This is an optimization exercise on Yosys and OpenROAD, whose aim is small area and a short achievable clock period, not a production implementation.
At most, simulation tests tie the RTL to the original design; equivalence was not proved.
Some runs may be left out. An edit can pass the tests and still lose a function that they never use.
Function not checked in runs 1 to 3, 11, 12, 14 and 17: the RTL went through the layout flow alone.

[flow/constraint.sdc]
create_clock -name core_clock -period 95.0 [get_ports {clk_i}]
set_input_delay 19.0000 -clock core_clock [delete_from_list [all_inputs] [get_ports {clk_i}]]
set_output_delay 19.0000 -clock core_clock [all_outputs]
set_load 0.01 [all_outputs]
[flow/design.v]
module adc_mul
(
    input  logic         clk_i,
    input  logic         rst_i,
    input  logic [11:0]  x_i,
    input  logic [11:0]  y_i,
    input  logic [11:0]  z_i,
    output logic [11:0]  fp_o
);
    localparam int C2 = 9;     
    localparam int C3 = 20;    
    logic [11:0] x1, y1, z1;
    always_ff @(posedge clk_i) begin
        x1 <= x_i;
        y1 <= y_i;
        z1 <= z_i;
    end
    logic [2:0] vld;
    always_ff @(posedge clk_i or posedge rst_i) begin
        if (rst_i) vld <= '0;
        else       vld <= {vld[1:0], 1'b1};
    end
    logic [10:0] ny1, nz1;
    logic [4:0]  sh1;
    logic        ge1;
    adc_norm u_norm (.x(x1), .y(y1), .z(z1), .ny(ny1), .nz(nz1), .sh(sh1), .ge(ge1));
    logic [13:0] ws [1:24];
    logic [13:0] wc [1:24];
    logic [13:0] yy1, zz1;
    assign yy1   = ge1 ? {3'b001, ny1} : {2'b01, ny1, 1'b0};
    assign zz1   = ~{3'b001, nz1};
    assign ws[1] = yy1 ^ zz1;
    assign wc[1] = {yy1[12:0] & zz1[12:0], 1'b1};
    logic [10:0] zt [1:3];
    logic [10:0] zb [1:3];
    assign zt[1] = nz1;
    assign zb[1] = ~nz1;
    logic [22:0] dp, dn;
    logic [13:0] rs [1:24];
    logic [13:0] rc [1:24];
    generate
        for (genvar j = 2; j <= 24; j++) begin : g_row
            localparam int ST = (j <= C2) ? 1 : (j <= C3) ? 2 : 3;
            srt_row #(.FIRST(j == 2)) u_row (
                .s(rs[j-1]), .c(rc[j-1]), .z(zt[ST]), .zb(zb[ST]),
                .qp(dp[24-j]), .qn(dn[24-j]), .so(ws[j]),
                .co({wc[j][13:2], wc[j][0]}));
            assign wc[j][1] = 1'b0;
        end
        for (genvar k = 1; k <= 24; k++) begin : g_in
            if (k != C2 && k != C3) begin : g_w
                assign rs[k] = ws[k];
                assign rc[k] = wc[k];
            end
        end
    endgenerate
    logic [11:0] x2;
    logic [13:0] s2r, c2r;
    logic [10:0] z2;
    logic [4:0]  sh2;
    logic [22:24-C2] p2, n2;
    always_ff @(posedge clk_i) begin
        x2  <= x1;
        s2r <= ws[C2];
        c2r <= wc[C2];
        z2  <= nz1;
        sh2 <= sh1;
        p2  <= dp[22:24-C2];
        n2  <= dn[22:24-C2];
    end
    assign rs[C2] = s2r;
    assign rc[C2] = c2r;
    assign zt[2]  = z2;
    assign zb[2]  = ~z2;
    logic [11:0] x3;
    logic [13:0] s3r, c3r;
    logic [10:0] z3;
    logic [4:0]  sh3;
    logic [22:24-C3] p3, n3;
    always_ff @(posedge clk_i) begin
        x3  <= x2;
        s3r <= ws[C3];
        c3r <= wc[C3];
        z3  <= z2;
        sh3 <= sh2;
        p3  <= {p2, dp[23-C2:24-C3]};
        n3  <= {n2, dn[23-C2:24-C3]};
    end
    assign rs[C3] = s3r;
    assign rc[C3] = c3r;
    assign zt[3]  = z3;
    assign zb[3]  = ~z3;
    logic [22:0] pp, nn, m;
    logic        neg;
    logic [35:12] p;
    logic [11:0] res;
    assign pp = {p3, dp[23-C3:0]};
    assign nn = {n3, dn[23-C3:0]};
    adc_sign  u_sign (.s(ws[24]), .c(wc[24]), .neg(neg));
    adc_conv #(.K(24 - C3)) u_conv (.p(pp), .n(nn), .neg(neg), .m(m));
    mul12x24  u_mul  (.x(x3), .m(m), .p(p));
    adc_shift u_shf  (.p(p), .sh(sh3), .res(res));
    always_ff @(posedge clk_i or posedge rst_i) begin
        if (rst_i)       fp_o <= '0;
        else if (vld[2]) fp_o <= res;
        else             fp_o <= '0;
    end
endmodule
module adc_norm (input logic [11:0] x, input logic [11:0] y, input logic [11:0] z,
                 output logic [10:0] ny, output logic [10:0] nz,
                 output logic [4:0] sh, output logic ge);
    logic [3:0]  lzy, lzz;
    logic [11:0] ty, tz;
    adc_nrm12 u_y (.v(y), .n(ty), .lz(lzy));
    adc_nrm12 u_z (.v(z), .n(tz), .lz(lzz));
    assign ny = ty[10:0];
    assign nz = tz[10:0];
    assign ge = ny >= nz;
    always_comb begin
        if (x == 12'd0 || y == 12'd0) sh = 5'd31;
        else if (z == 12'd0)           sh = 5'd30;
        else                           sh = 5'(5'd12 + lzy - lzz - {4'd0, ge});
    end
endmodule
module adc_nrm12 (input logic [11:0] v, output logic [11:0] n, output logic [3:0] lz);
    logic [11:0] a, b, c;
    assign lz[3] = v[11:4] == 8'd0;
    assign a     = lz[3] ? {v[3:0], 8'd0} : v;
    assign lz[2] = a[11:8] == 4'd0;
    assign b     = lz[2] ? {a[7:0], 4'd0} : a;
    assign lz[1] = b[11:10] == 2'd0;
    assign c     = lz[1] ? {b[9:0], 2'd0} : b;
    assign lz[0] = ~c[11];
    assign n     = lz[0] ? {c[10:0], 1'b0} : c;
endmodule
module srt_row #(parameter bit FIRST = 0)
    (input  logic [13:0] s, input logic [13:0] c,
     input  logic [10:0] z, input logic [10:0] zb,
     output logic qp, output logic qn,
     output logic [13:0] so, output logic [12:0] co);
    logic e3, nz3, qp1, qn1;
    srt_sel u_sel (.s(s[13:10]), .c(c[13:10]), .e3(e3), .nz(nz3));
    srt_drv u_d0 (.e3(e3), .nz(nz3), .qp(qp), .qn(qn));
    srt_drv u_d1 (.e3(e3), .nz(nz3), .qp(qp1), .qn(qn1));
    logic [13:0] cw;
    assign co = {cw[13:2], cw[0]};
    assign so[0] = (qp & zb[0]) | (qn & z[0]);
    assign cw[0] = qp;
    srt_bit u_b1 (.s(s[0]), .c(c[0]), .z(z[1]), .zb(zb[1]), .qp(qp), .qn(qn),
                  .so(so[1]), .co(cw[2]));
    if (FIRST) begin : g_first
        srt_bit u_b2 (.s(s[1]), .c(c[1]), .z(z[2]), .zb(zb[2]), .qp(qp), .qn(qn),
                      .so(so[2]), .co(cw[3]));
    end else begin : g_next
        srt_bith u_b2 (.s(s[1]), .z(z[2]), .zb(zb[2]), .qp(qp), .qn(qn),
                       .so(so[2]), .co(cw[3]));
    end
    for (genvar i = 3; i <= 10; i++) begin : g_b
        srt_bit u_b (.s(s[i-1]), .c(c[i-1]), .z(z[i]), .zb(zb[i]),
                     .qp(i < 7 ? qp : qp1), .qn(i < 7 ? qn : qn1),
                     .so(so[i]), .co(cw[i+1]));
    end
    adc_fa u_b11 (.a(s[10]), .b(c[10]), .c(qn1), .s(so[11]), .co(cw[12]));
    adc_fa u_b12 (.a(s[11]), .b(c[11]), .c(qp1), .s(so[12]), .co(cw[13]));
    assign so[13] = s[12] ^ c[12] ^ qp1;
endmodule
module srt_sel (input logic [3:0] s, input logic [3:0] c, output logic e3, output logic nz);
    logic c3, x3, lo;
    srt_cy3 u_cy (.s(s[2:0]), .c(c[2:0]), .cy(c3));
    srt_ne3 u_ne (.s(s[2:0]), .c(c[2:0]), .ne(lo));
    assign x3 = s[3] ^ c[3];
    assign e3 = x3 ^ c3;
    assign nz = ~(x3 & lo);
endmodule
module srt_drv (input logic e3, input logic nz, output logic qp, output logic qn);
    assign qp = ~e3;
    assign qn = e3 & nz;
endmodule
module srt_cy3 (input logic [2:0] s, input logic [2:0] c, output logic cy);
    logic [2:0] g, t;
    assign g  = s & c;
    assign t  = s | c;
    assign cy = g[2] | (t[2] & (g[1] | (t[1] & g[0])));
endmodule
module srt_ne3 (input logic [2:0] s, input logic [2:0] c, output logic ne);
    assign ne = &(s ^ c);
endmodule
module srt_bit (input logic s, input logic c, input logic z, input logic zb,
                input logic qp, input logic qn, output logic so, output logic co);
    logic a;
    assign a = (qp & zb) | (qn & z);
    adc_fa u_fa (.a(s), .b(c), .c(a), .s(so), .co(co));
endmodule
module srt_bith (input logic s, input logic z, input logic zb,
                 input logic qp, input logic qn, output logic so, output logic co);
    logic a;
    assign a = (qp & zb) | (qn & z);
    adc_ha u_ha (.a(s), .b(a), .s(so), .co(co));
endmodule
module adc_sign (input logic [13:0] s, input logic [13:0] c, output logic neg);
    logic [12:0] g, t;
    logic [3:0]  g4, t4;
    logic        cy;
    assign g = s[12:0] & c[12:0];
    assign t = s[12:0] | c[12:0];
    always_comb begin
        for (int k = 0; k < 3; k++) begin
            g4[k] = g[4*k+3] | (t[4*k+3] & (g[4*k+2] | (t[4*k+2] & (g[4*k+1] | (t[4*k+1] & g[4*k])))));
            t4[k] = &t[4*k +: 4];
        end
        g4[3] = g[12];
        t4[3] = t[12];
        cy = g4[3] | (t4[3] & (g4[2] | (t4[2] & (g4[1] | (t4[1] & g4[0])))));
    end
    assign neg = s[13] ^ c[13] ^ cy;
endmodule
module adc_conv #(parameter int K = 5)
    (input logic [22:0] p, input logic [22:0] n, input logic neg,
     output logic [22:0] m);
    logic [22:0] t, gg, tt, h;
    logic [K:0]  c0, c1;
    logic        ck;
    assign t = ~(p | n);
    always_comb begin
        c0[0] = 1'b0;           
        c1[0] = 1'b1;           
        for (int i = 0; i < K; i++) begin
            c0[i+1] = p[i] | (t[i] & c0[i]);
            c1[i+1] = p[i] | (t[i] & c1[i]);
        end
        gg = '0;
        tt = '0;
        tt[K] = 1'b1;
        for (int i = K; i < 22; i++) begin
            gg[i+1] = p[i] | (t[i] & gg[i]);
            tt[i+1] = t[i] & tt[i];
        end
    end
    assign ck = neg ? c0[K] : c1[K];
    always_comb begin
        h = '0;
        for (int i = 0; i < K; i++)
            h[i] = neg ? c0[i] : c1[i];
        for (int i = K; i < 23; i++)
            h[i] = gg[i] | (tt[i] & ck);
    end
    adc_xor23 u_x (.a(t), .b(h), .y(m));
endmodule
module adc_xor23 (input logic [22:0] a, input logic [22:0] b, output logic [22:0] y);
    assign y = a ^ b;
endmodule
module adc_shift (input logic [35:12] p, input logic [4:0] sh, output logic [11:0] res);
    logic [26:0] a;      
    logic [18:0] b;      
    logic [14:0] c;      
    logic [12:0] d;      
    logic [11:0] e;      
    logic [11:0] o;      
    logic        ovf;
    always_comb begin
        for (int k = 0; k < 27; k++)
            a[k] = sh[4] ? ((k + 16 <= 23) ? p[28 + k] : 1'b0) : ((k <= 23) ? p[12 + k] : 1'b0);
        for (int k = 0; k < 19; k++) b[k] = sh[3] ? a[k + 8] : a[k];
        for (int k = 0; k < 15; k++) c[k] = sh[2] ? b[k + 4] : b[k];
        for (int k = 0; k < 13; k++) d[k] = sh[1] ? c[k + 2] : c[k];
        for (int k = 0; k < 12; k++) e[k] = sh[0] ? d[k + 1] : d[k];
        o[11] = p[35];
        for (int k = 10; k >= 0; k--) o[k] = o[k + 1] | p[24 + k];
        ovf = ((sh <= 5'd11) && o[sh[3:0]]) || (sh == 5'd30);
        res = e | {12{ovf}};
    end
endmodule
module mul12x24 (input logic [11:0] x, input logic [22:0] m, output logic [35:12] p);
    logic [35:0] sb, cb, xs, g, t, ps;
    wire pb0_0 = ~(x[0] & m[0]);
    wire pb0_1 = ~(x[0] & m[1]);
    wire pb0_2 = ~(x[0] & m[2]);
    wire pb0_3 = ~(x[0] & m[3]);
    wire pb0_4 = ~(x[0] & m[4]);
    wire pb0_5 = ~(x[0] & m[5]);
    wire pb0_6 = ~(x[0] & m[6]);
    wire pb0_7 = ~(x[0] & m[7]);
    wire pb0_8 = ~(x[0] & m[8]);
    wire pb0_9 = ~(x[0] & m[9]);
    wire pb0_10 = ~(x[0] & m[10]);
    wire pb0_11 = ~(x[0] & m[11]);
    wire pb0_12 = ~(x[0] & m[12]);
    wire pb0_13 = ~(x[0] & m[13]);
    wire pb0_14 = ~(x[0] & m[14]);
    wire pb0_15 = ~(x[0] & m[15]);
    wire pb0_16 = ~(x[0] & m[16]);
    wire pb0_17 = ~(x[0] & m[17]);
    wire pb0_18 = ~(x[0] & m[18]);
    wire pb0_19 = ~(x[0] & m[19]);
    wire pb0_20 = ~(x[0] & m[20]);
    wire pb0_21 = ~(x[0] & m[21]);
    wire pb0_22 = ~(x[0] & m[22]);
    wire pb0_23 = ~x[0];
    wire pb1_0 = ~(x[1] & m[0]);
    wire pb1_1 = ~(x[1] & m[1]);
    wire pb1_2 = ~(x[1] & m[2]);
    wire pb1_3 = ~(x[1] & m[3]);
    wire pb1_4 = ~(x[1] & m[4]);
    wire pb1_5 = ~(x[1] & m[5]);
    wire pb1_6 = ~(x[1] & m[6]);
    wire pb1_7 = ~(x[1] & m[7]);
    wire pb1_8 = ~(x[1] & m[8]);
    wire pb1_9 = ~(x[1] & m[9]);
    wire pb1_10 = ~(x[1] & m[10]);
    wire pb1_11 = ~(x[1] & m[11]);
    wire pb1_12 = ~(x[1] & m[12]);
    wire pb1_13 = ~(x[1] & m[13]);
    wire pb1_14 = ~(x[1] & m[14]);
    wire pb1_15 = ~(x[1] & m[15]);
    wire pb1_16 = ~(x[1] & m[16]);
    wire pb1_17 = ~(x[1] & m[17]);
    wire pb1_18 = ~(x[1] & m[18]);
    wire pb1_19 = ~(x[1] & m[19]);
    wire pb1_20 = ~(x[1] & m[20]);
    wire pb1_21 = ~(x[1] & m[21]);
    wire pb1_22 = ~(x[1] & m[22]);
    wire pb1_23 = ~x[1];
    wire pb2_0 = ~(x[2] & m[0]);
    wire pb2_1 = ~(x[2] & m[1]);
    wire pb2_2 = ~(x[2] & m[2]);
    wire pb2_3 = ~(x[2] & m[3]);
    wire pb2_4 = ~(x[2] & m[4]);
    wire pb2_5 = ~(x[2] & m[5]);
    wire pb2_6 = ~(x[2] & m[6]);
    wire pb2_7 = ~(x[2] & m[7]);
    wire pb2_8 = ~(x[2] & m[8]);
    wire pb2_9 = ~(x[2] & m[9]);
    wire pb2_10 = ~(x[2] & m[10]);
    wire pb2_11 = ~(x[2] & m[11]);
    wire pb2_12 = ~(x[2] & m[12]);
    wire pb2_13 = ~(x[2] & m[13]);
    wire pb2_14 = ~(x[2] & m[14]);
    wire pb2_15 = ~(x[2] & m[15]);
    wire pb2_16 = ~(x[2] & m[16]);
    wire pb2_17 = ~(x[2] & m[17]);
    wire pb2_18 = ~(x[2] & m[18]);
    wire pb2_19 = ~(x[2] & m[19]);
    wire pb2_20 = ~(x[2] & m[20]);
    wire pb2_21 = ~(x[2] & m[21]);
    wire pb2_22 = ~(x[2] & m[22]);
    wire pb2_23 = ~x[2];
    wire pb3_0 = ~(x[3] & m[0]);
    wire pb3_1 = ~(x[3] & m[1]);
    wire pb3_2 = ~(x[3] & m[2]);
    wire pb3_3 = ~(x[3] & m[3]);
    wire pb3_4 = ~(x[3] & m[4]);
    wire pb3_5 = ~(x[3] & m[5]);
    wire pb3_6 = ~(x[3] & m[6]);
    wire pb3_7 = ~(x[3] & m[7]);
    wire pb3_8 = ~(x[3] & m[8]);
    wire pb3_9 = ~(x[3] & m[9]);
    wire pb3_10 = ~(x[3] & m[10]);
    wire pb3_11 = ~(x[3] & m[11]);
    wire pb3_12 = ~(x[3] & m[12]);
    wire pb3_13 = ~(x[3] & m[13]);
    wire pb3_14 = ~(x[3] & m[14]);
    wire pb3_15 = ~(x[3] & m[15]);
    wire pb3_16 = ~(x[3] & m[16]);
    wire pb3_17 = ~(x[3] & m[17]);
    wire pb3_18 = ~(x[3] & m[18]);
    wire pb3_19 = ~(x[3] & m[19]);
    wire pb3_20 = ~(x[3] & m[20]);
    wire pb3_21 = ~(x[3] & m[21]);
    wire pb3_22 = ~(x[3] & m[22]);
    wire pb3_23 = ~x[3];
    wire pb4_0 = ~(x[4] & m[0]);
    wire pb4_1 = ~(x[4] & m[1]);
    wire pb4_2 = ~(x[4] & m[2]);
    wire pb4_3 = ~(x[4] & m[3]);
    wire pb4_4 = ~(x[4] & m[4]);
    wire pb4_5 = ~(x[4] & m[5]);
    wire pb4_6 = ~(x[4] & m[6]);
    wire pb4_7 = ~(x[4] & m[7]);
    wire pb4_8 = ~(x[4] & m[8]);
    wire pb4_9 = ~(x[4] & m[9]);
    wire pb4_10 = ~(x[4] & m[10]);
    wire pb4_11 = ~(x[4] & m[11]);
    wire pb4_12 = ~(x[4] & m[12]);
    wire pb4_13 = ~(x[4] & m[13]);
    wire pb4_14 = ~(x[4] & m[14]);
    wire pb4_15 = ~(x[4] & m[15]);
    wire pb4_16 = ~(x[4] & m[16]);
    wire pb4_17 = ~(x[4] & m[17]);
    wire pb4_18 = ~(x[4] & m[18]);
    wire pb4_19 = ~(x[4] & m[19]);
    wire pb4_20 = ~(x[4] & m[20]);
    wire pb4_21 = ~(x[4] & m[21]);
    wire pb4_22 = ~(x[4] & m[22]);
    wire pb4_23 = ~x[4];
    wire pb5_0 = ~(x[5] & m[0]);
    wire pb5_1 = ~(x[5] & m[1]);
    wire pb5_2 = ~(x[5] & m[2]);
    wire pb5_3 = ~(x[5] & m[3]);
    wire pb5_4 = ~(x[5] & m[4]);
    wire pb5_5 = ~(x[5] & m[5]);
    wire pb5_6 = ~(x[5] & m[6]);
    wire pb5_7 = ~(x[5] & m[7]);
    wire pb5_8 = ~(x[5] & m[8]);
    wire pb5_9 = ~(x[5] & m[9]);
    wire pb5_10 = ~(x[5] & m[10]);
    wire pb5_11 = ~(x[5] & m[11]);
    wire pb5_12 = ~(x[5] & m[12]);
    wire pb5_13 = ~(x[5] & m[13]);
    wire pb5_14 = ~(x[5] & m[14]);
    wire pb5_15 = ~(x[5] & m[15]);
    wire pb5_16 = ~(x[5] & m[16]);
    wire pb5_17 = ~(x[5] & m[17]);
    wire pb5_18 = ~(x[5] & m[18]);
    wire pb5_19 = ~(x[5] & m[19]);
    wire pb5_20 = ~(x[5] & m[20]);
    wire pb5_21 = ~(x[5] & m[21]);
    wire pb5_22 = ~(x[5] & m[22]);
    wire pb5_23 = ~x[5];
    wire pb6_0 = ~(x[6] & m[0]);
    wire pb6_1 = ~(x[6] & m[1]);
    wire pb6_2 = ~(x[6] & m[2]);
    wire pb6_3 = ~(x[6] & m[3]);
    wire pb6_4 = ~(x[6] & m[4]);
    wire pb6_5 = ~(x[6] & m[5]);
    wire pb6_6 = ~(x[6] & m[6]);
    wire pb6_7 = ~(x[6] & m[7]);
    wire pb6_8 = ~(x[6] & m[8]);
    wire pb6_9 = ~(x[6] & m[9]);
    wire pb6_10 = ~(x[6] & m[10]);
    wire pb6_11 = ~(x[6] & m[11]);
    wire pb6_12 = ~(x[6] & m[12]);
    wire pb6_13 = ~(x[6] & m[13]);
    wire pb6_14 = ~(x[6] & m[14]);
    wire pb6_15 = ~(x[6] & m[15]);
    wire pb6_16 = ~(x[6] & m[16]);
    wire pb6_17 = ~(x[6] & m[17]);
    wire pb6_18 = ~(x[6] & m[18]);
    wire pb6_19 = ~(x[6] & m[19]);
    wire pb6_20 = ~(x[6] & m[20]);
    wire pb6_21 = ~(x[6] & m[21]);
    wire pb6_22 = ~(x[6] & m[22]);
    wire pb6_23 = ~x[6];
    wire pb7_0 = ~(x[7] & m[0]);
    wire pb7_1 = ~(x[7] & m[1]);
    wire pb7_2 = ~(x[7] & m[2]);
    wire pb7_3 = ~(x[7] & m[3]);
    wire pb7_4 = ~(x[7] & m[4]);
    wire pb7_5 = ~(x[7] & m[5]);
    wire pb7_6 = ~(x[7] & m[6]);
    wire pb7_7 = ~(x[7] & m[7]);
    wire pb7_8 = ~(x[7] & m[8]);
    wire pb7_9 = ~(x[7] & m[9]);
    wire pb7_10 = ~(x[7] & m[10]);
    wire pb7_11 = ~(x[7] & m[11]);
    wire pb7_12 = ~(x[7] & m[12]);
    wire pb7_13 = ~(x[7] & m[13]);
    wire pb7_14 = ~(x[7] & m[14]);
    wire pb7_15 = ~(x[7] & m[15]);
    wire pb7_16 = ~(x[7] & m[16]);
    wire pb7_17 = ~(x[7] & m[17]);
    wire pb7_18 = ~(x[7] & m[18]);
    wire pb7_19 = ~(x[7] & m[19]);
    wire pb7_20 = ~(x[7] & m[20]);
    wire pb7_21 = ~(x[7] & m[21]);
    wire pb7_22 = ~(x[7] & m[22]);
    wire pb7_23 = ~x[7];
    wire pb8_0 = ~(x[8] & m[0]);
    wire pb8_1 = ~(x[8] & m[1]);
    wire pb8_2 = ~(x[8] & m[2]);
    wire pb8_3 = ~(x[8] & m[3]);
    wire pb8_4 = ~(x[8] & m[4]);
    wire pb8_5 = ~(x[8] & m[5]);
    wire pb8_6 = ~(x[8] & m[6]);
    wire pb8_7 = ~(x[8] & m[7]);
    wire pb8_8 = ~(x[8] & m[8]);
    wire pb8_9 = ~(x[8] & m[9]);
    wire pb8_10 = ~(x[8] & m[10]);
    wire pb8_11 = ~(x[8] & m[11]);
    wire pb8_12 = ~(x[8] & m[12]);
    wire pb8_13 = ~(x[8] & m[13]);
    wire pb8_14 = ~(x[8] & m[14]);
    wire pb8_15 = ~(x[8] & m[15]);
    wire pb8_16 = ~(x[8] & m[16]);
    wire pb8_17 = ~(x[8] & m[17]);
    wire pb8_18 = ~(x[8] & m[18]);
    wire pb8_19 = ~(x[8] & m[19]);
    wire pb8_20 = ~(x[8] & m[20]);
    wire pb8_21 = ~(x[8] & m[21]);
    wire pb8_22 = ~(x[8] & m[22]);
    wire pb8_23 = ~x[8];
    wire pb9_0 = ~(x[9] & m[0]);
    wire pb9_1 = ~(x[9] & m[1]);
    wire pb9_2 = ~(x[9] & m[2]);
    wire pb9_3 = ~(x[9] & m[3]);
    wire pb9_4 = ~(x[9] & m[4]);
    wire pb9_5 = ~(x[9] & m[5]);
    wire pb9_6 = ~(x[9] & m[6]);
    wire pb9_7 = ~(x[9] & m[7]);
    wire pb9_8 = ~(x[9] & m[8]);
    wire pb9_9 = ~(x[9] & m[9]);
    wire pb9_10 = ~(x[9] & m[10]);
    wire pb9_11 = ~(x[9] & m[11]);
    wire pb9_12 = ~(x[9] & m[12]);
    wire pb9_13 = ~(x[9] & m[13]);
    wire pb9_14 = ~(x[9] & m[14]);
    wire pb9_15 = ~(x[9] & m[15]);
    wire pb9_16 = ~(x[9] & m[16]);
    wire pb9_17 = ~(x[9] & m[17]);
    wire pb9_18 = ~(x[9] & m[18]);
    wire pb9_19 = ~(x[9] & m[19]);
    wire pb9_20 = ~(x[9] & m[20]);
    wire pb9_21 = ~(x[9] & m[21]);
    wire pb9_22 = ~(x[9] & m[22]);
    wire pb9_23 = ~x[9];
    wire pb10_0 = ~(x[10] & m[0]);
    wire pb10_1 = ~(x[10] & m[1]);
    wire pb10_2 = ~(x[10] & m[2]);
    wire pb10_3 = ~(x[10] & m[3]);
    wire pb10_4 = ~(x[10] & m[4]);
    wire pb10_5 = ~(x[10] & m[5]);
    wire pb10_6 = ~(x[10] & m[6]);
    wire pb10_7 = ~(x[10] & m[7]);
    wire pb10_8 = ~(x[10] & m[8]);
    wire pb10_9 = ~(x[10] & m[9]);
    wire pb10_10 = ~(x[10] & m[10]);
    wire pb10_11 = ~(x[10] & m[11]);
    wire pb10_12 = ~(x[10] & m[12]);
    wire pb10_13 = ~(x[10] & m[13]);
    wire pb10_14 = ~(x[10] & m[14]);
    wire pb10_15 = ~(x[10] & m[15]);
    wire pb10_16 = ~(x[10] & m[16]);
    wire pb10_17 = ~(x[10] & m[17]);
    wire pb10_18 = ~(x[10] & m[18]);
    wire pb10_19 = ~(x[10] & m[19]);
    wire pb10_20 = ~(x[10] & m[20]);
    wire pb10_21 = ~(x[10] & m[21]);
    wire pb10_22 = ~(x[10] & m[22]);
    wire pb10_23 = ~x[10];
    wire pb11_0 = ~(x[11] & m[0]);
    wire pb11_1 = ~(x[11] & m[1]);
    wire pb11_2 = ~(x[11] & m[2]);
    wire pb11_3 = ~(x[11] & m[3]);
    wire pb11_4 = ~(x[11] & m[4]);
    wire pb11_5 = ~(x[11] & m[5]);
    wire pb11_6 = ~(x[11] & m[6]);
    wire pb11_7 = ~(x[11] & m[7]);
    wire pb11_8 = ~(x[11] & m[8]);
    wire pb11_9 = ~(x[11] & m[9]);
    wire pb11_10 = ~(x[11] & m[10]);
    wire pb11_11 = ~(x[11] & m[11]);
    wire pb11_12 = ~(x[11] & m[12]);
    wire pb11_13 = ~(x[11] & m[13]);
    wire pb11_14 = ~(x[11] & m[14]);
    wire pb11_15 = ~(x[11] & m[15]);
    wire pb11_16 = ~(x[11] & m[16]);
    wire pb11_17 = ~(x[11] & m[17]);
    wire pb11_18 = ~(x[11] & m[18]);
    wire pb11_19 = ~(x[11] & m[19]);
    wire pb11_20 = ~(x[11] & m[20]);
    wire pb11_21 = ~(x[11] & m[21]);
    wire pb11_22 = ~(x[11] & m[22]);
    wire pb11_23 = ~x[11];
    wire fs0, fc0;
    adc_fa u_fa0 (.a(pb0_9), .b(pb1_8), .c(1'b1), .s(fs0), .co(fc0));
    wire fs1, fc1;
    adc_fa u_fa1 (.a(pb0_10), .b(pb1_9), .c(pb2_8), .s(fs1), .co(fc1));
    wire fs2, fc2;
    adc_fa u_fa2 (.a(pb3_7), .b(pb4_6), .c(1'b1), .s(fs2), .co(fc2));
    wire fs3, fc3;
    adc_fa u_fa3 (.a(pb0_11), .b(pb1_10), .c(pb2_9), .s(fs3), .co(fc3));
    wire fs4, fc4;
    adc_fa u_fa4 (.a(pb3_8), .b(pb4_7), .c(pb5_6), .s(fs4), .co(fc4));
    wire fs5, fc5;
    adc_fa u_fa5 (.a(pb6_5), .b(pb7_4), .c(1'b1), .s(fs5), .co(fc5));
    wire fs6, fc6;
    adc_fa u_fa6 (.a(pb0_12), .b(pb1_11), .c(pb2_10), .s(fs6), .co(fc6));
    wire fs7, fc7;
    adc_fa u_fa7 (.a(pb3_9), .b(pb4_8), .c(pb5_7), .s(fs7), .co(fc7));
    wire fs8, fc8;
    adc_fa u_fa8 (.a(pb6_6), .b(pb7_5), .c(pb8_4), .s(fs8), .co(fc8));
    wire fs9, fc9;
    adc_fa u_fa9 (.a(pb0_13), .b(pb1_12), .c(pb2_11), .s(fs9), .co(fc9));
    wire fs10, fc10;
    adc_fa u_fa10 (.a(pb3_10), .b(pb4_9), .c(pb5_8), .s(fs10), .co(fc10));
    wire fs11, fc11;
    adc_fa u_fa11 (.a(pb6_7), .b(pb7_6), .c(pb8_5), .s(fs11), .co(fc11));
    wire fs12, fc12;
    adc_fa u_fa12 (.a(pb0_14), .b(pb1_13), .c(pb2_12), .s(fs12), .co(fc12));
    wire fs13, fc13;
    adc_fa u_fa13 (.a(pb3_11), .b(pb4_10), .c(pb5_9), .s(fs13), .co(fc13));
    wire fs14, fc14;
    adc_fa u_fa14 (.a(pb6_8), .b(pb7_7), .c(pb8_6), .s(fs14), .co(fc14));
    wire fs15, fc15;
    adc_fa u_fa15 (.a(pb0_15), .b(pb1_14), .c(pb2_13), .s(fs15), .co(fc15));
    wire fs16, fc16;
    adc_fa u_fa16 (.a(pb3_12), .b(pb4_11), .c(pb5_10), .s(fs16), .co(fc16));
    wire fs17, fc17;
    adc_fa u_fa17 (.a(pb6_9), .b(pb7_8), .c(pb8_7), .s(fs17), .co(fc17));
    wire fs18, fc18;
    adc_fa u_fa18 (.a(pb0_16), .b(pb1_15), .c(pb2_14), .s(fs18), .co(fc18));
    wire fs19, fc19;
    adc_fa u_fa19 (.a(pb3_13), .b(pb4_12), .c(pb5_11), .s(fs19), .co(fc19));
    wire fs20, fc20;
    adc_fa u_fa20 (.a(pb6_10), .b(pb7_9), .c(pb8_8), .s(fs20), .co(fc20));
    wire fs21, fc21;
    adc_fa u_fa21 (.a(pb0_17), .b(pb1_16), .c(pb2_15), .s(fs21), .co(fc21));
    wire fs22, fc22;
    adc_fa u_fa22 (.a(pb3_14), .b(pb4_13), .c(pb5_12), .s(fs22), .co(fc22));
    wire fs23, fc23;
    adc_fa u_fa23 (.a(pb6_11), .b(pb7_10), .c(pb8_9), .s(fs23), .co(fc23));
    wire fs24, fc24;
    adc_fa u_fa24 (.a(pb0_18), .b(pb1_17), .c(pb2_16), .s(fs24), .co(fc24));
    wire fs25, fc25;
    adc_fa u_fa25 (.a(pb3_15), .b(pb4_14), .c(pb5_13), .s(fs25), .co(fc25));
    wire fs26, fc26;
    adc_fa u_fa26 (.a(pb6_12), .b(pb7_11), .c(pb8_10), .s(fs26), .co(fc26));
    wire fs27, fc27;
    adc_fa u_fa27 (.a(pb0_19), .b(pb1_18), .c(pb2_17), .s(fs27), .co(fc27));
    wire fs28, fc28;
    adc_fa u_fa28 (.a(pb3_16), .b(pb4_15), .c(pb5_14), .s(fs28), .co(fc28));
    wire fs29, fc29;
    adc_fa u_fa29 (.a(pb6_13), .b(pb7_12), .c(pb8_11), .s(fs29), .co(fc29));
    wire fs30, fc30;
    adc_fa u_fa30 (.a(pb0_20), .b(pb1_19), .c(pb2_18), .s(fs30), .co(fc30));
    wire fs31, fc31;
    adc_fa u_fa31 (.a(pb3_17), .b(pb4_16), .c(pb5_15), .s(fs31), .co(fc31));
    wire fs32, fc32;
    adc_fa u_fa32 (.a(pb6_14), .b(pb7_13), .c(pb8_12), .s(fs32), .co(fc32));
    wire fs33, fc33;
    adc_fa u_fa33 (.a(pb0_21), .b(pb1_20), .c(pb2_19), .s(fs33), .co(fc33));
    wire fs34, fc34;
    adc_fa u_fa34 (.a(pb3_18), .b(pb4_17), .c(pb5_16), .s(fs34), .co(fc34));
    wire fs35, fc35;
    adc_fa u_fa35 (.a(pb6_15), .b(pb7_14), .c(pb8_13), .s(fs35), .co(fc35));
    wire fs36, fc36;
    adc_fa u_fa36 (.a(pb0_22), .b(pb1_21), .c(pb2_20), .s(fs36), .co(fc36));
    wire fs37, fc37;
    adc_fa u_fa37 (.a(pb3_19), .b(pb4_18), .c(pb5_17), .s(fs37), .co(fc37));
    wire fs38, fc38;
    adc_fa u_fa38 (.a(pb6_16), .b(pb7_15), .c(pb8_14), .s(fs38), .co(fc38));
    wire fs39, fc39;
    adc_fa u_fa39 (.a(pb0_23), .b(pb1_22), .c(pb2_21), .s(fs39), .co(fc39));
    wire fs40, fc40;
    adc_fa u_fa40 (.a(pb3_20), .b(pb4_19), .c(pb5_18), .s(fs40), .co(fc40));
    wire fs41, fc41;
    adc_fa u_fa41 (.a(pb6_17), .b(pb7_16), .c(pb8_15), .s(fs41), .co(fc41));
    wire fs42, fc42;
    adc_fa u_fa42 (.a(pb1_23), .b(pb2_22), .c(pb3_21), .s(fs42), .co(fc42));
    wire fs43, fc43;
    adc_fa u_fa43 (.a(pb4_20), .b(pb5_19), .c(pb6_18), .s(fs43), .co(fc43));
    wire fs44, fc44;
    adc_fa u_fa44 (.a(pb7_17), .b(pb8_16), .c(1'b1), .s(fs44), .co(fc44));
    wire fs45, fc45;
    adc_fa u_fa45 (.a(pb2_23), .b(pb3_22), .c(pb4_21), .s(fs45), .co(fc45));
    wire fs46, fc46;
    adc_fa u_fa46 (.a(pb5_20), .b(pb6_19), .c(pb7_18), .s(fs46), .co(fc46));
    wire fs47, fc47;
    adc_fa u_fa47 (.a(pb3_23), .b(pb4_22), .c(pb5_21), .s(fs47), .co(fc47));
    wire fs48, fc48;
    adc_fa u_fa48 (.a(pb0_6), .b(pb1_5), .c(1'b1), .s(fs48), .co(fc48));
    wire fs49, fc49;
    adc_fa u_fa49 (.a(pb0_7), .b(pb1_6), .c(pb2_5), .s(fs49), .co(fc49));
    wire fs50, fc50;
    adc_fa u_fa50 (.a(pb3_4), .b(pb4_3), .c(1'b1), .s(fs50), .co(fc50));
    wire fs51, fc51;
    adc_fa u_fa51 (.a(pb0_8), .b(pb1_7), .c(pb2_6), .s(fs51), .co(fc51));
    wire fs52, fc52;
    adc_fa u_fa52 (.a(pb3_5), .b(pb4_4), .c(pb5_3), .s(fs52), .co(fc52));
    wire fs53, fc53;
    adc_fa u_fa53 (.a(pb6_2), .b(pb7_1), .c(1'b1), .s(fs53), .co(fc53));
    wire fs54, fc54;
    adc_fa u_fa54 (.a(fs0), .b(pb2_7), .c(pb3_6), .s(fs54), .co(fc54));
    wire fs55, fc55;
    adc_fa u_fa55 (.a(pb4_5), .b(pb5_4), .c(pb6_3), .s(fs55), .co(fc55));
    wire fs56, fc56;
    adc_fa u_fa56 (.a(pb7_2), .b(pb8_1), .c(pb9_0), .s(fs56), .co(fc56));
    wire fs57, fc57;
    adc_fa u_fa57 (.a(fc0), .b(fs1), .c(fs2), .s(fs57), .co(fc57));
    wire fs58, fc58;
    adc_fa u_fa58 (.a(pb5_5), .b(pb6_4), .c(pb7_3), .s(fs58), .co(fc58));
    wire fs59, fc59;
    adc_fa u_fa59 (.a(pb8_2), .b(pb9_1), .c(pb10_0), .s(fs59), .co(fc59));
    wire fs60, fc60;
    adc_fa u_fa60 (.a(fc1), .b(fc2), .c(fs3), .s(fs60), .co(fc60));
    wire fs61, fc61;
    adc_fa u_fa61 (.a(fs4), .b(fs5), .c(pb8_3), .s(fs61), .co(fc61));
    wire fs62, fc62;
    adc_fa u_fa62 (.a(pb9_2), .b(pb10_1), .c(pb11_0), .s(fs62), .co(fc62));
    wire fs63, fc63;
    adc_fa u_fa63 (.a(fc3), .b(fc4), .c(fc5), .s(fs63), .co(fc63));
    wire fs64, fc64;
    adc_fa u_fa64 (.a(fs6), .b(fs7), .c(fs8), .s(fs64), .co(fc64));
    wire fs65, fc65;
    adc_fa u_fa65 (.a(pb9_3), .b(pb10_2), .c(pb11_1), .s(fs65), .co(fc65));
    wire fs66, fc66;
    adc_fa u_fa66 (.a(fc6), .b(fc7), .c(fc8), .s(fs66), .co(fc66));
    wire fs67, fc67;
    adc_fa u_fa67 (.a(fs9), .b(fs10), .c(fs11), .s(fs67), .co(fc67));
    wire fs68, fc68;
    adc_fa u_fa68 (.a(pb9_4), .b(pb10_3), .c(pb11_2), .s(fs68), .co(fc68));
    wire fs69, fc69;
    adc_fa u_fa69 (.a(fc9), .b(fc10), .c(fc11), .s(fs69), .co(fc69));
    wire fs70, fc70;
    adc_fa u_fa70 (.a(fs12), .b(fs13), .c(fs14), .s(fs70), .co(fc70));
    wire fs71, fc71;
    adc_fa u_fa71 (.a(pb9_5), .b(pb10_4), .c(pb11_3), .s(fs71), .co(fc71));
    wire fs72, fc72;
    adc_fa u_fa72 (.a(fc12), .b(fc13), .c(fc14), .s(fs72), .co(fc72));
    wire fs73, fc73;
    adc_fa u_fa73 (.a(fs15), .b(fs16), .c(fs17), .s(fs73), .co(fc73));
    wire fs74, fc74;
    adc_fa u_fa74 (.a(pb9_6), .b(pb10_5), .c(pb11_4), .s(fs74), .co(fc74));
    wire fs75, fc75;
    adc_fa u_fa75 (.a(fc15), .b(fc16), .c(fc17), .s(fs75), .co(fc75));
    wire fs76, fc76;
    adc_fa u_fa76 (.a(fs18), .b(fs19), .c(fs20), .s(fs76), .co(fc76));
    wire fs77, fc77;
    adc_fa u_fa77 (.a(pb9_7), .b(pb10_6), .c(pb11_5), .s(fs77), .co(fc77));
    wire fs78, fc78;
    adc_fa u_fa78 (.a(fc18), .b(fc19), .c(fc20), .s(fs78), .co(fc78));
    wire fs79, fc79;
    adc_fa u_fa79 (.a(fs21), .b(fs22), .c(fs23), .s(fs79), .co(fc79));
    wire fs80, fc80;
    adc_fa u_fa80 (.a(pb9_8), .b(pb10_7), .c(pb11_6), .s(fs80), .co(fc80));
    wire fs81, fc81;
    adc_fa u_fa81 (.a(fc21), .b(fc22), .c(fc23), .s(fs81), .co(fc81));
    wire fs82, fc82;
    adc_fa u_fa82 (.a(fs24), .b(fs25), .c(fs26), .s(fs82), .co(fc82));
    wire fs83, fc83;
    adc_fa u_fa83 (.a(pb9_9), .b(pb10_8), .c(pb11_7), .s(fs83), .co(fc83));
    wire fs84, fc84;
    adc_fa u_fa84 (.a(fc24), .b(fc25), .c(fc26), .s(fs84), .co(fc84));
    wire fs85, fc85;
    adc_fa u_fa85 (.a(fs27), .b(fs28), .c(fs29), .s(fs85), .co(fc85));
    wire fs86, fc86;
    adc_fa u_fa86 (.a(pb9_10), .b(pb10_9), .c(pb11_8), .s(fs86), .co(fc86));
    wire fs87, fc87;
    adc_fa u_fa87 (.a(fc27), .b(fc28), .c(fc29), .s(fs87), .co(fc87));
    wire fs88, fc88;
    adc_fa u_fa88 (.a(fs30), .b(fs31), .c(fs32), .s(fs88), .co(fc88));
    wire fs89, fc89;
    adc_fa u_fa89 (.a(pb9_11), .b(pb10_10), .c(pb11_9), .s(fs89), .co(fc89));
    wire fs90, fc90;
    adc_fa u_fa90 (.a(fc30), .b(fc31), .c(fc32), .s(fs90), .co(fc90));
    wire fs91, fc91;
    adc_fa u_fa91 (.a(fs33), .b(fs34), .c(fs35), .s(fs91), .co(fc91));
    wire fs92, fc92;
    adc_fa u_fa92 (.a(pb9_12), .b(pb10_11), .c(pb11_10), .s(fs92), .co(fc92));
    wire fs93, fc93;
    adc_fa u_fa93 (.a(fc33), .b(fc34), .c(fc35), .s(fs93), .co(fc93));
    wire fs94, fc94;
    adc_fa u_fa94 (.a(fs36), .b(fs37), .c(fs38), .s(fs94), .co(fc94));
    wire fs95, fc95;
    adc_fa u_fa95 (.a(pb9_13), .b(pb10_12), .c(pb11_11), .s(fs95), .co(fc95));
    wire fs96, fc96;
    adc_fa u_fa96 (.a(fc36), .b(fc37), .c(fc38), .s(fs96), .co(fc96));
    wire fs97, fc97;
    adc_fa u_fa97 (.a(fs39), .b(fs40), .c(fs41), .s(fs97), .co(fc97));
    wire fs98, fc98;
    adc_fa u_fa98 (.a(pb9_14), .b(pb10_13), .c(pb11_12), .s(fs98), .co(fc98));
    wire fs99, fc99;
    adc_fa u_fa99 (.a(fc39), .b(fc40), .c(fc41), .s(fs99), .co(fc99));
    wire fs100, fc100;
    adc_fa u_fa100 (.a(fs42), .b(fs43), .c(fs44), .s(fs100), .co(fc100));
    wire fs101, fc101;
    adc_fa u_fa101 (.a(pb9_15), .b(pb10_14), .c(pb11_13), .s(fs101), .co(fc101));
    wire fs102, fc102;
    adc_fa u_fa102 (.a(fc42), .b(fc43), .c(fc44), .s(fs102), .co(fc102));
    wire fs103, fc103;
    adc_fa u_fa103 (.a(fs45), .b(fs46), .c(pb8_17), .s(fs103), .co(fc103));
    wire fs104, fc104;
    adc_fa u_fa104 (.a(pb9_16), .b(pb10_15), .c(pb11_14), .s(fs104), .co(fc104));
    wire fs105, fc105;
    adc_fa u_fa105 (.a(fc45), .b(fc46), .c(fs47), .s(fs105), .co(fc105));
    wire fs106, fc106;
    adc_fa u_fa106 (.a(pb6_20), .b(pb7_19), .c(pb8_18), .s(fs106), .co(fc106));
    wire fs107, fc107;
    adc_fa u_fa107 (.a(pb9_17), .b(pb10_16), .c(pb11_15), .s(fs107), .co(fc107));
    wire fs108, fc108;
    adc_fa u_fa108 (.a(fc47), .b(pb4_23), .c(pb5_22), .s(fs108), .co(fc108));
    wire fs109, fc109;
    adc_fa u_fa109 (.a(pb6_21), .b(pb7_20), .c(pb8_19), .s(fs109), .co(fc109));
    wire fs110, fc110;
    adc_fa u_fa110 (.a(pb9_18), .b(pb10_17), .c(pb11_16), .s(fs110), .co(fc110));
    wire fs111, fc111;
    adc_fa u_fa111 (.a(pb5_23), .b(pb6_22), .c(pb7_21), .s(fs111), .co(fc111));
    wire fs112, fc112;
    adc_fa u_fa112 (.a(pb8_20), .b(pb9_19), .c(pb10_18), .s(fs112), .co(fc112));
    wire fs113, fc113;
    adc_fa u_fa113 (.a(pb6_23), .b(pb7_22), .c(pb8_21), .s(fs113), .co(fc113));
    wire fs114, fc114;
    adc_fa u_fa114 (.a(pb0_4), .b(pb1_3), .c(1'b1), .s(fs114), .co(fc114));
    wire fs115, fc115;
    adc_fa u_fa115 (.a(pb0_5), .b(pb1_4), .c(pb2_3), .s(fs115), .co(fc115));
    wire fs116, fc116;
    adc_fa u_fa116 (.a(pb3_2), .b(pb4_1), .c(1'b1), .s(fs116), .co(fc116));
    wire fs117, fc117;
    adc_fa u_fa117 (.a(fs48), .b(pb2_4), .c(pb3_3), .s(fs117), .co(fc117));
    wire fs118, fc118;
    adc_fa u_fa118 (.a(pb4_2), .b(pb5_1), .c(pb6_0), .s(fs118), .co(fc118));
    wire fs119, fc119;
    adc_fa u_fa119 (.a(fc48), .b(fs49), .c(fs50), .s(fs119), .co(fc119));
    wire fs120, fc120;
    adc_fa u_fa120 (.a(pb5_2), .b(pb6_1), .c(pb7_0), .s(fs120), .co(fc120));
    wire fs121, fc121;
    adc_fa u_fa121 (.a(fc49), .b(fc50), .c(fs51), .s(fs121), .co(fc121));
    wire fs122, fc122;
    adc_fa u_fa122 (.a(fs52), .b(fs53), .c(pb8_0), .s(fs122), .co(fc122));
    wire fs123, fc123;
    adc_fa u_fa123 (.a(fc51), .b(fc52), .c(fc53), .s(fs123), .co(fc123));
    wire fs124, fc124;
    adc_fa u_fa124 (.a(fs54), .b(fs55), .c(fs56), .s(fs124), .co(fc124));
    wire fs125, fc125;
    adc_fa u_fa125 (.a(fc54), .b(fc55), .c(fc56), .s(fs125), .co(fc125));
    wire fs126, fc126;
    adc_fa u_fa126 (.a(fs57), .b(fs58), .c(fs59), .s(fs126), .co(fc126));
    wire fs127, fc127;
    adc_fa u_fa127 (.a(fc57), .b(fc58), .c(fc59), .s(fs127), .co(fc127));
    wire fs128, fc128;
    adc_fa u_fa128 (.a(fs60), .b(fs61), .c(fs62), .s(fs128), .co(fc128));
    wire fs129, fc129;
    adc_fa u_fa129 (.a(fc60), .b(fc61), .c(fc62), .s(fs129), .co(fc129));
    wire fs130, fc130;
    adc_fa u_fa130 (.a(fs63), .b(fs64), .c(fs65), .s(fs130), .co(fc130));
    wire fs131, fc131;
    adc_fa u_fa131 (.a(fc63), .b(fc64), .c(fc65), .s(fs131), .co(fc131));
    wire fs132, fc132;
    adc_fa u_fa132 (.a(fs66), .b(fs67), .c(fs68), .s(fs132), .co(fc132));
    wire fs133, fc133;
    adc_fa u_fa133 (.a(fc66), .b(fc67), .c(fc68), .s(fs133), .co(fc133));
    wire fs134, fc134;
    adc_fa u_fa134 (.a(fs69), .b(fs70), .c(fs71), .s(fs134), .co(fc134));
    wire fs135, fc135;
    adc_fa u_fa135 (.a(fc69), .b(fc70), .c(fc71), .s(fs135), .co(fc135));
    wire fs136, fc136;
    adc_fa u_fa136 (.a(fs72), .b(fs73), .c(fs74), .s(fs136), .co(fc136));
    wire fs137, fc137;
    adc_fa u_fa137 (.a(fc72), .b(fc73), .c(fc74), .s(fs137), .co(fc137));
    wire fs138, fc138;
    adc_fa u_fa138 (.a(fs75), .b(fs76), .c(fs77), .s(fs138), .co(fc138));
    wire fs139, fc139;
    adc_fa u_fa139 (.a(fc75), .b(fc76), .c(fc77), .s(fs139), .co(fc139));
    wire fs140, fc140;
    adc_fa u_fa140 (.a(fs78), .b(fs79), .c(fs80), .s(fs140), .co(fc140));
    wire fs141, fc141;
    adc_fa u_fa141 (.a(fc78), .b(fc79), .c(fc80), .s(fs141), .co(fc141));
    wire fs142, fc142;
    adc_fa u_fa142 (.a(fs81), .b(fs82), .c(fs83), .s(fs142), .co(fc142));
    wire fs143, fc143;
    adc_fa u_fa143 (.a(fc81), .b(fc82), .c(fc83), .s(fs143), .co(fc143));
    wire fs144, fc144;
    adc_fa u_fa144 (.a(fs84), .b(fs85), .c(fs86), .s(fs144), .co(fc144));
    wire fs145, fc145;
    adc_fa u_fa145 (.a(fc84), .b(fc85), .c(fc86), .s(fs145), .co(fc145));
    wire fs146, fc146;
    adc_fa u_fa146 (.a(fs87), .b(fs88), .c(fs89), .s(fs146), .co(fc146));
    wire fs147, fc147;
    adc_fa u_fa147 (.a(fc87), .b(fc88), .c(fc89), .s(fs147), .co(fc147));
    wire fs148, fc148;
    adc_fa u_fa148 (.a(fs90), .b(fs91), .c(fs92), .s(fs148), .co(fc148));
    wire fs149, fc149;
    adc_fa u_fa149 (.a(fc90), .b(fc91), .c(fc92), .s(fs149), .co(fc149));
    wire fs150, fc150;
    adc_fa u_fa150 (.a(fs93), .b(fs94), .c(fs95), .s(fs150), .co(fc150));
    wire fs151, fc151;
    adc_fa u_fa151 (.a(fc93), .b(fc94), .c(fc95), .s(fs151), .co(fc151));
    wire fs152, fc152;
    adc_fa u_fa152 (.a(fs96), .b(fs97), .c(fs98), .s(fs152), .co(fc152));
    wire fs153, fc153;
    adc_fa u_fa153 (.a(fc96), .b(fc97), .c(fc98), .s(fs153), .co(fc153));
    wire fs154, fc154;
    adc_fa u_fa154 (.a(fs99), .b(fs100), .c(fs101), .s(fs154), .co(fc154));
    wire fs155, fc155;
    adc_fa u_fa155 (.a(fc99), .b(fc100), .c(fc101), .s(fs155), .co(fc155));
    wire fs156, fc156;
    adc_fa u_fa156 (.a(fs102), .b(fs103), .c(fs104), .s(fs156), .co(fc156));
    wire fs157, fc157;
    adc_fa u_fa157 (.a(fc102), .b(fc103), .c(fc104), .s(fs157), .co(fc157));
    wire fs158, fc158;
    adc_fa u_fa158 (.a(fs105), .b(fs106), .c(fs107), .s(fs158), .co(fc158));
    wire fs159, fc159;
    adc_fa u_fa159 (.a(fc105), .b(fc106), .c(fc107), .s(fs159), .co(fc159));
    wire fs160, fc160;
    adc_fa u_fa160 (.a(fs108), .b(fs109), .c(fs110), .s(fs160), .co(fc160));
    wire fs161, fc161;
    adc_fa u_fa161 (.a(fc108), .b(fc109), .c(fc110), .s(fs161), .co(fc161));
    wire fs162, fc162;
    adc_fa u_fa162 (.a(fs111), .b(fs112), .c(pb11_17), .s(fs162), .co(fc162));
    wire fs163, fc163;
    adc_fa u_fa163 (.a(fc111), .b(fc112), .c(fs113), .s(fs163), .co(fc163));
    wire fs164, fc164;
    adc_fa u_fa164 (.a(pb9_20), .b(pb10_19), .c(pb11_18), .s(fs164), .co(fc164));
    wire fs165, fc165;
    adc_fa u_fa165 (.a(fc113), .b(pb7_23), .c(pb8_22), .s(fs165), .co(fc165));
    wire fs166, fc166;
    adc_fa u_fa166 (.a(pb9_21), .b(pb10_20), .c(pb11_19), .s(fs166), .co(fc166));
    wire fs167, fc167;
    adc_fa u_fa167 (.a(pb8_23), .b(pb9_22), .c(pb10_21), .s(fs167), .co(fc167));
    wire fs168, fc168;
    adc_fa u_fa168 (.a(pb0_3), .b(pb1_2), .c(1'b1), .s(fs168), .co(fc168));
    wire fs169, fc169;
    adc_fa u_fa169 (.a(fs114), .b(pb2_2), .c(pb3_1), .s(fs169), .co(fc169));
    wire fs170, fc170;
    adc_fa u_fa170 (.a(fc114), .b(fs115), .c(fs116), .s(fs170), .co(fc170));
    wire fs171, fc171;
    adc_fa u_fa171 (.a(fc115), .b(fc116), .c(fs117), .s(fs171), .co(fc171));
    wire fs172, fc172;
    adc_fa u_fa172 (.a(fc117), .b(fc118), .c(fs119), .s(fs172), .co(fc172));
    wire fs173, fc173;
    adc_fa u_fa173 (.a(fc119), .b(fc120), .c(fs121), .s(fs173), .co(fc173));
    wire fs174, fc174;
    adc_fa u_fa174 (.a(fc121), .b(fc122), .c(fs123), .s(fs174), .co(fc174));
    wire fs175, fc175;
    adc_fa u_fa175 (.a(fc123), .b(fc124), .c(fs125), .s(fs175), .co(fc175));
    wire fs176, fc176;
    adc_fa u_fa176 (.a(fc125), .b(fc126), .c(fs127), .s(fs176), .co(fc176));
    wire fs177, fc177;
    adc_fa u_fa177 (.a(fc127), .b(fc128), .c(fs129), .s(fs177), .co(fc177));
    wire fs178, fc178;
    adc_fa u_fa178 (.a(fc129), .b(fc130), .c(fs131), .s(fs178), .co(fc178));
    wire fs179, fc179;
    adc_fa u_fa179 (.a(fc131), .b(fc132), .c(fs133), .s(fs179), .co(fc179));
    wire fs180, fc180;
    adc_fa u_fa180 (.a(fc133), .b(fc134), .c(fs135), .s(fs180), .co(fc180));
    wire fs181, fc181;
    adc_fa u_fa181 (.a(fc135), .b(fc136), .c(fs137), .s(fs181), .co(fc181));
    wire fs182, fc182;
    adc_fa u_fa182 (.a(fc137), .b(fc138), .c(fs139), .s(fs182), .co(fc182));
    wire fs183, fc183;
    adc_fa u_fa183 (.a(fc139), .b(fc140), .c(fs141), .s(fs183), .co(fc183));
    wire fs184, fc184;
    adc_fa u_fa184 (.a(fc141), .b(fc142), .c(fs143), .s(fs184), .co(fc184));
    wire fs185, fc185;
    adc_fa u_fa185 (.a(fc143), .b(fc144), .c(fs145), .s(fs185), .co(fc185));
    wire fs186, fc186;
    adc_fa u_fa186 (.a(fc145), .b(fc146), .c(fs147), .s(fs186), .co(fc186));
    wire fs187, fc187;
    adc_fa u_fa187 (.a(fc147), .b(fc148), .c(fs149), .s(fs187), .co(fc187));
    wire fs188, fc188;
    adc_fa u_fa188 (.a(fc149), .b(fc150), .c(fs151), .s(fs188), .co(fc188));
    wire fs189, fc189;
    adc_fa u_fa189 (.a(fc151), .b(fc152), .c(fs153), .s(fs189), .co(fc189));
    wire fs190, fc190;
    adc_fa u_fa190 (.a(fc153), .b(fc154), .c(fs155), .s(fs190), .co(fc190));
    wire fs191, fc191;
    adc_fa u_fa191 (.a(fc155), .b(fc156), .c(fs157), .s(fs191), .co(fc191));
    wire fs192, fc192;
    adc_fa u_fa192 (.a(fc157), .b(fc158), .c(fs159), .s(fs192), .co(fc192));
    wire fs193, fc193;
    adc_fa u_fa193 (.a(fc159), .b(fc160), .c(fs161), .s(fs193), .co(fc193));
    wire fs194, fc194;
    adc_fa u_fa194 (.a(fc161), .b(fc162), .c(fs163), .s(fs194), .co(fc194));
    wire fs195, fc195;
    adc_fa u_fa195 (.a(fc163), .b(fc164), .c(fs165), .s(fs195), .co(fc195));
    wire fs196, fc196;
    adc_fa u_fa196 (.a(fc165), .b(fc166), .c(fs167), .s(fs196), .co(fc196));
    wire fs197, fc197;
    adc_fa u_fa197 (.a(fc167), .b(pb9_23), .c(pb10_22), .s(fs197), .co(fc197));
    wire fs198, fc198;
    adc_fa u_fa198 (.a(pb0_2), .b(pb1_1), .c(1'b1), .s(fs198), .co(fc198));
    wire fs199, fc199;
    adc_fa u_fa199 (.a(fs168), .b(pb2_1), .c(pb3_0), .s(fs199), .co(fc199));
    wire fs200, fc200;
    adc_fa u_fa200 (.a(fc168), .b(fs169), .c(pb4_0), .s(fs200), .co(fc200));
    wire fs201, fc201;
    adc_fa u_fa201 (.a(fc169), .b(fs170), .c(pb5_0), .s(fs201), .co(fc201));
    wire fs202, fc202;
    adc_fa u_fa202 (.a(fc170), .b(fs171), .c(fs118), .s(fs202), .co(fc202));
    wire fs203, fc203;
    adc_fa u_fa203 (.a(fc171), .b(fs172), .c(fs120), .s(fs203), .co(fc203));
    wire fs204, fc204;
    adc_fa u_fa204 (.a(fc172), .b(fs173), .c(fs122), .s(fs204), .co(fc204));
    wire fs205, fc205;
    adc_fa u_fa205 (.a(fc173), .b(fs174), .c(fs124), .s(fs205), .co(fc205));
    wire fs206, fc206;
    adc_fa u_fa206 (.a(fc174), .b(fs175), .c(fs126), .s(fs206), .co(fc206));
    wire fs207, fc207;
    adc_fa u_fa207 (.a(fc175), .b(fs176), .c(fs128), .s(fs207), .co(fc207));
    wire fs208, fc208;
    adc_fa u_fa208 (.a(fc176), .b(fs177), .c(fs130), .s(fs208), .co(fc208));
    wire fs209, fc209;
    adc_fa u_fa209 (.a(fc177), .b(fs178), .c(fs132), .s(fs209), .co(fc209));
    wire fs210, fc210;
    adc_fa u_fa210 (.a(fc178), .b(fs179), .c(fs134), .s(fs210), .co(fc210));
    wire fs211, fc211;
    adc_fa u_fa211 (.a(fc179), .b(fs180), .c(fs136), .s(fs211), .co(fc211));
    wire fs212, fc212;
    adc_fa u_fa212 (.a(fc180), .b(fs181), .c(fs138), .s(fs212), .co(fc212));
    wire fs213, fc213;
    adc_fa u_fa213 (.a(fc181), .b(fs182), .c(fs140), .s(fs213), .co(fc213));
    wire fs214, fc214;
    adc_fa u_fa214 (.a(fc182), .b(fs183), .c(fs142), .s(fs214), .co(fc214));
    wire fs215, fc215;
    adc_fa u_fa215 (.a(fc183), .b(fs184), .c(fs144), .s(fs215), .co(fc215));
    wire fs216, fc216;
    adc_fa u_fa216 (.a(fc184), .b(fs185), .c(fs146), .s(fs216), .co(fc216));
    wire fs217, fc217;
    adc_fa u_fa217 (.a(fc185), .b(fs186), .c(fs148), .s(fs217), .co(fc217));
    wire fs218, fc218;
    adc_fa u_fa218 (.a(fc186), .b(fs187), .c(fs150), .s(fs218), .co(fc218));
    wire fs219, fc219;
    adc_fa u_fa219 (.a(fc187), .b(fs188), .c(fs152), .s(fs219), .co(fc219));
    wire fs220, fc220;
    adc_fa u_fa220 (.a(fc188), .b(fs189), .c(fs154), .s(fs220), .co(fc220));
    wire fs221, fc221;
    adc_fa u_fa221 (.a(fc189), .b(fs190), .c(fs156), .s(fs221), .co(fc221));
    wire fs222, fc222;
    adc_fa u_fa222 (.a(fc190), .b(fs191), .c(fs158), .s(fs222), .co(fc222));
    wire fs223, fc223;
    adc_fa u_fa223 (.a(fc191), .b(fs192), .c(fs160), .s(fs223), .co(fc223));
    wire fs224, fc224;
    adc_fa u_fa224 (.a(fc192), .b(fs193), .c(fs162), .s(fs224), .co(fc224));
    wire fs225, fc225;
    adc_fa u_fa225 (.a(fc193), .b(fs194), .c(fs164), .s(fs225), .co(fc225));
    wire fs226, fc226;
    adc_fa u_fa226 (.a(fc194), .b(fs195), .c(fs166), .s(fs226), .co(fc226));
    wire fs227, fc227;
    adc_fa u_fa227 (.a(fc195), .b(fs196), .c(pb11_20), .s(fs227), .co(fc227));
    wire fs228, fc228;
    adc_fa u_fa228 (.a(fc196), .b(fs197), .c(pb11_21), .s(fs228), .co(fc228));
    wire fs229, fc229;
    adc_fa u_fa229 (.a(fc197), .b(pb10_23), .c(pb11_22), .s(fs229), .co(fc229));
    assign sb[0] = pb0_0;
    assign cb[0] = 1'b1;
    assign sb[1] = pb0_1;
    assign cb[1] = pb1_0;
    assign sb[2] = fs198;
    assign cb[2] = pb2_0;
    assign sb[3] = fc198;
    assign cb[3] = fs199;
    assign sb[4] = fc199;
    assign cb[4] = fs200;
    assign sb[5] = fc200;
    assign cb[5] = fs201;
    assign sb[6] = fc201;
    assign cb[6] = fs202;
    assign sb[7] = fc202;
    assign cb[7] = fs203;
    assign sb[8] = fc203;
    assign cb[8] = fs204;
    assign sb[9] = fc204;
    assign cb[9] = fs205;
    assign sb[10] = fc205;
    assign cb[10] = fs206;
    assign sb[11] = fc206;
    assign cb[11] = fs207;
    assign sb[12] = fc207;
    assign cb[12] = fs208;
    assign sb[13] = fc208;
    assign cb[13] = fs209;
    assign sb[14] = fc209;
    assign cb[14] = fs210;
    assign sb[15] = fc210;
    assign cb[15] = fs211;
    assign sb[16] = fc211;
    assign cb[16] = fs212;
    assign sb[17] = fc212;
    assign cb[17] = fs213;
    assign sb[18] = fc213;
    assign cb[18] = fs214;
    assign sb[19] = fc214;
    assign cb[19] = fs215;
    assign sb[20] = fc215;
    assign cb[20] = fs216;
    assign sb[21] = fc216;
    assign cb[21] = fs217;
    assign sb[22] = fc217;
    assign cb[22] = fs218;
    assign sb[23] = fc218;
    assign cb[23] = fs219;
    assign sb[24] = fc219;
    assign cb[24] = fs220;
    assign sb[25] = fc220;
    assign cb[25] = fs221;
    assign sb[26] = fc221;
    assign cb[26] = fs222;
    assign sb[27] = fc222;
    assign cb[27] = fs223;
    assign sb[28] = fc223;
    assign cb[28] = fs224;
    assign sb[29] = fc224;
    assign cb[29] = fs225;
    assign sb[30] = fc225;
    assign cb[30] = fs226;
    assign sb[31] = fc226;
    assign cb[31] = fs227;
    assign sb[32] = fc227;
    assign cb[32] = fs228;
    assign sb[33] = fc228;
    assign cb[33] = fs229;
    assign sb[34] = fc229;
    assign cb[34] = pb11_23;
    assign sb[35] = 1'b1;
    assign cb[35] = 1'b1;
    always_comb begin
        xs = sb ^ cb;
        g  = sb & cb;
        t  = xs;
        g[0] = g[0] | t[0];
        for (int d = 1; d < 36; d = d * 2)
            for (int i = 2 * d - 1; i < 36; i = i + 2 * d) begin
                g[i] = g[i] | (t[i] & g[i - d]);
                t[i] = t[i] & t[i - d];
            end
        for (int d = 16; d >= 1; d = d / 2)
            for (int i = 3 * d - 1; i < 36; i = i + 2 * d) begin
                g[i] = g[i] | (t[i] & g[i - d]);
                t[i] = t[i] & t[i - d];
            end
        ps = xs ^ {g[34:0], 1'b1};
    end
    assign p = ~ps[35:12];
endmodule
module adc_fa (input logic a, input logic b, input logic c, output logic s, output logic co);
    assign s  = a ^ b ^ c;
    assign co = (a & b) | (a & c) | (b & c);
endmodule
module adc_ha (input logic a, input logic b, output logic s, output logic co);
    assign s  = a ^ b;
    assign co = a & b;
endmodule
[flow/config.mk]
export PLATFORM = sky130hd
export DESIGN_NAME = adc_mul
export DESIGN_NICKNAME = adc_mul
export VERILOG_FILES = /design/flow/design.v
export SDC_FILE = /design/flow/constraint.sdc
export NUM_CORES = 4
export LEC_CHECK = 0
export CAP_MARGIN = 20
export CORE_MARGIN = 2
export CORE_UTILIZATION = 40
export CTS_BUF_LIST = sky130_fd_sc_hd__clkbuf_8
export SLEW_MARGIN = 20
export SYNTH_HIERARCHICAL = 1
export SYNTH_MINIMUM_KEEP_SIZE = 0
[flow/standard.sh]
#!/bin/bash
# synth_recipe.tcl (not shown) runs the flow's synth.tcl, then flattens the netlist and writes it again
# the make line also repeats each setting of config.mk as NAME=value (left out here)
make -C /OpenROAD-flow-scripts/flow DESIGN_CONFIG=/design/flow/config.mk WORK_HOME=/design/flow/orfs CLKGATE_MAP_FILE= SYNTH_SCRIPT=/design/flow/synth_recipe.tcl "${@:-finish}"
[flow/flow/run.sh]
#!/bin/bash
# The standard layout (standard.sh), with the input and output ports
# buffered by sky130_fd_sc_hd__buf_2 cells instead of the cell buffer_ports picks
# by default. Everything else, synthesis included, is the standard flow.
set -euo pipefail
export BUFFER_PORTS_ARGS="-buffer_cell sky130_fd_sc_hd__buf_2"
bash standard.sh > standard.log 2>&1
run_1/layer_met1.png
(2 px per um) Supply wires on this layer in grey. Cells faint in the background.
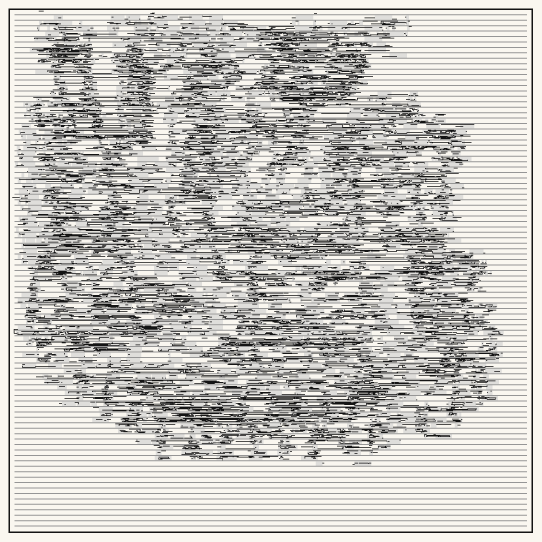
wire length on this layer: 27.2 mm
main direction: horizontal
final wirelength: 62,000 um
met1 usage: 0.245

run_1/placement_by_type.png
(1.5 px per um) Fill, decap, tap and diode cells in grey.
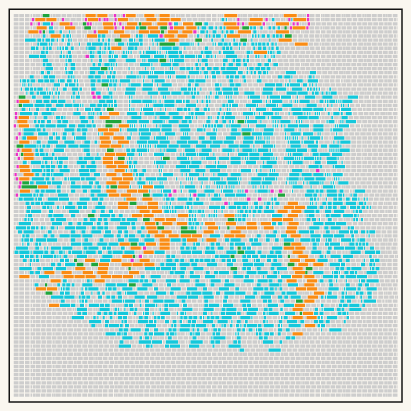
[clock drivers and dummy loads] green | cells: 65 | share of their area: 3.0%
[combinational and other logic] cyan | cells: 2,156 | share of their area: 79%
[sequential cells] orange | cells: 215 | share of their area: 16%
[remaining buffers and delay cells] magenta | cells: 70 | share of their area: 1.5%
post-route cell area: 0.0283 mm2
Rows: 94

run_1/detail.png
Region (176, 45) to (216, 85) um. Cells in grey, sequential cells in the stronger grey; small squares are vias.
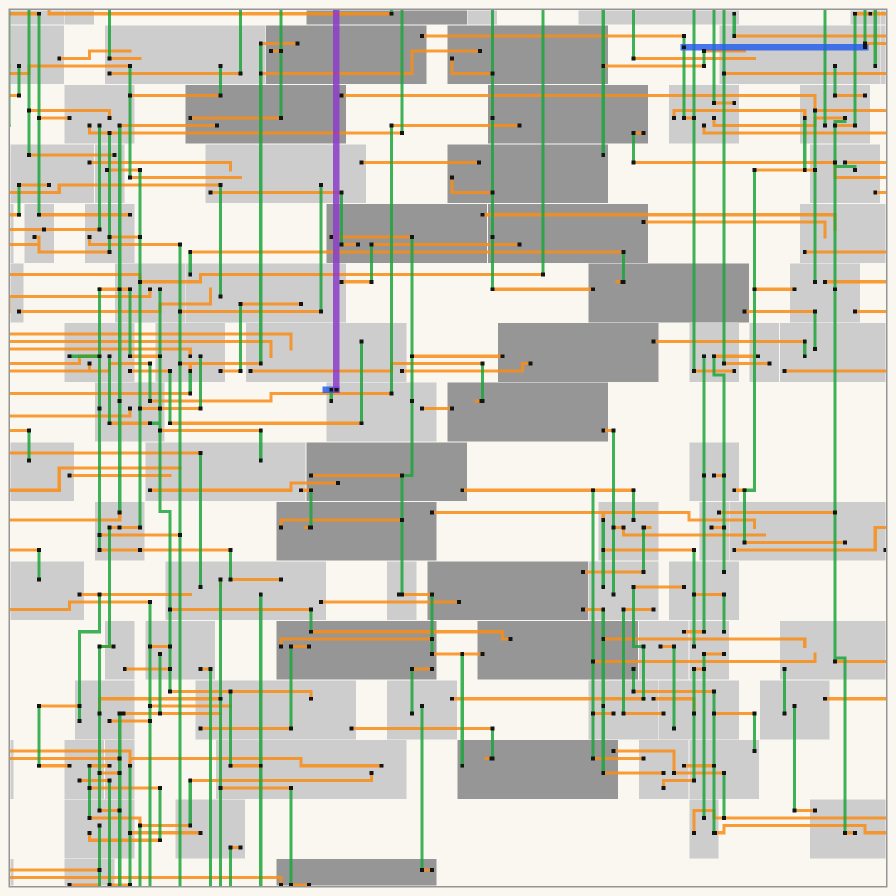
[metal 4] purple
[metal 2] green
[metal 3] blue
[metal 1] orange
cells with their middle in the window: 68
most frequent: dfxtp_1 (16), fa_1 (13)
netlist names of flops here include: s3r (7), c3r (6), z3 (3)
sequential cells in the window: 16

==> flow_summary_export.csv, run 1 <==
group,metric,value,unit
status,status,"timing/DRC/antenna clean",
sta,final-hold-violation-count,0,
layout,signal_buffers,70,
cts,numCtsBuffers,37,
layout,final-clk-cell-share,0.0286,
die,start_util,0.403,
route,vias,18800,
yosys,synth_warnings,24,
layout,layout_commonest_cell,"fa_1",
route,met1_length,27200,um
cts,clkTransAtPathRegs,0.07,ns
layout,final_cells,3370,
sta,fmax,0.0498,GHz
layout,inverters,166,
grt,met3_usage,0.0245,
grt,antenna_found_initial,0,
die,die_h,261,um
grt,grt_pass1_vias,20740,
place,placed_cells,3304,
critical_path,start_kind,"register",
cts,holdBufCountCts,0,
place,place_ws,75.51,ns
route,wl_per_cell,18.4,um
sta,whs,0.304,ns
critical_path,cp_data_arrival_time,1.08,ns
layout,top_regs,"n3 (19), p3 (19)",
grt,use_met2,0.324,
sta,worst_pin_slew,1.17,ns
sta,setup_viol,0,
cts,htreeDepth,2,
layout,nFillCells,6118,
layout,buf_share,0.0142,
route,dr_wl_met2,30800,um
critical_path,crit_end,"fp_o[5]",
run,cap_viol_max_count,0,
==> run 2, diff against run 1 <==
==> flow/flow/run.sh (replaced) <==
#!/bin/bash
# The standard layout (standard.sh), with the input and output ports
# buffered by sky130_fd_sc_hd__buf_1 cells instead of the cell buffer_ports picks
# by default. Everything else, synthesis included, is the standard flow.
set -euo pipefail
export BUFFER_PORTS_ARGS="-buffer_cell sky130_fd_sc_hd__buf_1"
bash standard.sh > standard.log 2>&1
run_2/placement_by_type.png
(1.5 px per um) Fill, decap, tap and diode cells in grey.
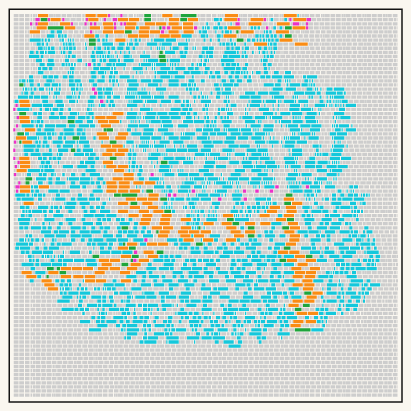
[clock drivers and dummy loads] green | cells: 67 | share of their area: 3.2%
[sequential cells] orange | cells: 215 | share of their area: 16%
[combinational and other logic] cyan | cells: 2,156 | share of their area: 79%
[remaining buffers and delay cells] magenta | cells: 71 | share of their area: 1.3%
Final Util: 0.432
post-route cell area: 0.0283 mm2
CORE AREA: 0.0655 mm2
Seq area share: 0.155

==> run 2 against run 1 <==
Net effect:
- cell area about the same
- core utilization about the same
- sequential share of layout area is essentially flat
- critical path depth did not move
- synthesized cell count did not move
- setup slack improved by 0.012 ns
- non-clock buffer count grew 1
- register-to-register slack better by 0.19 ns
- routed wire length down 0.72%
- highest routed layer unchanged
==> flow_summary_export.csv, run 2 <==
group,metric,value,unit
route,dr.max_layer_used,"met4",
die,num_rows,94,
cts,htreeDepth,2,
layout,final_cells,3374,
place,routabilityCongestion,0.841,
run,cap_viol_max_count,0,
layout,nets,3097,
layout,layout_commonest_cell,"fa_1",
layout,final-clk-cell-share,0.0308,
grt,grt_pass1_wl,104000,um
route,wl_per_cell,18.3,um
sta,finalCritPeriodShare,0.211,
grt,met1_usage,0.246,
grt,met3_usage,0.0234,
sta,fmax,0.0498,GHz
sta,setup_viol,0,
critical_path,critPathMaxFanout,1,
yosys,synth_warnings,24,
grt,grt_pass1_vias,20624,
status,status,"timing/DRC/antenna clean",
critical_path,startpoint,"fp_o[5]",
layout,comb.multi_input.count,1990,
cts,holdBufCountCts,0,
yosys,synthCells,2449,
layout,buf_share,0.0123,
sta,final-hold-violation-count,0,
route,drc,0,
cts,numCtsBuffers,37,
route,wirelength,61600,um
layout,top_regs,"n3 (19), p3 (19)",
cts,cts.sinks,215,
critical_path,crit_end,"fp_o[5]",
route,dr_wl_met2,30800,um
sta,worst_pin_slew,1.17,ns
die,die_w,261,um
sta,whs,0.318,ns
critical_path,start_kind,"register",
layout,nFillCells,6099,
route,vias,18797,
grt,grt_usage,0.186,
grt,antenna_found_initial,0,
critical_path,cp_cell_sequence,"buf_1",
place,placed_cells,3304,
sta,rsz0062_at_grt,"no",
sta,slew_violations,0,
layout,drive_gt1_frac,0.0769,
critical_path,r2r_slack,77.01,ns
route,met1_length,27100,um
route,wl_met3,2680,um
cts,clkTransAtPathRegs,0.07,ns
layout,signal_buffers,71,
place,dpl_cell_area,0.0274,mm2
cts,post-cts-setup-buffers,0,
grt,use_met2,0.325,
sta,skew,0.0465,ns
place,io_buffers,49,
yosys,syn_area,0.0264,mm2
place,place_ws,75.52,ns
die,start_util,0.403,
die,die_h,261,um
critical_path,cp_data_arrival_time,1.07,ns
place,post-dp-hpwl,49400,um
critical_path,cp_top_family,"flip-flops",
layout,inverters,166,
die,boundaryPins,50,
run_2/detail.png
Region (176, 45) to (216, 85) um. Cells in grey, sequential cells in the stronger grey; small squares are vias.
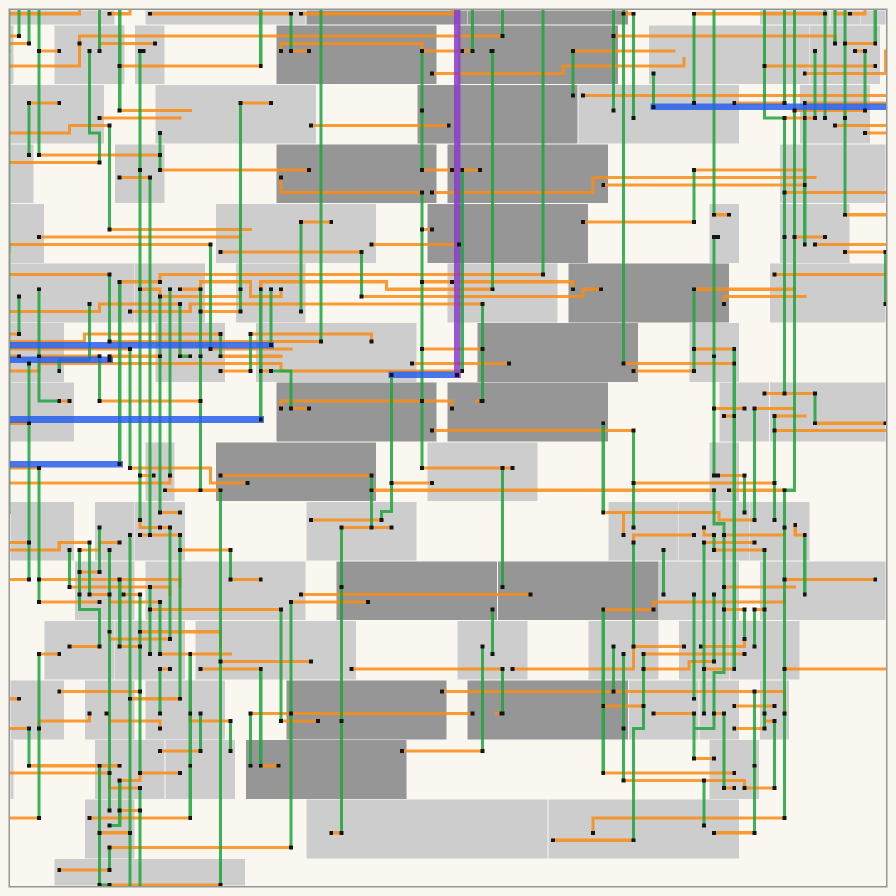
[metal 2] green
[metal 1] orange
[metal 4] purple
[metal 3] blue
sequential cells in the window: 16
netlist names of flops here include: c3r (7), s3r (7), z3 (2)
cells with their middle in the window: 71
most frequent: dfxtp_1 (16), fa_1 (13), xnor2_1 (10)

==> run 3, diff against run 2 <==
--- a/flow/design.v
+++ b/flow/design.v
@@ -7,8 +7,8 @@
     input  logic [11:0]  z_i,
     output logic [11:0]  fp_o
 );
-    localparam int C2 = 9;     
-    localparam int C3 = 20;    
+    localparam int C2 = 8;     
+    localparam int C3 = 19;    
     logic [11:0] x1, y1, z1;
     always_ff @(posedge clk_i) begin
         x1 <= x_i;
@@ -55,39 +55,41 @@
         end
     endgenerate
     logic [11:0] x2;
-    logic [13:0] s2r, c2r;
+    logic [13:0] s2r;
+    logic [13:1] c2r;
     logic [10:0] z2;
     logic [4:0]  sh2;
     logic [22:24-C2] p2, n2;
     always_ff @(posedge clk_i) begin
         x2  <= x1;
         s2r <= ws[C2];
-        c2r <= wc[C2];
+        c2r <= wc[C2][13:1];
         z2  <= nz1;
         sh2 <= sh1;
         p2  <= dp[22:24-C2];
         n2  <= dn[22:24-C2];
     end
     assign rs[C2] = s2r;
-    assign rc[C2] = c2r;
+    assign rc[C2] = {c2r, p2[24-C2]};     
     assign zt[2]  = z2;
     assign zb[2]  = ~z2;
     logic [11:0] x3;
-    logic [13:0] s3r, c3r;
+    logic [13:0] s3r;
+    logic [13:1] c3r;
     logic [10:0] z3;
     logic [4:0]  sh3;
     logic [22:24-C3] p3, n3;
     always_ff @(posedge clk_i) begin
         x3  <= x2;
         s3r <= ws[C3];
-        c3r <= wc[C3];
+        c3r <= wc[C3][13:1];
         z3  <= z2;
         sh3 <= sh2;
         p3  <= {p2, dp[23-C2:24-C3]};
         n3  <= {n2, dn[23-C2:24-C3]};
     end
     assign rs[C3] = s3r;
-    assign rc[C3] = c3r;
+    assign rc[C3] = {c3r, p3[24-C3]};
     assign zt[3]  = z3;
     assign zb[3]  = ~z3;
     logic [22:0] pp, nn, m;
==> flow/flow/run.sh (replaced) <==
#!/bin/bash
# The standard layout (standard.sh), with the input and output ports
# buffered by sky130_fd_sc_hd__buf_2 cells instead of the cell buffer_ports picks
# by default. Everything else, synthesis included, is the standard flow.
set -euo pipefail
export BUFFER_PORTS_ARGS="-buffer_cell sky130_fd_sc_hd__buf_2"
bash standard.sh > standard.log 2>&1
run_3/layer_met1.png
(2 px per um) Supply wires on this layer in grey. Cells faint in the background.
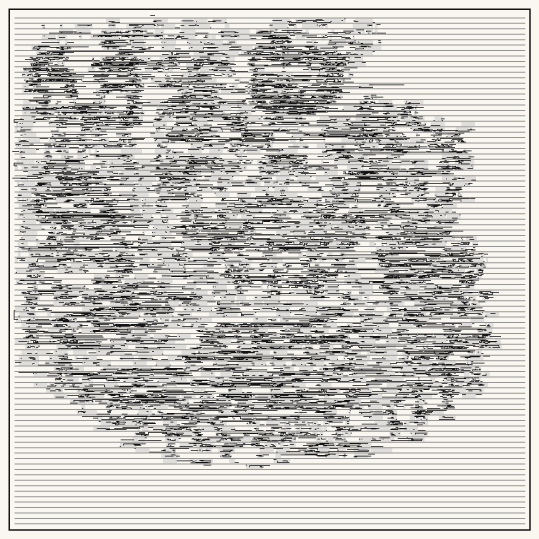
wire length on this layer: 26.8 mm
share of all routed wire: 43%
met1 usage: 0.246
vias post-DR: 18,719

==> run 3 against run 2 <==
Net effect:
- via count fell by 0.41%
- core utilization rose by 0.17 points
- critical path depth did not move
- still clean
- area after synthesis fell by 0.89%
- flip-flop and latch count fell by 6
- maximum frequency rose by 0.12%
- final cell count fell by 0.83%
- setup slack improved by 0.024 ns
- first-iteration DRC count fell by 17%
- global-route usage rose by 0.18 points
==> flow_summary_export.csv, run 3 <==
group,metric,value,unit
layout,inverters,165,
yosys,syn_area,0.0261,mm2
die,num_rows,93,
layout,final-clk-cell-share,0.0254,
grt,grt_usage,0.188,
grt,grt_pass1_wl,105000,um
sta,slew_violations,0,
critical_path,startpoint,"fp_o[5]",
route,dr.max_layer_used,"met4",
route,wl_met3,2820,um
cts,htreeDepth,2,
layout,nets,3084,
grt,use_met2,0.327,
layout,finalInstanceArea,0.0280,mm2
layout,nFillCells,6082,
place,io_buffers,49,
place,post-dp-hpwl,49600,um
sta,final-hold-violation-count,0,
place,dpl_cell_area,0.0272,mm2
route,dr_wl_met2,31000,um
critical_path,critPathMaxFanout,1,
critical_path,cp_data_arrival_time,1.05,ns
sta,finalCritPeriodShare,0.211,
layout,final_cells,3346,
grt,met3_usage,0.0267,
critical_path,cp_cell_sequence,"buf_2",
cts,cts.sinks,209,
sta,skew,0.0251,ns
status,status,"timing/DRC/antenna clean",
critical_path,cp_top_family,"flip-flops",
sta,whs,0.305,ns
grt,grt_pass1_vias,20826,
critical_path,r2r_slack,75.93,ns
yosys,synth_warnings,24,
die,die_w,260,um
critical_path,start_kind,"register",
grt,antenna_found_initial,0,
route,met1_length,26800,um
die,die_h,260,um
cts,clkTransAtPathRegs,0.06,ns
layout,comb.multi_input.count,1983,
route,wirelength,61700,um
place,placed_cells,3284,
route,wl_per_cell,18.4,um
die,boundaryPins,50,
layout,seq_area_frac,0.152,
layout,layout_commonest_cell,"fa_1",
run_3/cell_density.png
(1.5 px per um) The die is cut into 26 by 26 equal tiles; dark purple is low, yellow is high, 0 to 100% covered.
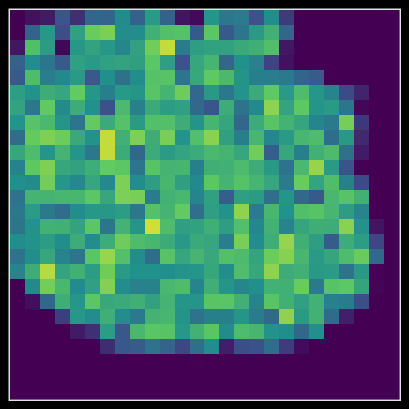
nearly empty tiles: 25%
tiles over 75% full: 6.7%
mean over tiles: 40%
CORE AREA: 0.0646 mm2
Initial Utilization: 0.405
Final Util: 0.434

==> run 4, diff against run 3 <==
--- a/flow/design.v
+++ b/flow/design.v
@@ -7,7 +7,7 @@
     input  logic [11:0]  z_i,
     output logic [11:0]  fp_o
 );
-    localparam int C2 = 8;     
+    localparam int C2 = 9;     
     localparam int C3 = 19;    
     logic [11:0] x1, y1, z1;
     always_ff @(posedge clk_i) begin
--- a/flow/config.mk
+++ b/flow/config.mk
@@ -7,7 +7,7 @@
 export LEC_CHECK = 0
 export CAP_MARGIN = 20
 export CORE_MARGIN = 2
-export CORE_UTILIZATION = 40
+export CORE_UTILIZATION = 65
 export CTS_BUF_LIST = sky130_fd_sc_hd__clkbuf_8
 export SLEW_MARGIN = 20
 export SYNTH_HIERARCHICAL = 1
run_4/congestion.png
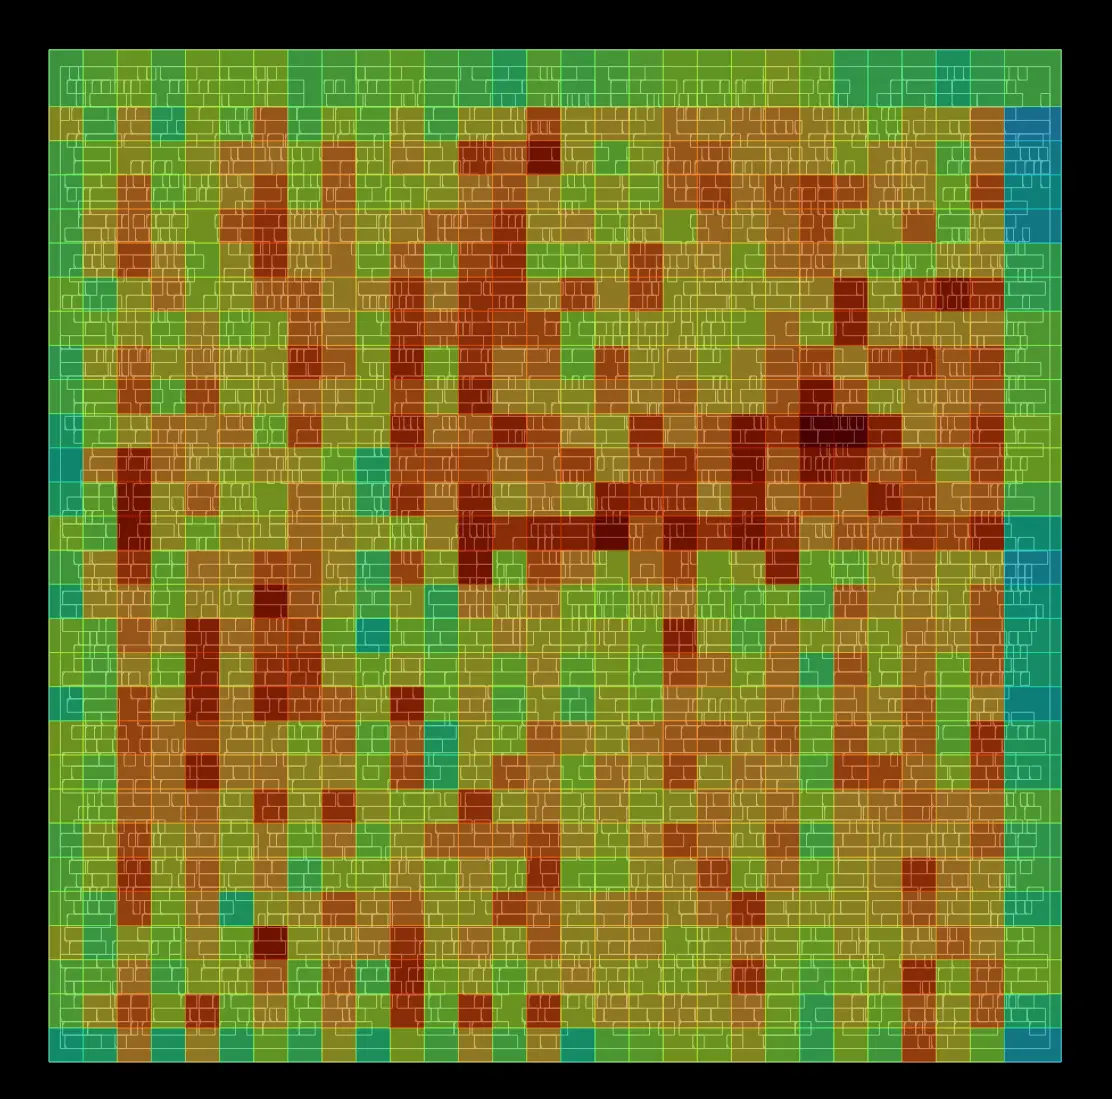
busiest grt layer: met2
met1 usage: 0.390
met3 usage: 0.0344
Total GRT Usage: 0.290

==> run 4 against run 3 <==
Net effect:
- largest cell class unchanged
- core utilization grew 26 points
- sequential share of layout area up 0.35 points
- non-clock buffer count decreased by 6
- final cell count decreased by 9.9%
==> flow_summary_export.csv, run 4 <==
group,metric,value,unit
layout,seq_area_frac,0.156,
grt,grt_pass1_wl,98600,um
place,placed_cells,2951,
sta,finalCritPeriodShare,0.212,
grt,antenna_found_initial,0,
die,die_h,205,um
layout,comb.multi_input.count,1983,
status,status,"timing/DRC/antenna clean",
cts,clkTransAtPathRegs,0.06,ns
critical_path,critPathMaxFanout,1,
grt,grt_pass1_vias,20099,
cts,cts.sinks,211,
critical_path,r2r_slack,75.91,ns
critical_path,start_kind,"register",
route,vias,18628,
sta,skew,0.0344,ns
yosys,syn_area,0.0262,mm2
route,wirelength,58000,um
layout,layout_commonest_cell,"fa_1",
die,start_util,0.659,
sta,slew_violations,0,
place,dpl_cell_area,0.0268,mm2
critical_path,cp_top_family,"flip-flops",
place,io_buffers,49,
sta,final-hold-violation-count,0,
critical_path,crit_end,"fp_o[6]",
die,boundaryPins,50,
layout,inverters,165,
layout,multi_input_area,0.0209,mm2
yosys,synth_warnings,24,
layout,final_cells,3016,
layout,finish.utilization,0.695,
layout,final-clk-cell-share,0.0279,
route,dr_wl_met2,29300,um
critical_path,reg2reg_depth,66,
route,wl_met3,2820,um
layout,nFillCells,3047,
die,core,0.0397,mm2
layout,nets,3081,
die,num_rows,73,
die,die_w,205,um
grt,use_met2,0.502,
critical_path,cp_data_arrival_time,1.10,ns
layout,finalInstanceArea,0.0276,mm2
route,wl_per_cell,19.2,um
critical_path,cp_cell_sequence,"buf_2",
cts,htreeDepth,2,
run_4/detail.png
Region (134, 31) to (174, 71) um. Cells in grey, sequential cells in the stronger grey; small squares are vias.
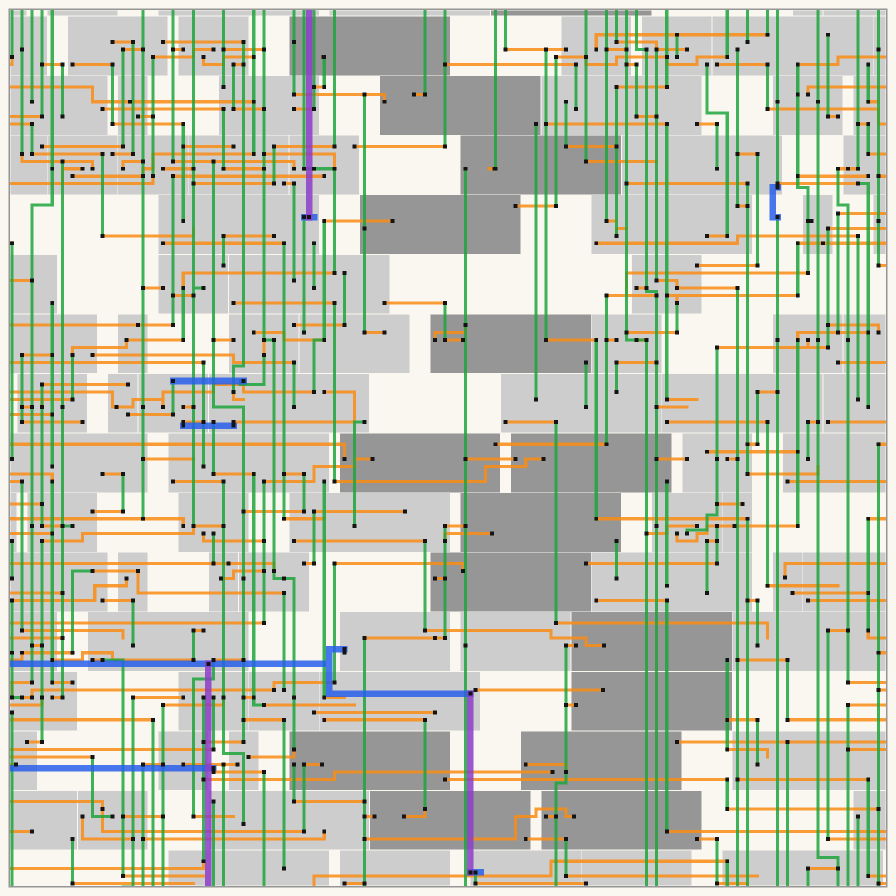
[metal 3] blue
[metal 1] orange
[metal 4] purple
[metal 2] green
netlist names of flops here include: c3r (5), s3r (5), z3 (5)
most frequent: a22o_1 (27), fa_1 (25), dfxtp_1 (15)
sequential cells in the window: 15
cells with their middle in the window: 87

==> run 5, diff against run 4 <==
--- a/flow/config.mk
+++ b/flow/config.mk
@@ -7,8 +7,9 @@
 export LEC_CHECK = 0
 export CAP_MARGIN = 20
 export CORE_MARGIN = 2
-export CORE_UTILIZATION = 65
+export CORE_UTILIZATION = 55
 export CTS_BUF_LIST = sky130_fd_sc_hd__clkbuf_8
+export PLACE_DENSITY = 0.7
 export SLEW_MARGIN = 20
 export SYNTH_HIERARCHICAL = 1
 export SYNTH_MINIMUM_KEEP_SIZE = 0
run_5/chip.png
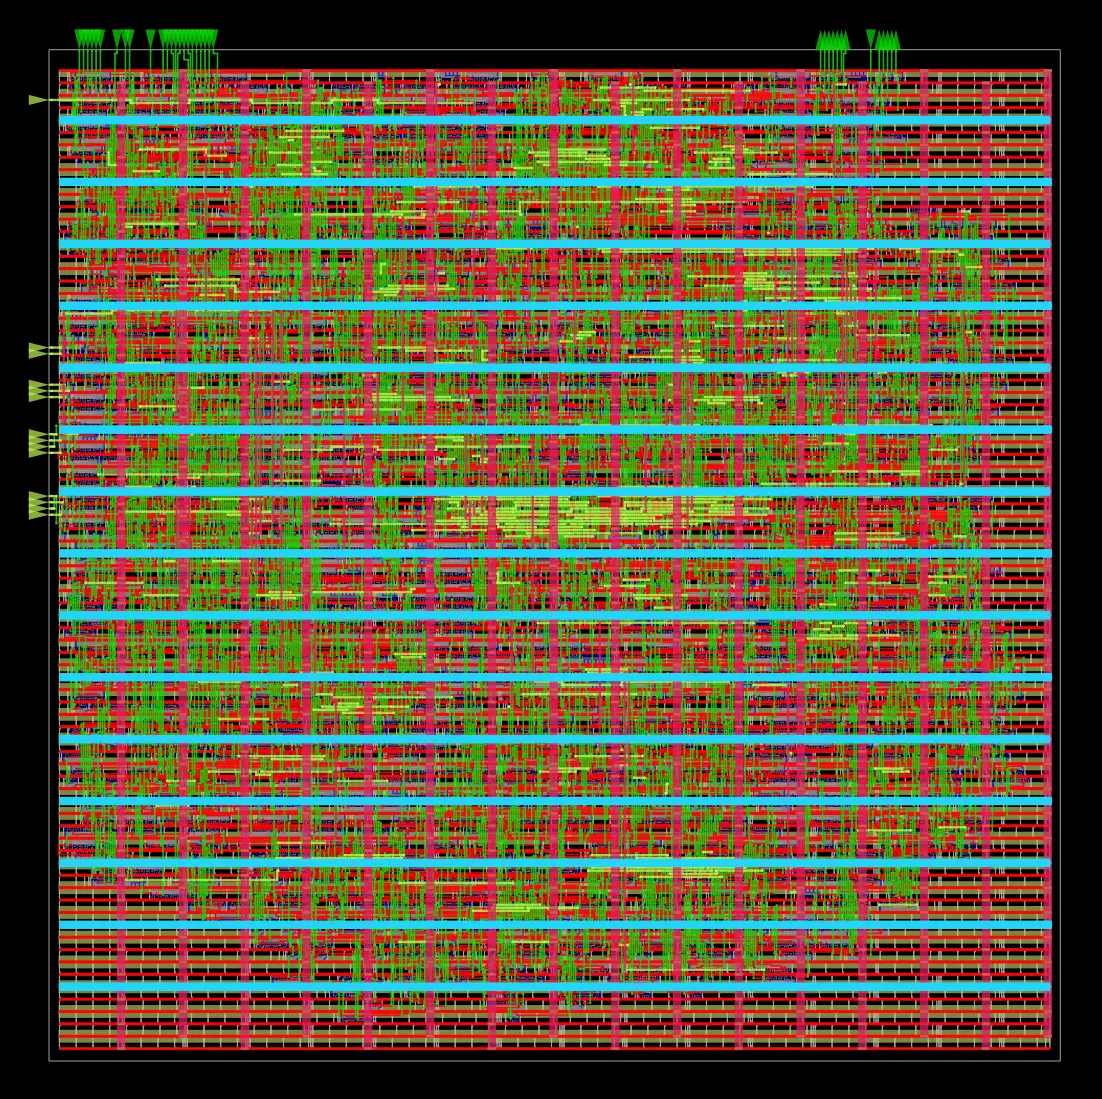
Final Util: 0.592
final wirelength: 59,700 um

==> run 5 against run 4 <==
Net effect:
- maximum frequency barely moved
- final cell count increased by 2.5%
- synthesized cell count did not move
- register-to-register slack got worse by 0.13 ns
- flip-flop and latch count unchanged
- cell area grew 0.20%
- sequential share of layout area is essentially flat
- non-clock buffer count grew 1
- via count is 1.6% higher
==> flow_summary_export.csv, run 5 <==
group,metric,value,unit
layout,layout_commonest_cell,"fa_1",
critical_path,reg2reg_depth,66,
layout,finalInstanceArea,0.0277,mm2
sta,finalCritPeriodShare,0.212,
die,boundaryPins,50,
die,die_h,222,um
place,placed_cells,3034,
cts,cts.sinks,211,
grt,grt_pass1_wl,101000,um
grt,grt_usage,0.249,
sta,slew_violations,0,
layout,inverters,165,
grt,met3_usage,0.0382,
route,wl_met3,3410,um
cts,htreeDepth,2,
status,status,"timing/DRC/antenna clean",
layout,nFillCells,3872,
layout,nets,3080,
route,vias,18918,
layout,final_cells,3090,
die,core,0.0468,mm2
sta,skew,0.0461,ns
die,num_rows,79,
critical_path,cp_cell_sequence,"buf_2",
yosys,synth_warnings,24,
sta,final-hold-violation-count,0,
critical_path,r2r_slack,75.78,ns
grt,use_met2,0.429,
critical_path,critPathMaxFanout,1,
grt,grt.busiest_layer,"met2",
critical_path,start_kind,"register",
cts,clkTransAtPathRegs,0.06,ns
layout,final-clk-cell-share,0.0255,
critical_path,cp_data_arrival_time,1.11,ns
yosys,syn_area,0.0262,mm2
place,io_buffers,49,
grt,grt_pass1_vias,20481,
critical_path,crit_end,"fp_o[7]",
run_5/congestion.png
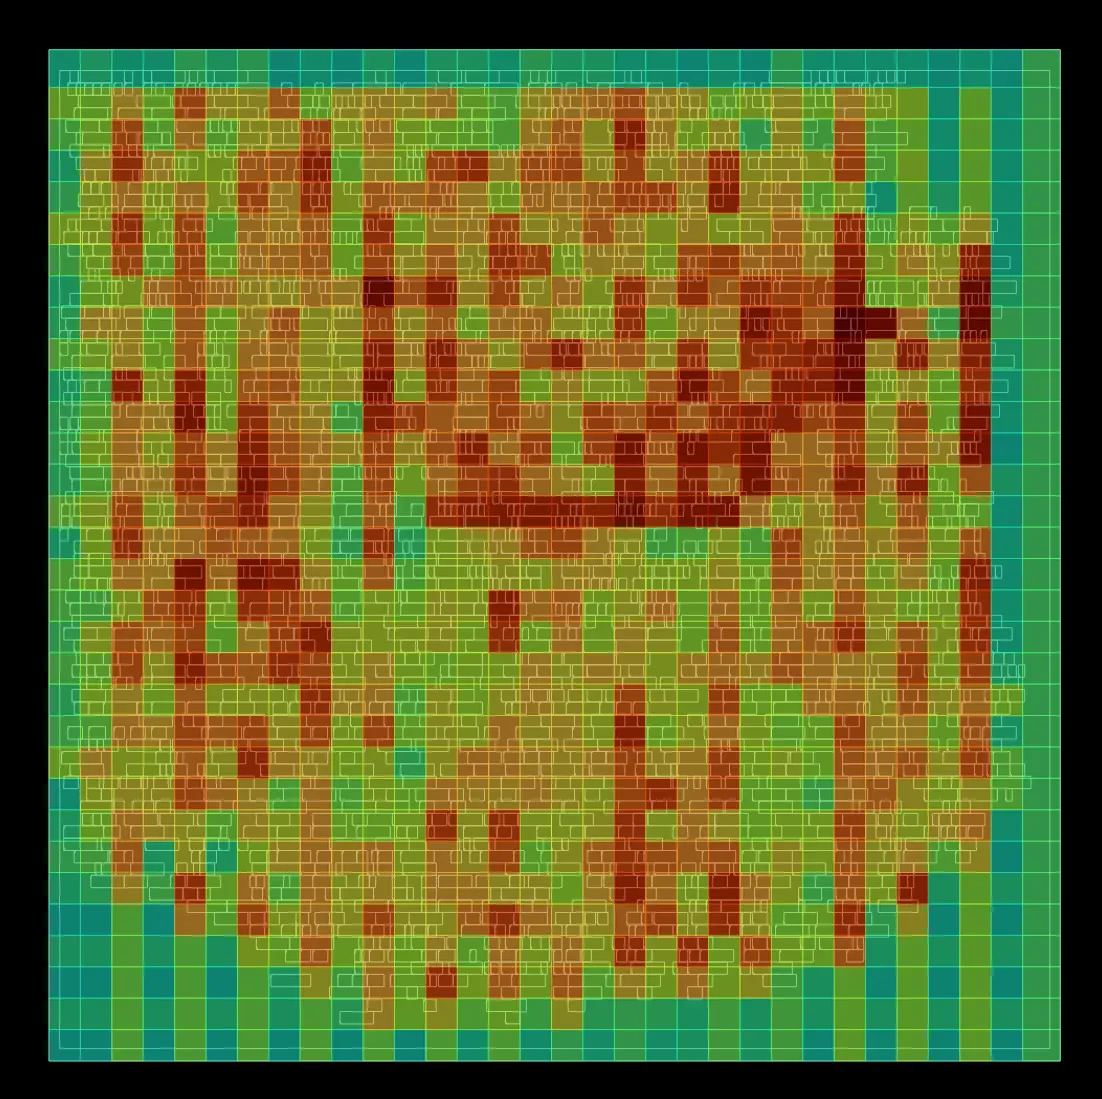
drt wl/cell: 19.3 um
met1 usage: 0.323

==> run 6, diff against run 5 <==
--- a/flow/config.mk
+++ b/flow/config.mk
@@ -7,9 +7,8 @@
 export LEC_CHECK = 0
 export CAP_MARGIN = 20
 export CORE_MARGIN = 2
-export CORE_UTILIZATION = 55
+export CORE_UTILIZATION = 40
 export CTS_BUF_LIST = sky130_fd_sc_hd__clkbuf_8
-export PLACE_DENSITY = 0.7
 export SLEW_MARGIN = 20
 export SYNTH_HIERARCHICAL = 1
 export SYNTH_MINIMUM_KEEP_SIZE = 0
run_6/chip.png
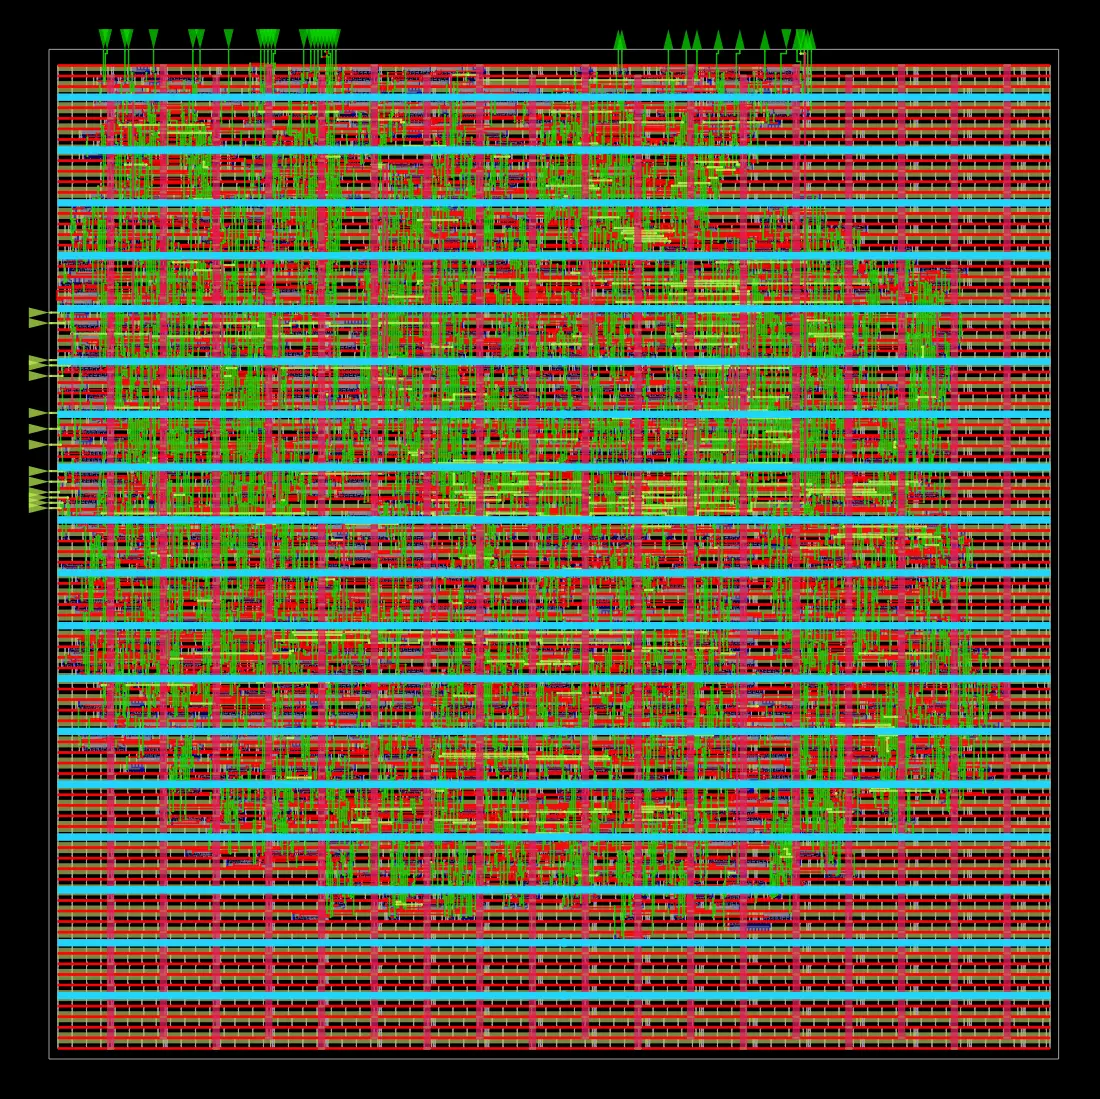
Rows: 93
full die area: 0.0675 mm2

==> run 6 against run 5 <==
Net effect:
- critical endpoint is now fp_o[10]
- non-clock buffer count down 3
- area after synthesis did not move
- cell area increased by 1.2%
- synthesized cell count unchanged
- still clean on timing, DRC and antenna
==> flow_summary_export.csv, run 6 <==
group,metric,value,unit
die,start_util,0.405,
layout,nFillCells,6122,
layout,multi_input_area_share,0.746,
critical_path,reg2reg_depth,66,
critical_path,cp_data_arrival_time,1.04,ns
layout,comb.multi_input.count,1983,
layout,final_cells,3341,
route,vias,18702,
layout,nets,3078,
min_path,hold_class,"register to register",
grt,grt_pass1_vias,20556,
cts,htreeDepth,2,
route,dr.max_layer_used,"met4",
cts,clkTransAtPathRegs,0.06,ns
grt,grt_overflow_total,0,
cts,cts.sinks,211,
place,io_buffers,49,
route,wirelength,61300,um
die,boundaryPins,50,
layout,top_regs,"n3 (18), p3 (18)",
route,met1_length,26600,um
grt,grt.busiest_layer,"met2",
critical_path,start_kind,"register",
route,antenna_left,0,
sta,period_needed,20.04,ns
critical_path,slowest_stage,"dfrtp_1",
yosys,synth_warnings,24,
yosys,synthCells,2435,
critical_path,cp_cell_sequence,"buf_2",
layout,regArea,0.00431,mm2
die,core,0.0646,mm2
route,wl_met3,2770,um
grt,grt_pass1_wl,105000,um
layout,diodes,1,
sta,final-hold-violation-count,0,
yosys,syn_area,0.0262,mm2
critical_path,crit_end,"fp_o[10]",
critical_path,startpoint,"fp_o[10]",
sta,finalCritPeriodShare,0.211,
critical_path,r2r_slack,75.69,ns
layout,final-clk-cell-share,0.0265,
sta,slew_violations,0,
status,status,"timing/DRC/antenna clean",
critical_path,critPathMaxFanout,1,
place,placed_cells,3280,
layout,nFlopsAndLatches,211,
sta,rsz0062_at_grt,"no",
layout,clock_buffers,44,
layout,finalInstanceArea,0.0280,mm2
critical_path,cp-end-kind,"primary output",
grt,grt_usage,0.188,
die,die_h,260,um
layout,dominant_cells,"multi-input combinational cells",
layout,layout_commonest_cell,"fa_1",
sta,skew,0.0320,ns
cts,clk_latency,0.57,ns
layout,inverters,165,
run_6/congestion.png
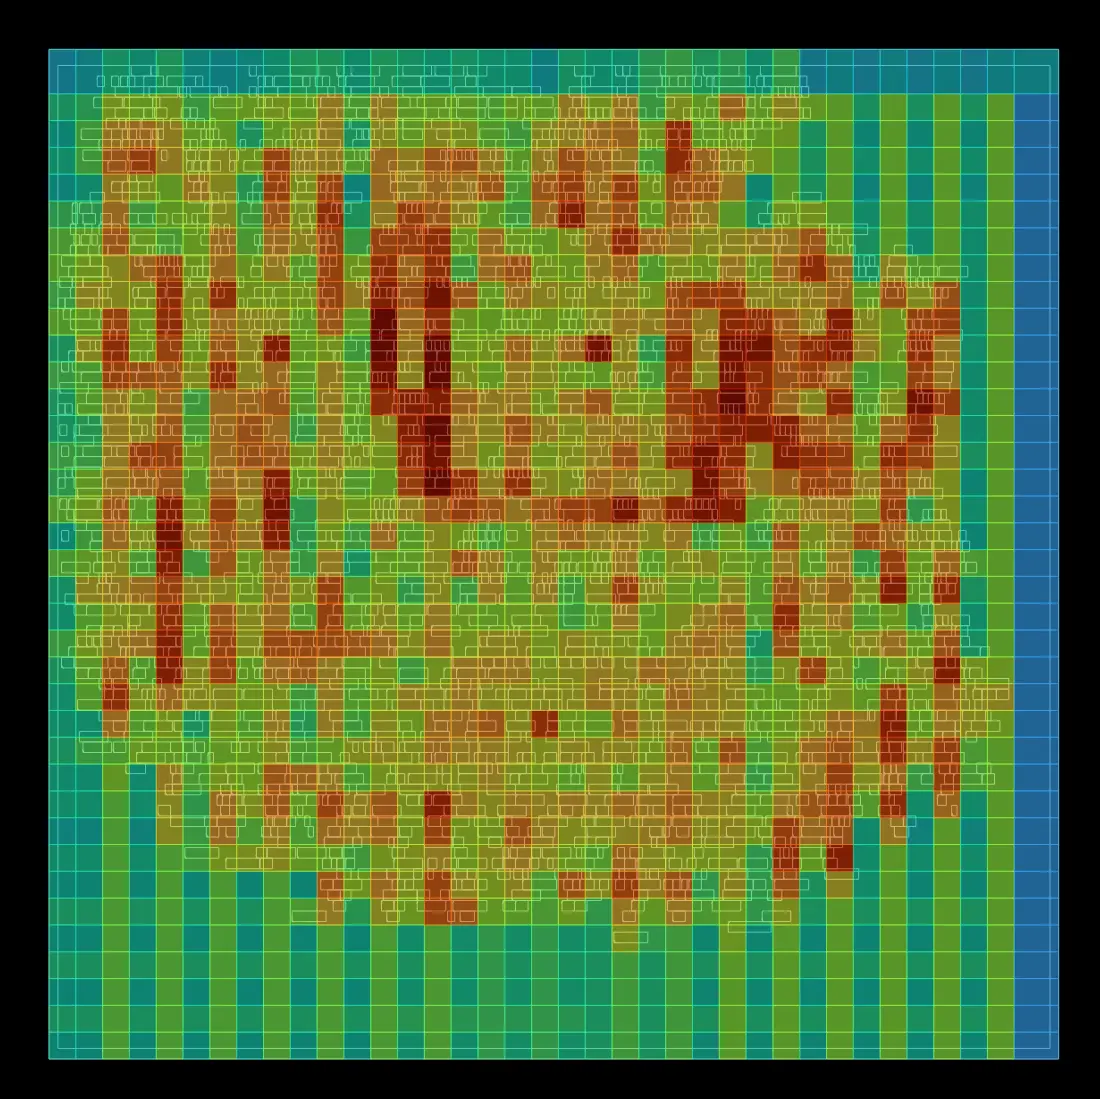
GRT met2 Usage: 0.326
Final Util: 0.434
met1 usage: 0.245
met3 usage: 0.0249
drt wl/cell: 18.3 um

==> run 7, diff against run 6 <==
--- a/flow/config.mk
+++ b/flow/config.mk
@@ -8,7 +8,8 @@
 export CAP_MARGIN = 20
 export CORE_MARGIN = 2
 export CORE_UTILIZATION = 40
-export CTS_BUF_LIST = sky130_fd_sc_hd__clkbuf_8
+export CTS_BUF_LIST = sky130_fd_sc_hd__clkbuf_16
+export CTS_CLUSTER_SIZE = 20
 export SLEW_MARGIN = 20
 export SYNTH_HIERARCHICAL = 1
 export SYNTH_MINIMUM_KEEP_SIZE = 0
run_7/chip.png
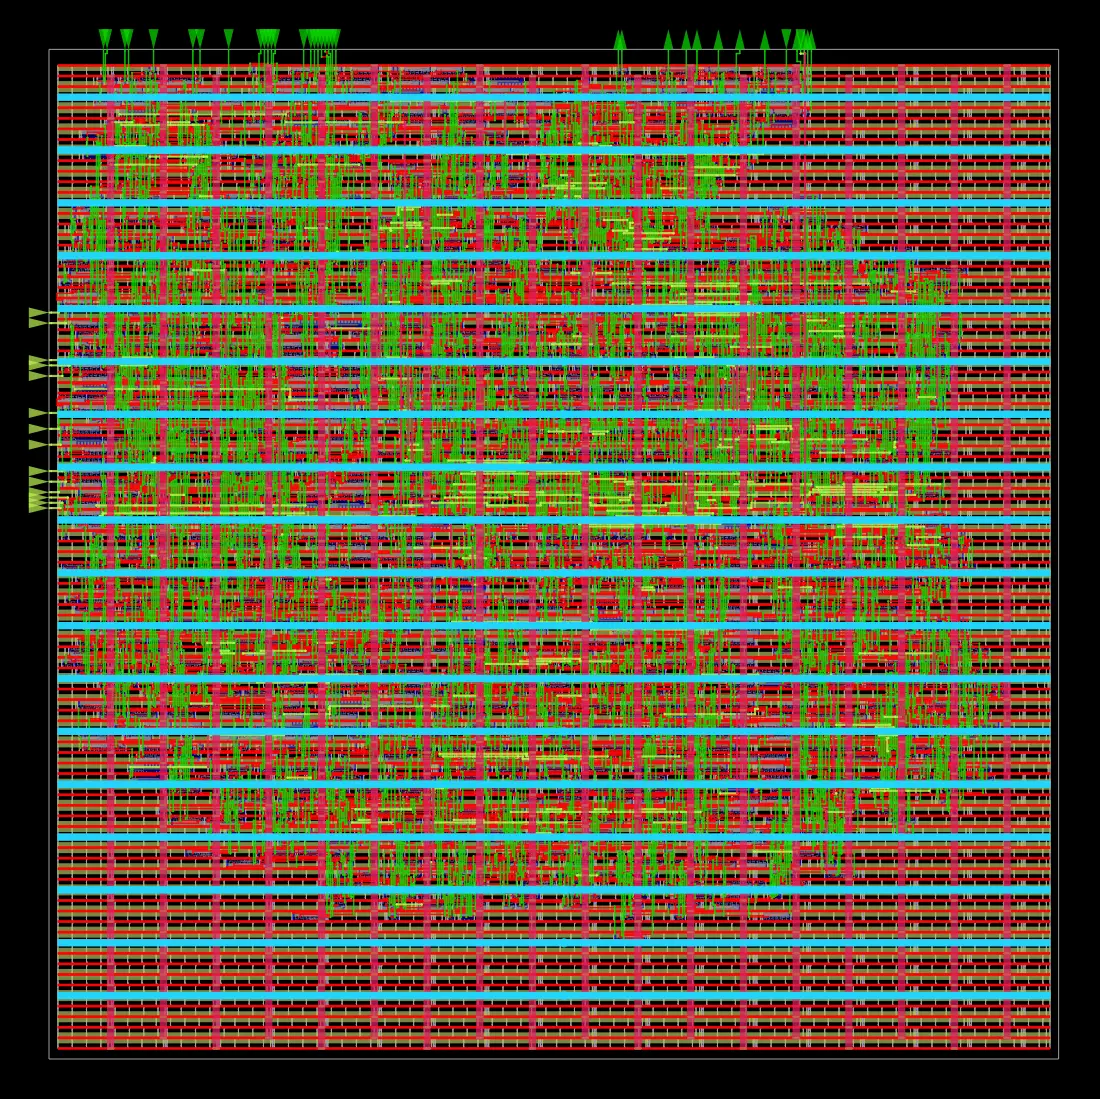
die height: 260 um
Final Util: 0.435
final wirelength: 61,600 um

==> run 7 against run 6 <==
Net effect:
- final cell count fell by 0.51%
- area after synthesis did not move
- flip-flop and latch count did not move
- critical path type unchanged
- setup slack improved by 0.0061 ns
- largest cell class unchanged
- global-route usage fell by 0.084 points
- critical path depth did not move
- register-to-register slack improved by 0.03 ns
==> flow_summary_export.csv, run 7 <==
group,metric,value,unit
layout,top_regs,"n3 (18), p3 (18)",
die,boundaryPins,50,
route,wl_per_cell,18.5,um
layout,final-clk-cell-share,0.0300,
grt,grt_pass1_vias,20502,
grt,grt_max_degree,29,
sta,whs,0.322,ns
layout,multi_input_area,0.0209,mm2
place,post-dp-hpwl,49900,um
die,fp.dieArea,0.0675,mm2
layout,drive_gt1_frac,0.0846,
min_path,hold_class,"register to register",
yosys,syn_area,0.0262,mm2
grt,met1_usage,0.246,
cts,numCtsBuffers,24,
yosys,synth_warnings,24,
sta,skew,0.0142,ns
grt,use_met2,0.329,
critical_path,slowest_stage,"dfrtp_1",
status,status,"timing/DRC/antenna clean",
cts,cts_buffer_depth,3,
layout,regArea,0.00431,mm2
place,io_buffers,49,
place,dpl_cell_area,0.0272,mm2
sta,slew_headroom,0.190,
place,place_ws,75.52,ns
critical_path,cpPeakStageDelay,0.37,ns
run,cap_viol_max_count,0,
critical_path,start_kind,"register",
critical_path,r2r_slack,75.72,ns
layout,nFillCells,6097,
sta,slew_violations,0,
sta,fmax,0.0499,GHz
route,wl_met3,2650,um
grt,antenna_found_initial,0,
critical_path,r2r-end,"fp_o[2]",
sta,rsz0062_at_grt,"no",
route,dr_wl_met2,31000,um
grt,grt_usage,0.187,
sta,final-hold-violation-count,0,
route,dr.max_layer_used,"met4",
layout,comb.multi_input.count,1983,
layout,buf_share,0.0133,
layout,inverters,165,
place,routabilityCongestion,0.847,
sta,worst_pin_slew,1.21,ns
min_path,min_path_cells,0,
grt,met3_usage,0.0201,
critical_path,cp_cell_sequence,"buf_2",
critical_path,crit_end,"fp_o[10]",
cts,clkTransAtPathRegs,0.06,ns
route,drc,0,
critical_path,startpoint,"fp_o[10]",
sta,setup_tns,0,ns
route,antenna_left,0,
route,met1_length,27000,um
sta,period_needed,20.04,ns
layout,multi_input_area_share,0.743,
critical_path,reg2reg_depth,66,
cts,htreeDepth,1,
grt,grt.busiest_layer,"met2",
layout,clock_buffers,26,
critical_path,cp_data_arrival_time,1.04,ns
critical_path,critPathMaxFanout,1,
route,dr.first_iter.drc_count,986,
layout,syn2layout_area_growth,7.37,%
layout,nFlopsAndLatches,211,
layout,final_cells,3324,
place,placed_cells,3280,
sta,layout_setup_ws,74.96,ns
grt,grt_pass1_wl,105000,um
layout,dominant_cells,"multi-input combinational cells",
die,die_w,260,um
yosys,synthCells,2435,
sta,setup_viol,0,
yosys,synth.avg_cell_area,10.8,um2
die,start_util,0.405,
grt,grt_overflow_total,0,
cts,cts_resized,0,
layout,diodes,0,
die,core,0.0646,mm2
critical_path,cp-end-kind,"primary output",
die,num_rows,93,
die,n_tap_cell,855,
layout,nets,3067,
cts,clk_latency,0.53,ns
layout,layout_commonest_cell,"fa_1",
layout,signal_buffers,66,
sta,finalCritPeriodShare,0.211,
cts,cts.sinks,211,
route,routed_via_density,5.61,
cts,holdBufCountCts,0,
route,vias,18663,
run_7/placement_by_type.png
(1.5 px per um) Fill, decap, tap and diode cells in grey.
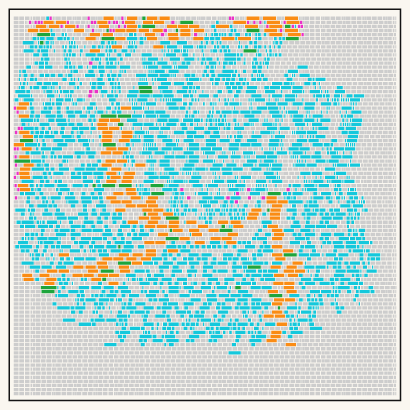
[combinational and other logic] cyan | cells: 2,148 | share of their area: 80%
[clock drivers and dummy loads] green | cells: 44 | share of their area: 3.1%
[remaining buffers and delay cells] magenta | cells: 66 | share of their area: 1.4%
[sequential cells] orange | cells: 211 | share of their area: 16%
Seq area share: 0.153
post-route cell area: 0.0281 mm2

==> run 8, diff against run 7 <==
==> flow/flow/run.sh (replaced) <==
#!/bin/bash
# The standard layout (standard.sh), with the input and output ports
# buffered by sky130_fd_sc_hd__buf_2 cells instead of the cell buffer_ports picks
# by default, and clock tree synthesis asked for larger sink clusters so that
# the tree has fewer levels. Everything else, synthesis included, is the
# standard flow.
set -euo pipefail
export BUFFER_PORTS_ARGS="-buffer_cell sky130_fd_sc_hd__buf_2"
export CTS_ARGS="-sink_clustering_enable -repair_clock_nets -buf_list sky130_fd_sc_hd__clkbuf_16 -root_buf sky130_fd_sc_hd__clkbuf_16 -sink_clustering_size 24 -sink_clustering_max_diameter 90 -sink_clustering_levels 1"
bash standard.sh > standard.log 2>&1
--- a/flow/config.mk
+++ b/flow/config.mk
@@ -8,8 +8,6 @@
 export CAP_MARGIN = 20
 export CORE_MARGIN = 2
 export CORE_UTILIZATION = 40
-export CTS_BUF_LIST = sky130_fd_sc_hd__clkbuf_16
-export CTS_CLUSTER_SIZE = 20
 export SLEW_MARGIN = 20
 export SYNTH_HIERARCHICAL = 1
 export SYNTH_MINIMUM_KEEP_SIZE = 0
run_8/placement_by_type.png
(1.5 px per um) Fill, decap, tap and diode cells in grey.
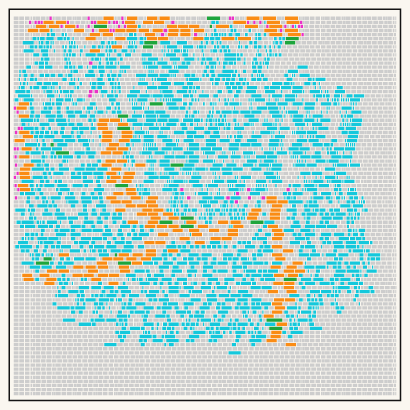
[sequential cells] orange | cells: 211 | share of their area: 16%
[clock drivers and dummy loads] green | cells: 25 | share of their area: 2.0%
[combinational and other logic] cyan | cells: 2,148 | share of their area: 80%
[remaining buffers and delay cells] magenta | cells: 66 | share of their area: 1.4%
Final Util: 0.431
post-route cell area: 0.0278 mm2
Seq area share: 0.155

==> run 8 against run 7 <==
Net effect:
- non-clock buffer count did not move
- still clean
- critical path type unchanged
- cell area is 1.1% lower
- synthesized cell count unchanged
==> flow_summary_export.csv, run 8 <==
group,metric,value,unit
place,dpl_cell_area,0.0272,mm2
critical_path,cpPeakStageDelay,0.37,ns
grt,grt_pass1_vias,20384,
die,die_w,260,um
status,status,"timing/DRC/antenna clean",
cts,cts_buffer_depth,3,
grt,met1_usage,0.245,
place,place_ws,75.52,ns
critical_path,slowest_stage,"dfrtp_1",
grt,grt_pass1_wl,104000,um
layout,buf_share,0.0134,
route,routed_via_density,5.63,
cts,numCtsBuffers,16,
layout,signal_buffers,66,
yosys,syn_area,0.0262,mm2
layout,comb.multi_input.count,1983,
layout,final_cells,3305,
route,dr.first_iter.drc_count,963,
critical_path,critPathMaxFanout,1,
die,boundaryPins,50,
layout,diodes,0,
sta,slew_headroom,0.189,
route,wl_per_cell,18.5,um
sta,skew,0.0278,ns
sta,fmax,0.0499,GHz
layout,nFillCells,6124,
grt,grt_overflow_total,0,
layout,regArea,0.00431,mm2
route,vias,18592,
place,placed_cells,3280,
yosys,synthCells,2435,
place,post-dp-hpwl,49900,um
grt,antenna_found_initial,0,
layout,multi_input_area,0.0209,mm2
critical_path,reg2reg_depth,66,
layout,final-clk-cell-share,0.0197,
layout,nets,3059,
run_8/cell_density.png
(1.5 px per um) The die is cut into 26 by 26 equal tiles; dark purple is low, yellow is high, 0 to 100% covered.
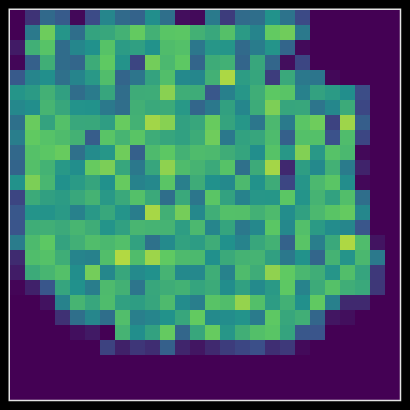
mean over tiles: 40%
nearly empty tiles: 25%
tiles over 75% full: 6.2%
fullest tile: 88%
Initial Utilization: 0.405

==> run 9, diff against run 8 <==
--- a/flow/flow/run.sh
+++ b/flow/flow/run.sh
@@ -6,5 +6,5 @@
 # standard flow.
 set -euo pipefail
 export BUFFER_PORTS_ARGS="-buffer_cell sky130_fd_sc_hd__buf_2"
-export CTS_ARGS="-sink_clustering_enable -repair_clock_nets -buf_list sky130_fd_sc_hd__clkbuf_16 -root_buf sky130_fd_sc_hd__clkbuf_16 -sink_clustering_size 24 -sink_clustering_max_diameter 90 -sink_clustering_levels 1"
+export CTS_ARGS="-sink_clustering_enable -repair_clock_nets -buf_list sky130_fd_sc_hd__clkbuf_8 -root_buf sky130_fd_sc_hd__clkbuf_16 -sink_clustering_size 18 -sink_clustering_max_diameter 90"
 bash standard.sh > standard.log 2>&1
run_9/congestion.png
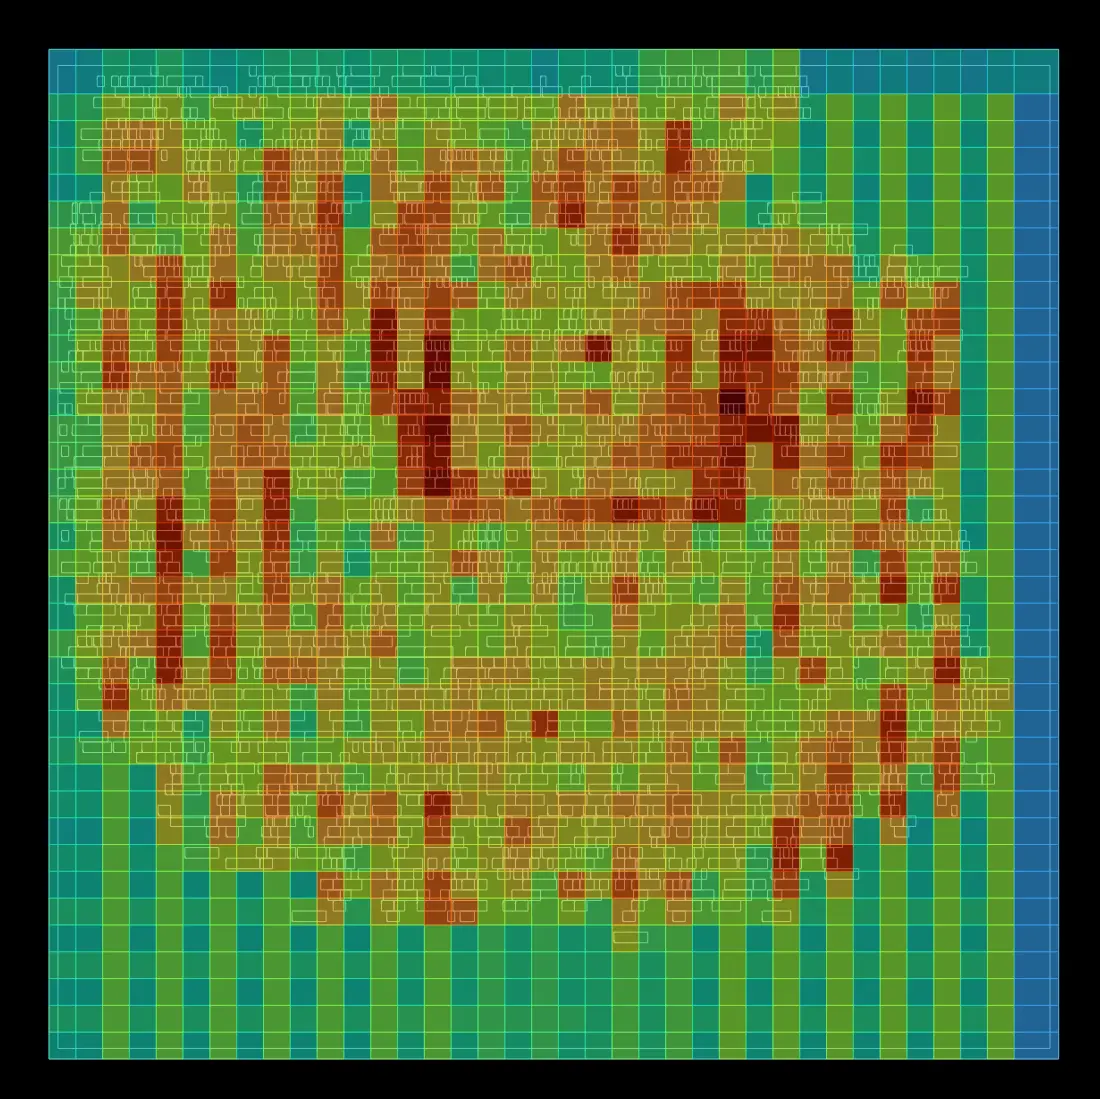
GRT met2 Usage: 0.327
Final Util: 0.428
met3 usage: 0.0193
Total GRT Usage: 0.186
drt wl/cell: 18.5 um

==> run 9 against run 8 <==
Net effect:
- still clean
- global-route usage barely moved
- first-iteration DRC count fell by 0.31%
- flip-flop and latch count did not move
- maximum frequency barely moved
- clock skew barely moved
- non-clock buffer count did not move
==> flow_summary_export.csv, run 9 <==
group,metric,value,unit
yosys,synthCells,2435,
layout,nFlopsAndLatches,211,
sta,period_needed,20.02,ns
critical_path,crit_end,"fp_o[10]",
critical_path,r2r_slack,75.70,ns
critical_path,reg2reg_depth,66,
critical_path,cp_top_family,"flip-flops",
route,dr_wl_met2,30800,um
layout,buf_share,0.0135,
status,status,"timing/DRC/antenna clean",
place,dpl_cell_area,0.0272,mm2
layout,regArea,0.00431,mm2
sta,setup_viol,0,
place,io_buffers,49,
grt,grt_overflow_total,0,
cts,cts_resized,0,
layout,signal_buffers,66,
grt,grt_pass1_wl,105000,um
sta,setup_tns,0,ns
sta,layout_setup_ws,74.98,ns
layout,mostFrequentLayoutCells,"fa_1, nand2_1, a22o_1",
layout,diodes,0,
cts,post-cts-setup-buffers,0,
layout,multi_input_area,0.0209,mm2
route,dr.max_layer_used,"met4",
cts,cts_buffer_depth,3,
critical_path,slowest_stage,"dfrtp_1",
die,start_util,0.405,
route,wl_met3,2670,um
route,routed_via_density,5.61,
grt,antenna_found_initial,0,
layout,nFillCells,6148,
cts,cts_tree,"done",
route,vias,18532,
critical_path,path_class,"register to primary output",
route,met1_length,26700,um
route,antenna_left,0,
die,die_h,260,um
die,core,0.0646,mm2
sta,fmax,0.0500,GHz
route,firstDrtPassIters,5,
critical_path,cp_data_required_time,76.00,ns
sta,slew_headroom,0.212,
cts,cts-root-buf,"clkbuf_16",
min_path,hold_class,"register to register",
die,boundaryPins,50,
cts,numCtsBuffers,17,
sta,skew,0.0279,ns
place,place_ws,75.52,ns
die,fp.dieArea,0.0675,mm2
layout,final_cells,3304,
layout,final-clk-cell-share,0.0135,
cts,cts.sinks,211,
grt,met1_usage,0.246,
layout,nets,3060,
route,wirelength,61200,um
layout,layout_commonest_cell,"fa_1",
cts,clk_latency,0.50,ns
sta,finalCritPeriodShare,0.211,
yosys,syn_area,0.0262,mm2
critical_path,startpoint,"fp_o[10]",
layout,inverters,165,
route,drc,0,
sta,worst_pin_slew,1.18,ns
grt,grt_pass1_vias,20408,
critical_path,critPathMaxFanout,1,
min_path,holdPathEnd,"x3[6]",
layout,syn2layout_area_growth,5.57,%
critical_path,cpPeakStageDelay,0.38,ns
sta,slew_violations,0,
place,post-dp-hpwl,49900,um
critical_path,r2r-end,"fp_o[2]",
critical_path,crit_cells,1,
layout,multi_input_area_share,0.756,
cts,holdBufCountCts,0,
layout,drive_gt1_frac,0.0784,
route,dr.first_iter.drc_count,960,
place,placed_cells,3280,
critical_path,start_kind,"register",
die,die_w,260,um
sta,rsz0062_at_grt,"no",
sta,whs,0.331,ns
layout,comb.multi_input.count,1983,
run_9/placement_by_type.png
(1.5 px per um) Fill, decap, tap and diode cells in grey.
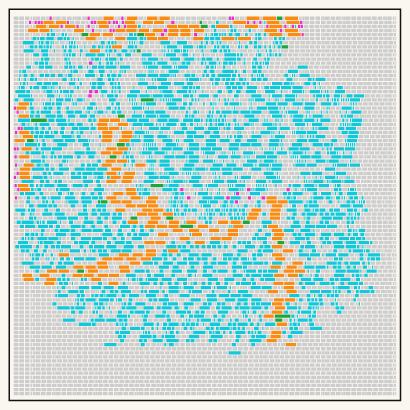
[combinational and other logic] cyan | cells: 2,148 | share of their area: 81%
[clock drivers and dummy loads] green | cells: 24 | share of their area: 1.4%
[remaining buffers and delay cells] magenta | cells: 66 | share of their area: 1.4%
[sequential cells] orange | cells: 211 | share of their area: 16%
post-route cell area: 0.0276 mm2
Seq area share: 0.156

==> run 10, diff against run 9 <==
--- a/flow/flow/run.sh
+++ b/flow/flow/run.sh
@@ -6,5 +6,5 @@
 # standard flow.
 set -euo pipefail
 export BUFFER_PORTS_ARGS="-buffer_cell sky130_fd_sc_hd__buf_2"
-export CTS_ARGS="-sink_clustering_enable -repair_clock_nets -buf_list sky130_fd_sc_hd__clkbuf_8 -root_buf sky130_fd_sc_hd__clkbuf_16 -sink_clustering_size 18 -sink_clustering_max_diameter 90"
+export CTS_ARGS="-sink_clustering_enable -repair_clock_nets -buf_list sky130_fd_sc_hd__clkbuf_16 -root_buf sky130_fd_sc_hd__clkbuf_16 -sink_clustering_size 30 -sink_clustering_max_diameter 120"
 bash standard.sh > standard.log 2>&1
run_10/cell_density.png
(1.5 px per um) The die is cut into 26 by 26 equal tiles; dark purple is low, yellow is high, 0 to 100% covered.
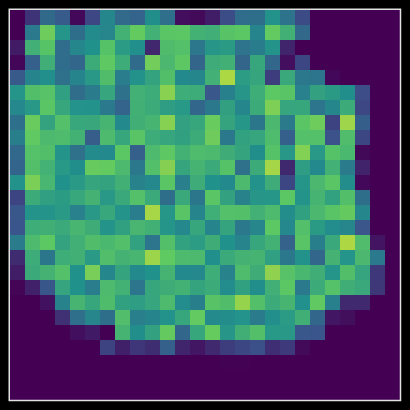
fullest tile: 88%
nearly empty tiles: 25%
tiles over 75% full: 4.9%
mean over tiles: 39%
Final Util: 0.427

==> run 10 against run 9 <==
Net effect:
- first-iteration DRC count grew 6.0%
- clock skew shrank 0.011 ns
- worst hold slack lost 0.0060 ns
- routed wire length shrank 0.24%
- highest routed layer unchanged
- sequential share of layout area is essentially flat
- final cell count shrank 0.27%
- critical endpoint unchanged
- non-clock buffer count is the same
- synthesized cell count is the same
- core utilization shrank 0.095 points
- still clean on timing, DRC and antenna
- die area is the same
==> flow_summary_export.csv, run 10 <==
group,metric,value,unit
status,status,"timing/DRC/antenna clean",
sta,fmax,0.0500,GHz
critical_path,cp-end-kind,"primary output",
die,core,0.0646,mm2
route,met1_length,26600,um
place,io_buffers,49,
grt,grt.busiest_layer,"met2",
route,routed_via_density,5.63,
sta,slew_violations,0,
grt,antenna_found_initial,0,
cts,holdBufCountCts,0,
run,cap_viol_max_count,0,
critical_path,cp_top_family,"flip-flops",
layout,finalInstanceArea,0.0276,mm2
layout,multi_input_area_share,0.758,
critical_path,cp_cell_sequence,"buf_2",
layout,nFillCells,6151,
die,fp.dieArea,0.0675,mm2
grt,grt_overflow_total,0,
route,wl_per_cell,18.5,um
cts,cts-root-buf,"clkbuf_16",
layout,multi_input_area,0.0209,mm2
layout,buf_share,0.0135,
critical_path,r2r_slack,75.68,ns
layout,diodes,0,
layout,layout_commonest_cell,"fa_1",
layout,inverters,165,
layout,syn2layout_area_growth,5.34,%
critical_path,r2r-end,"fp_o[2]",
layout,dominant_cells,"multi-input combinational cells",
route,drc,0,
layout,comb.multi_input.count,1983,
cts,cts_resized,0,
route,dr.max_layer_used,"met4",
critical_path,slowest_stage,"dfrtp_1",
critical_path,cp_data_required_time,76.00,ns
critical_path,crit_end,"fp_o[10]",
critical_path,start_kind,"register",
sta,setup_tns,0,ns
sta,whs,0.325,ns
sta,slew_headroom,0.209,
min_path,holdPathEnd,"x3[7]",
critical_path,path_class,"register to primary output",
grt,grt_max_degree,31,
grt,grt_pass1_wl,104000,um
cts,cts_buffer_depth,3,
layout,mostFrequentLayoutCells,"fa_1, nand2_1, a22o_1",
layout,seq_area_frac,0.156,
route,dr_wl_met2,30700,um
die,n_tap_cell,855,
critical_path,cpPeakStageDelay,0.38,ns
grt,met1_usage,0.245,
route,dr.first_iter.drc_count,1018,
cts,cts.sinks,211,
sta,rsz0062_at_grt,"no",
sta,finalCritPeriodShare,0.211,
sta,setup_viol,0,
min_path,hold_class,"register to register",
place,dpl_cell_area,0.0272,mm2
critical_path,crit_cells,1,
sta,layout_setup_ws,75.00,ns
grt,grt_pass1_vias,20310,
layout,nets,3054,
layout,final-clk-cell-share,0.0113,
place,place_ws,75.52,ns
route,antenna_left,0,
cts,htreeDepth,1,
layout,nFlopsAndLatches,211,
yosys,synthCells,2435,
layout,signal_buffers,66,
route,vias,18557,
sta,skew,0.0164,ns
layout,regArea,0.00431,mm2
grt,grt_usage,0.185,
cts,post-cts-setup-buffers,0,
place,post-dp-hpwl,49900,um
cts,numCtsBuffers,11,
sta,worst_pin_slew,1.18,ns
yosys,synth.avg_cell_area,10.8,um2
yosys,syn_area,0.0262,mm2
critical_path,startpoint,"fp_o[10]",
route,wl_met3,2630,um
die,start_util,0.405,
grt,use_met2,0.327,
place,placed_cells,3280,
cts,cts_tree,"done",
critical_path,reg2reg_depth,66,
place,routabilityCongestion,0.847,
sta,period_needed,20.00,ns
critical_path,timing.rr.start,"s3r[11]",
route,firstDrtPassIters,5,
layout,drive_gt1_frac,0.0754,
cts,clk_latency,0.50,ns
critical_path,critPathMaxFanout,1,
min_path,min_path_cells,0,
layout,clock_buffers,11,
grt,met3_usage,0.0193,
run_10/chip.png
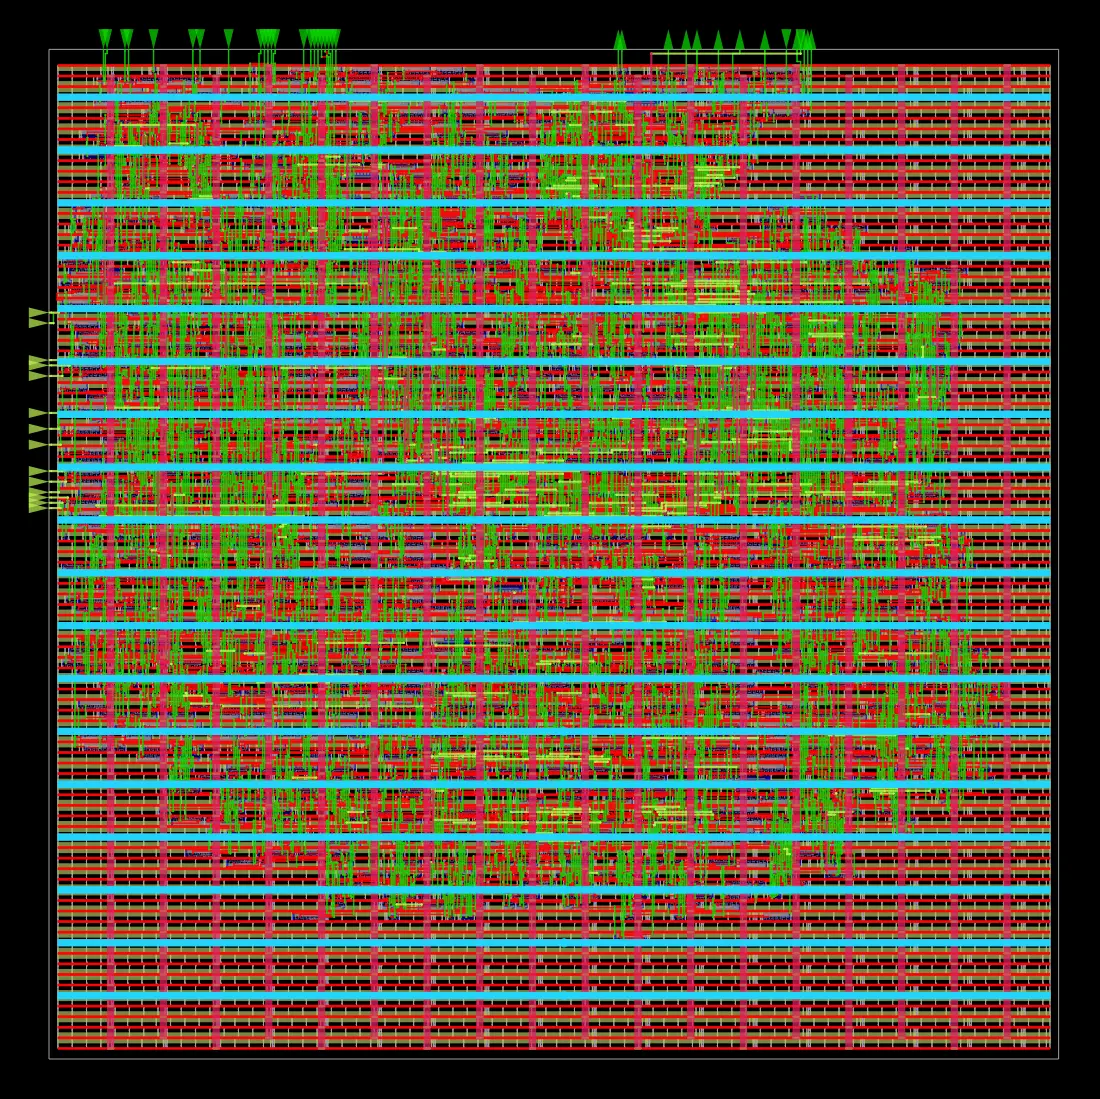
Top Ports: 50
Die Wd: 260 um
final wirelength: 61,100 um
non-filler cells, final: 3,295

==> run 11, diff against run 10 <==
--- a/flow/design.v
+++ b/flow/design.v
@@ -9,6 +9,7 @@
 );
     localparam int C2 = 9;     
     localparam int C3 = 19;    
+    localparam logic [24:0] DUPROW = 25'h0000000;
     logic [11:0] x1, y1, z1;
     always_ff @(posedge clk_i) begin
         x1 <= x_i;
@@ -41,7 +42,7 @@
     generate
         for (genvar j = 2; j <= 24; j++) begin : g_row
             localparam int ST = (j <= C2) ? 1 : (j <= C3) ? 2 : 3;
-            srt_row #(.FIRST(j == 2)) u_row (
+            srt_row #(.FIRST(j == 2), .DUP(DUPROW[j])) u_row (
                 .s(rs[j-1]), .c(rc[j-1]), .z(zt[ST]), .zb(zb[ST]),
                 .qp(dp[24-j]), .qn(dn[24-j]), .so(ws[j]),
                 .co({wc[j][13:2], wc[j][0]}));
@@ -135,7 +136,7 @@
     assign lz[0] = ~c[11];
     assign n     = lz[0] ? {c[10:0], 1'b0} : c;
 endmodule
-module srt_row #(parameter bit FIRST = 0)
+module srt_row #(parameter bit FIRST = 0, parameter bit DUP = 1)
     (input  logic [13:0] s, input logic [13:0] c,
      input  logic [10:0] z, input logic [10:0] zb,
      output logic qp, output logic qn,
@@ -143,7 +144,12 @@
     logic e3, nz3, qp1, qn1;
     srt_sel u_sel (.s(s[13:10]), .c(c[13:10]), .e3(e3), .nz(nz3));
     srt_drv u_d0 (.e3(e3), .nz(nz3), .qp(qp), .qn(qn));
-    srt_drv u_d1 (.e3(e3), .nz(nz3), .qp(qp1), .qn(qn1));
+    if (DUP) begin : g_dup
+        srt_drv u_d1 (.e3(e3), .nz(nz3), .qp(qp1), .qn(qn1));
+    end else begin : g_one
+        assign qp1 = qp;
+        assign qn1 = qn;
+    end
     logic [13:0] cw;
     assign co = {cw[13:2], cw[0]};
     assign so[0] = (qp & zb[0]) | (qn & z[0]);
run_11/chip.png
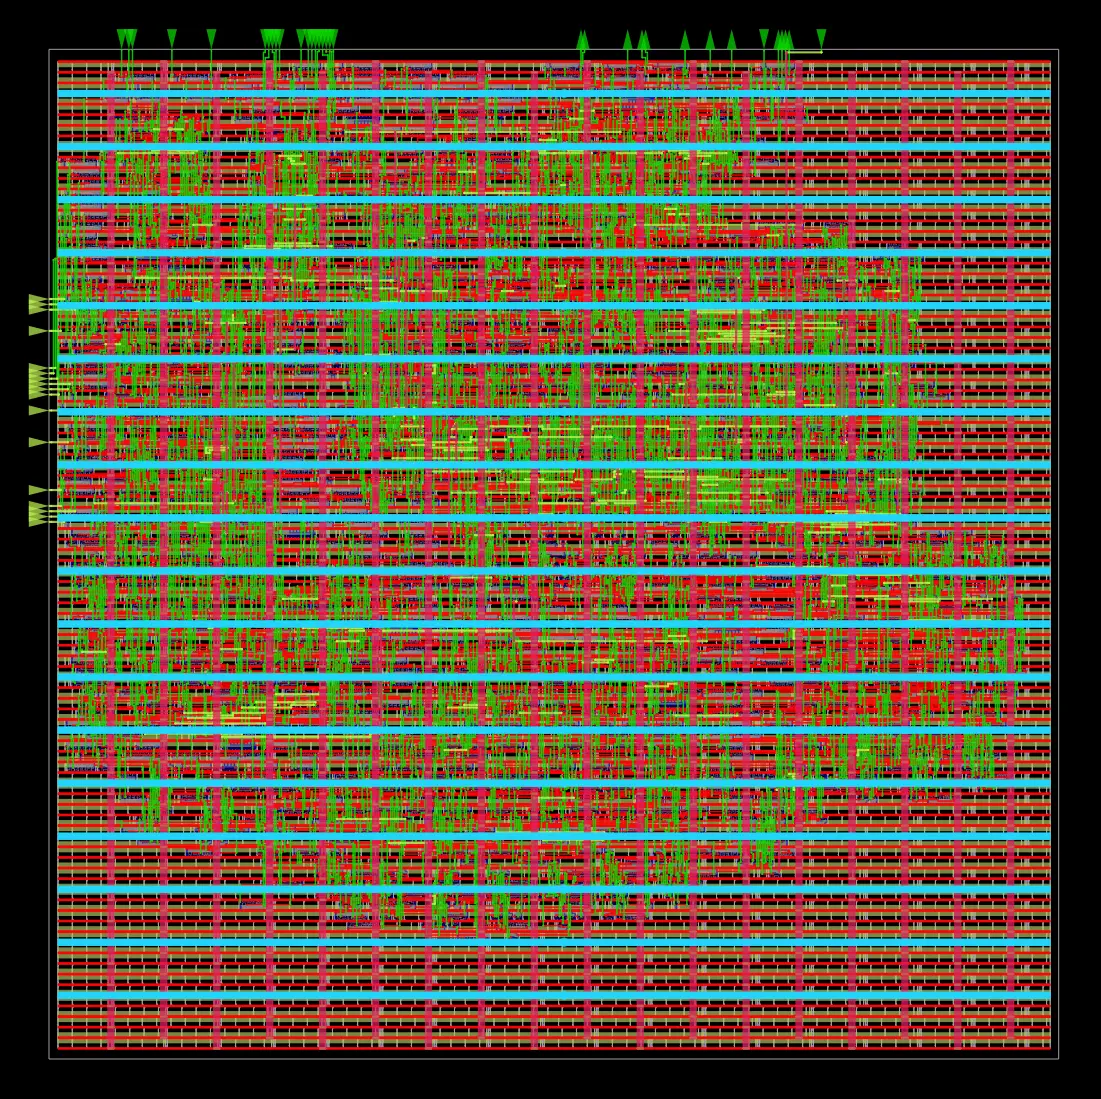
Final Util: 0.427
final wirelength: 60,400 um
Die Wd: 259 um
full die area: 0.0670 mm2

==> run 11 against run 10 <==
Net effect:
- core utilization barely moved
- sequential share of layout area barely moved
- area after synthesis fell by 0.77%
- critical endpoint is now fp_o[3]
- largest cell class unchanged
- highest routed layer unchanged
==> flow_summary_export.csv, run 11 <==
group,metric,value,unit
layout,buf_share,0.0166,
place,placed_cells,3245,
route,dr_wl_met2,30400,um
grt,met3_usage,0.0151,
layout,mostFrequentLayoutCells,"fa_1, nand2_1, a22o_1",
place,dpl_cell_area,0.0271,mm2
run,cap_viol_max_count,0,
layout,nets,3019,
layout,dominant_cells,"multi-input combinational cells",
yosys,synth.avg_cell_area,10.9,um2
grt,grt.busiest_layer,"met2",
layout,signal_buffers,77,
min_path,min_path_cells,0,
grt,use_met2,0.326,
critical_path,timing.rr.start,"s3r[11]",
layout,regArea,0.00430,mm2
sta,skew,0.0240,ns
grt,antenna_found_initial,0,
cts,cts-root-buf,"clkbuf_16",
layout,syn2layout_area_growth,5.76,%
critical_path,cp-end-kind,"primary output",
critical_path,path_class,"register to primary output",
layout,nFlopsAndLatches,211,
status,status,"timing/DRC/antenna clean",
sta,layout_setup_ws,74.99,ns
min_path,hold_class,"register to register",
layout,clock_buffers,11,
yosys,syn_area,0.0260,mm2
route,routed_via_density,5.60,
grt,met1_usage,0.249,
route,wl_per_cell,18.5,um
sta,slew_headroom,0.215,
sta,setup_viol,0,
die,n_tap_cell,855,
route,met1_length,27000,um
die,start_util,0.404,
route,drc,0,
sta,worst_pin_slew,1.18,ns
layout,inverters,142,
layout,nFillCells,6151,
critical_path,cp_cell_sequence,"buf_2",
route,dr.first_iter.drc_count,1029,
critical_path,critPathMaxFanout,1,
cts,cts_resized,0,
layout,final_cells,3260,
grt,grt_pass1_wl,103000,um
sta,whs,0.329,ns
critical_path,cpPeakStageDelay,0.39,ns
place,post-dp-hpwl,48800,um
critical_path,r2r_slack,75.14,ns
layout,final-clk-cell-share,0.0123,
critical_path,reg2reg_depth,66,
sta,period_needed,20.01,ns
layout,layout_commonest_cell,"fa_1",
sta,rsz0062_at_grt,"no",
critical_path,start_kind,"register",
layout,multi_input_area_share,0.756,
grt,grt_usage,0.185,
min_path,holdPathEnd,"x3[9]",
place,routabilityCongestion,0.852,
grt,grt_pass1_vias,20045,
grt,grt_overflow_total,0,
route,dr.max_layer_used,"met4",
layout,drive_gt1_frac,0.0881,
critical_path,crit_end,"fp_o[3]",
sta,finalCritPeriodShare,0.211,
yosys,synthCells,2389,
sta,fmax,0.0500,GHz
cts,cts_buffer_depth,3,
cts,clk_latency,0.49,ns
cts,holdBufCountCts,0,
run_11/placement_by_type.png
(1.5 px per um) Fill, decap, tap and diode cells in grey.
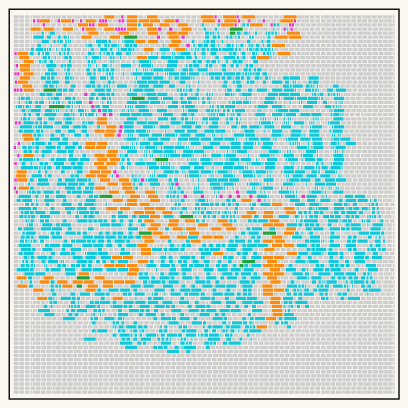
[combinational and other logic] cyan | cells: 2,102 | share of their area: 81%
[remaining buffers and delay cells] magenta | cells: 77 | share of their area: 1.7%
[clock drivers and dummy loads] green | cells: 15 | share of their area: 1.3%
[sequential cells] orange | cells: 211 | share of their area: 16%
post-route cell area: 0.0275 mm2
Seq area share: 0.157
CORE AREA: 0.0643 mm2

==> run 12, diff against run 11 <==
--- a/flow/design.v
+++ b/flow/design.v
@@ -8,7 +8,7 @@
     output logic [11:0]  fp_o
 );
     localparam int C2 = 9;     
-    localparam int C3 = 19;    
+    localparam int C3 = 20;    
     localparam logic [24:0] DUPROW = 25'h0000000;
     logic [11:0] x1, y1, z1;
     always_ff @(posedge clk_i) begin
run_12/placement_by_type.png
(1.5 px per um) Fill, decap, tap and diode cells in grey.
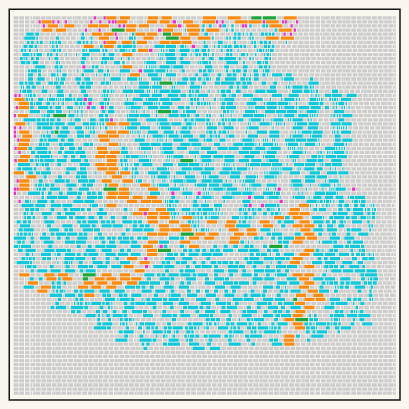
[sequential cells] orange | cells: 213 | share of their area: 16%
[remaining buffers and delay cells] magenta | cells: 73 | share of their area: 1.6%
[combinational and other logic] cyan | cells: 2,110 | share of their area: 81%
[clock drivers and dummy loads] green | cells: 18 | share of their area: 1.5%
post-route cell area: 0.0277 mm2
Final Util: 0.429
CORE AREA: 0.0645 mm2
Seq area share: 0.157

==> run 12 against run 11 <==
Net effect:
- still clean on timing, DRC and antenna
- setup slack gained 0.024 ns
- critical path depth is the same
- via count grew 0.42%
==> flow_summary_export.csv, run 12 <==
group,metric,value,unit
status,status,"timing/DRC/antenna clean",
critical_path,cp-end-kind,"primary output",
cts,holdBufCountCts,0,
grt,grt_pass1_wl,103000,um
critical_path,critPathMaxFanout,1,
route,dr_wl_met2,29900,um
critical_path,cp_cell_sequence,"buf_2",
critical_path,timing.rr.start,"s2r[11]",
sta,slew_headroom,0.217,
layout,syn2layout_area_growth,5.94,%
layout,final_cells,3269,
critical_path,path_class,"register to primary output",
place,post-dp-hpwl,48300,um
sta,whs,0.333,ns
layout,drive_gt1_frac,0.0940,
grt,grt.busiest_layer,"met2",
cts,cts-root-buf,"clkbuf_16",
cts,clk_latency,0.50,ns
sta,worst_pin_slew,1.17,ns
route,wl_met3,2680,um
critical_path,cp_data_required_time,76.00,ns
route,vias,18347,
route,wl_per_cell,18.3,um
cts,cts_buffer_depth,3,
sta,layout_setup_ws,75.01,ns
sta,period_needed,19.99,ns
critical_path,cp_top_family,"flip-flops",
layout,multi_input_area_share,0.755,
grt,met3_usage,0.0208,
sta,setup_tns,0,ns
critical_path,r2r-end,"s3r[8]",
yosys,synth_warnings,24,
yosys,synthCells,2399,
layout,inverters,143,
route,dr.first_iter.drc_count,1120,
die,die_w,260,um
critical_path,crit_cells,1,
cts,cts_tree,"done",
die,start_util,0.405,
layout,layout_commonest_cell,"fa_1",
route,firstDrtPassIters,5,
sta,rsz0062_at_grt,"no",
cts,cts_resized,0,
min_path,holdPathEnd,"x3[4]",
route,met1_length,26500,um
layout,nFlopsAndLatches,213,
critical_path,reg2reg_depth,66,
route,wirelength,59900,um
run,cap_viol_max_count,0,
grt,grt_overflow_total,0,
die,n_tap_cell,855,
cts,cts.sinks,213,
place,routabilityCongestion,0.852,
critical_path,cp_data_arrival_time,0.99,ns
layout,final-clk-cell-share,0.0141,
cts,htreeDepth,1,
place,placed_cells,3251,
layout,nFillCells,6168,
grt,grt_pass1_vias,20196,
sta,skew,0.0246,ns
layout,comb.multi_input.count,1967,
layout,regArea,0.00435,mm2
layout,multi_input_area,0.0209,mm2
layout,mostFrequentLayoutCells,"fa_1, nand2_1, a22o_1",
grt,use_met2,0.318,
layout,nets,3026,
route,antenna_left,0,
critical_path,startpoint,"fp_o[0]",
sta,fmax,0.0500,GHz
layout,dominant_cells,"multi-input combinational cells",
min_path,worstHoldStart,"x2[4]",
layout,signal_buffers,73,
sta,setup_viol,0,
route,dr.max_layer_used,"met4",
yosys,synth.avg_cell_area,10.9,um2
sta,finalCritPeriodShare,0.210,
place,dpl_cell_area,0.0272,mm2
min_path,hold_class,"register to register",
cts,clkTransAtPathRegs,0.11,ns
yosys,syn_area,0.0261,mm2
critical_path,cpPeakStageDelay,0.38,ns
route,routed_via_density,5.61,
critical_path,start_kind,"register",
critical_path,slowest_stage,"dfrtp_1",
layout,clock_buffers,13,
critical_path,crit_end,"fp_o[0]",
place,place_ws,75.52,ns
die,fp.dieArea,0.0674,mm2
critical_path,r2r_slack,76.21,ns
layout,top_regs,"n3 (19), p3 (19)",
die,die_h,260,um
grt,antenna_found_initial,0,
route,drc,0,
layout,buf_share,0.0154,
layout,diodes,0,
min_path,min_path_cells,0,
run_12/congestion.png
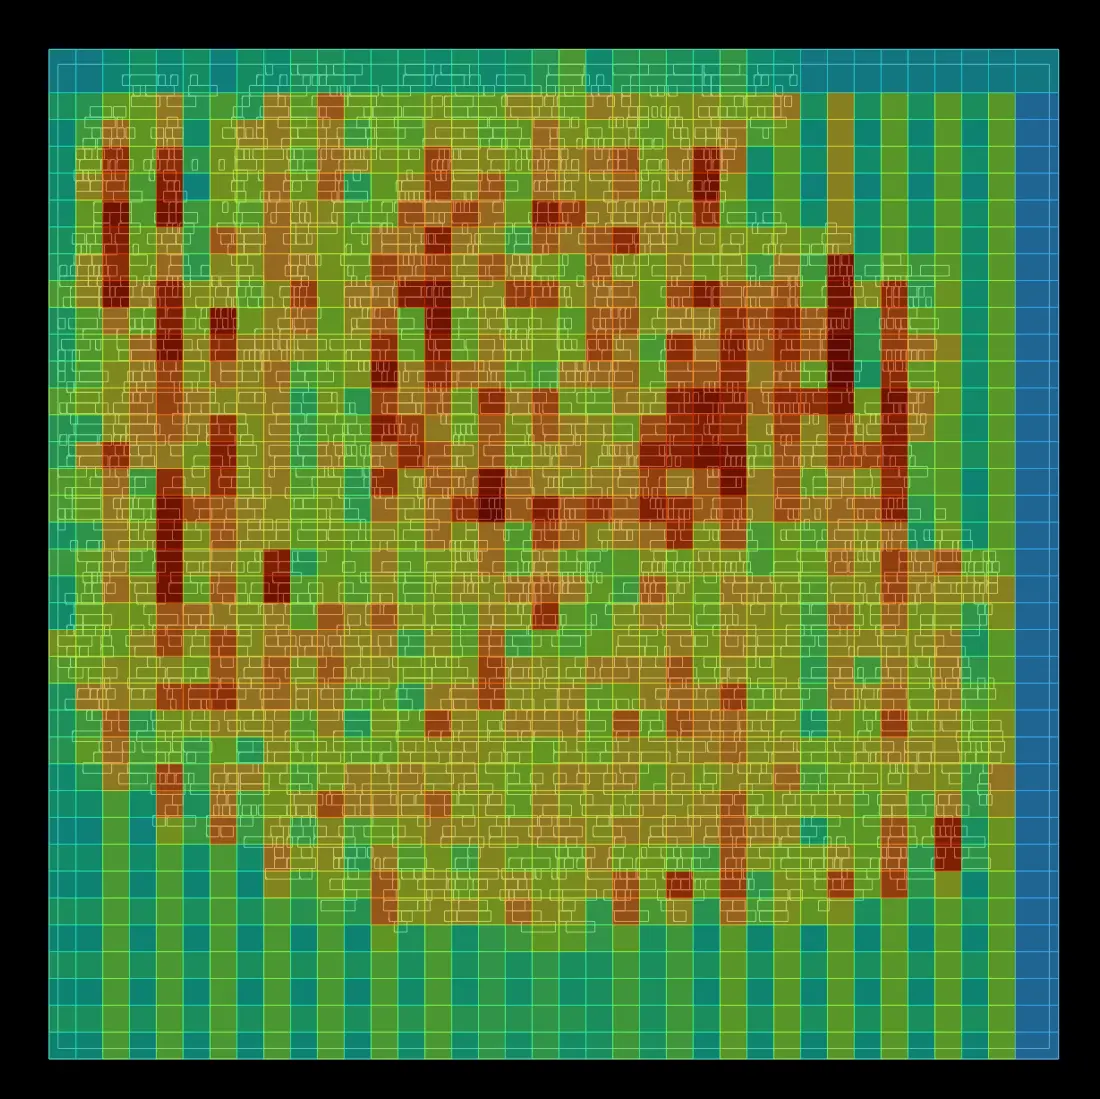
Total GRT Usage: 0.183
met1 usage: 0.246

==> run 13, diff against run 12 <==
--- a/flow/design.v
+++ b/flow/design.v
@@ -8,8 +8,7 @@
     output logic [11:0]  fp_o
 );
     localparam int C2 = 9;     
-    localparam int C3 = 20;    
-    localparam logic [24:0] DUPROW = 25'h0000000;
+    localparam int C3 = 19;    
     logic [11:0] x1, y1, z1;
     always_ff @(posedge clk_i) begin
         x1 <= x_i;
@@ -42,7 +41,7 @@
     generate
         for (genvar j = 2; j <= 24; j++) begin : g_row
             localparam int ST = (j <= C2) ? 1 : (j <= C3) ? 2 : 3;
-            srt_row #(.FIRST(j == 2), .DUP(DUPROW[j])) u_row (
+            srt_row #(.FIRST(j == 2)) u_row (
                 .s(rs[j-1]), .c(rc[j-1]), .z(zt[ST]), .zb(zb[ST]),
                 .qp(dp[24-j]), .qn(dn[24-j]), .so(ws[j]),
                 .co({wc[j][13:2], wc[j][0]}));
@@ -114,15 +113,27 @@
                  output logic [4:0] sh, output logic ge);
     logic [3:0]  lzy, lzz;
     logic [11:0] ty, tz;
+    logic [10:0] g, t;
+    logic [2:0]  gb, tb;
     adc_nrm12 u_y (.v(y), .n(ty), .lz(lzy));
     adc_nrm12 u_z (.v(z), .n(tz), .lz(lzz));
     assign ny = ty[10:0];
     assign nz = tz[10:0];
-    assign ge = ny >= nz;
+    assign g = ny & ~nz;
+    assign t = ny | ~nz;
     always_comb begin
-        if (x == 12'd0 || y == 12'd0) sh = 5'd31;
-        else if (z == 12'd0)           sh = 5'd30;
-        else                           sh = 5'(5'd12 + lzy - lzz - {4'd0, ge});
+        for (int k = 0; k < 2; k++) begin
+            gb[k] = g[4*k+3] | (t[4*k+3] & (g[4*k+2] | (t[4*k+2] & (g[4*k+1] | (t[4*k+1] & g[4*k])))));
+            tb[k] = &t[4*k +: 4];
+        end
+        gb[2] = g[10] | (t[10] & (g[9] | (t[9] & g[8])));
+        tb[2] = &t[10:8];
+        ge = gb[2] | (tb[2] & (gb[1] | (tb[1] & (gb[0] | tb[0]))));
+    end
+    always_comb begin
+        if (x == 12'd0 || !ty[11]) sh = 5'd31;
+        else if (!tz[11])           sh = 5'd30;
+        else                        sh = 5'(5'd12 + lzy - lzz - {4'd0, ge});
     end
 endmodule
 module adc_nrm12 (input logic [11:0] v, output logic [11:0] n, output logic [3:0] lz);
@@ -136,7 +147,7 @@
     assign lz[0] = ~c[11];
     assign n     = lz[0] ? {c[10:0], 1'b0} : c;
 endmodule
-module srt_row #(parameter bit FIRST = 0, parameter bit DUP = 1)
+module srt_row #(parameter bit FIRST = 0)
     (input  logic [13:0] s, input logic [13:0] c,
      input  logic [10:0] z, input logic [10:0] zb,
      output logic qp, output logic qn,
@@ -144,12 +155,7 @@
     logic e3, nz3, qp1, qn1;
     srt_sel u_sel (.s(s[13:10]), .c(c[13:10]), .e3(e3), .nz(nz3));
     srt_drv u_d0 (.e3(e3), .nz(nz3), .qp(qp), .qn(qn));
-    if (DUP) begin : g_dup
-        srt_drv u_d1 (.e3(e3), .nz(nz3), .qp(qp1), .qn(qn1));
-    end else begin : g_one
-        assign qp1 = qp;
-        assign qn1 = qn;
-    end
+    srt_drv u_d1 (.e3(e3), .nz(nz3), .qp(qp1), .qn(qn1));
     logic [13:0] cw;
     assign co = {cw[13:2], cw[0]};
     assign so[0] = (qp & zb[0]) | (qn & z[0]);
@@ -170,7 +176,12 @@
     end
     adc_fa u_b11 (.a(s[10]), .b(c[10]), .c(qn1), .s(so[11]), .co(cw[12]));
     adc_fa u_b12 (.a(s[11]), .b(c[11]), .c(qp1), .s(so[12]), .co(cw[13]));
-    assign so[13] = s[12] ^ c[12] ^ qp1;
+    logic x12;
+    adc_xor1 u_x13 (.a(s[12]), .b(c[12]), .y(x12));
+    assign so[13] = x12 ^ qp1;
+endmodule
+module adc_xor1 (input logic a, input logic b, output logic y);
+    assign y = a ^ b;
 endmodule
 module srt_sel (input logic [3:0] s, input logic [3:0] c, output logic e3, output logic nz);
     logic c3, x3, lo;
--- a/flow/flow/run.sh
+++ b/flow/flow/run.sh
@@ -1,8 +1,8 @@
 #!/bin/bash
 # The standard layout (standard.sh), with the input and output ports
 # buffered by sky130_fd_sc_hd__buf_2 cells instead of the cell buffer_ports picks
-# by default, and clock tree synthesis asked for larger sink clusters so that
-# the tree has fewer levels. Everything else, synthesis included, is the
+# by default, and clock tree synthesis asked for larger sink clusters (fewer
+# clock buffers, clkbuf_16 throughout). Everything else, synthesis included, is the
 # standard flow.
 set -euo pipefail
 export BUFFER_PORTS_ARGS="-buffer_cell sky130_fd_sc_hd__buf_2"
run_13/placement_by_type.png
(1.5 px per um) Fill, decap, tap and diode cells in grey.
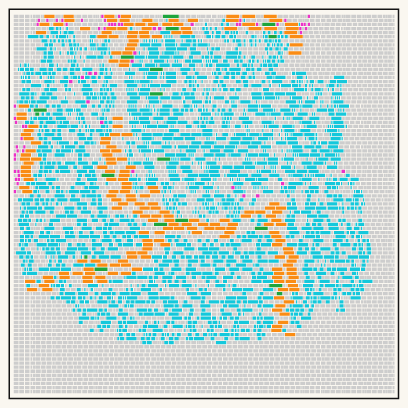
[clock drivers and dummy loads] green | cells: 18 | share of their area: 1.5%
[combinational and other logic] cyan | cells: 2,156 | share of their area: 81%
[sequential cells] orange | cells: 211 | share of their area: 16%
[remaining buffers and delay cells] magenta | cells: 66 | share of their area: 1.4%
post-route cell area: 0.0274 mm2
Seq area share: 0.157
Final Util: 0.427
CORE AREA: 0.0642 mm2

==> run 13 against run 12 <==
Net effect:
- non-clock buffer count decreased by 7
- sequential share of layout area about the same
- final cell count increased by 1.1%
- maximum frequency about the same
==> flow_summary_export.csv, run 13 <==
group,metric,value,unit
status,status,"timing/DRC/antenna clean",
place,routabilityCongestion,0.862,
run,cap_viol_max_count,0,
layout,drive_gt1_frac,0.0779,
grt,met1_usage,0.243,
min_path,holdPathEnd,"p3[16]",
cts,cts_tree,"done",
critical_path,slowest_stage,"dfrtp_1",
yosys,synthCells,2443,
grt,grt_overflow_total,0,
sta,setup_tns,0,ns
route,antenna_left,0,
layout,final-clk-cell-share,0.0145,
layout,signal_buffers,66,
min_path,min_path_cells,0,
layout,dominant_cells,"multi-input combinational cells",
layout,syn2layout_area_growth,5.94,%
sta,layout_setup_ws,75.00,ns
route,dr_wl_met2,30000,um
critical_path,crit_cells,1,
layout,nets,3052,
layout,buf_share,0.0136,
route,met1_length,26500,um
layout,top_regs,"n3 (18), p3 (18)",
critical_path,cp_top_family,"flip-flops",
place,dpl_cell_area,0.0270,mm2
sta,finalCritPeriodShare,0.211,
yosys,syn_area,0.0259,mm2
route,dr.max_layer_used,"met4",
layout,inverters,163,
critical_path,path_class,"register to primary output",
cts,cts_resized,0,
layout,mostFrequentLayoutCells,"fa_1, nand2_1, a22o_1",
place,place_ws,75.51,ns
route,drc,0,
sta,rsz0062_at_grt,"no",
critical_path,reg2reg_depth,66,
die,start_util,0.403,
layout,regArea,0.00430,mm2
critical_path,cp_cell_sequence,"buf_2",
sta,worst_pin_slew,1.19,ns
cts,cts_buffer_depth,3,
critical_path,r2r-end,"fp_o[2]",
sta,slew_headroom,0.204,
min_path,worstHoldStart,"p2[16]",
critical_path,critPathMaxFanout,1,
yosys,synth_warnings,24,
yosys,synth.avg_cell_area,10.6,um2
cts,clk_latency,0.50,ns
sta,skew,0.0216,ns
place,placed_cells,3288,
cts,htreeDepth,1,
layout,nFlopsAndLatches,211,
critical_path,r2r_slack,75.82,ns
run_13/chip.png
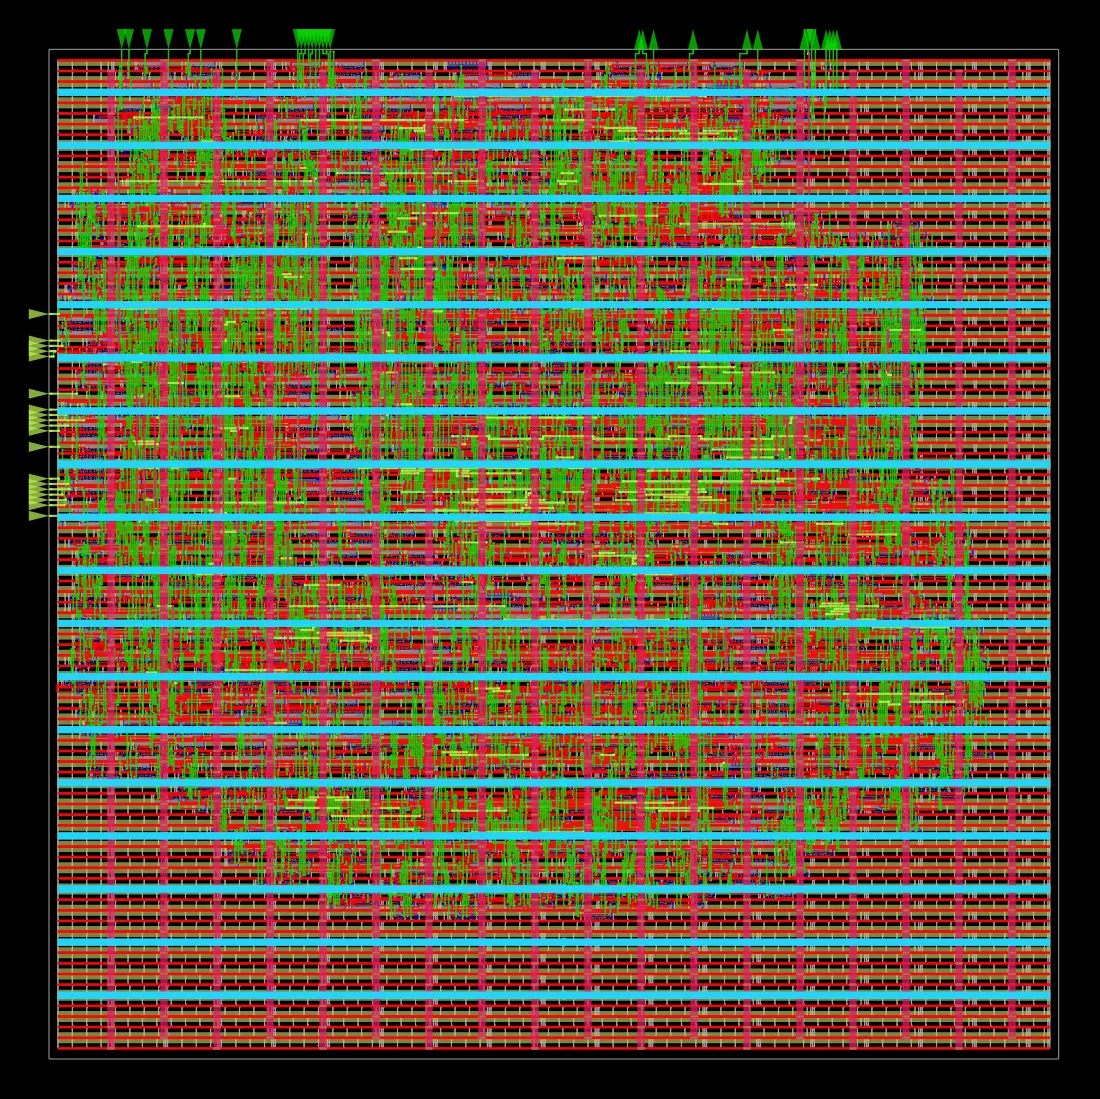
full die area: 0.0668 mm2
final wirelength: 59,700 um
Die Wd: 259 um
non-filler cells, final: 3,306
die height: 259 um

==> run 14, diff against run 13 <==
--- a/flow/design.v
+++ b/flow/design.v
@@ -152,10 +152,10 @@
      input  logic [10:0] z, input logic [10:0] zb,
      output logic qp, output logic qn,
      output logic [13:0] so, output logic [12:0] co);
-    logic e3, nz3, qp1, qn1;
-    srt_sel u_sel (.s(s[13:10]), .c(c[13:10]), .e3(e3), .nz(nz3));
-    srt_drv u_d0 (.e3(e3), .nz(nz3), .qp(qp), .qn(qn));
-    srt_drv u_d1 (.e3(e3), .nz(nz3), .qp(qp1), .qn(qn1));
+    logic x3, g3, g31, qp1, qn1;
+    srt_sel u_sel (.s(s[13:10]), .c(c[13:10]), .x3(x3), .g(g3), .g1(g31));
+    srt_drv u_d0 (.x3(x3), .g(g3), .g1(g31), .qp(qp), .qn(qn));
+    srt_drv u_d1 (.x3(x3), .g(g3), .g1(g31), .qp(qp1), .qn(qn1));
     logic [13:0] cw;
     assign co = {cw[13:2], cw[0]};
     assign so[0] = (qp & zb[0]) | (qn & z[0]);
@@ -183,17 +183,11 @@
 module adc_xor1 (input logic a, input logic b, output logic y);
     assign y = a ^ b;
 endmodule
-module srt_sel (input logic [3:0] s, input logic [3:0] c, output logic e3, output logic nz);
-    logic c3, x3, lo;
-    srt_cy3 u_cy (.s(s[2:0]), .c(c[2:0]), .cy(c3));
-    srt_ne3 u_ne (.s(s[2:0]), .c(c[2:0]), .ne(lo));
+module srt_sel (input logic [3:0] s, input logic [3:0] c,
+                output logic x3, output logic g, output logic g1);
+    srt_cy3  u_cy  (.s(s[2:0]), .c(c[2:0]), .cy(g));
+    srt_cy3i u_cyi (.s(s[2:0]), .c(c[2:0]), .cy(g1));
     assign x3 = s[3] ^ c[3];
-    assign e3 = x3 ^ c3;
-    assign nz = ~(x3 & lo);
-endmodule
-module srt_drv (input logic e3, input logic nz, output logic qp, output logic qn);
-    assign qp = ~e3;
-    assign qn = e3 & nz;
 endmodule
 module srt_cy3 (input logic [2:0] s, input logic [2:0] c, output logic cy);
     logic [2:0] g, t;
@@ -201,8 +195,15 @@
     assign t  = s | c;
     assign cy = g[2] | (t[2] & (g[1] | (t[1] & g[0])));
 endmodule
-module srt_ne3 (input logic [2:0] s, input logic [2:0] c, output logic ne);
-    assign ne = &(s ^ c);
+module srt_cy3i (input logic [2:0] s, input logic [2:0] c, output logic cy);
+    logic [2:0] g, t;
+    assign g  = s & c;
+    assign t  = s | c;
+    assign cy = g[2] | (t[2] & (g[1] | (t[1] & (g[0] | t[0]))));
+endmodule
+module srt_drv (input logic x3, input logic g, input logic g1, output logic qp, output logic qn);
+    assign qp = ~(x3 ^ g);
+    assign qn = x3 ^ g1;
 endmodule
 module srt_bit (input logic s, input logic c, input logic z, input logic zb,
                 input logic qp, input logic qn, output logic so, output logic co);
run_14/placement_by_type.png
(1.5 px per um) Fill, decap, tap and diode cells in grey.
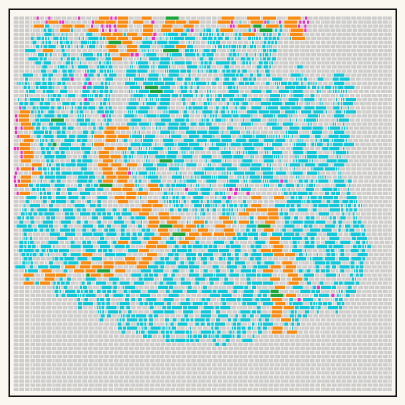
[clock drivers and dummy loads] green | cells: 18 | share of their area: 1.5%
[combinational and other logic] cyan | cells: 2,111 | share of their area: 80%
[sequential cells] orange | cells: 211 | share of their area: 16%
[remaining buffers and delay cells] magenta | cells: 72 | share of their area: 1.6%
Rows: 92
CORE AREA: 0.0632 mm2

==> run 14 against run 13 <==
Net effect:
- still clean on timing, DRC and antenna
- global-route usage grew 0.37 points
- area after synthesis shrank 1.2%
- maximum frequency about the same
- final cell count decreased by 1.5%
- non-clock buffer count grew 6
- sequential share of layout area increased by 0.18 points
- first-iteration DRC count is 6.6% higher
- largest cell class unchanged
==> flow_summary_export.csv, run 14 <==
group,metric,value,unit
critical_path,reg2reg_depth,61,
sta,slew_headroom,0.245,
sta,worst_pin_slew,1.12,ns
critical_path,r2r_slack,75.55,ns
layout,top_regs,"n3 (18), p3 (18)",
critical_path,path_class,"register to primary output",
die,fp.dieArea,0.0660,mm2
cts,htreeDepth,1,
place,routabilityCongestion,0.857,
layout,syn2layout_area_growth,6.07,%
min_path,min_path_cells,0,
route,dr.max_layer_used,"met4",
yosys,synth.avg_cell_area,10.7,um2
die,die_w,257,um
layout,final_cells,3258,
yosys,synth_warnings,24,
sta,rsz0062_at_grt,"no",
critical_path,crit_cells,1,
cts,cts_tree,"done",
cts,clk_latency,0.50,ns
yosys,synthCells,2397,
layout,buf_share,0.0154,
layout,nFlopsAndLatches,211,
place,dpl_cell_area,0.0267,mm2
layout,regArea,0.00430,mm2
min_path,worstHoldStart,"x2[5]",
layout,dominant_cells,"multi-input combinational cells",
status,status,"timing/DRC/antenna clean",
critical_path,cp_cell_sequence,"buf_2",
sta,layout_setup_ws,75.01,ns
grt,grt_overflow_total,0,
route,antenna_left,0,
layout,drive_gt1_frac,0.0713,
layout,signal_buffers,72,
place,placed_cells,3240,
layout,inverters,117,
run_14/congestion.png
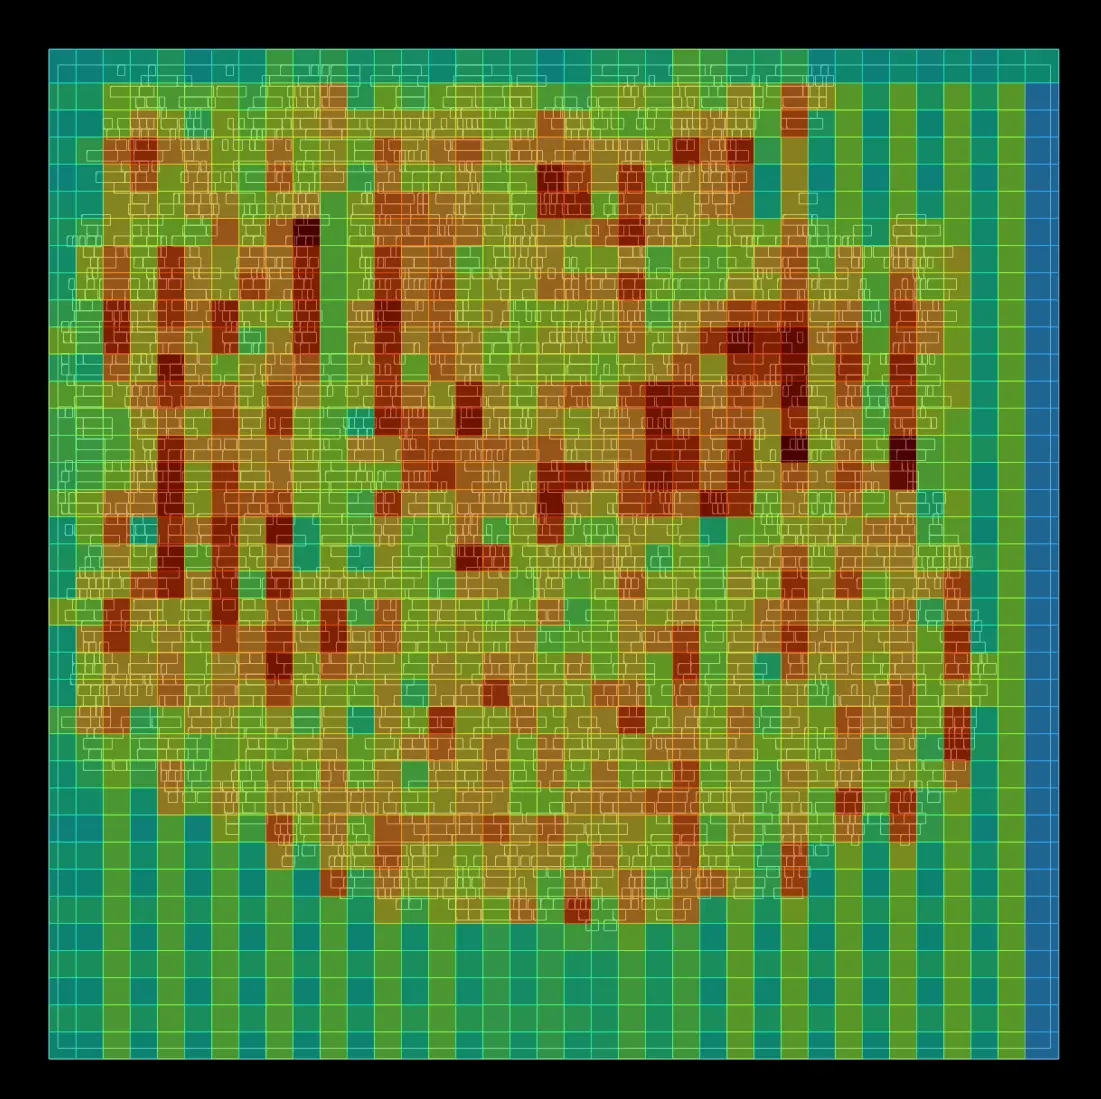
met3 usage: 0.0158
GRT met2 Usage: 0.327
Final Util: 0.430
met1 usage: 0.246

==> run 15, diff against run 14 <==
--- a/flow/design.v
+++ b/flow/design.v
@@ -9,6 +9,7 @@
 );
     localparam int C2 = 9;     
     localparam int C3 = 19;    
+    localparam logic [24:0] DUPROW = ~25'b0000000001111110000111000;
     logic [11:0] x1, y1, z1;
     always_ff @(posedge clk_i) begin
         x1 <= x_i;
@@ -41,7 +42,7 @@
     generate
         for (genvar j = 2; j <= 24; j++) begin : g_row
             localparam int ST = (j <= C2) ? 1 : (j <= C3) ? 2 : 3;
-            srt_row #(.FIRST(j == 2)) u_row (
+            srt_row #(.FIRST(j == 2), .DUP(DUPROW[j])) u_row (
                 .s(rs[j-1]), .c(rc[j-1]), .z(zt[ST]), .zb(zb[ST]),
                 .qp(dp[24-j]), .qn(dn[24-j]), .so(ws[j]),
                 .co({wc[j][13:2], wc[j][0]}));
@@ -147,7 +148,7 @@
     assign lz[0] = ~c[11];
     assign n     = lz[0] ? {c[10:0], 1'b0} : c;
 endmodule
-module srt_row #(parameter bit FIRST = 0)
+module srt_row #(parameter bit FIRST = 0, parameter bit DUP = 1)
     (input  logic [13:0] s, input logic [13:0] c,
      input  logic [10:0] z, input logic [10:0] zb,
      output logic qp, output logic qn,
@@ -155,7 +156,12 @@
     logic x3, g3, g31, qp1, qn1;
     srt_sel u_sel (.s(s[13:10]), .c(c[13:10]), .x3(x3), .g(g3), .g1(g31));
     srt_drv u_d0 (.x3(x3), .g(g3), .g1(g31), .qp(qp), .qn(qn));
-    srt_drv u_d1 (.x3(x3), .g(g3), .g1(g31), .qp(qp1), .qn(qn1));
+    if (DUP) begin : g_dup
+        srt_drv u_d1 (.x3(x3), .g(g3), .g1(g31), .qp(qp1), .qn(qn1));
+    end else begin : g_one
+        assign qp1 = qp;
+        assign qn1 = qn;
+    end
     logic [13:0] cw;
     assign co = {cw[13:2], cw[0]};
     assign so[0] = (qp & zb[0]) | (qn & z[0]);
run_15/cell_density.png
(1.5 px per um) The die is cut into 26 by 26 equal tiles; dark purple is low, yellow is high, 0 to 100% covered.
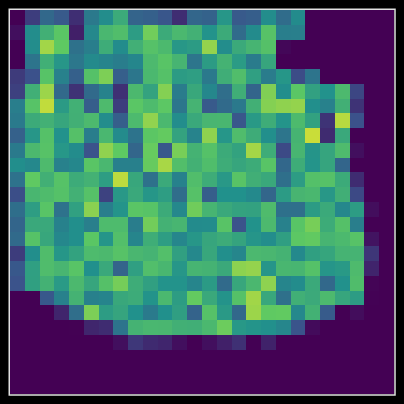
mean over tiles: 40%
fullest tile: 92%
tiles over 75% full: 6.1%
nearly empty tiles: 26%
Initial Utilization: 0.404
CORE AREA: 0.0630 mm2
Final Util: 0.429

==> run 15 against run 14 <==
Net effect:
- cell area is 0.51% lower
- synthesized cell count is 0.75% lower
- core utilization decreased by 0.063 points
- critical path depth unchanged
- via count shrank 0.48%
- non-clock buffer count is 10 higher
- clock-buffer cell count decreased by 2
- final cell count shrank 0.34%
- worst hold slack got worse by 0.0018 ns
- area after synthesis down 0.62%
- die area down 0.61%
- sequential share of layout area grew 0.077 points
- critical path type unchanged
- largest cell class unchanged
- highest routed layer unchanged
==> flow_summary_export.csv, run 15 <==
group,metric,value,unit
grt,met1_usage,0.244,
critical_path,cp_cell_sequence,"buf_2",
die,num_rows,92,
route,antenna_left,0,
yosys,synth.avg_cell_area,10.7,um2
critical_path,crit_cells,1,
die,die_h,256,um
layout,dominant_cells,"multi-input combinational cells",
layout,buf_share,0.0183,
die,die_w,256,um
place,placed_cells,3232,
critical_path,reg2reg_depth,61,
cts,cts_resized,0,
die,fp.dieArea,0.0656,mm2
sta,slew_headroom,0.203,
grt,met3_usage,0.0136,
sta,fmax,0.0500,GHz
cts,cts.sinks,211,
place,post-dp-hpwl,47900,um
layout,signal_buffers,82,
critical_path,critPathMaxFanout,1,
yosys,synth_warnings,24,
route,firstDrtPassIters,5,
grt,grt_overflow_total,0,
status,status,"timing/DRC/antenna clean",
route,dr_wl_met2,29800,um
layout,nFillCells,5973,
sta,finalCritPeriodShare,0.211,
sta,worst_pin_slew,1.19,ns
layout,nFlopsAndLatches,211,
run,cap_viol_max_count,0,
grt,use_met2,0.321,
layout,final_cells,3247,
place,io_buffers,49,
route,drc,0,
yosys,synthCells,2379,
grt,grt_usage,0.182,
cts,clkTransAtPathRegs,0.11,ns
critical_path,path_class,"register to primary output",
critical_path,crit_end,"fp_o[10]",
min_path,worstHoldStart,"x2[5]",
route,dr.max_layer_used,"met4",
grt,antenna_found_initial,0,
cts,cts_tree,"done",
critical_path,startpoint,"fp_o[10]",
place,dpl_cell_area,0.0266,mm2
cts,cts-root-buf,"clkbuf_16",
sta,layout_setup_ws,75.00,ns
layout,syn2layout_area_growth,6.18,%
layout,multi_input_area,0.0204,mm2
critical_path,r2r_slack,75.66,ns
min_path,min_path_cells,0,
grt,grt_max_degree,31,
layout,regArea,0.00430,mm2
place,place_ws,75.51,ns
layout,top_regs,"n3 (18), p3 (18)",
critical_path,r2r-end,"fp_o[2]",
cts,htreeDepth,1,
grt,grt_pass1_vias,19873,
critical_path,start_kind,"register",
critical_path,crit_buf_inv,1,
grt,grt_pass1_wl,101000,um
layout,drive_gt1_frac,0.0758,
cts,cts_buffer_depth,3,
sta,setup_tns,0,ns
place,routabilityCongestion,0.857,
critical_path,cp-end-kind,"primary output",
die,boundaryPins,50,
sta,rsz0062_at_grt,"no",
cts,clk_latency,0.49,ns
layout,nets,3004,
layout,inverters,117,
run_15/placement_by_type.png
(1.5 px per um) Fill, decap, tap and diode cells in grey.
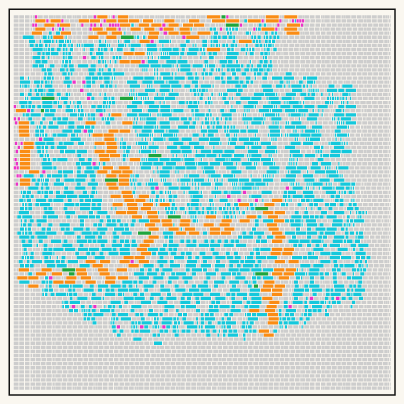
[clock drivers and dummy loads] green | cells: 15 | share of their area: 1.2%
[combinational and other logic] cyan | cells: 2,093 | share of their area: 80%
[remaining buffers and delay cells] magenta | cells: 82 | share of their area: 1.9%
[sequential cells] orange | cells: 211 | share of their area: 17%
post-route cell area: 0.0270 mm2
Seq area share: 0.159

==> run 16, diff against run 15 <==
==> flow/flow/run.sh (replaced) <==
#!/bin/bash
# The standard layout (standard.sh), with the input and output ports
# buffered by sky130_fd_sc_hd__buf_1 cells instead of the cell buffer_ports picks
# by default, and clock tree synthesis asked for larger sink clusters (fewer
# clock buffers, clkbuf_16 throughout). Everything else, synthesis included, is the
# standard flow.
set -euo pipefail
export BUFFER_PORTS_ARGS="-buffer_cell sky130_fd_sc_hd__buf_1"
export CTS_ARGS="-sink_clustering_enable -repair_clock_nets -buf_list sky130_fd_sc_hd__clkbuf_16 -root_buf sky130_fd_sc_hd__clkbuf_16 -sink_clustering_size 30 -sink_clustering_max_diameter 120"
bash standard.sh > standard.log 2>&1
run_16/chip.png
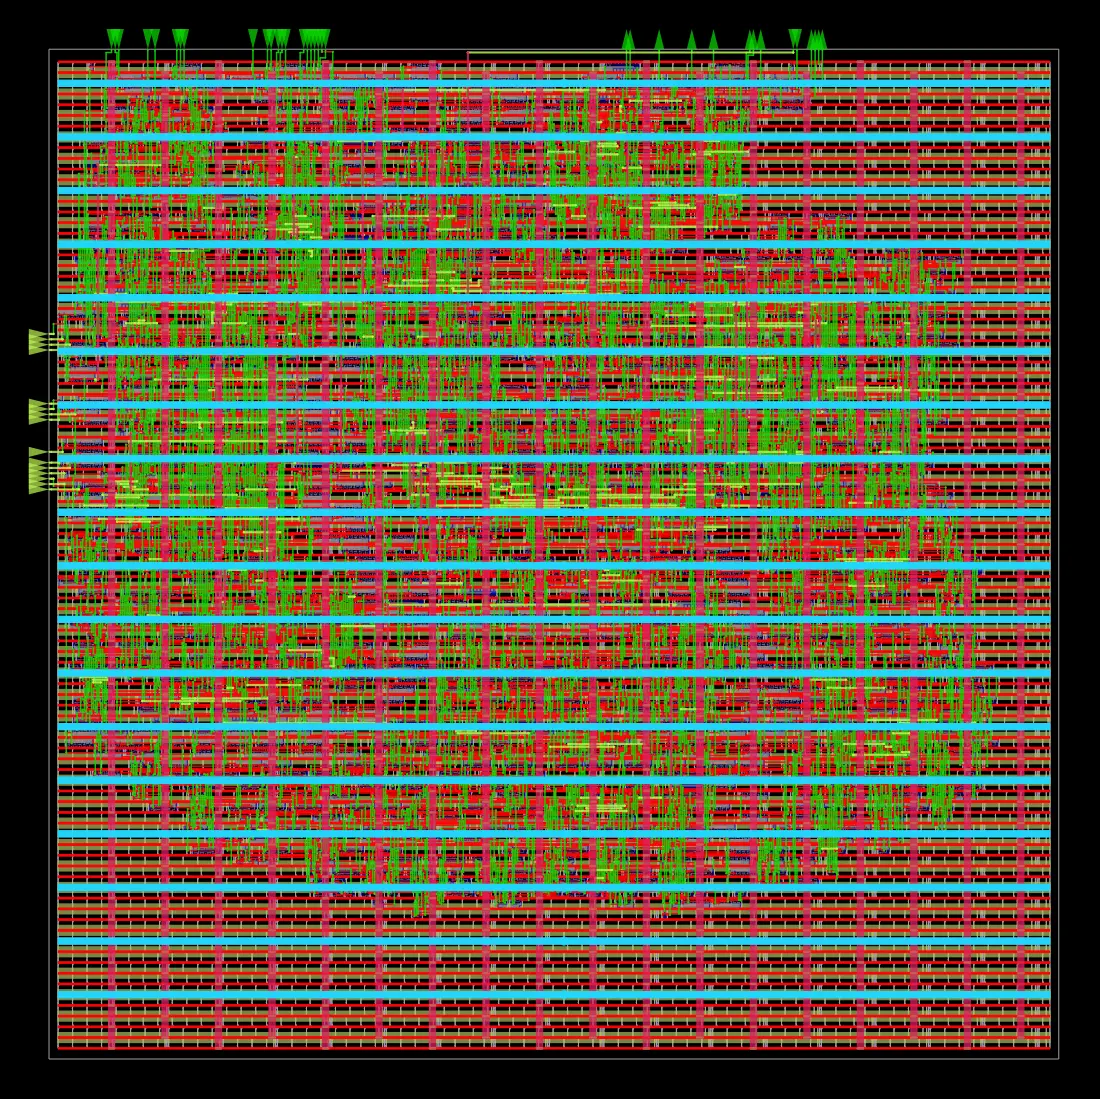
Die Wd: 256 um
non-filler cells, final: 3,246
Final Util: 0.428

==> run 16 against run 15 <==
Net effect:
- sequential share of layout area hardly changed
- maximum frequency is essentially flat
- via count is essentially flat
- largest cell class unchanged
- routed wire length is the same
- register-to-register slack lost 0.07 ns
- still clean
- setup slack better by 0.011 ns
- critical path depth stayed put
- synthesized cell count unchanged
- area after synthesis is the same
==> flow_summary_export.csv, run 16 <==
group,metric,value,unit
critical_path,start_kind,"register",
min_path,min_path_cells,0,
layout,syn2layout_area_growth,6.04,%
place,io_buffers,49,
layout,signal_buffers,81,
critical_path,cp_data_required_time,76.00,ns
place,routabilityCongestion,0.859,
layout,dominant_cells,"multi-input combinational cells",
layout,top_regs,"n3 (18), p3 (18)",
grt,met3_usage,0.0205,
cts,htreeDepth,1,
place,post-dp-hpwl,47900,um
sta,finalCritPeriodShare,0.210,
cts,cts_tree,"done",
sta,period_needed,19.99,ns
place,place_ws,75.52,ns
route,dr.max_layer_used,"met4",
layout,drive_gt1_frac,0.0579,
sta,worst_pin_slew,1.13,ns
critical_path,crit_cells,1,
die,fp.dieArea,0.0656,mm2
layout,multi_input_area,0.0204,mm2
layout,nets,3003,
die,core,0.0630,mm2
route,drc,0,
grt,antenna_found_initial,0,
sta,slew_headroom,0.241,
run,cap_viol_max_count,0,
grt,grt_pass1_vias,19927,
grt,use_met2,0.323,
critical_path,r2r-end,"fp_o[2]",
critical_path,cp-end-kind,"primary output",
critical_path,path_class,"register to primary output",
cts,clkTransAtPathRegs,0.11,ns
die,start_util,0.404,
layout,buf_share,0.0157,
sta,layout_setup_ws,75.01,ns
route,routed_via_density,5.68,
grt,grt_overflow_total,0,
critical_path,critPathMaxFanout,1,
die,boundaryPins,50,
sta,fmax,0.0500,GHz
sta,setup_tns,0,ns
route,vias,18442,
grt,grt_usage,0.182,
cts,cts-root-buf,"clkbuf_16",
yosys,synth_warnings,24,
critical_path,cp_cell_sequence,"buf_1",
critical_path,startpoint,"fp_o[11]",
cts,cts_resized,0,
critical_path,crit_buf_inv,1,
critical_path,crit_end,"fp_o[11]",
grt,met1_usage,0.240,
die,num_rows,92,
yosys,synthCells,2379,
layout,regArea,0.00431,mm2
critical_path,reg2reg_depth,61,
min_path,worstHoldStart,"x2[2]",
sta,rsz0062_at_grt,"no",
yosys,synth.avg_cell_area,10.7,um2
grt,grt_pass1_wl,101000,um
layout,nFlopsAndLatches,211,
layout,nFillCells,6026,
place,dpl_cell_area,0.0265,mm2
place,placed_cells,3231,
route,antenna_left,0,
min_path,holdPathEnd,"x3[2]",
status,status,"timing/DRC/antenna clean",
route,dr_wl_met2,29600,um
cts,clk_latency,0.49,ns
grt,grt_max_degree,31,
critical_path,r2r_slack,75.59,ns
cts,cts_buffer_depth,3,
cts,cts.sinks,211,
run_16/placement_by_type.png
(1.5 px per um) Fill, decap, tap and diode cells in grey.
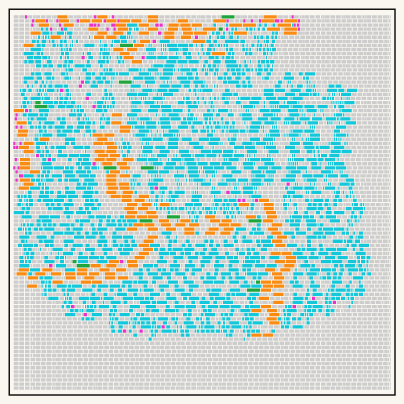
[clock drivers and dummy loads] green | cells: 15 | share of their area: 1.2%
[remaining buffers and delay cells] magenta | cells: 81 | share of their area: 1.6%
[sequential cells] orange | cells: 211 | share of their area: 17%
[combinational and other logic] cyan | cells: 2,093 | share of their area: 81%
Seq area share: 0.160
post-route cell area: 0.0270 mm2

==> run 17, diff against run 16 <==
--- a/flow/design.v
+++ b/flow/design.v
@@ -9,7 +9,7 @@
 );
     localparam int C2 = 9;     
     localparam int C3 = 19;    
-    localparam logic [24:0] DUPROW = ~25'b0000000001111110000111000;
+    localparam logic [24:0] DUPROW = ~25'b0000011111111111111111000;
     logic [11:0] x1, y1, z1;
     always_ff @(posedge clk_i) begin
         x1 <= x_i;
run_17/chip.png
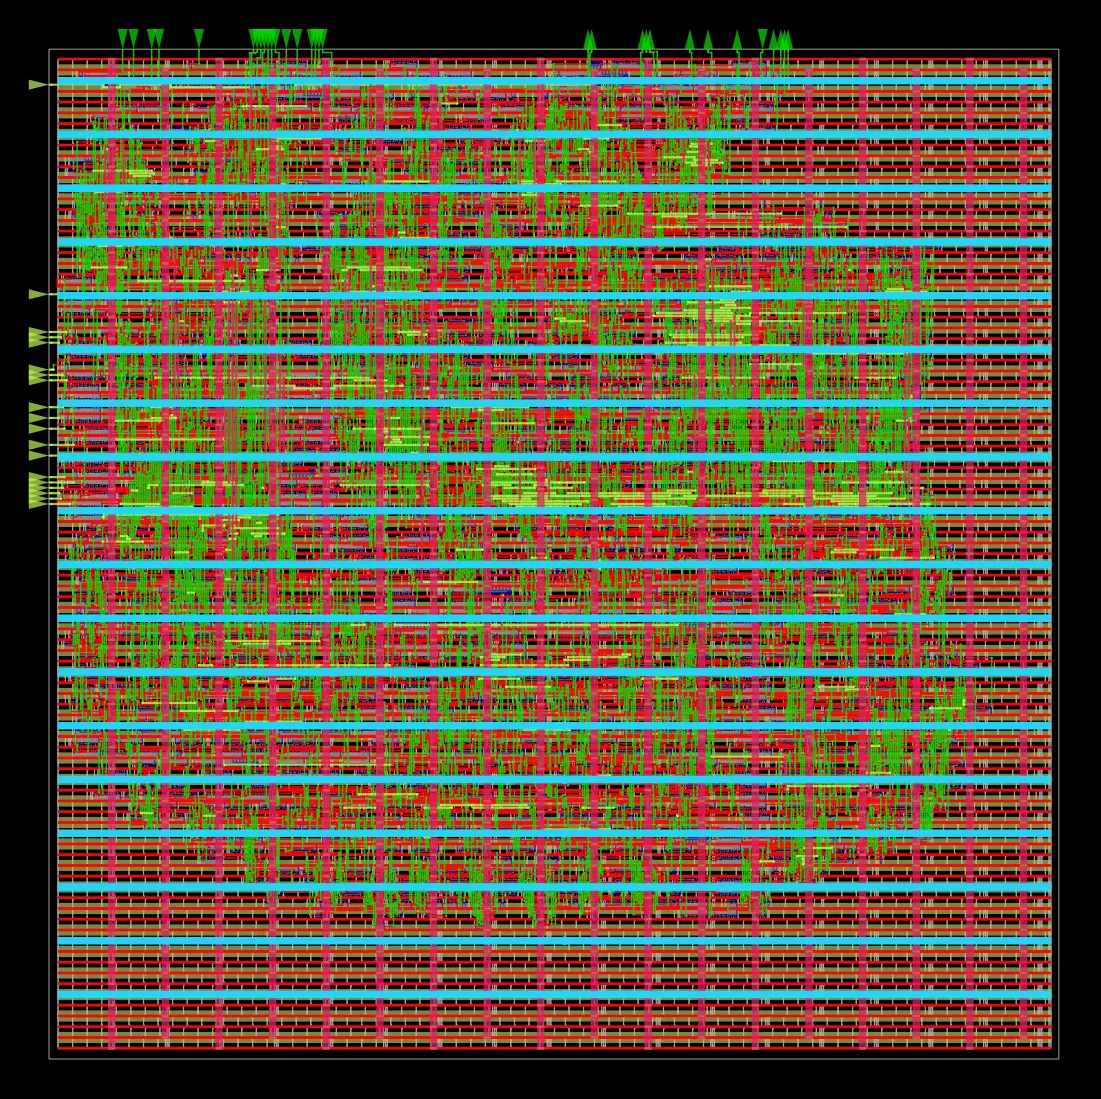
Final Util: 0.429
final wirelength: 59,200 um
die height: 255 um

==> run 17 against run 16 <==
Net effect:
- core utilization barely moved
- still clean on timing, DRC and antenna
- critical path depth did not move
- worst hold slack got worse by 0.0072 ns
- clock-buffer cell count did not move
- register-to-register slack barely moved
- synthesized cell count fell by 0.67%
- via count rose by 0.66%
- routed wire length barely moved
==> flow_summary_export.csv, run 17 <==
group,metric,value,unit
status,status,"timing/DRC/antenna clean",
place,post-dp-hpwl,47800,um
cts,htreeDepth,1,
layout,multi_input_area,0.0203,mm2
critical_path,cp_cell_sequence,"buf_1",
route,routed_via_density,5.72,
layout,mostFrequentLayoutCells,"fa_1, nand2_1, a22o_1",
place,dpl_cell_area,0.0265,mm2
die,die_w,255,um
sta,layout_setup_ws,75.02,ns
die,num_rows,92,
route,vias,18564,
critical_path,cp-end-kind,"primary output",
critical_path,reg2reg_depth,61,
sta,rsz0062_at_grt,"no",
sta,slew_violations,0,
layout,nFlopsAndLatches,211,
route,drc,0,
layout,inverters,117,
sta,period_needed,19.98,ns
cts,clkTransAtPathRegs,0.10,ns
die,start_util,0.402,
grt,grt_pass1_vias,19967,
sta,finalCritPeriodShare,0.210,
layout,multi_input_area_share,0.753,
cts,cts-root-buf,"clkbuf_16",
layout,nets,3004,
layout,drive_gt1_frac,0.0625,
critical_path,start_kind,"register",
layout,final-clk-cell-share,0.0116,
critical_path,cp_data_required_time,76.00,ns
route,wl_per_cell,18.2,um
min_path,min_path_cells,0,
sta,fmax,0.0500,GHz
grt,use_met2,0.323,
cts,cts.sinks,211,
critical_path,r2r-end,"fp_o[6]",
sta,setup_tns,0,ns
cts,post-cts-setup-buffers,0,
grt,met1_usage,0.239,
critical_path,path_class,"register to primary output",
route,dr_wl_met2,29900,um
run,cap_viol_max_count,0,
critical_path,r2r_slack,75.60,ns
place,io_buffers,49,
critical_path,crit_cells,1,
critical_path,startpoint,"fp_o[6]",
place,place_ws,75.53,ns
layout,nFillCells,6047,
place,placed_cells,3228,
grt,grt_usage,0.182,
cts,cts_buffer_depth,3,
grt,met3_usage,0.0186,
grt,grt_max_degree,31,
place,routabilityCongestion,0.848,
layout,signal_buffers,98,
layout,diodes,0,
cts,holdBufCountCts,0,
critical_path,critPathMaxFanout,1,
cts,clk_latency,0.49,ns
grt,grt_overflow_total,0,
min_path,worstHoldStart,"n2[21]",
die,boundaryPins,50,
critical_path,crit_end,"fp_o[6]",
layout,top_regs,"n3 (18), p3 (18)",
layout,comb.multi_input.count,1960,
die,fp.dieArea,0.0653,mm2
route,dr.first_iter.drc_count,1177,
cts,cts_resized,0,
sta,slew_headroom,0.215,
yosys,synth_warnings,24,
layout,syn2layout_area_growth,6.51,%
route,met1_length,25500,um
layout,regArea,0.00430,mm2
layout,final_cells,3247,
cts,cts_tree,"done",
critical_path,crit_buf_inv,1,
layout,dominant_cells,"multi-input combinational cells",
grt,grt_pass1_wl,101000,um
yosys,synthCells,2363,
route,antenna_left,0,
route,dr.max_layer_used,"met4",
sta,worst_pin_slew,1.18,ns
layout,buf_share,0.0205,
critical_path,cpPeakStageDelay,0.38,ns
min_path,holdPathEnd,"n3[21]",
yosys,synth.avg_cell_area,10.7,um2
grt,antenna_found_initial,0,
sta,skew,0.0135,ns
run_17/placement_by_type.png
(1.5 px per um) Fill, decap, tap and diode cells in grey.
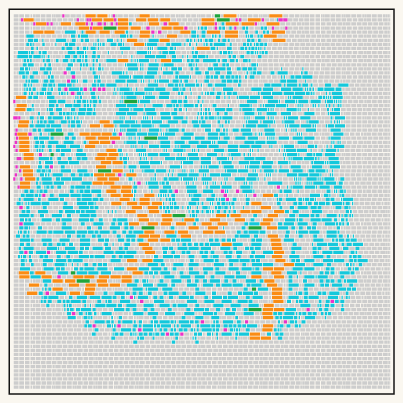
[combinational and other logic] cyan | cells: 2,077 | share of their area: 80%
[sequential cells] orange | cells: 211 | share of their area: 17%
[clock drivers and dummy loads] green | cells: 15 | share of their area: 1.2%
[remaining buffers and delay cells] magenta | cells: 98 | share of their area: 2.1%
post-route cell area: 0.0269 mm2
Seq area share: 0.160
CORE AREA: 0.0629 mm2

==> run 18, diff against run 17 <==
--- a/flow/design.v
+++ b/flow/design.v
@@ -9,7 +9,7 @@
 );
     localparam int C2 = 9;     
     localparam int C3 = 19;    
-    localparam logic [24:0] DUPROW = ~25'b0000011111111111111111000;
+    localparam logic [24:0] DUPROW = ~25'b0000000111111110011111000;
     logic [11:0] x1, y1, z1;
     always_ff @(posedge clk_i) begin
         x1 <= x_i;
run_18/congestion.png
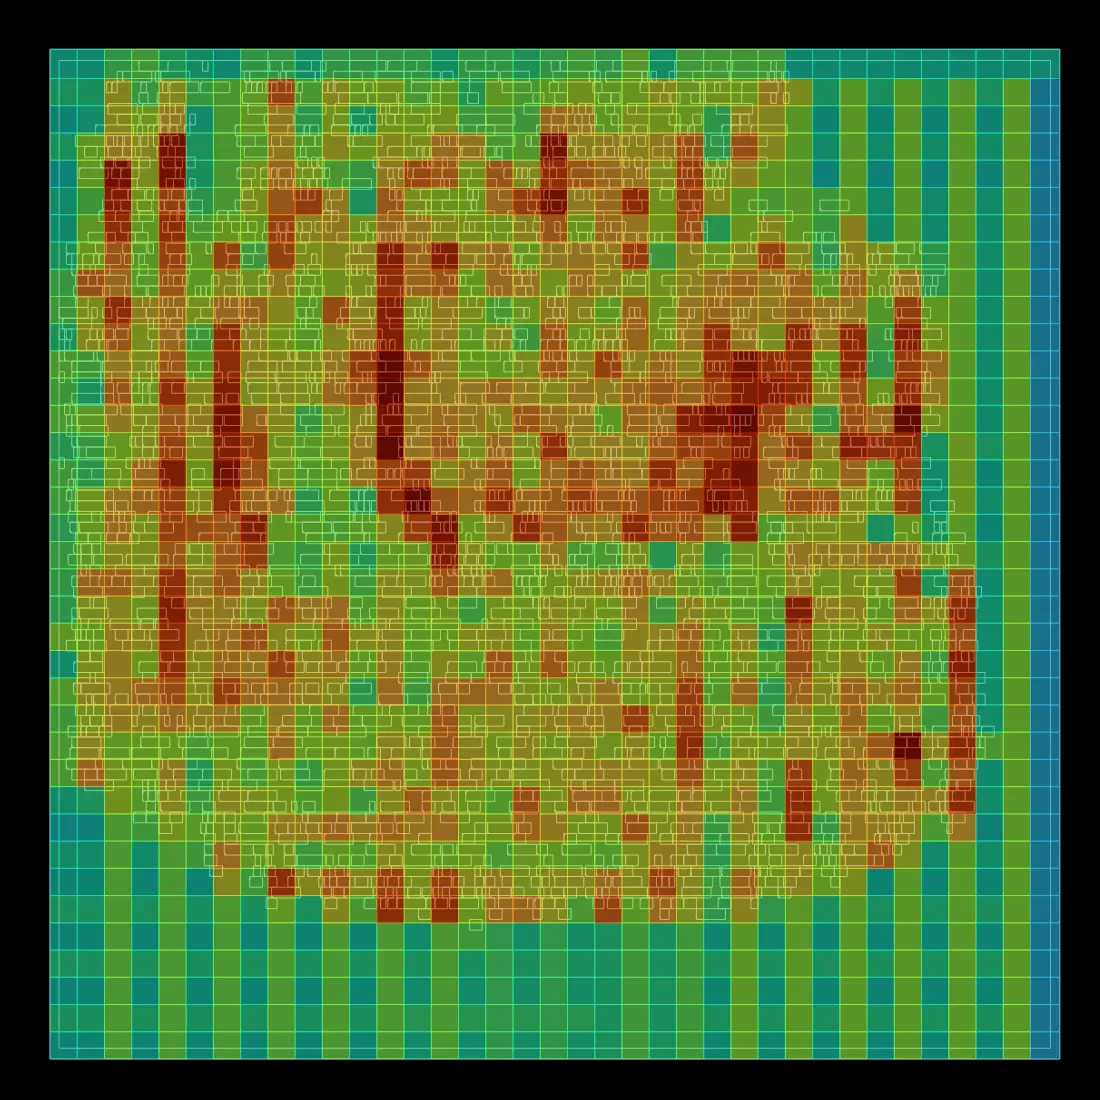
met3 usage: 0.0143
Final Util: 0.428
met1 usage: 0.245
drt wl/cell: 18.3 um

==> run 18 against run 17 <==
Net effect:
- routed wire length increased by 0.45%
- maximum frequency about the same
- critical path type unchanged
- synthesized cell count up 0.34%
- non-clock buffer count fell by 9
- core utilization barely moved
- register-to-register slack improved by 0.03 ns
- largest cell class unchanged
- die area increased by 0.27%
- first-iteration DRC count decreased by 2.1%
==> flow_summary_export.csv, run 18 <==
group,metric,value,unit
cts,cts.sinks,211,
die,boundaryPins,50,
cts,htreeDepth,1,
critical_path,critPathMaxFanout,1,
cts,cts_buffer_depth,3,
layout,inverters,117,
sta,worst_pin_slew,1.15,ns
critical_path,cp-end-kind,"primary output",
layout,finalInstanceArea,0.0269,mm2
die,num_rows,92,
layout,regArea,0.00430,mm2
grt,grt_overflow_total,0,
sta,period_needed,19.99,ns
run,cap_viol_max_count,0,
layout,nFillCells,6069,
cts,post-cts-setup-buffers,0,
route,drc,0,
layout,drive_gt1_frac,0.0571,
grt,use_met2,0.326,
critical_path,cp_cell_sequence,"buf_1",
critical_path,startpoint,"fp_o[4]",
cts,clkTransAtPathRegs,0.11,ns
sta,slew_headroom,0.232,
status,status,"timing/DRC/antenna clean",
critical_path,crit_cells,1,
sta,skew,0.0259,ns
layout,final_cells,3246,
route,wirelength,59400,um
grt,grt_pass1_wl,102000,um
yosys,synthCells,2371,
grt,antenna_found_initial,0,
critical_path,start_kind,"register",
layout,nets,3003,
layout,top_regs,"n3 (18), p3 (18)",
route,antenna_left,0,
layout,multi_input_area_share,0.755,
min_path,worstHoldStart,"p2[20]",
layout,mostFrequentLayoutCells,"fa_1, nand2_1, a22o_1",
layout,buf_share,0.0180,
critical_path,path_class,"register to primary output",
sta,fmax,0.0500,GHz
sta,finalCritPeriodShare,0.210,
layout,comb.multi_input.count,1968,
place,dpl_cell_area,0.0265,mm2
layout,signal_buffers,89,
sta,slew_violations,0,
critical_path,cpPeakStageDelay,0.38,ns
die,start_util,0.404,
cts,clk_latency,0.50,ns
critical_path,crit_buf_inv,1,
critical_path,r2r_slack,75.63,ns
critical_path,crit_end,"fp_o[4]",
layout,dominant_cells,"multi-input combinational cells",
place,placed_cells,3231,
grt,grt_usage,0.184,
sta,rsz0062_at_grt,"no",
yosys,synth.avg_cell_area,10.7,um2
yosys,synth_warnings,24,
run_18/detail.png
Region (172, 44) to (212, 84) um. Cells in grey, sequential cells in the stronger grey; small squares are vias.
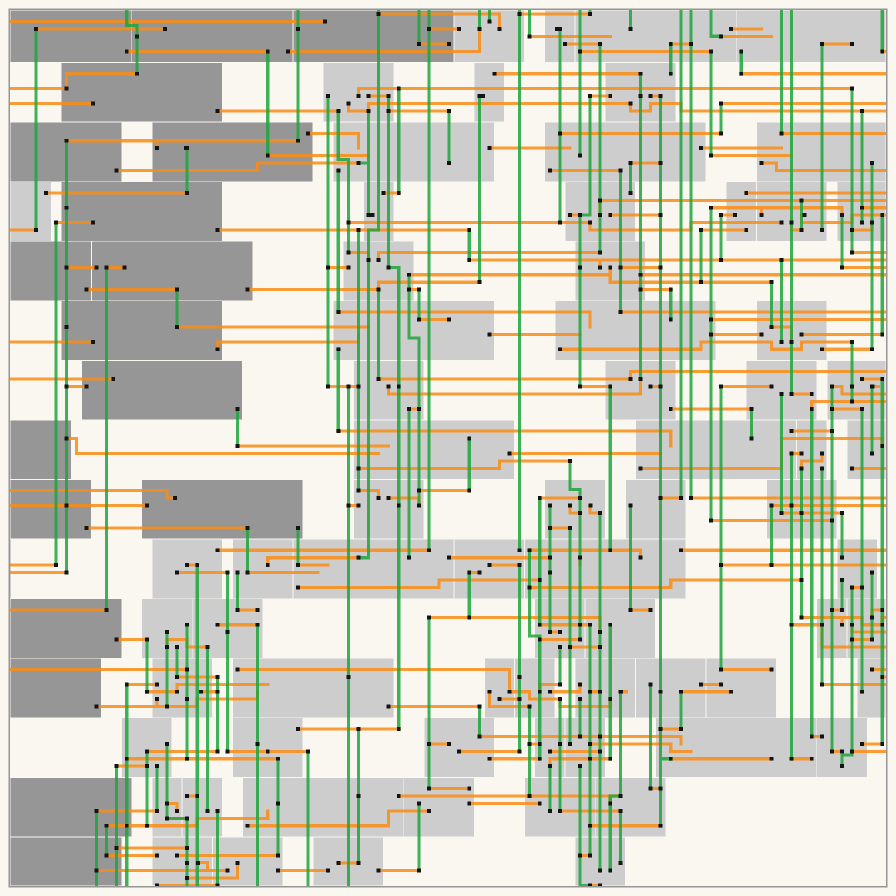
[metal 1] orange
[metal 2] green
cells with their middle in the window: 85
most frequent: dfxtp_1 (17), fa_1 (14), a22o_1 (12)
netlist names of flops here include: c3r (6), z3 (6), s3r (5)
sequential cells in the window: 17

## port drivers added, routing unchanged
Ports are ideal in the flow. The routed layouts listed here were re-timed in OpenROAD. Step 1 (the two cells are an assumption about what drives the block):
set clk [get_ports {clk_i}]
set_driving_cell -lib_cell sky130_fd_sc_hd__clkbuf_16 $clk
set_driving_cell -lib_cell sky130_fd_sc_hd__buf_2 [delete_from_list [all_inputs] $clk]
Step 2, shift: input delay + t, output delay - t, t = (earliest + latest rising clock arrival at the registers) / 2. This alone moves slack from input paths to output paths. Three values: ideal ports, drivers, drivers and shift; two values: the first two.
run	t, ns	setup slack, ns	worst hold slack (ns)	clock arrival spread, ns
run 1	0.633	74.915 / 74.861 / 75.495	0.304 / 0.304 / 0.304	0.032 / 0.031
run 2	0.617	74.927 / 74.872 / 75.488	0.318 / 0.318 / 0.318	0.046 / 0.047
run 3	0.593	74.951 / 74.899 / 75.492	0.305 / 0.305 / 0.305	0.032 / 0.032
run 4	0.629	74.899 / 74.848 / 75.477	0.322 / 0.322 / 0.322	0.042 / 0.041
run 5	0.622	74.895 / 74.847 / 75.469	0.301 / 0.301 / 0.301	0.058 / 0.058
run 6	0.614	74.959 / 74.897 / 75.511	0.319 / 0.319 / 0.319	0.036 / 0.036
run 7	0.592	74.965 / 74.900 / 75.492	0.322 / 0.322 / 0.322	0.014 / 0.014
run 8	0.553	74.979 / 74.925 / 75.478	0.327 / 0.327 / 0.327	0.030 / 0.030
run 9	0.542	74.983 / 74.925 / 75.467	0.331 / 0.331 / 0.331	0.029 / 0.029
run 10	0.540	75.001 / 74.947 / 75.487	0.325 / 0.325 / 0.325	0.018 / 0.019
run 11	0.538	74.985 / 74.929 / 75.138	0.329 / 0.329 / 0.329	0.024 / 0.024
run 12	0.546	75.009 / 74.954 / 75.500	0.333 / 0.333 / 0.333	0.025 / 0.025
run 13	0.550	74.998 / 74.940 / 75.490	0.335 / 0.335 / 0.335	0.025 / 0.024
run 14	0.548	75.014 / 74.957 / 75.505	0.333 / 0.333 / 0.333	0.021 / 0.020
run 15	0.536	74.998 / 74.943 / 75.479	0.332 / 0.332 / 0.332	0.021 / 0.021
run 16	0.536	75.009 / 74.955 / 75.491	0.335 / 0.335 / 0.335	0.020 / 0.021
run 17	0.531	75.018 / 74.965 / 75.496	0.327 / 0.327 / 0.327	0.014 / 0.014
run 18	0.541	75.014 / 74.958 / 75.499	0.333 / 0.333 / 0.333	0.026 / 0.026
After both steps every run listed still meets setup and hold.
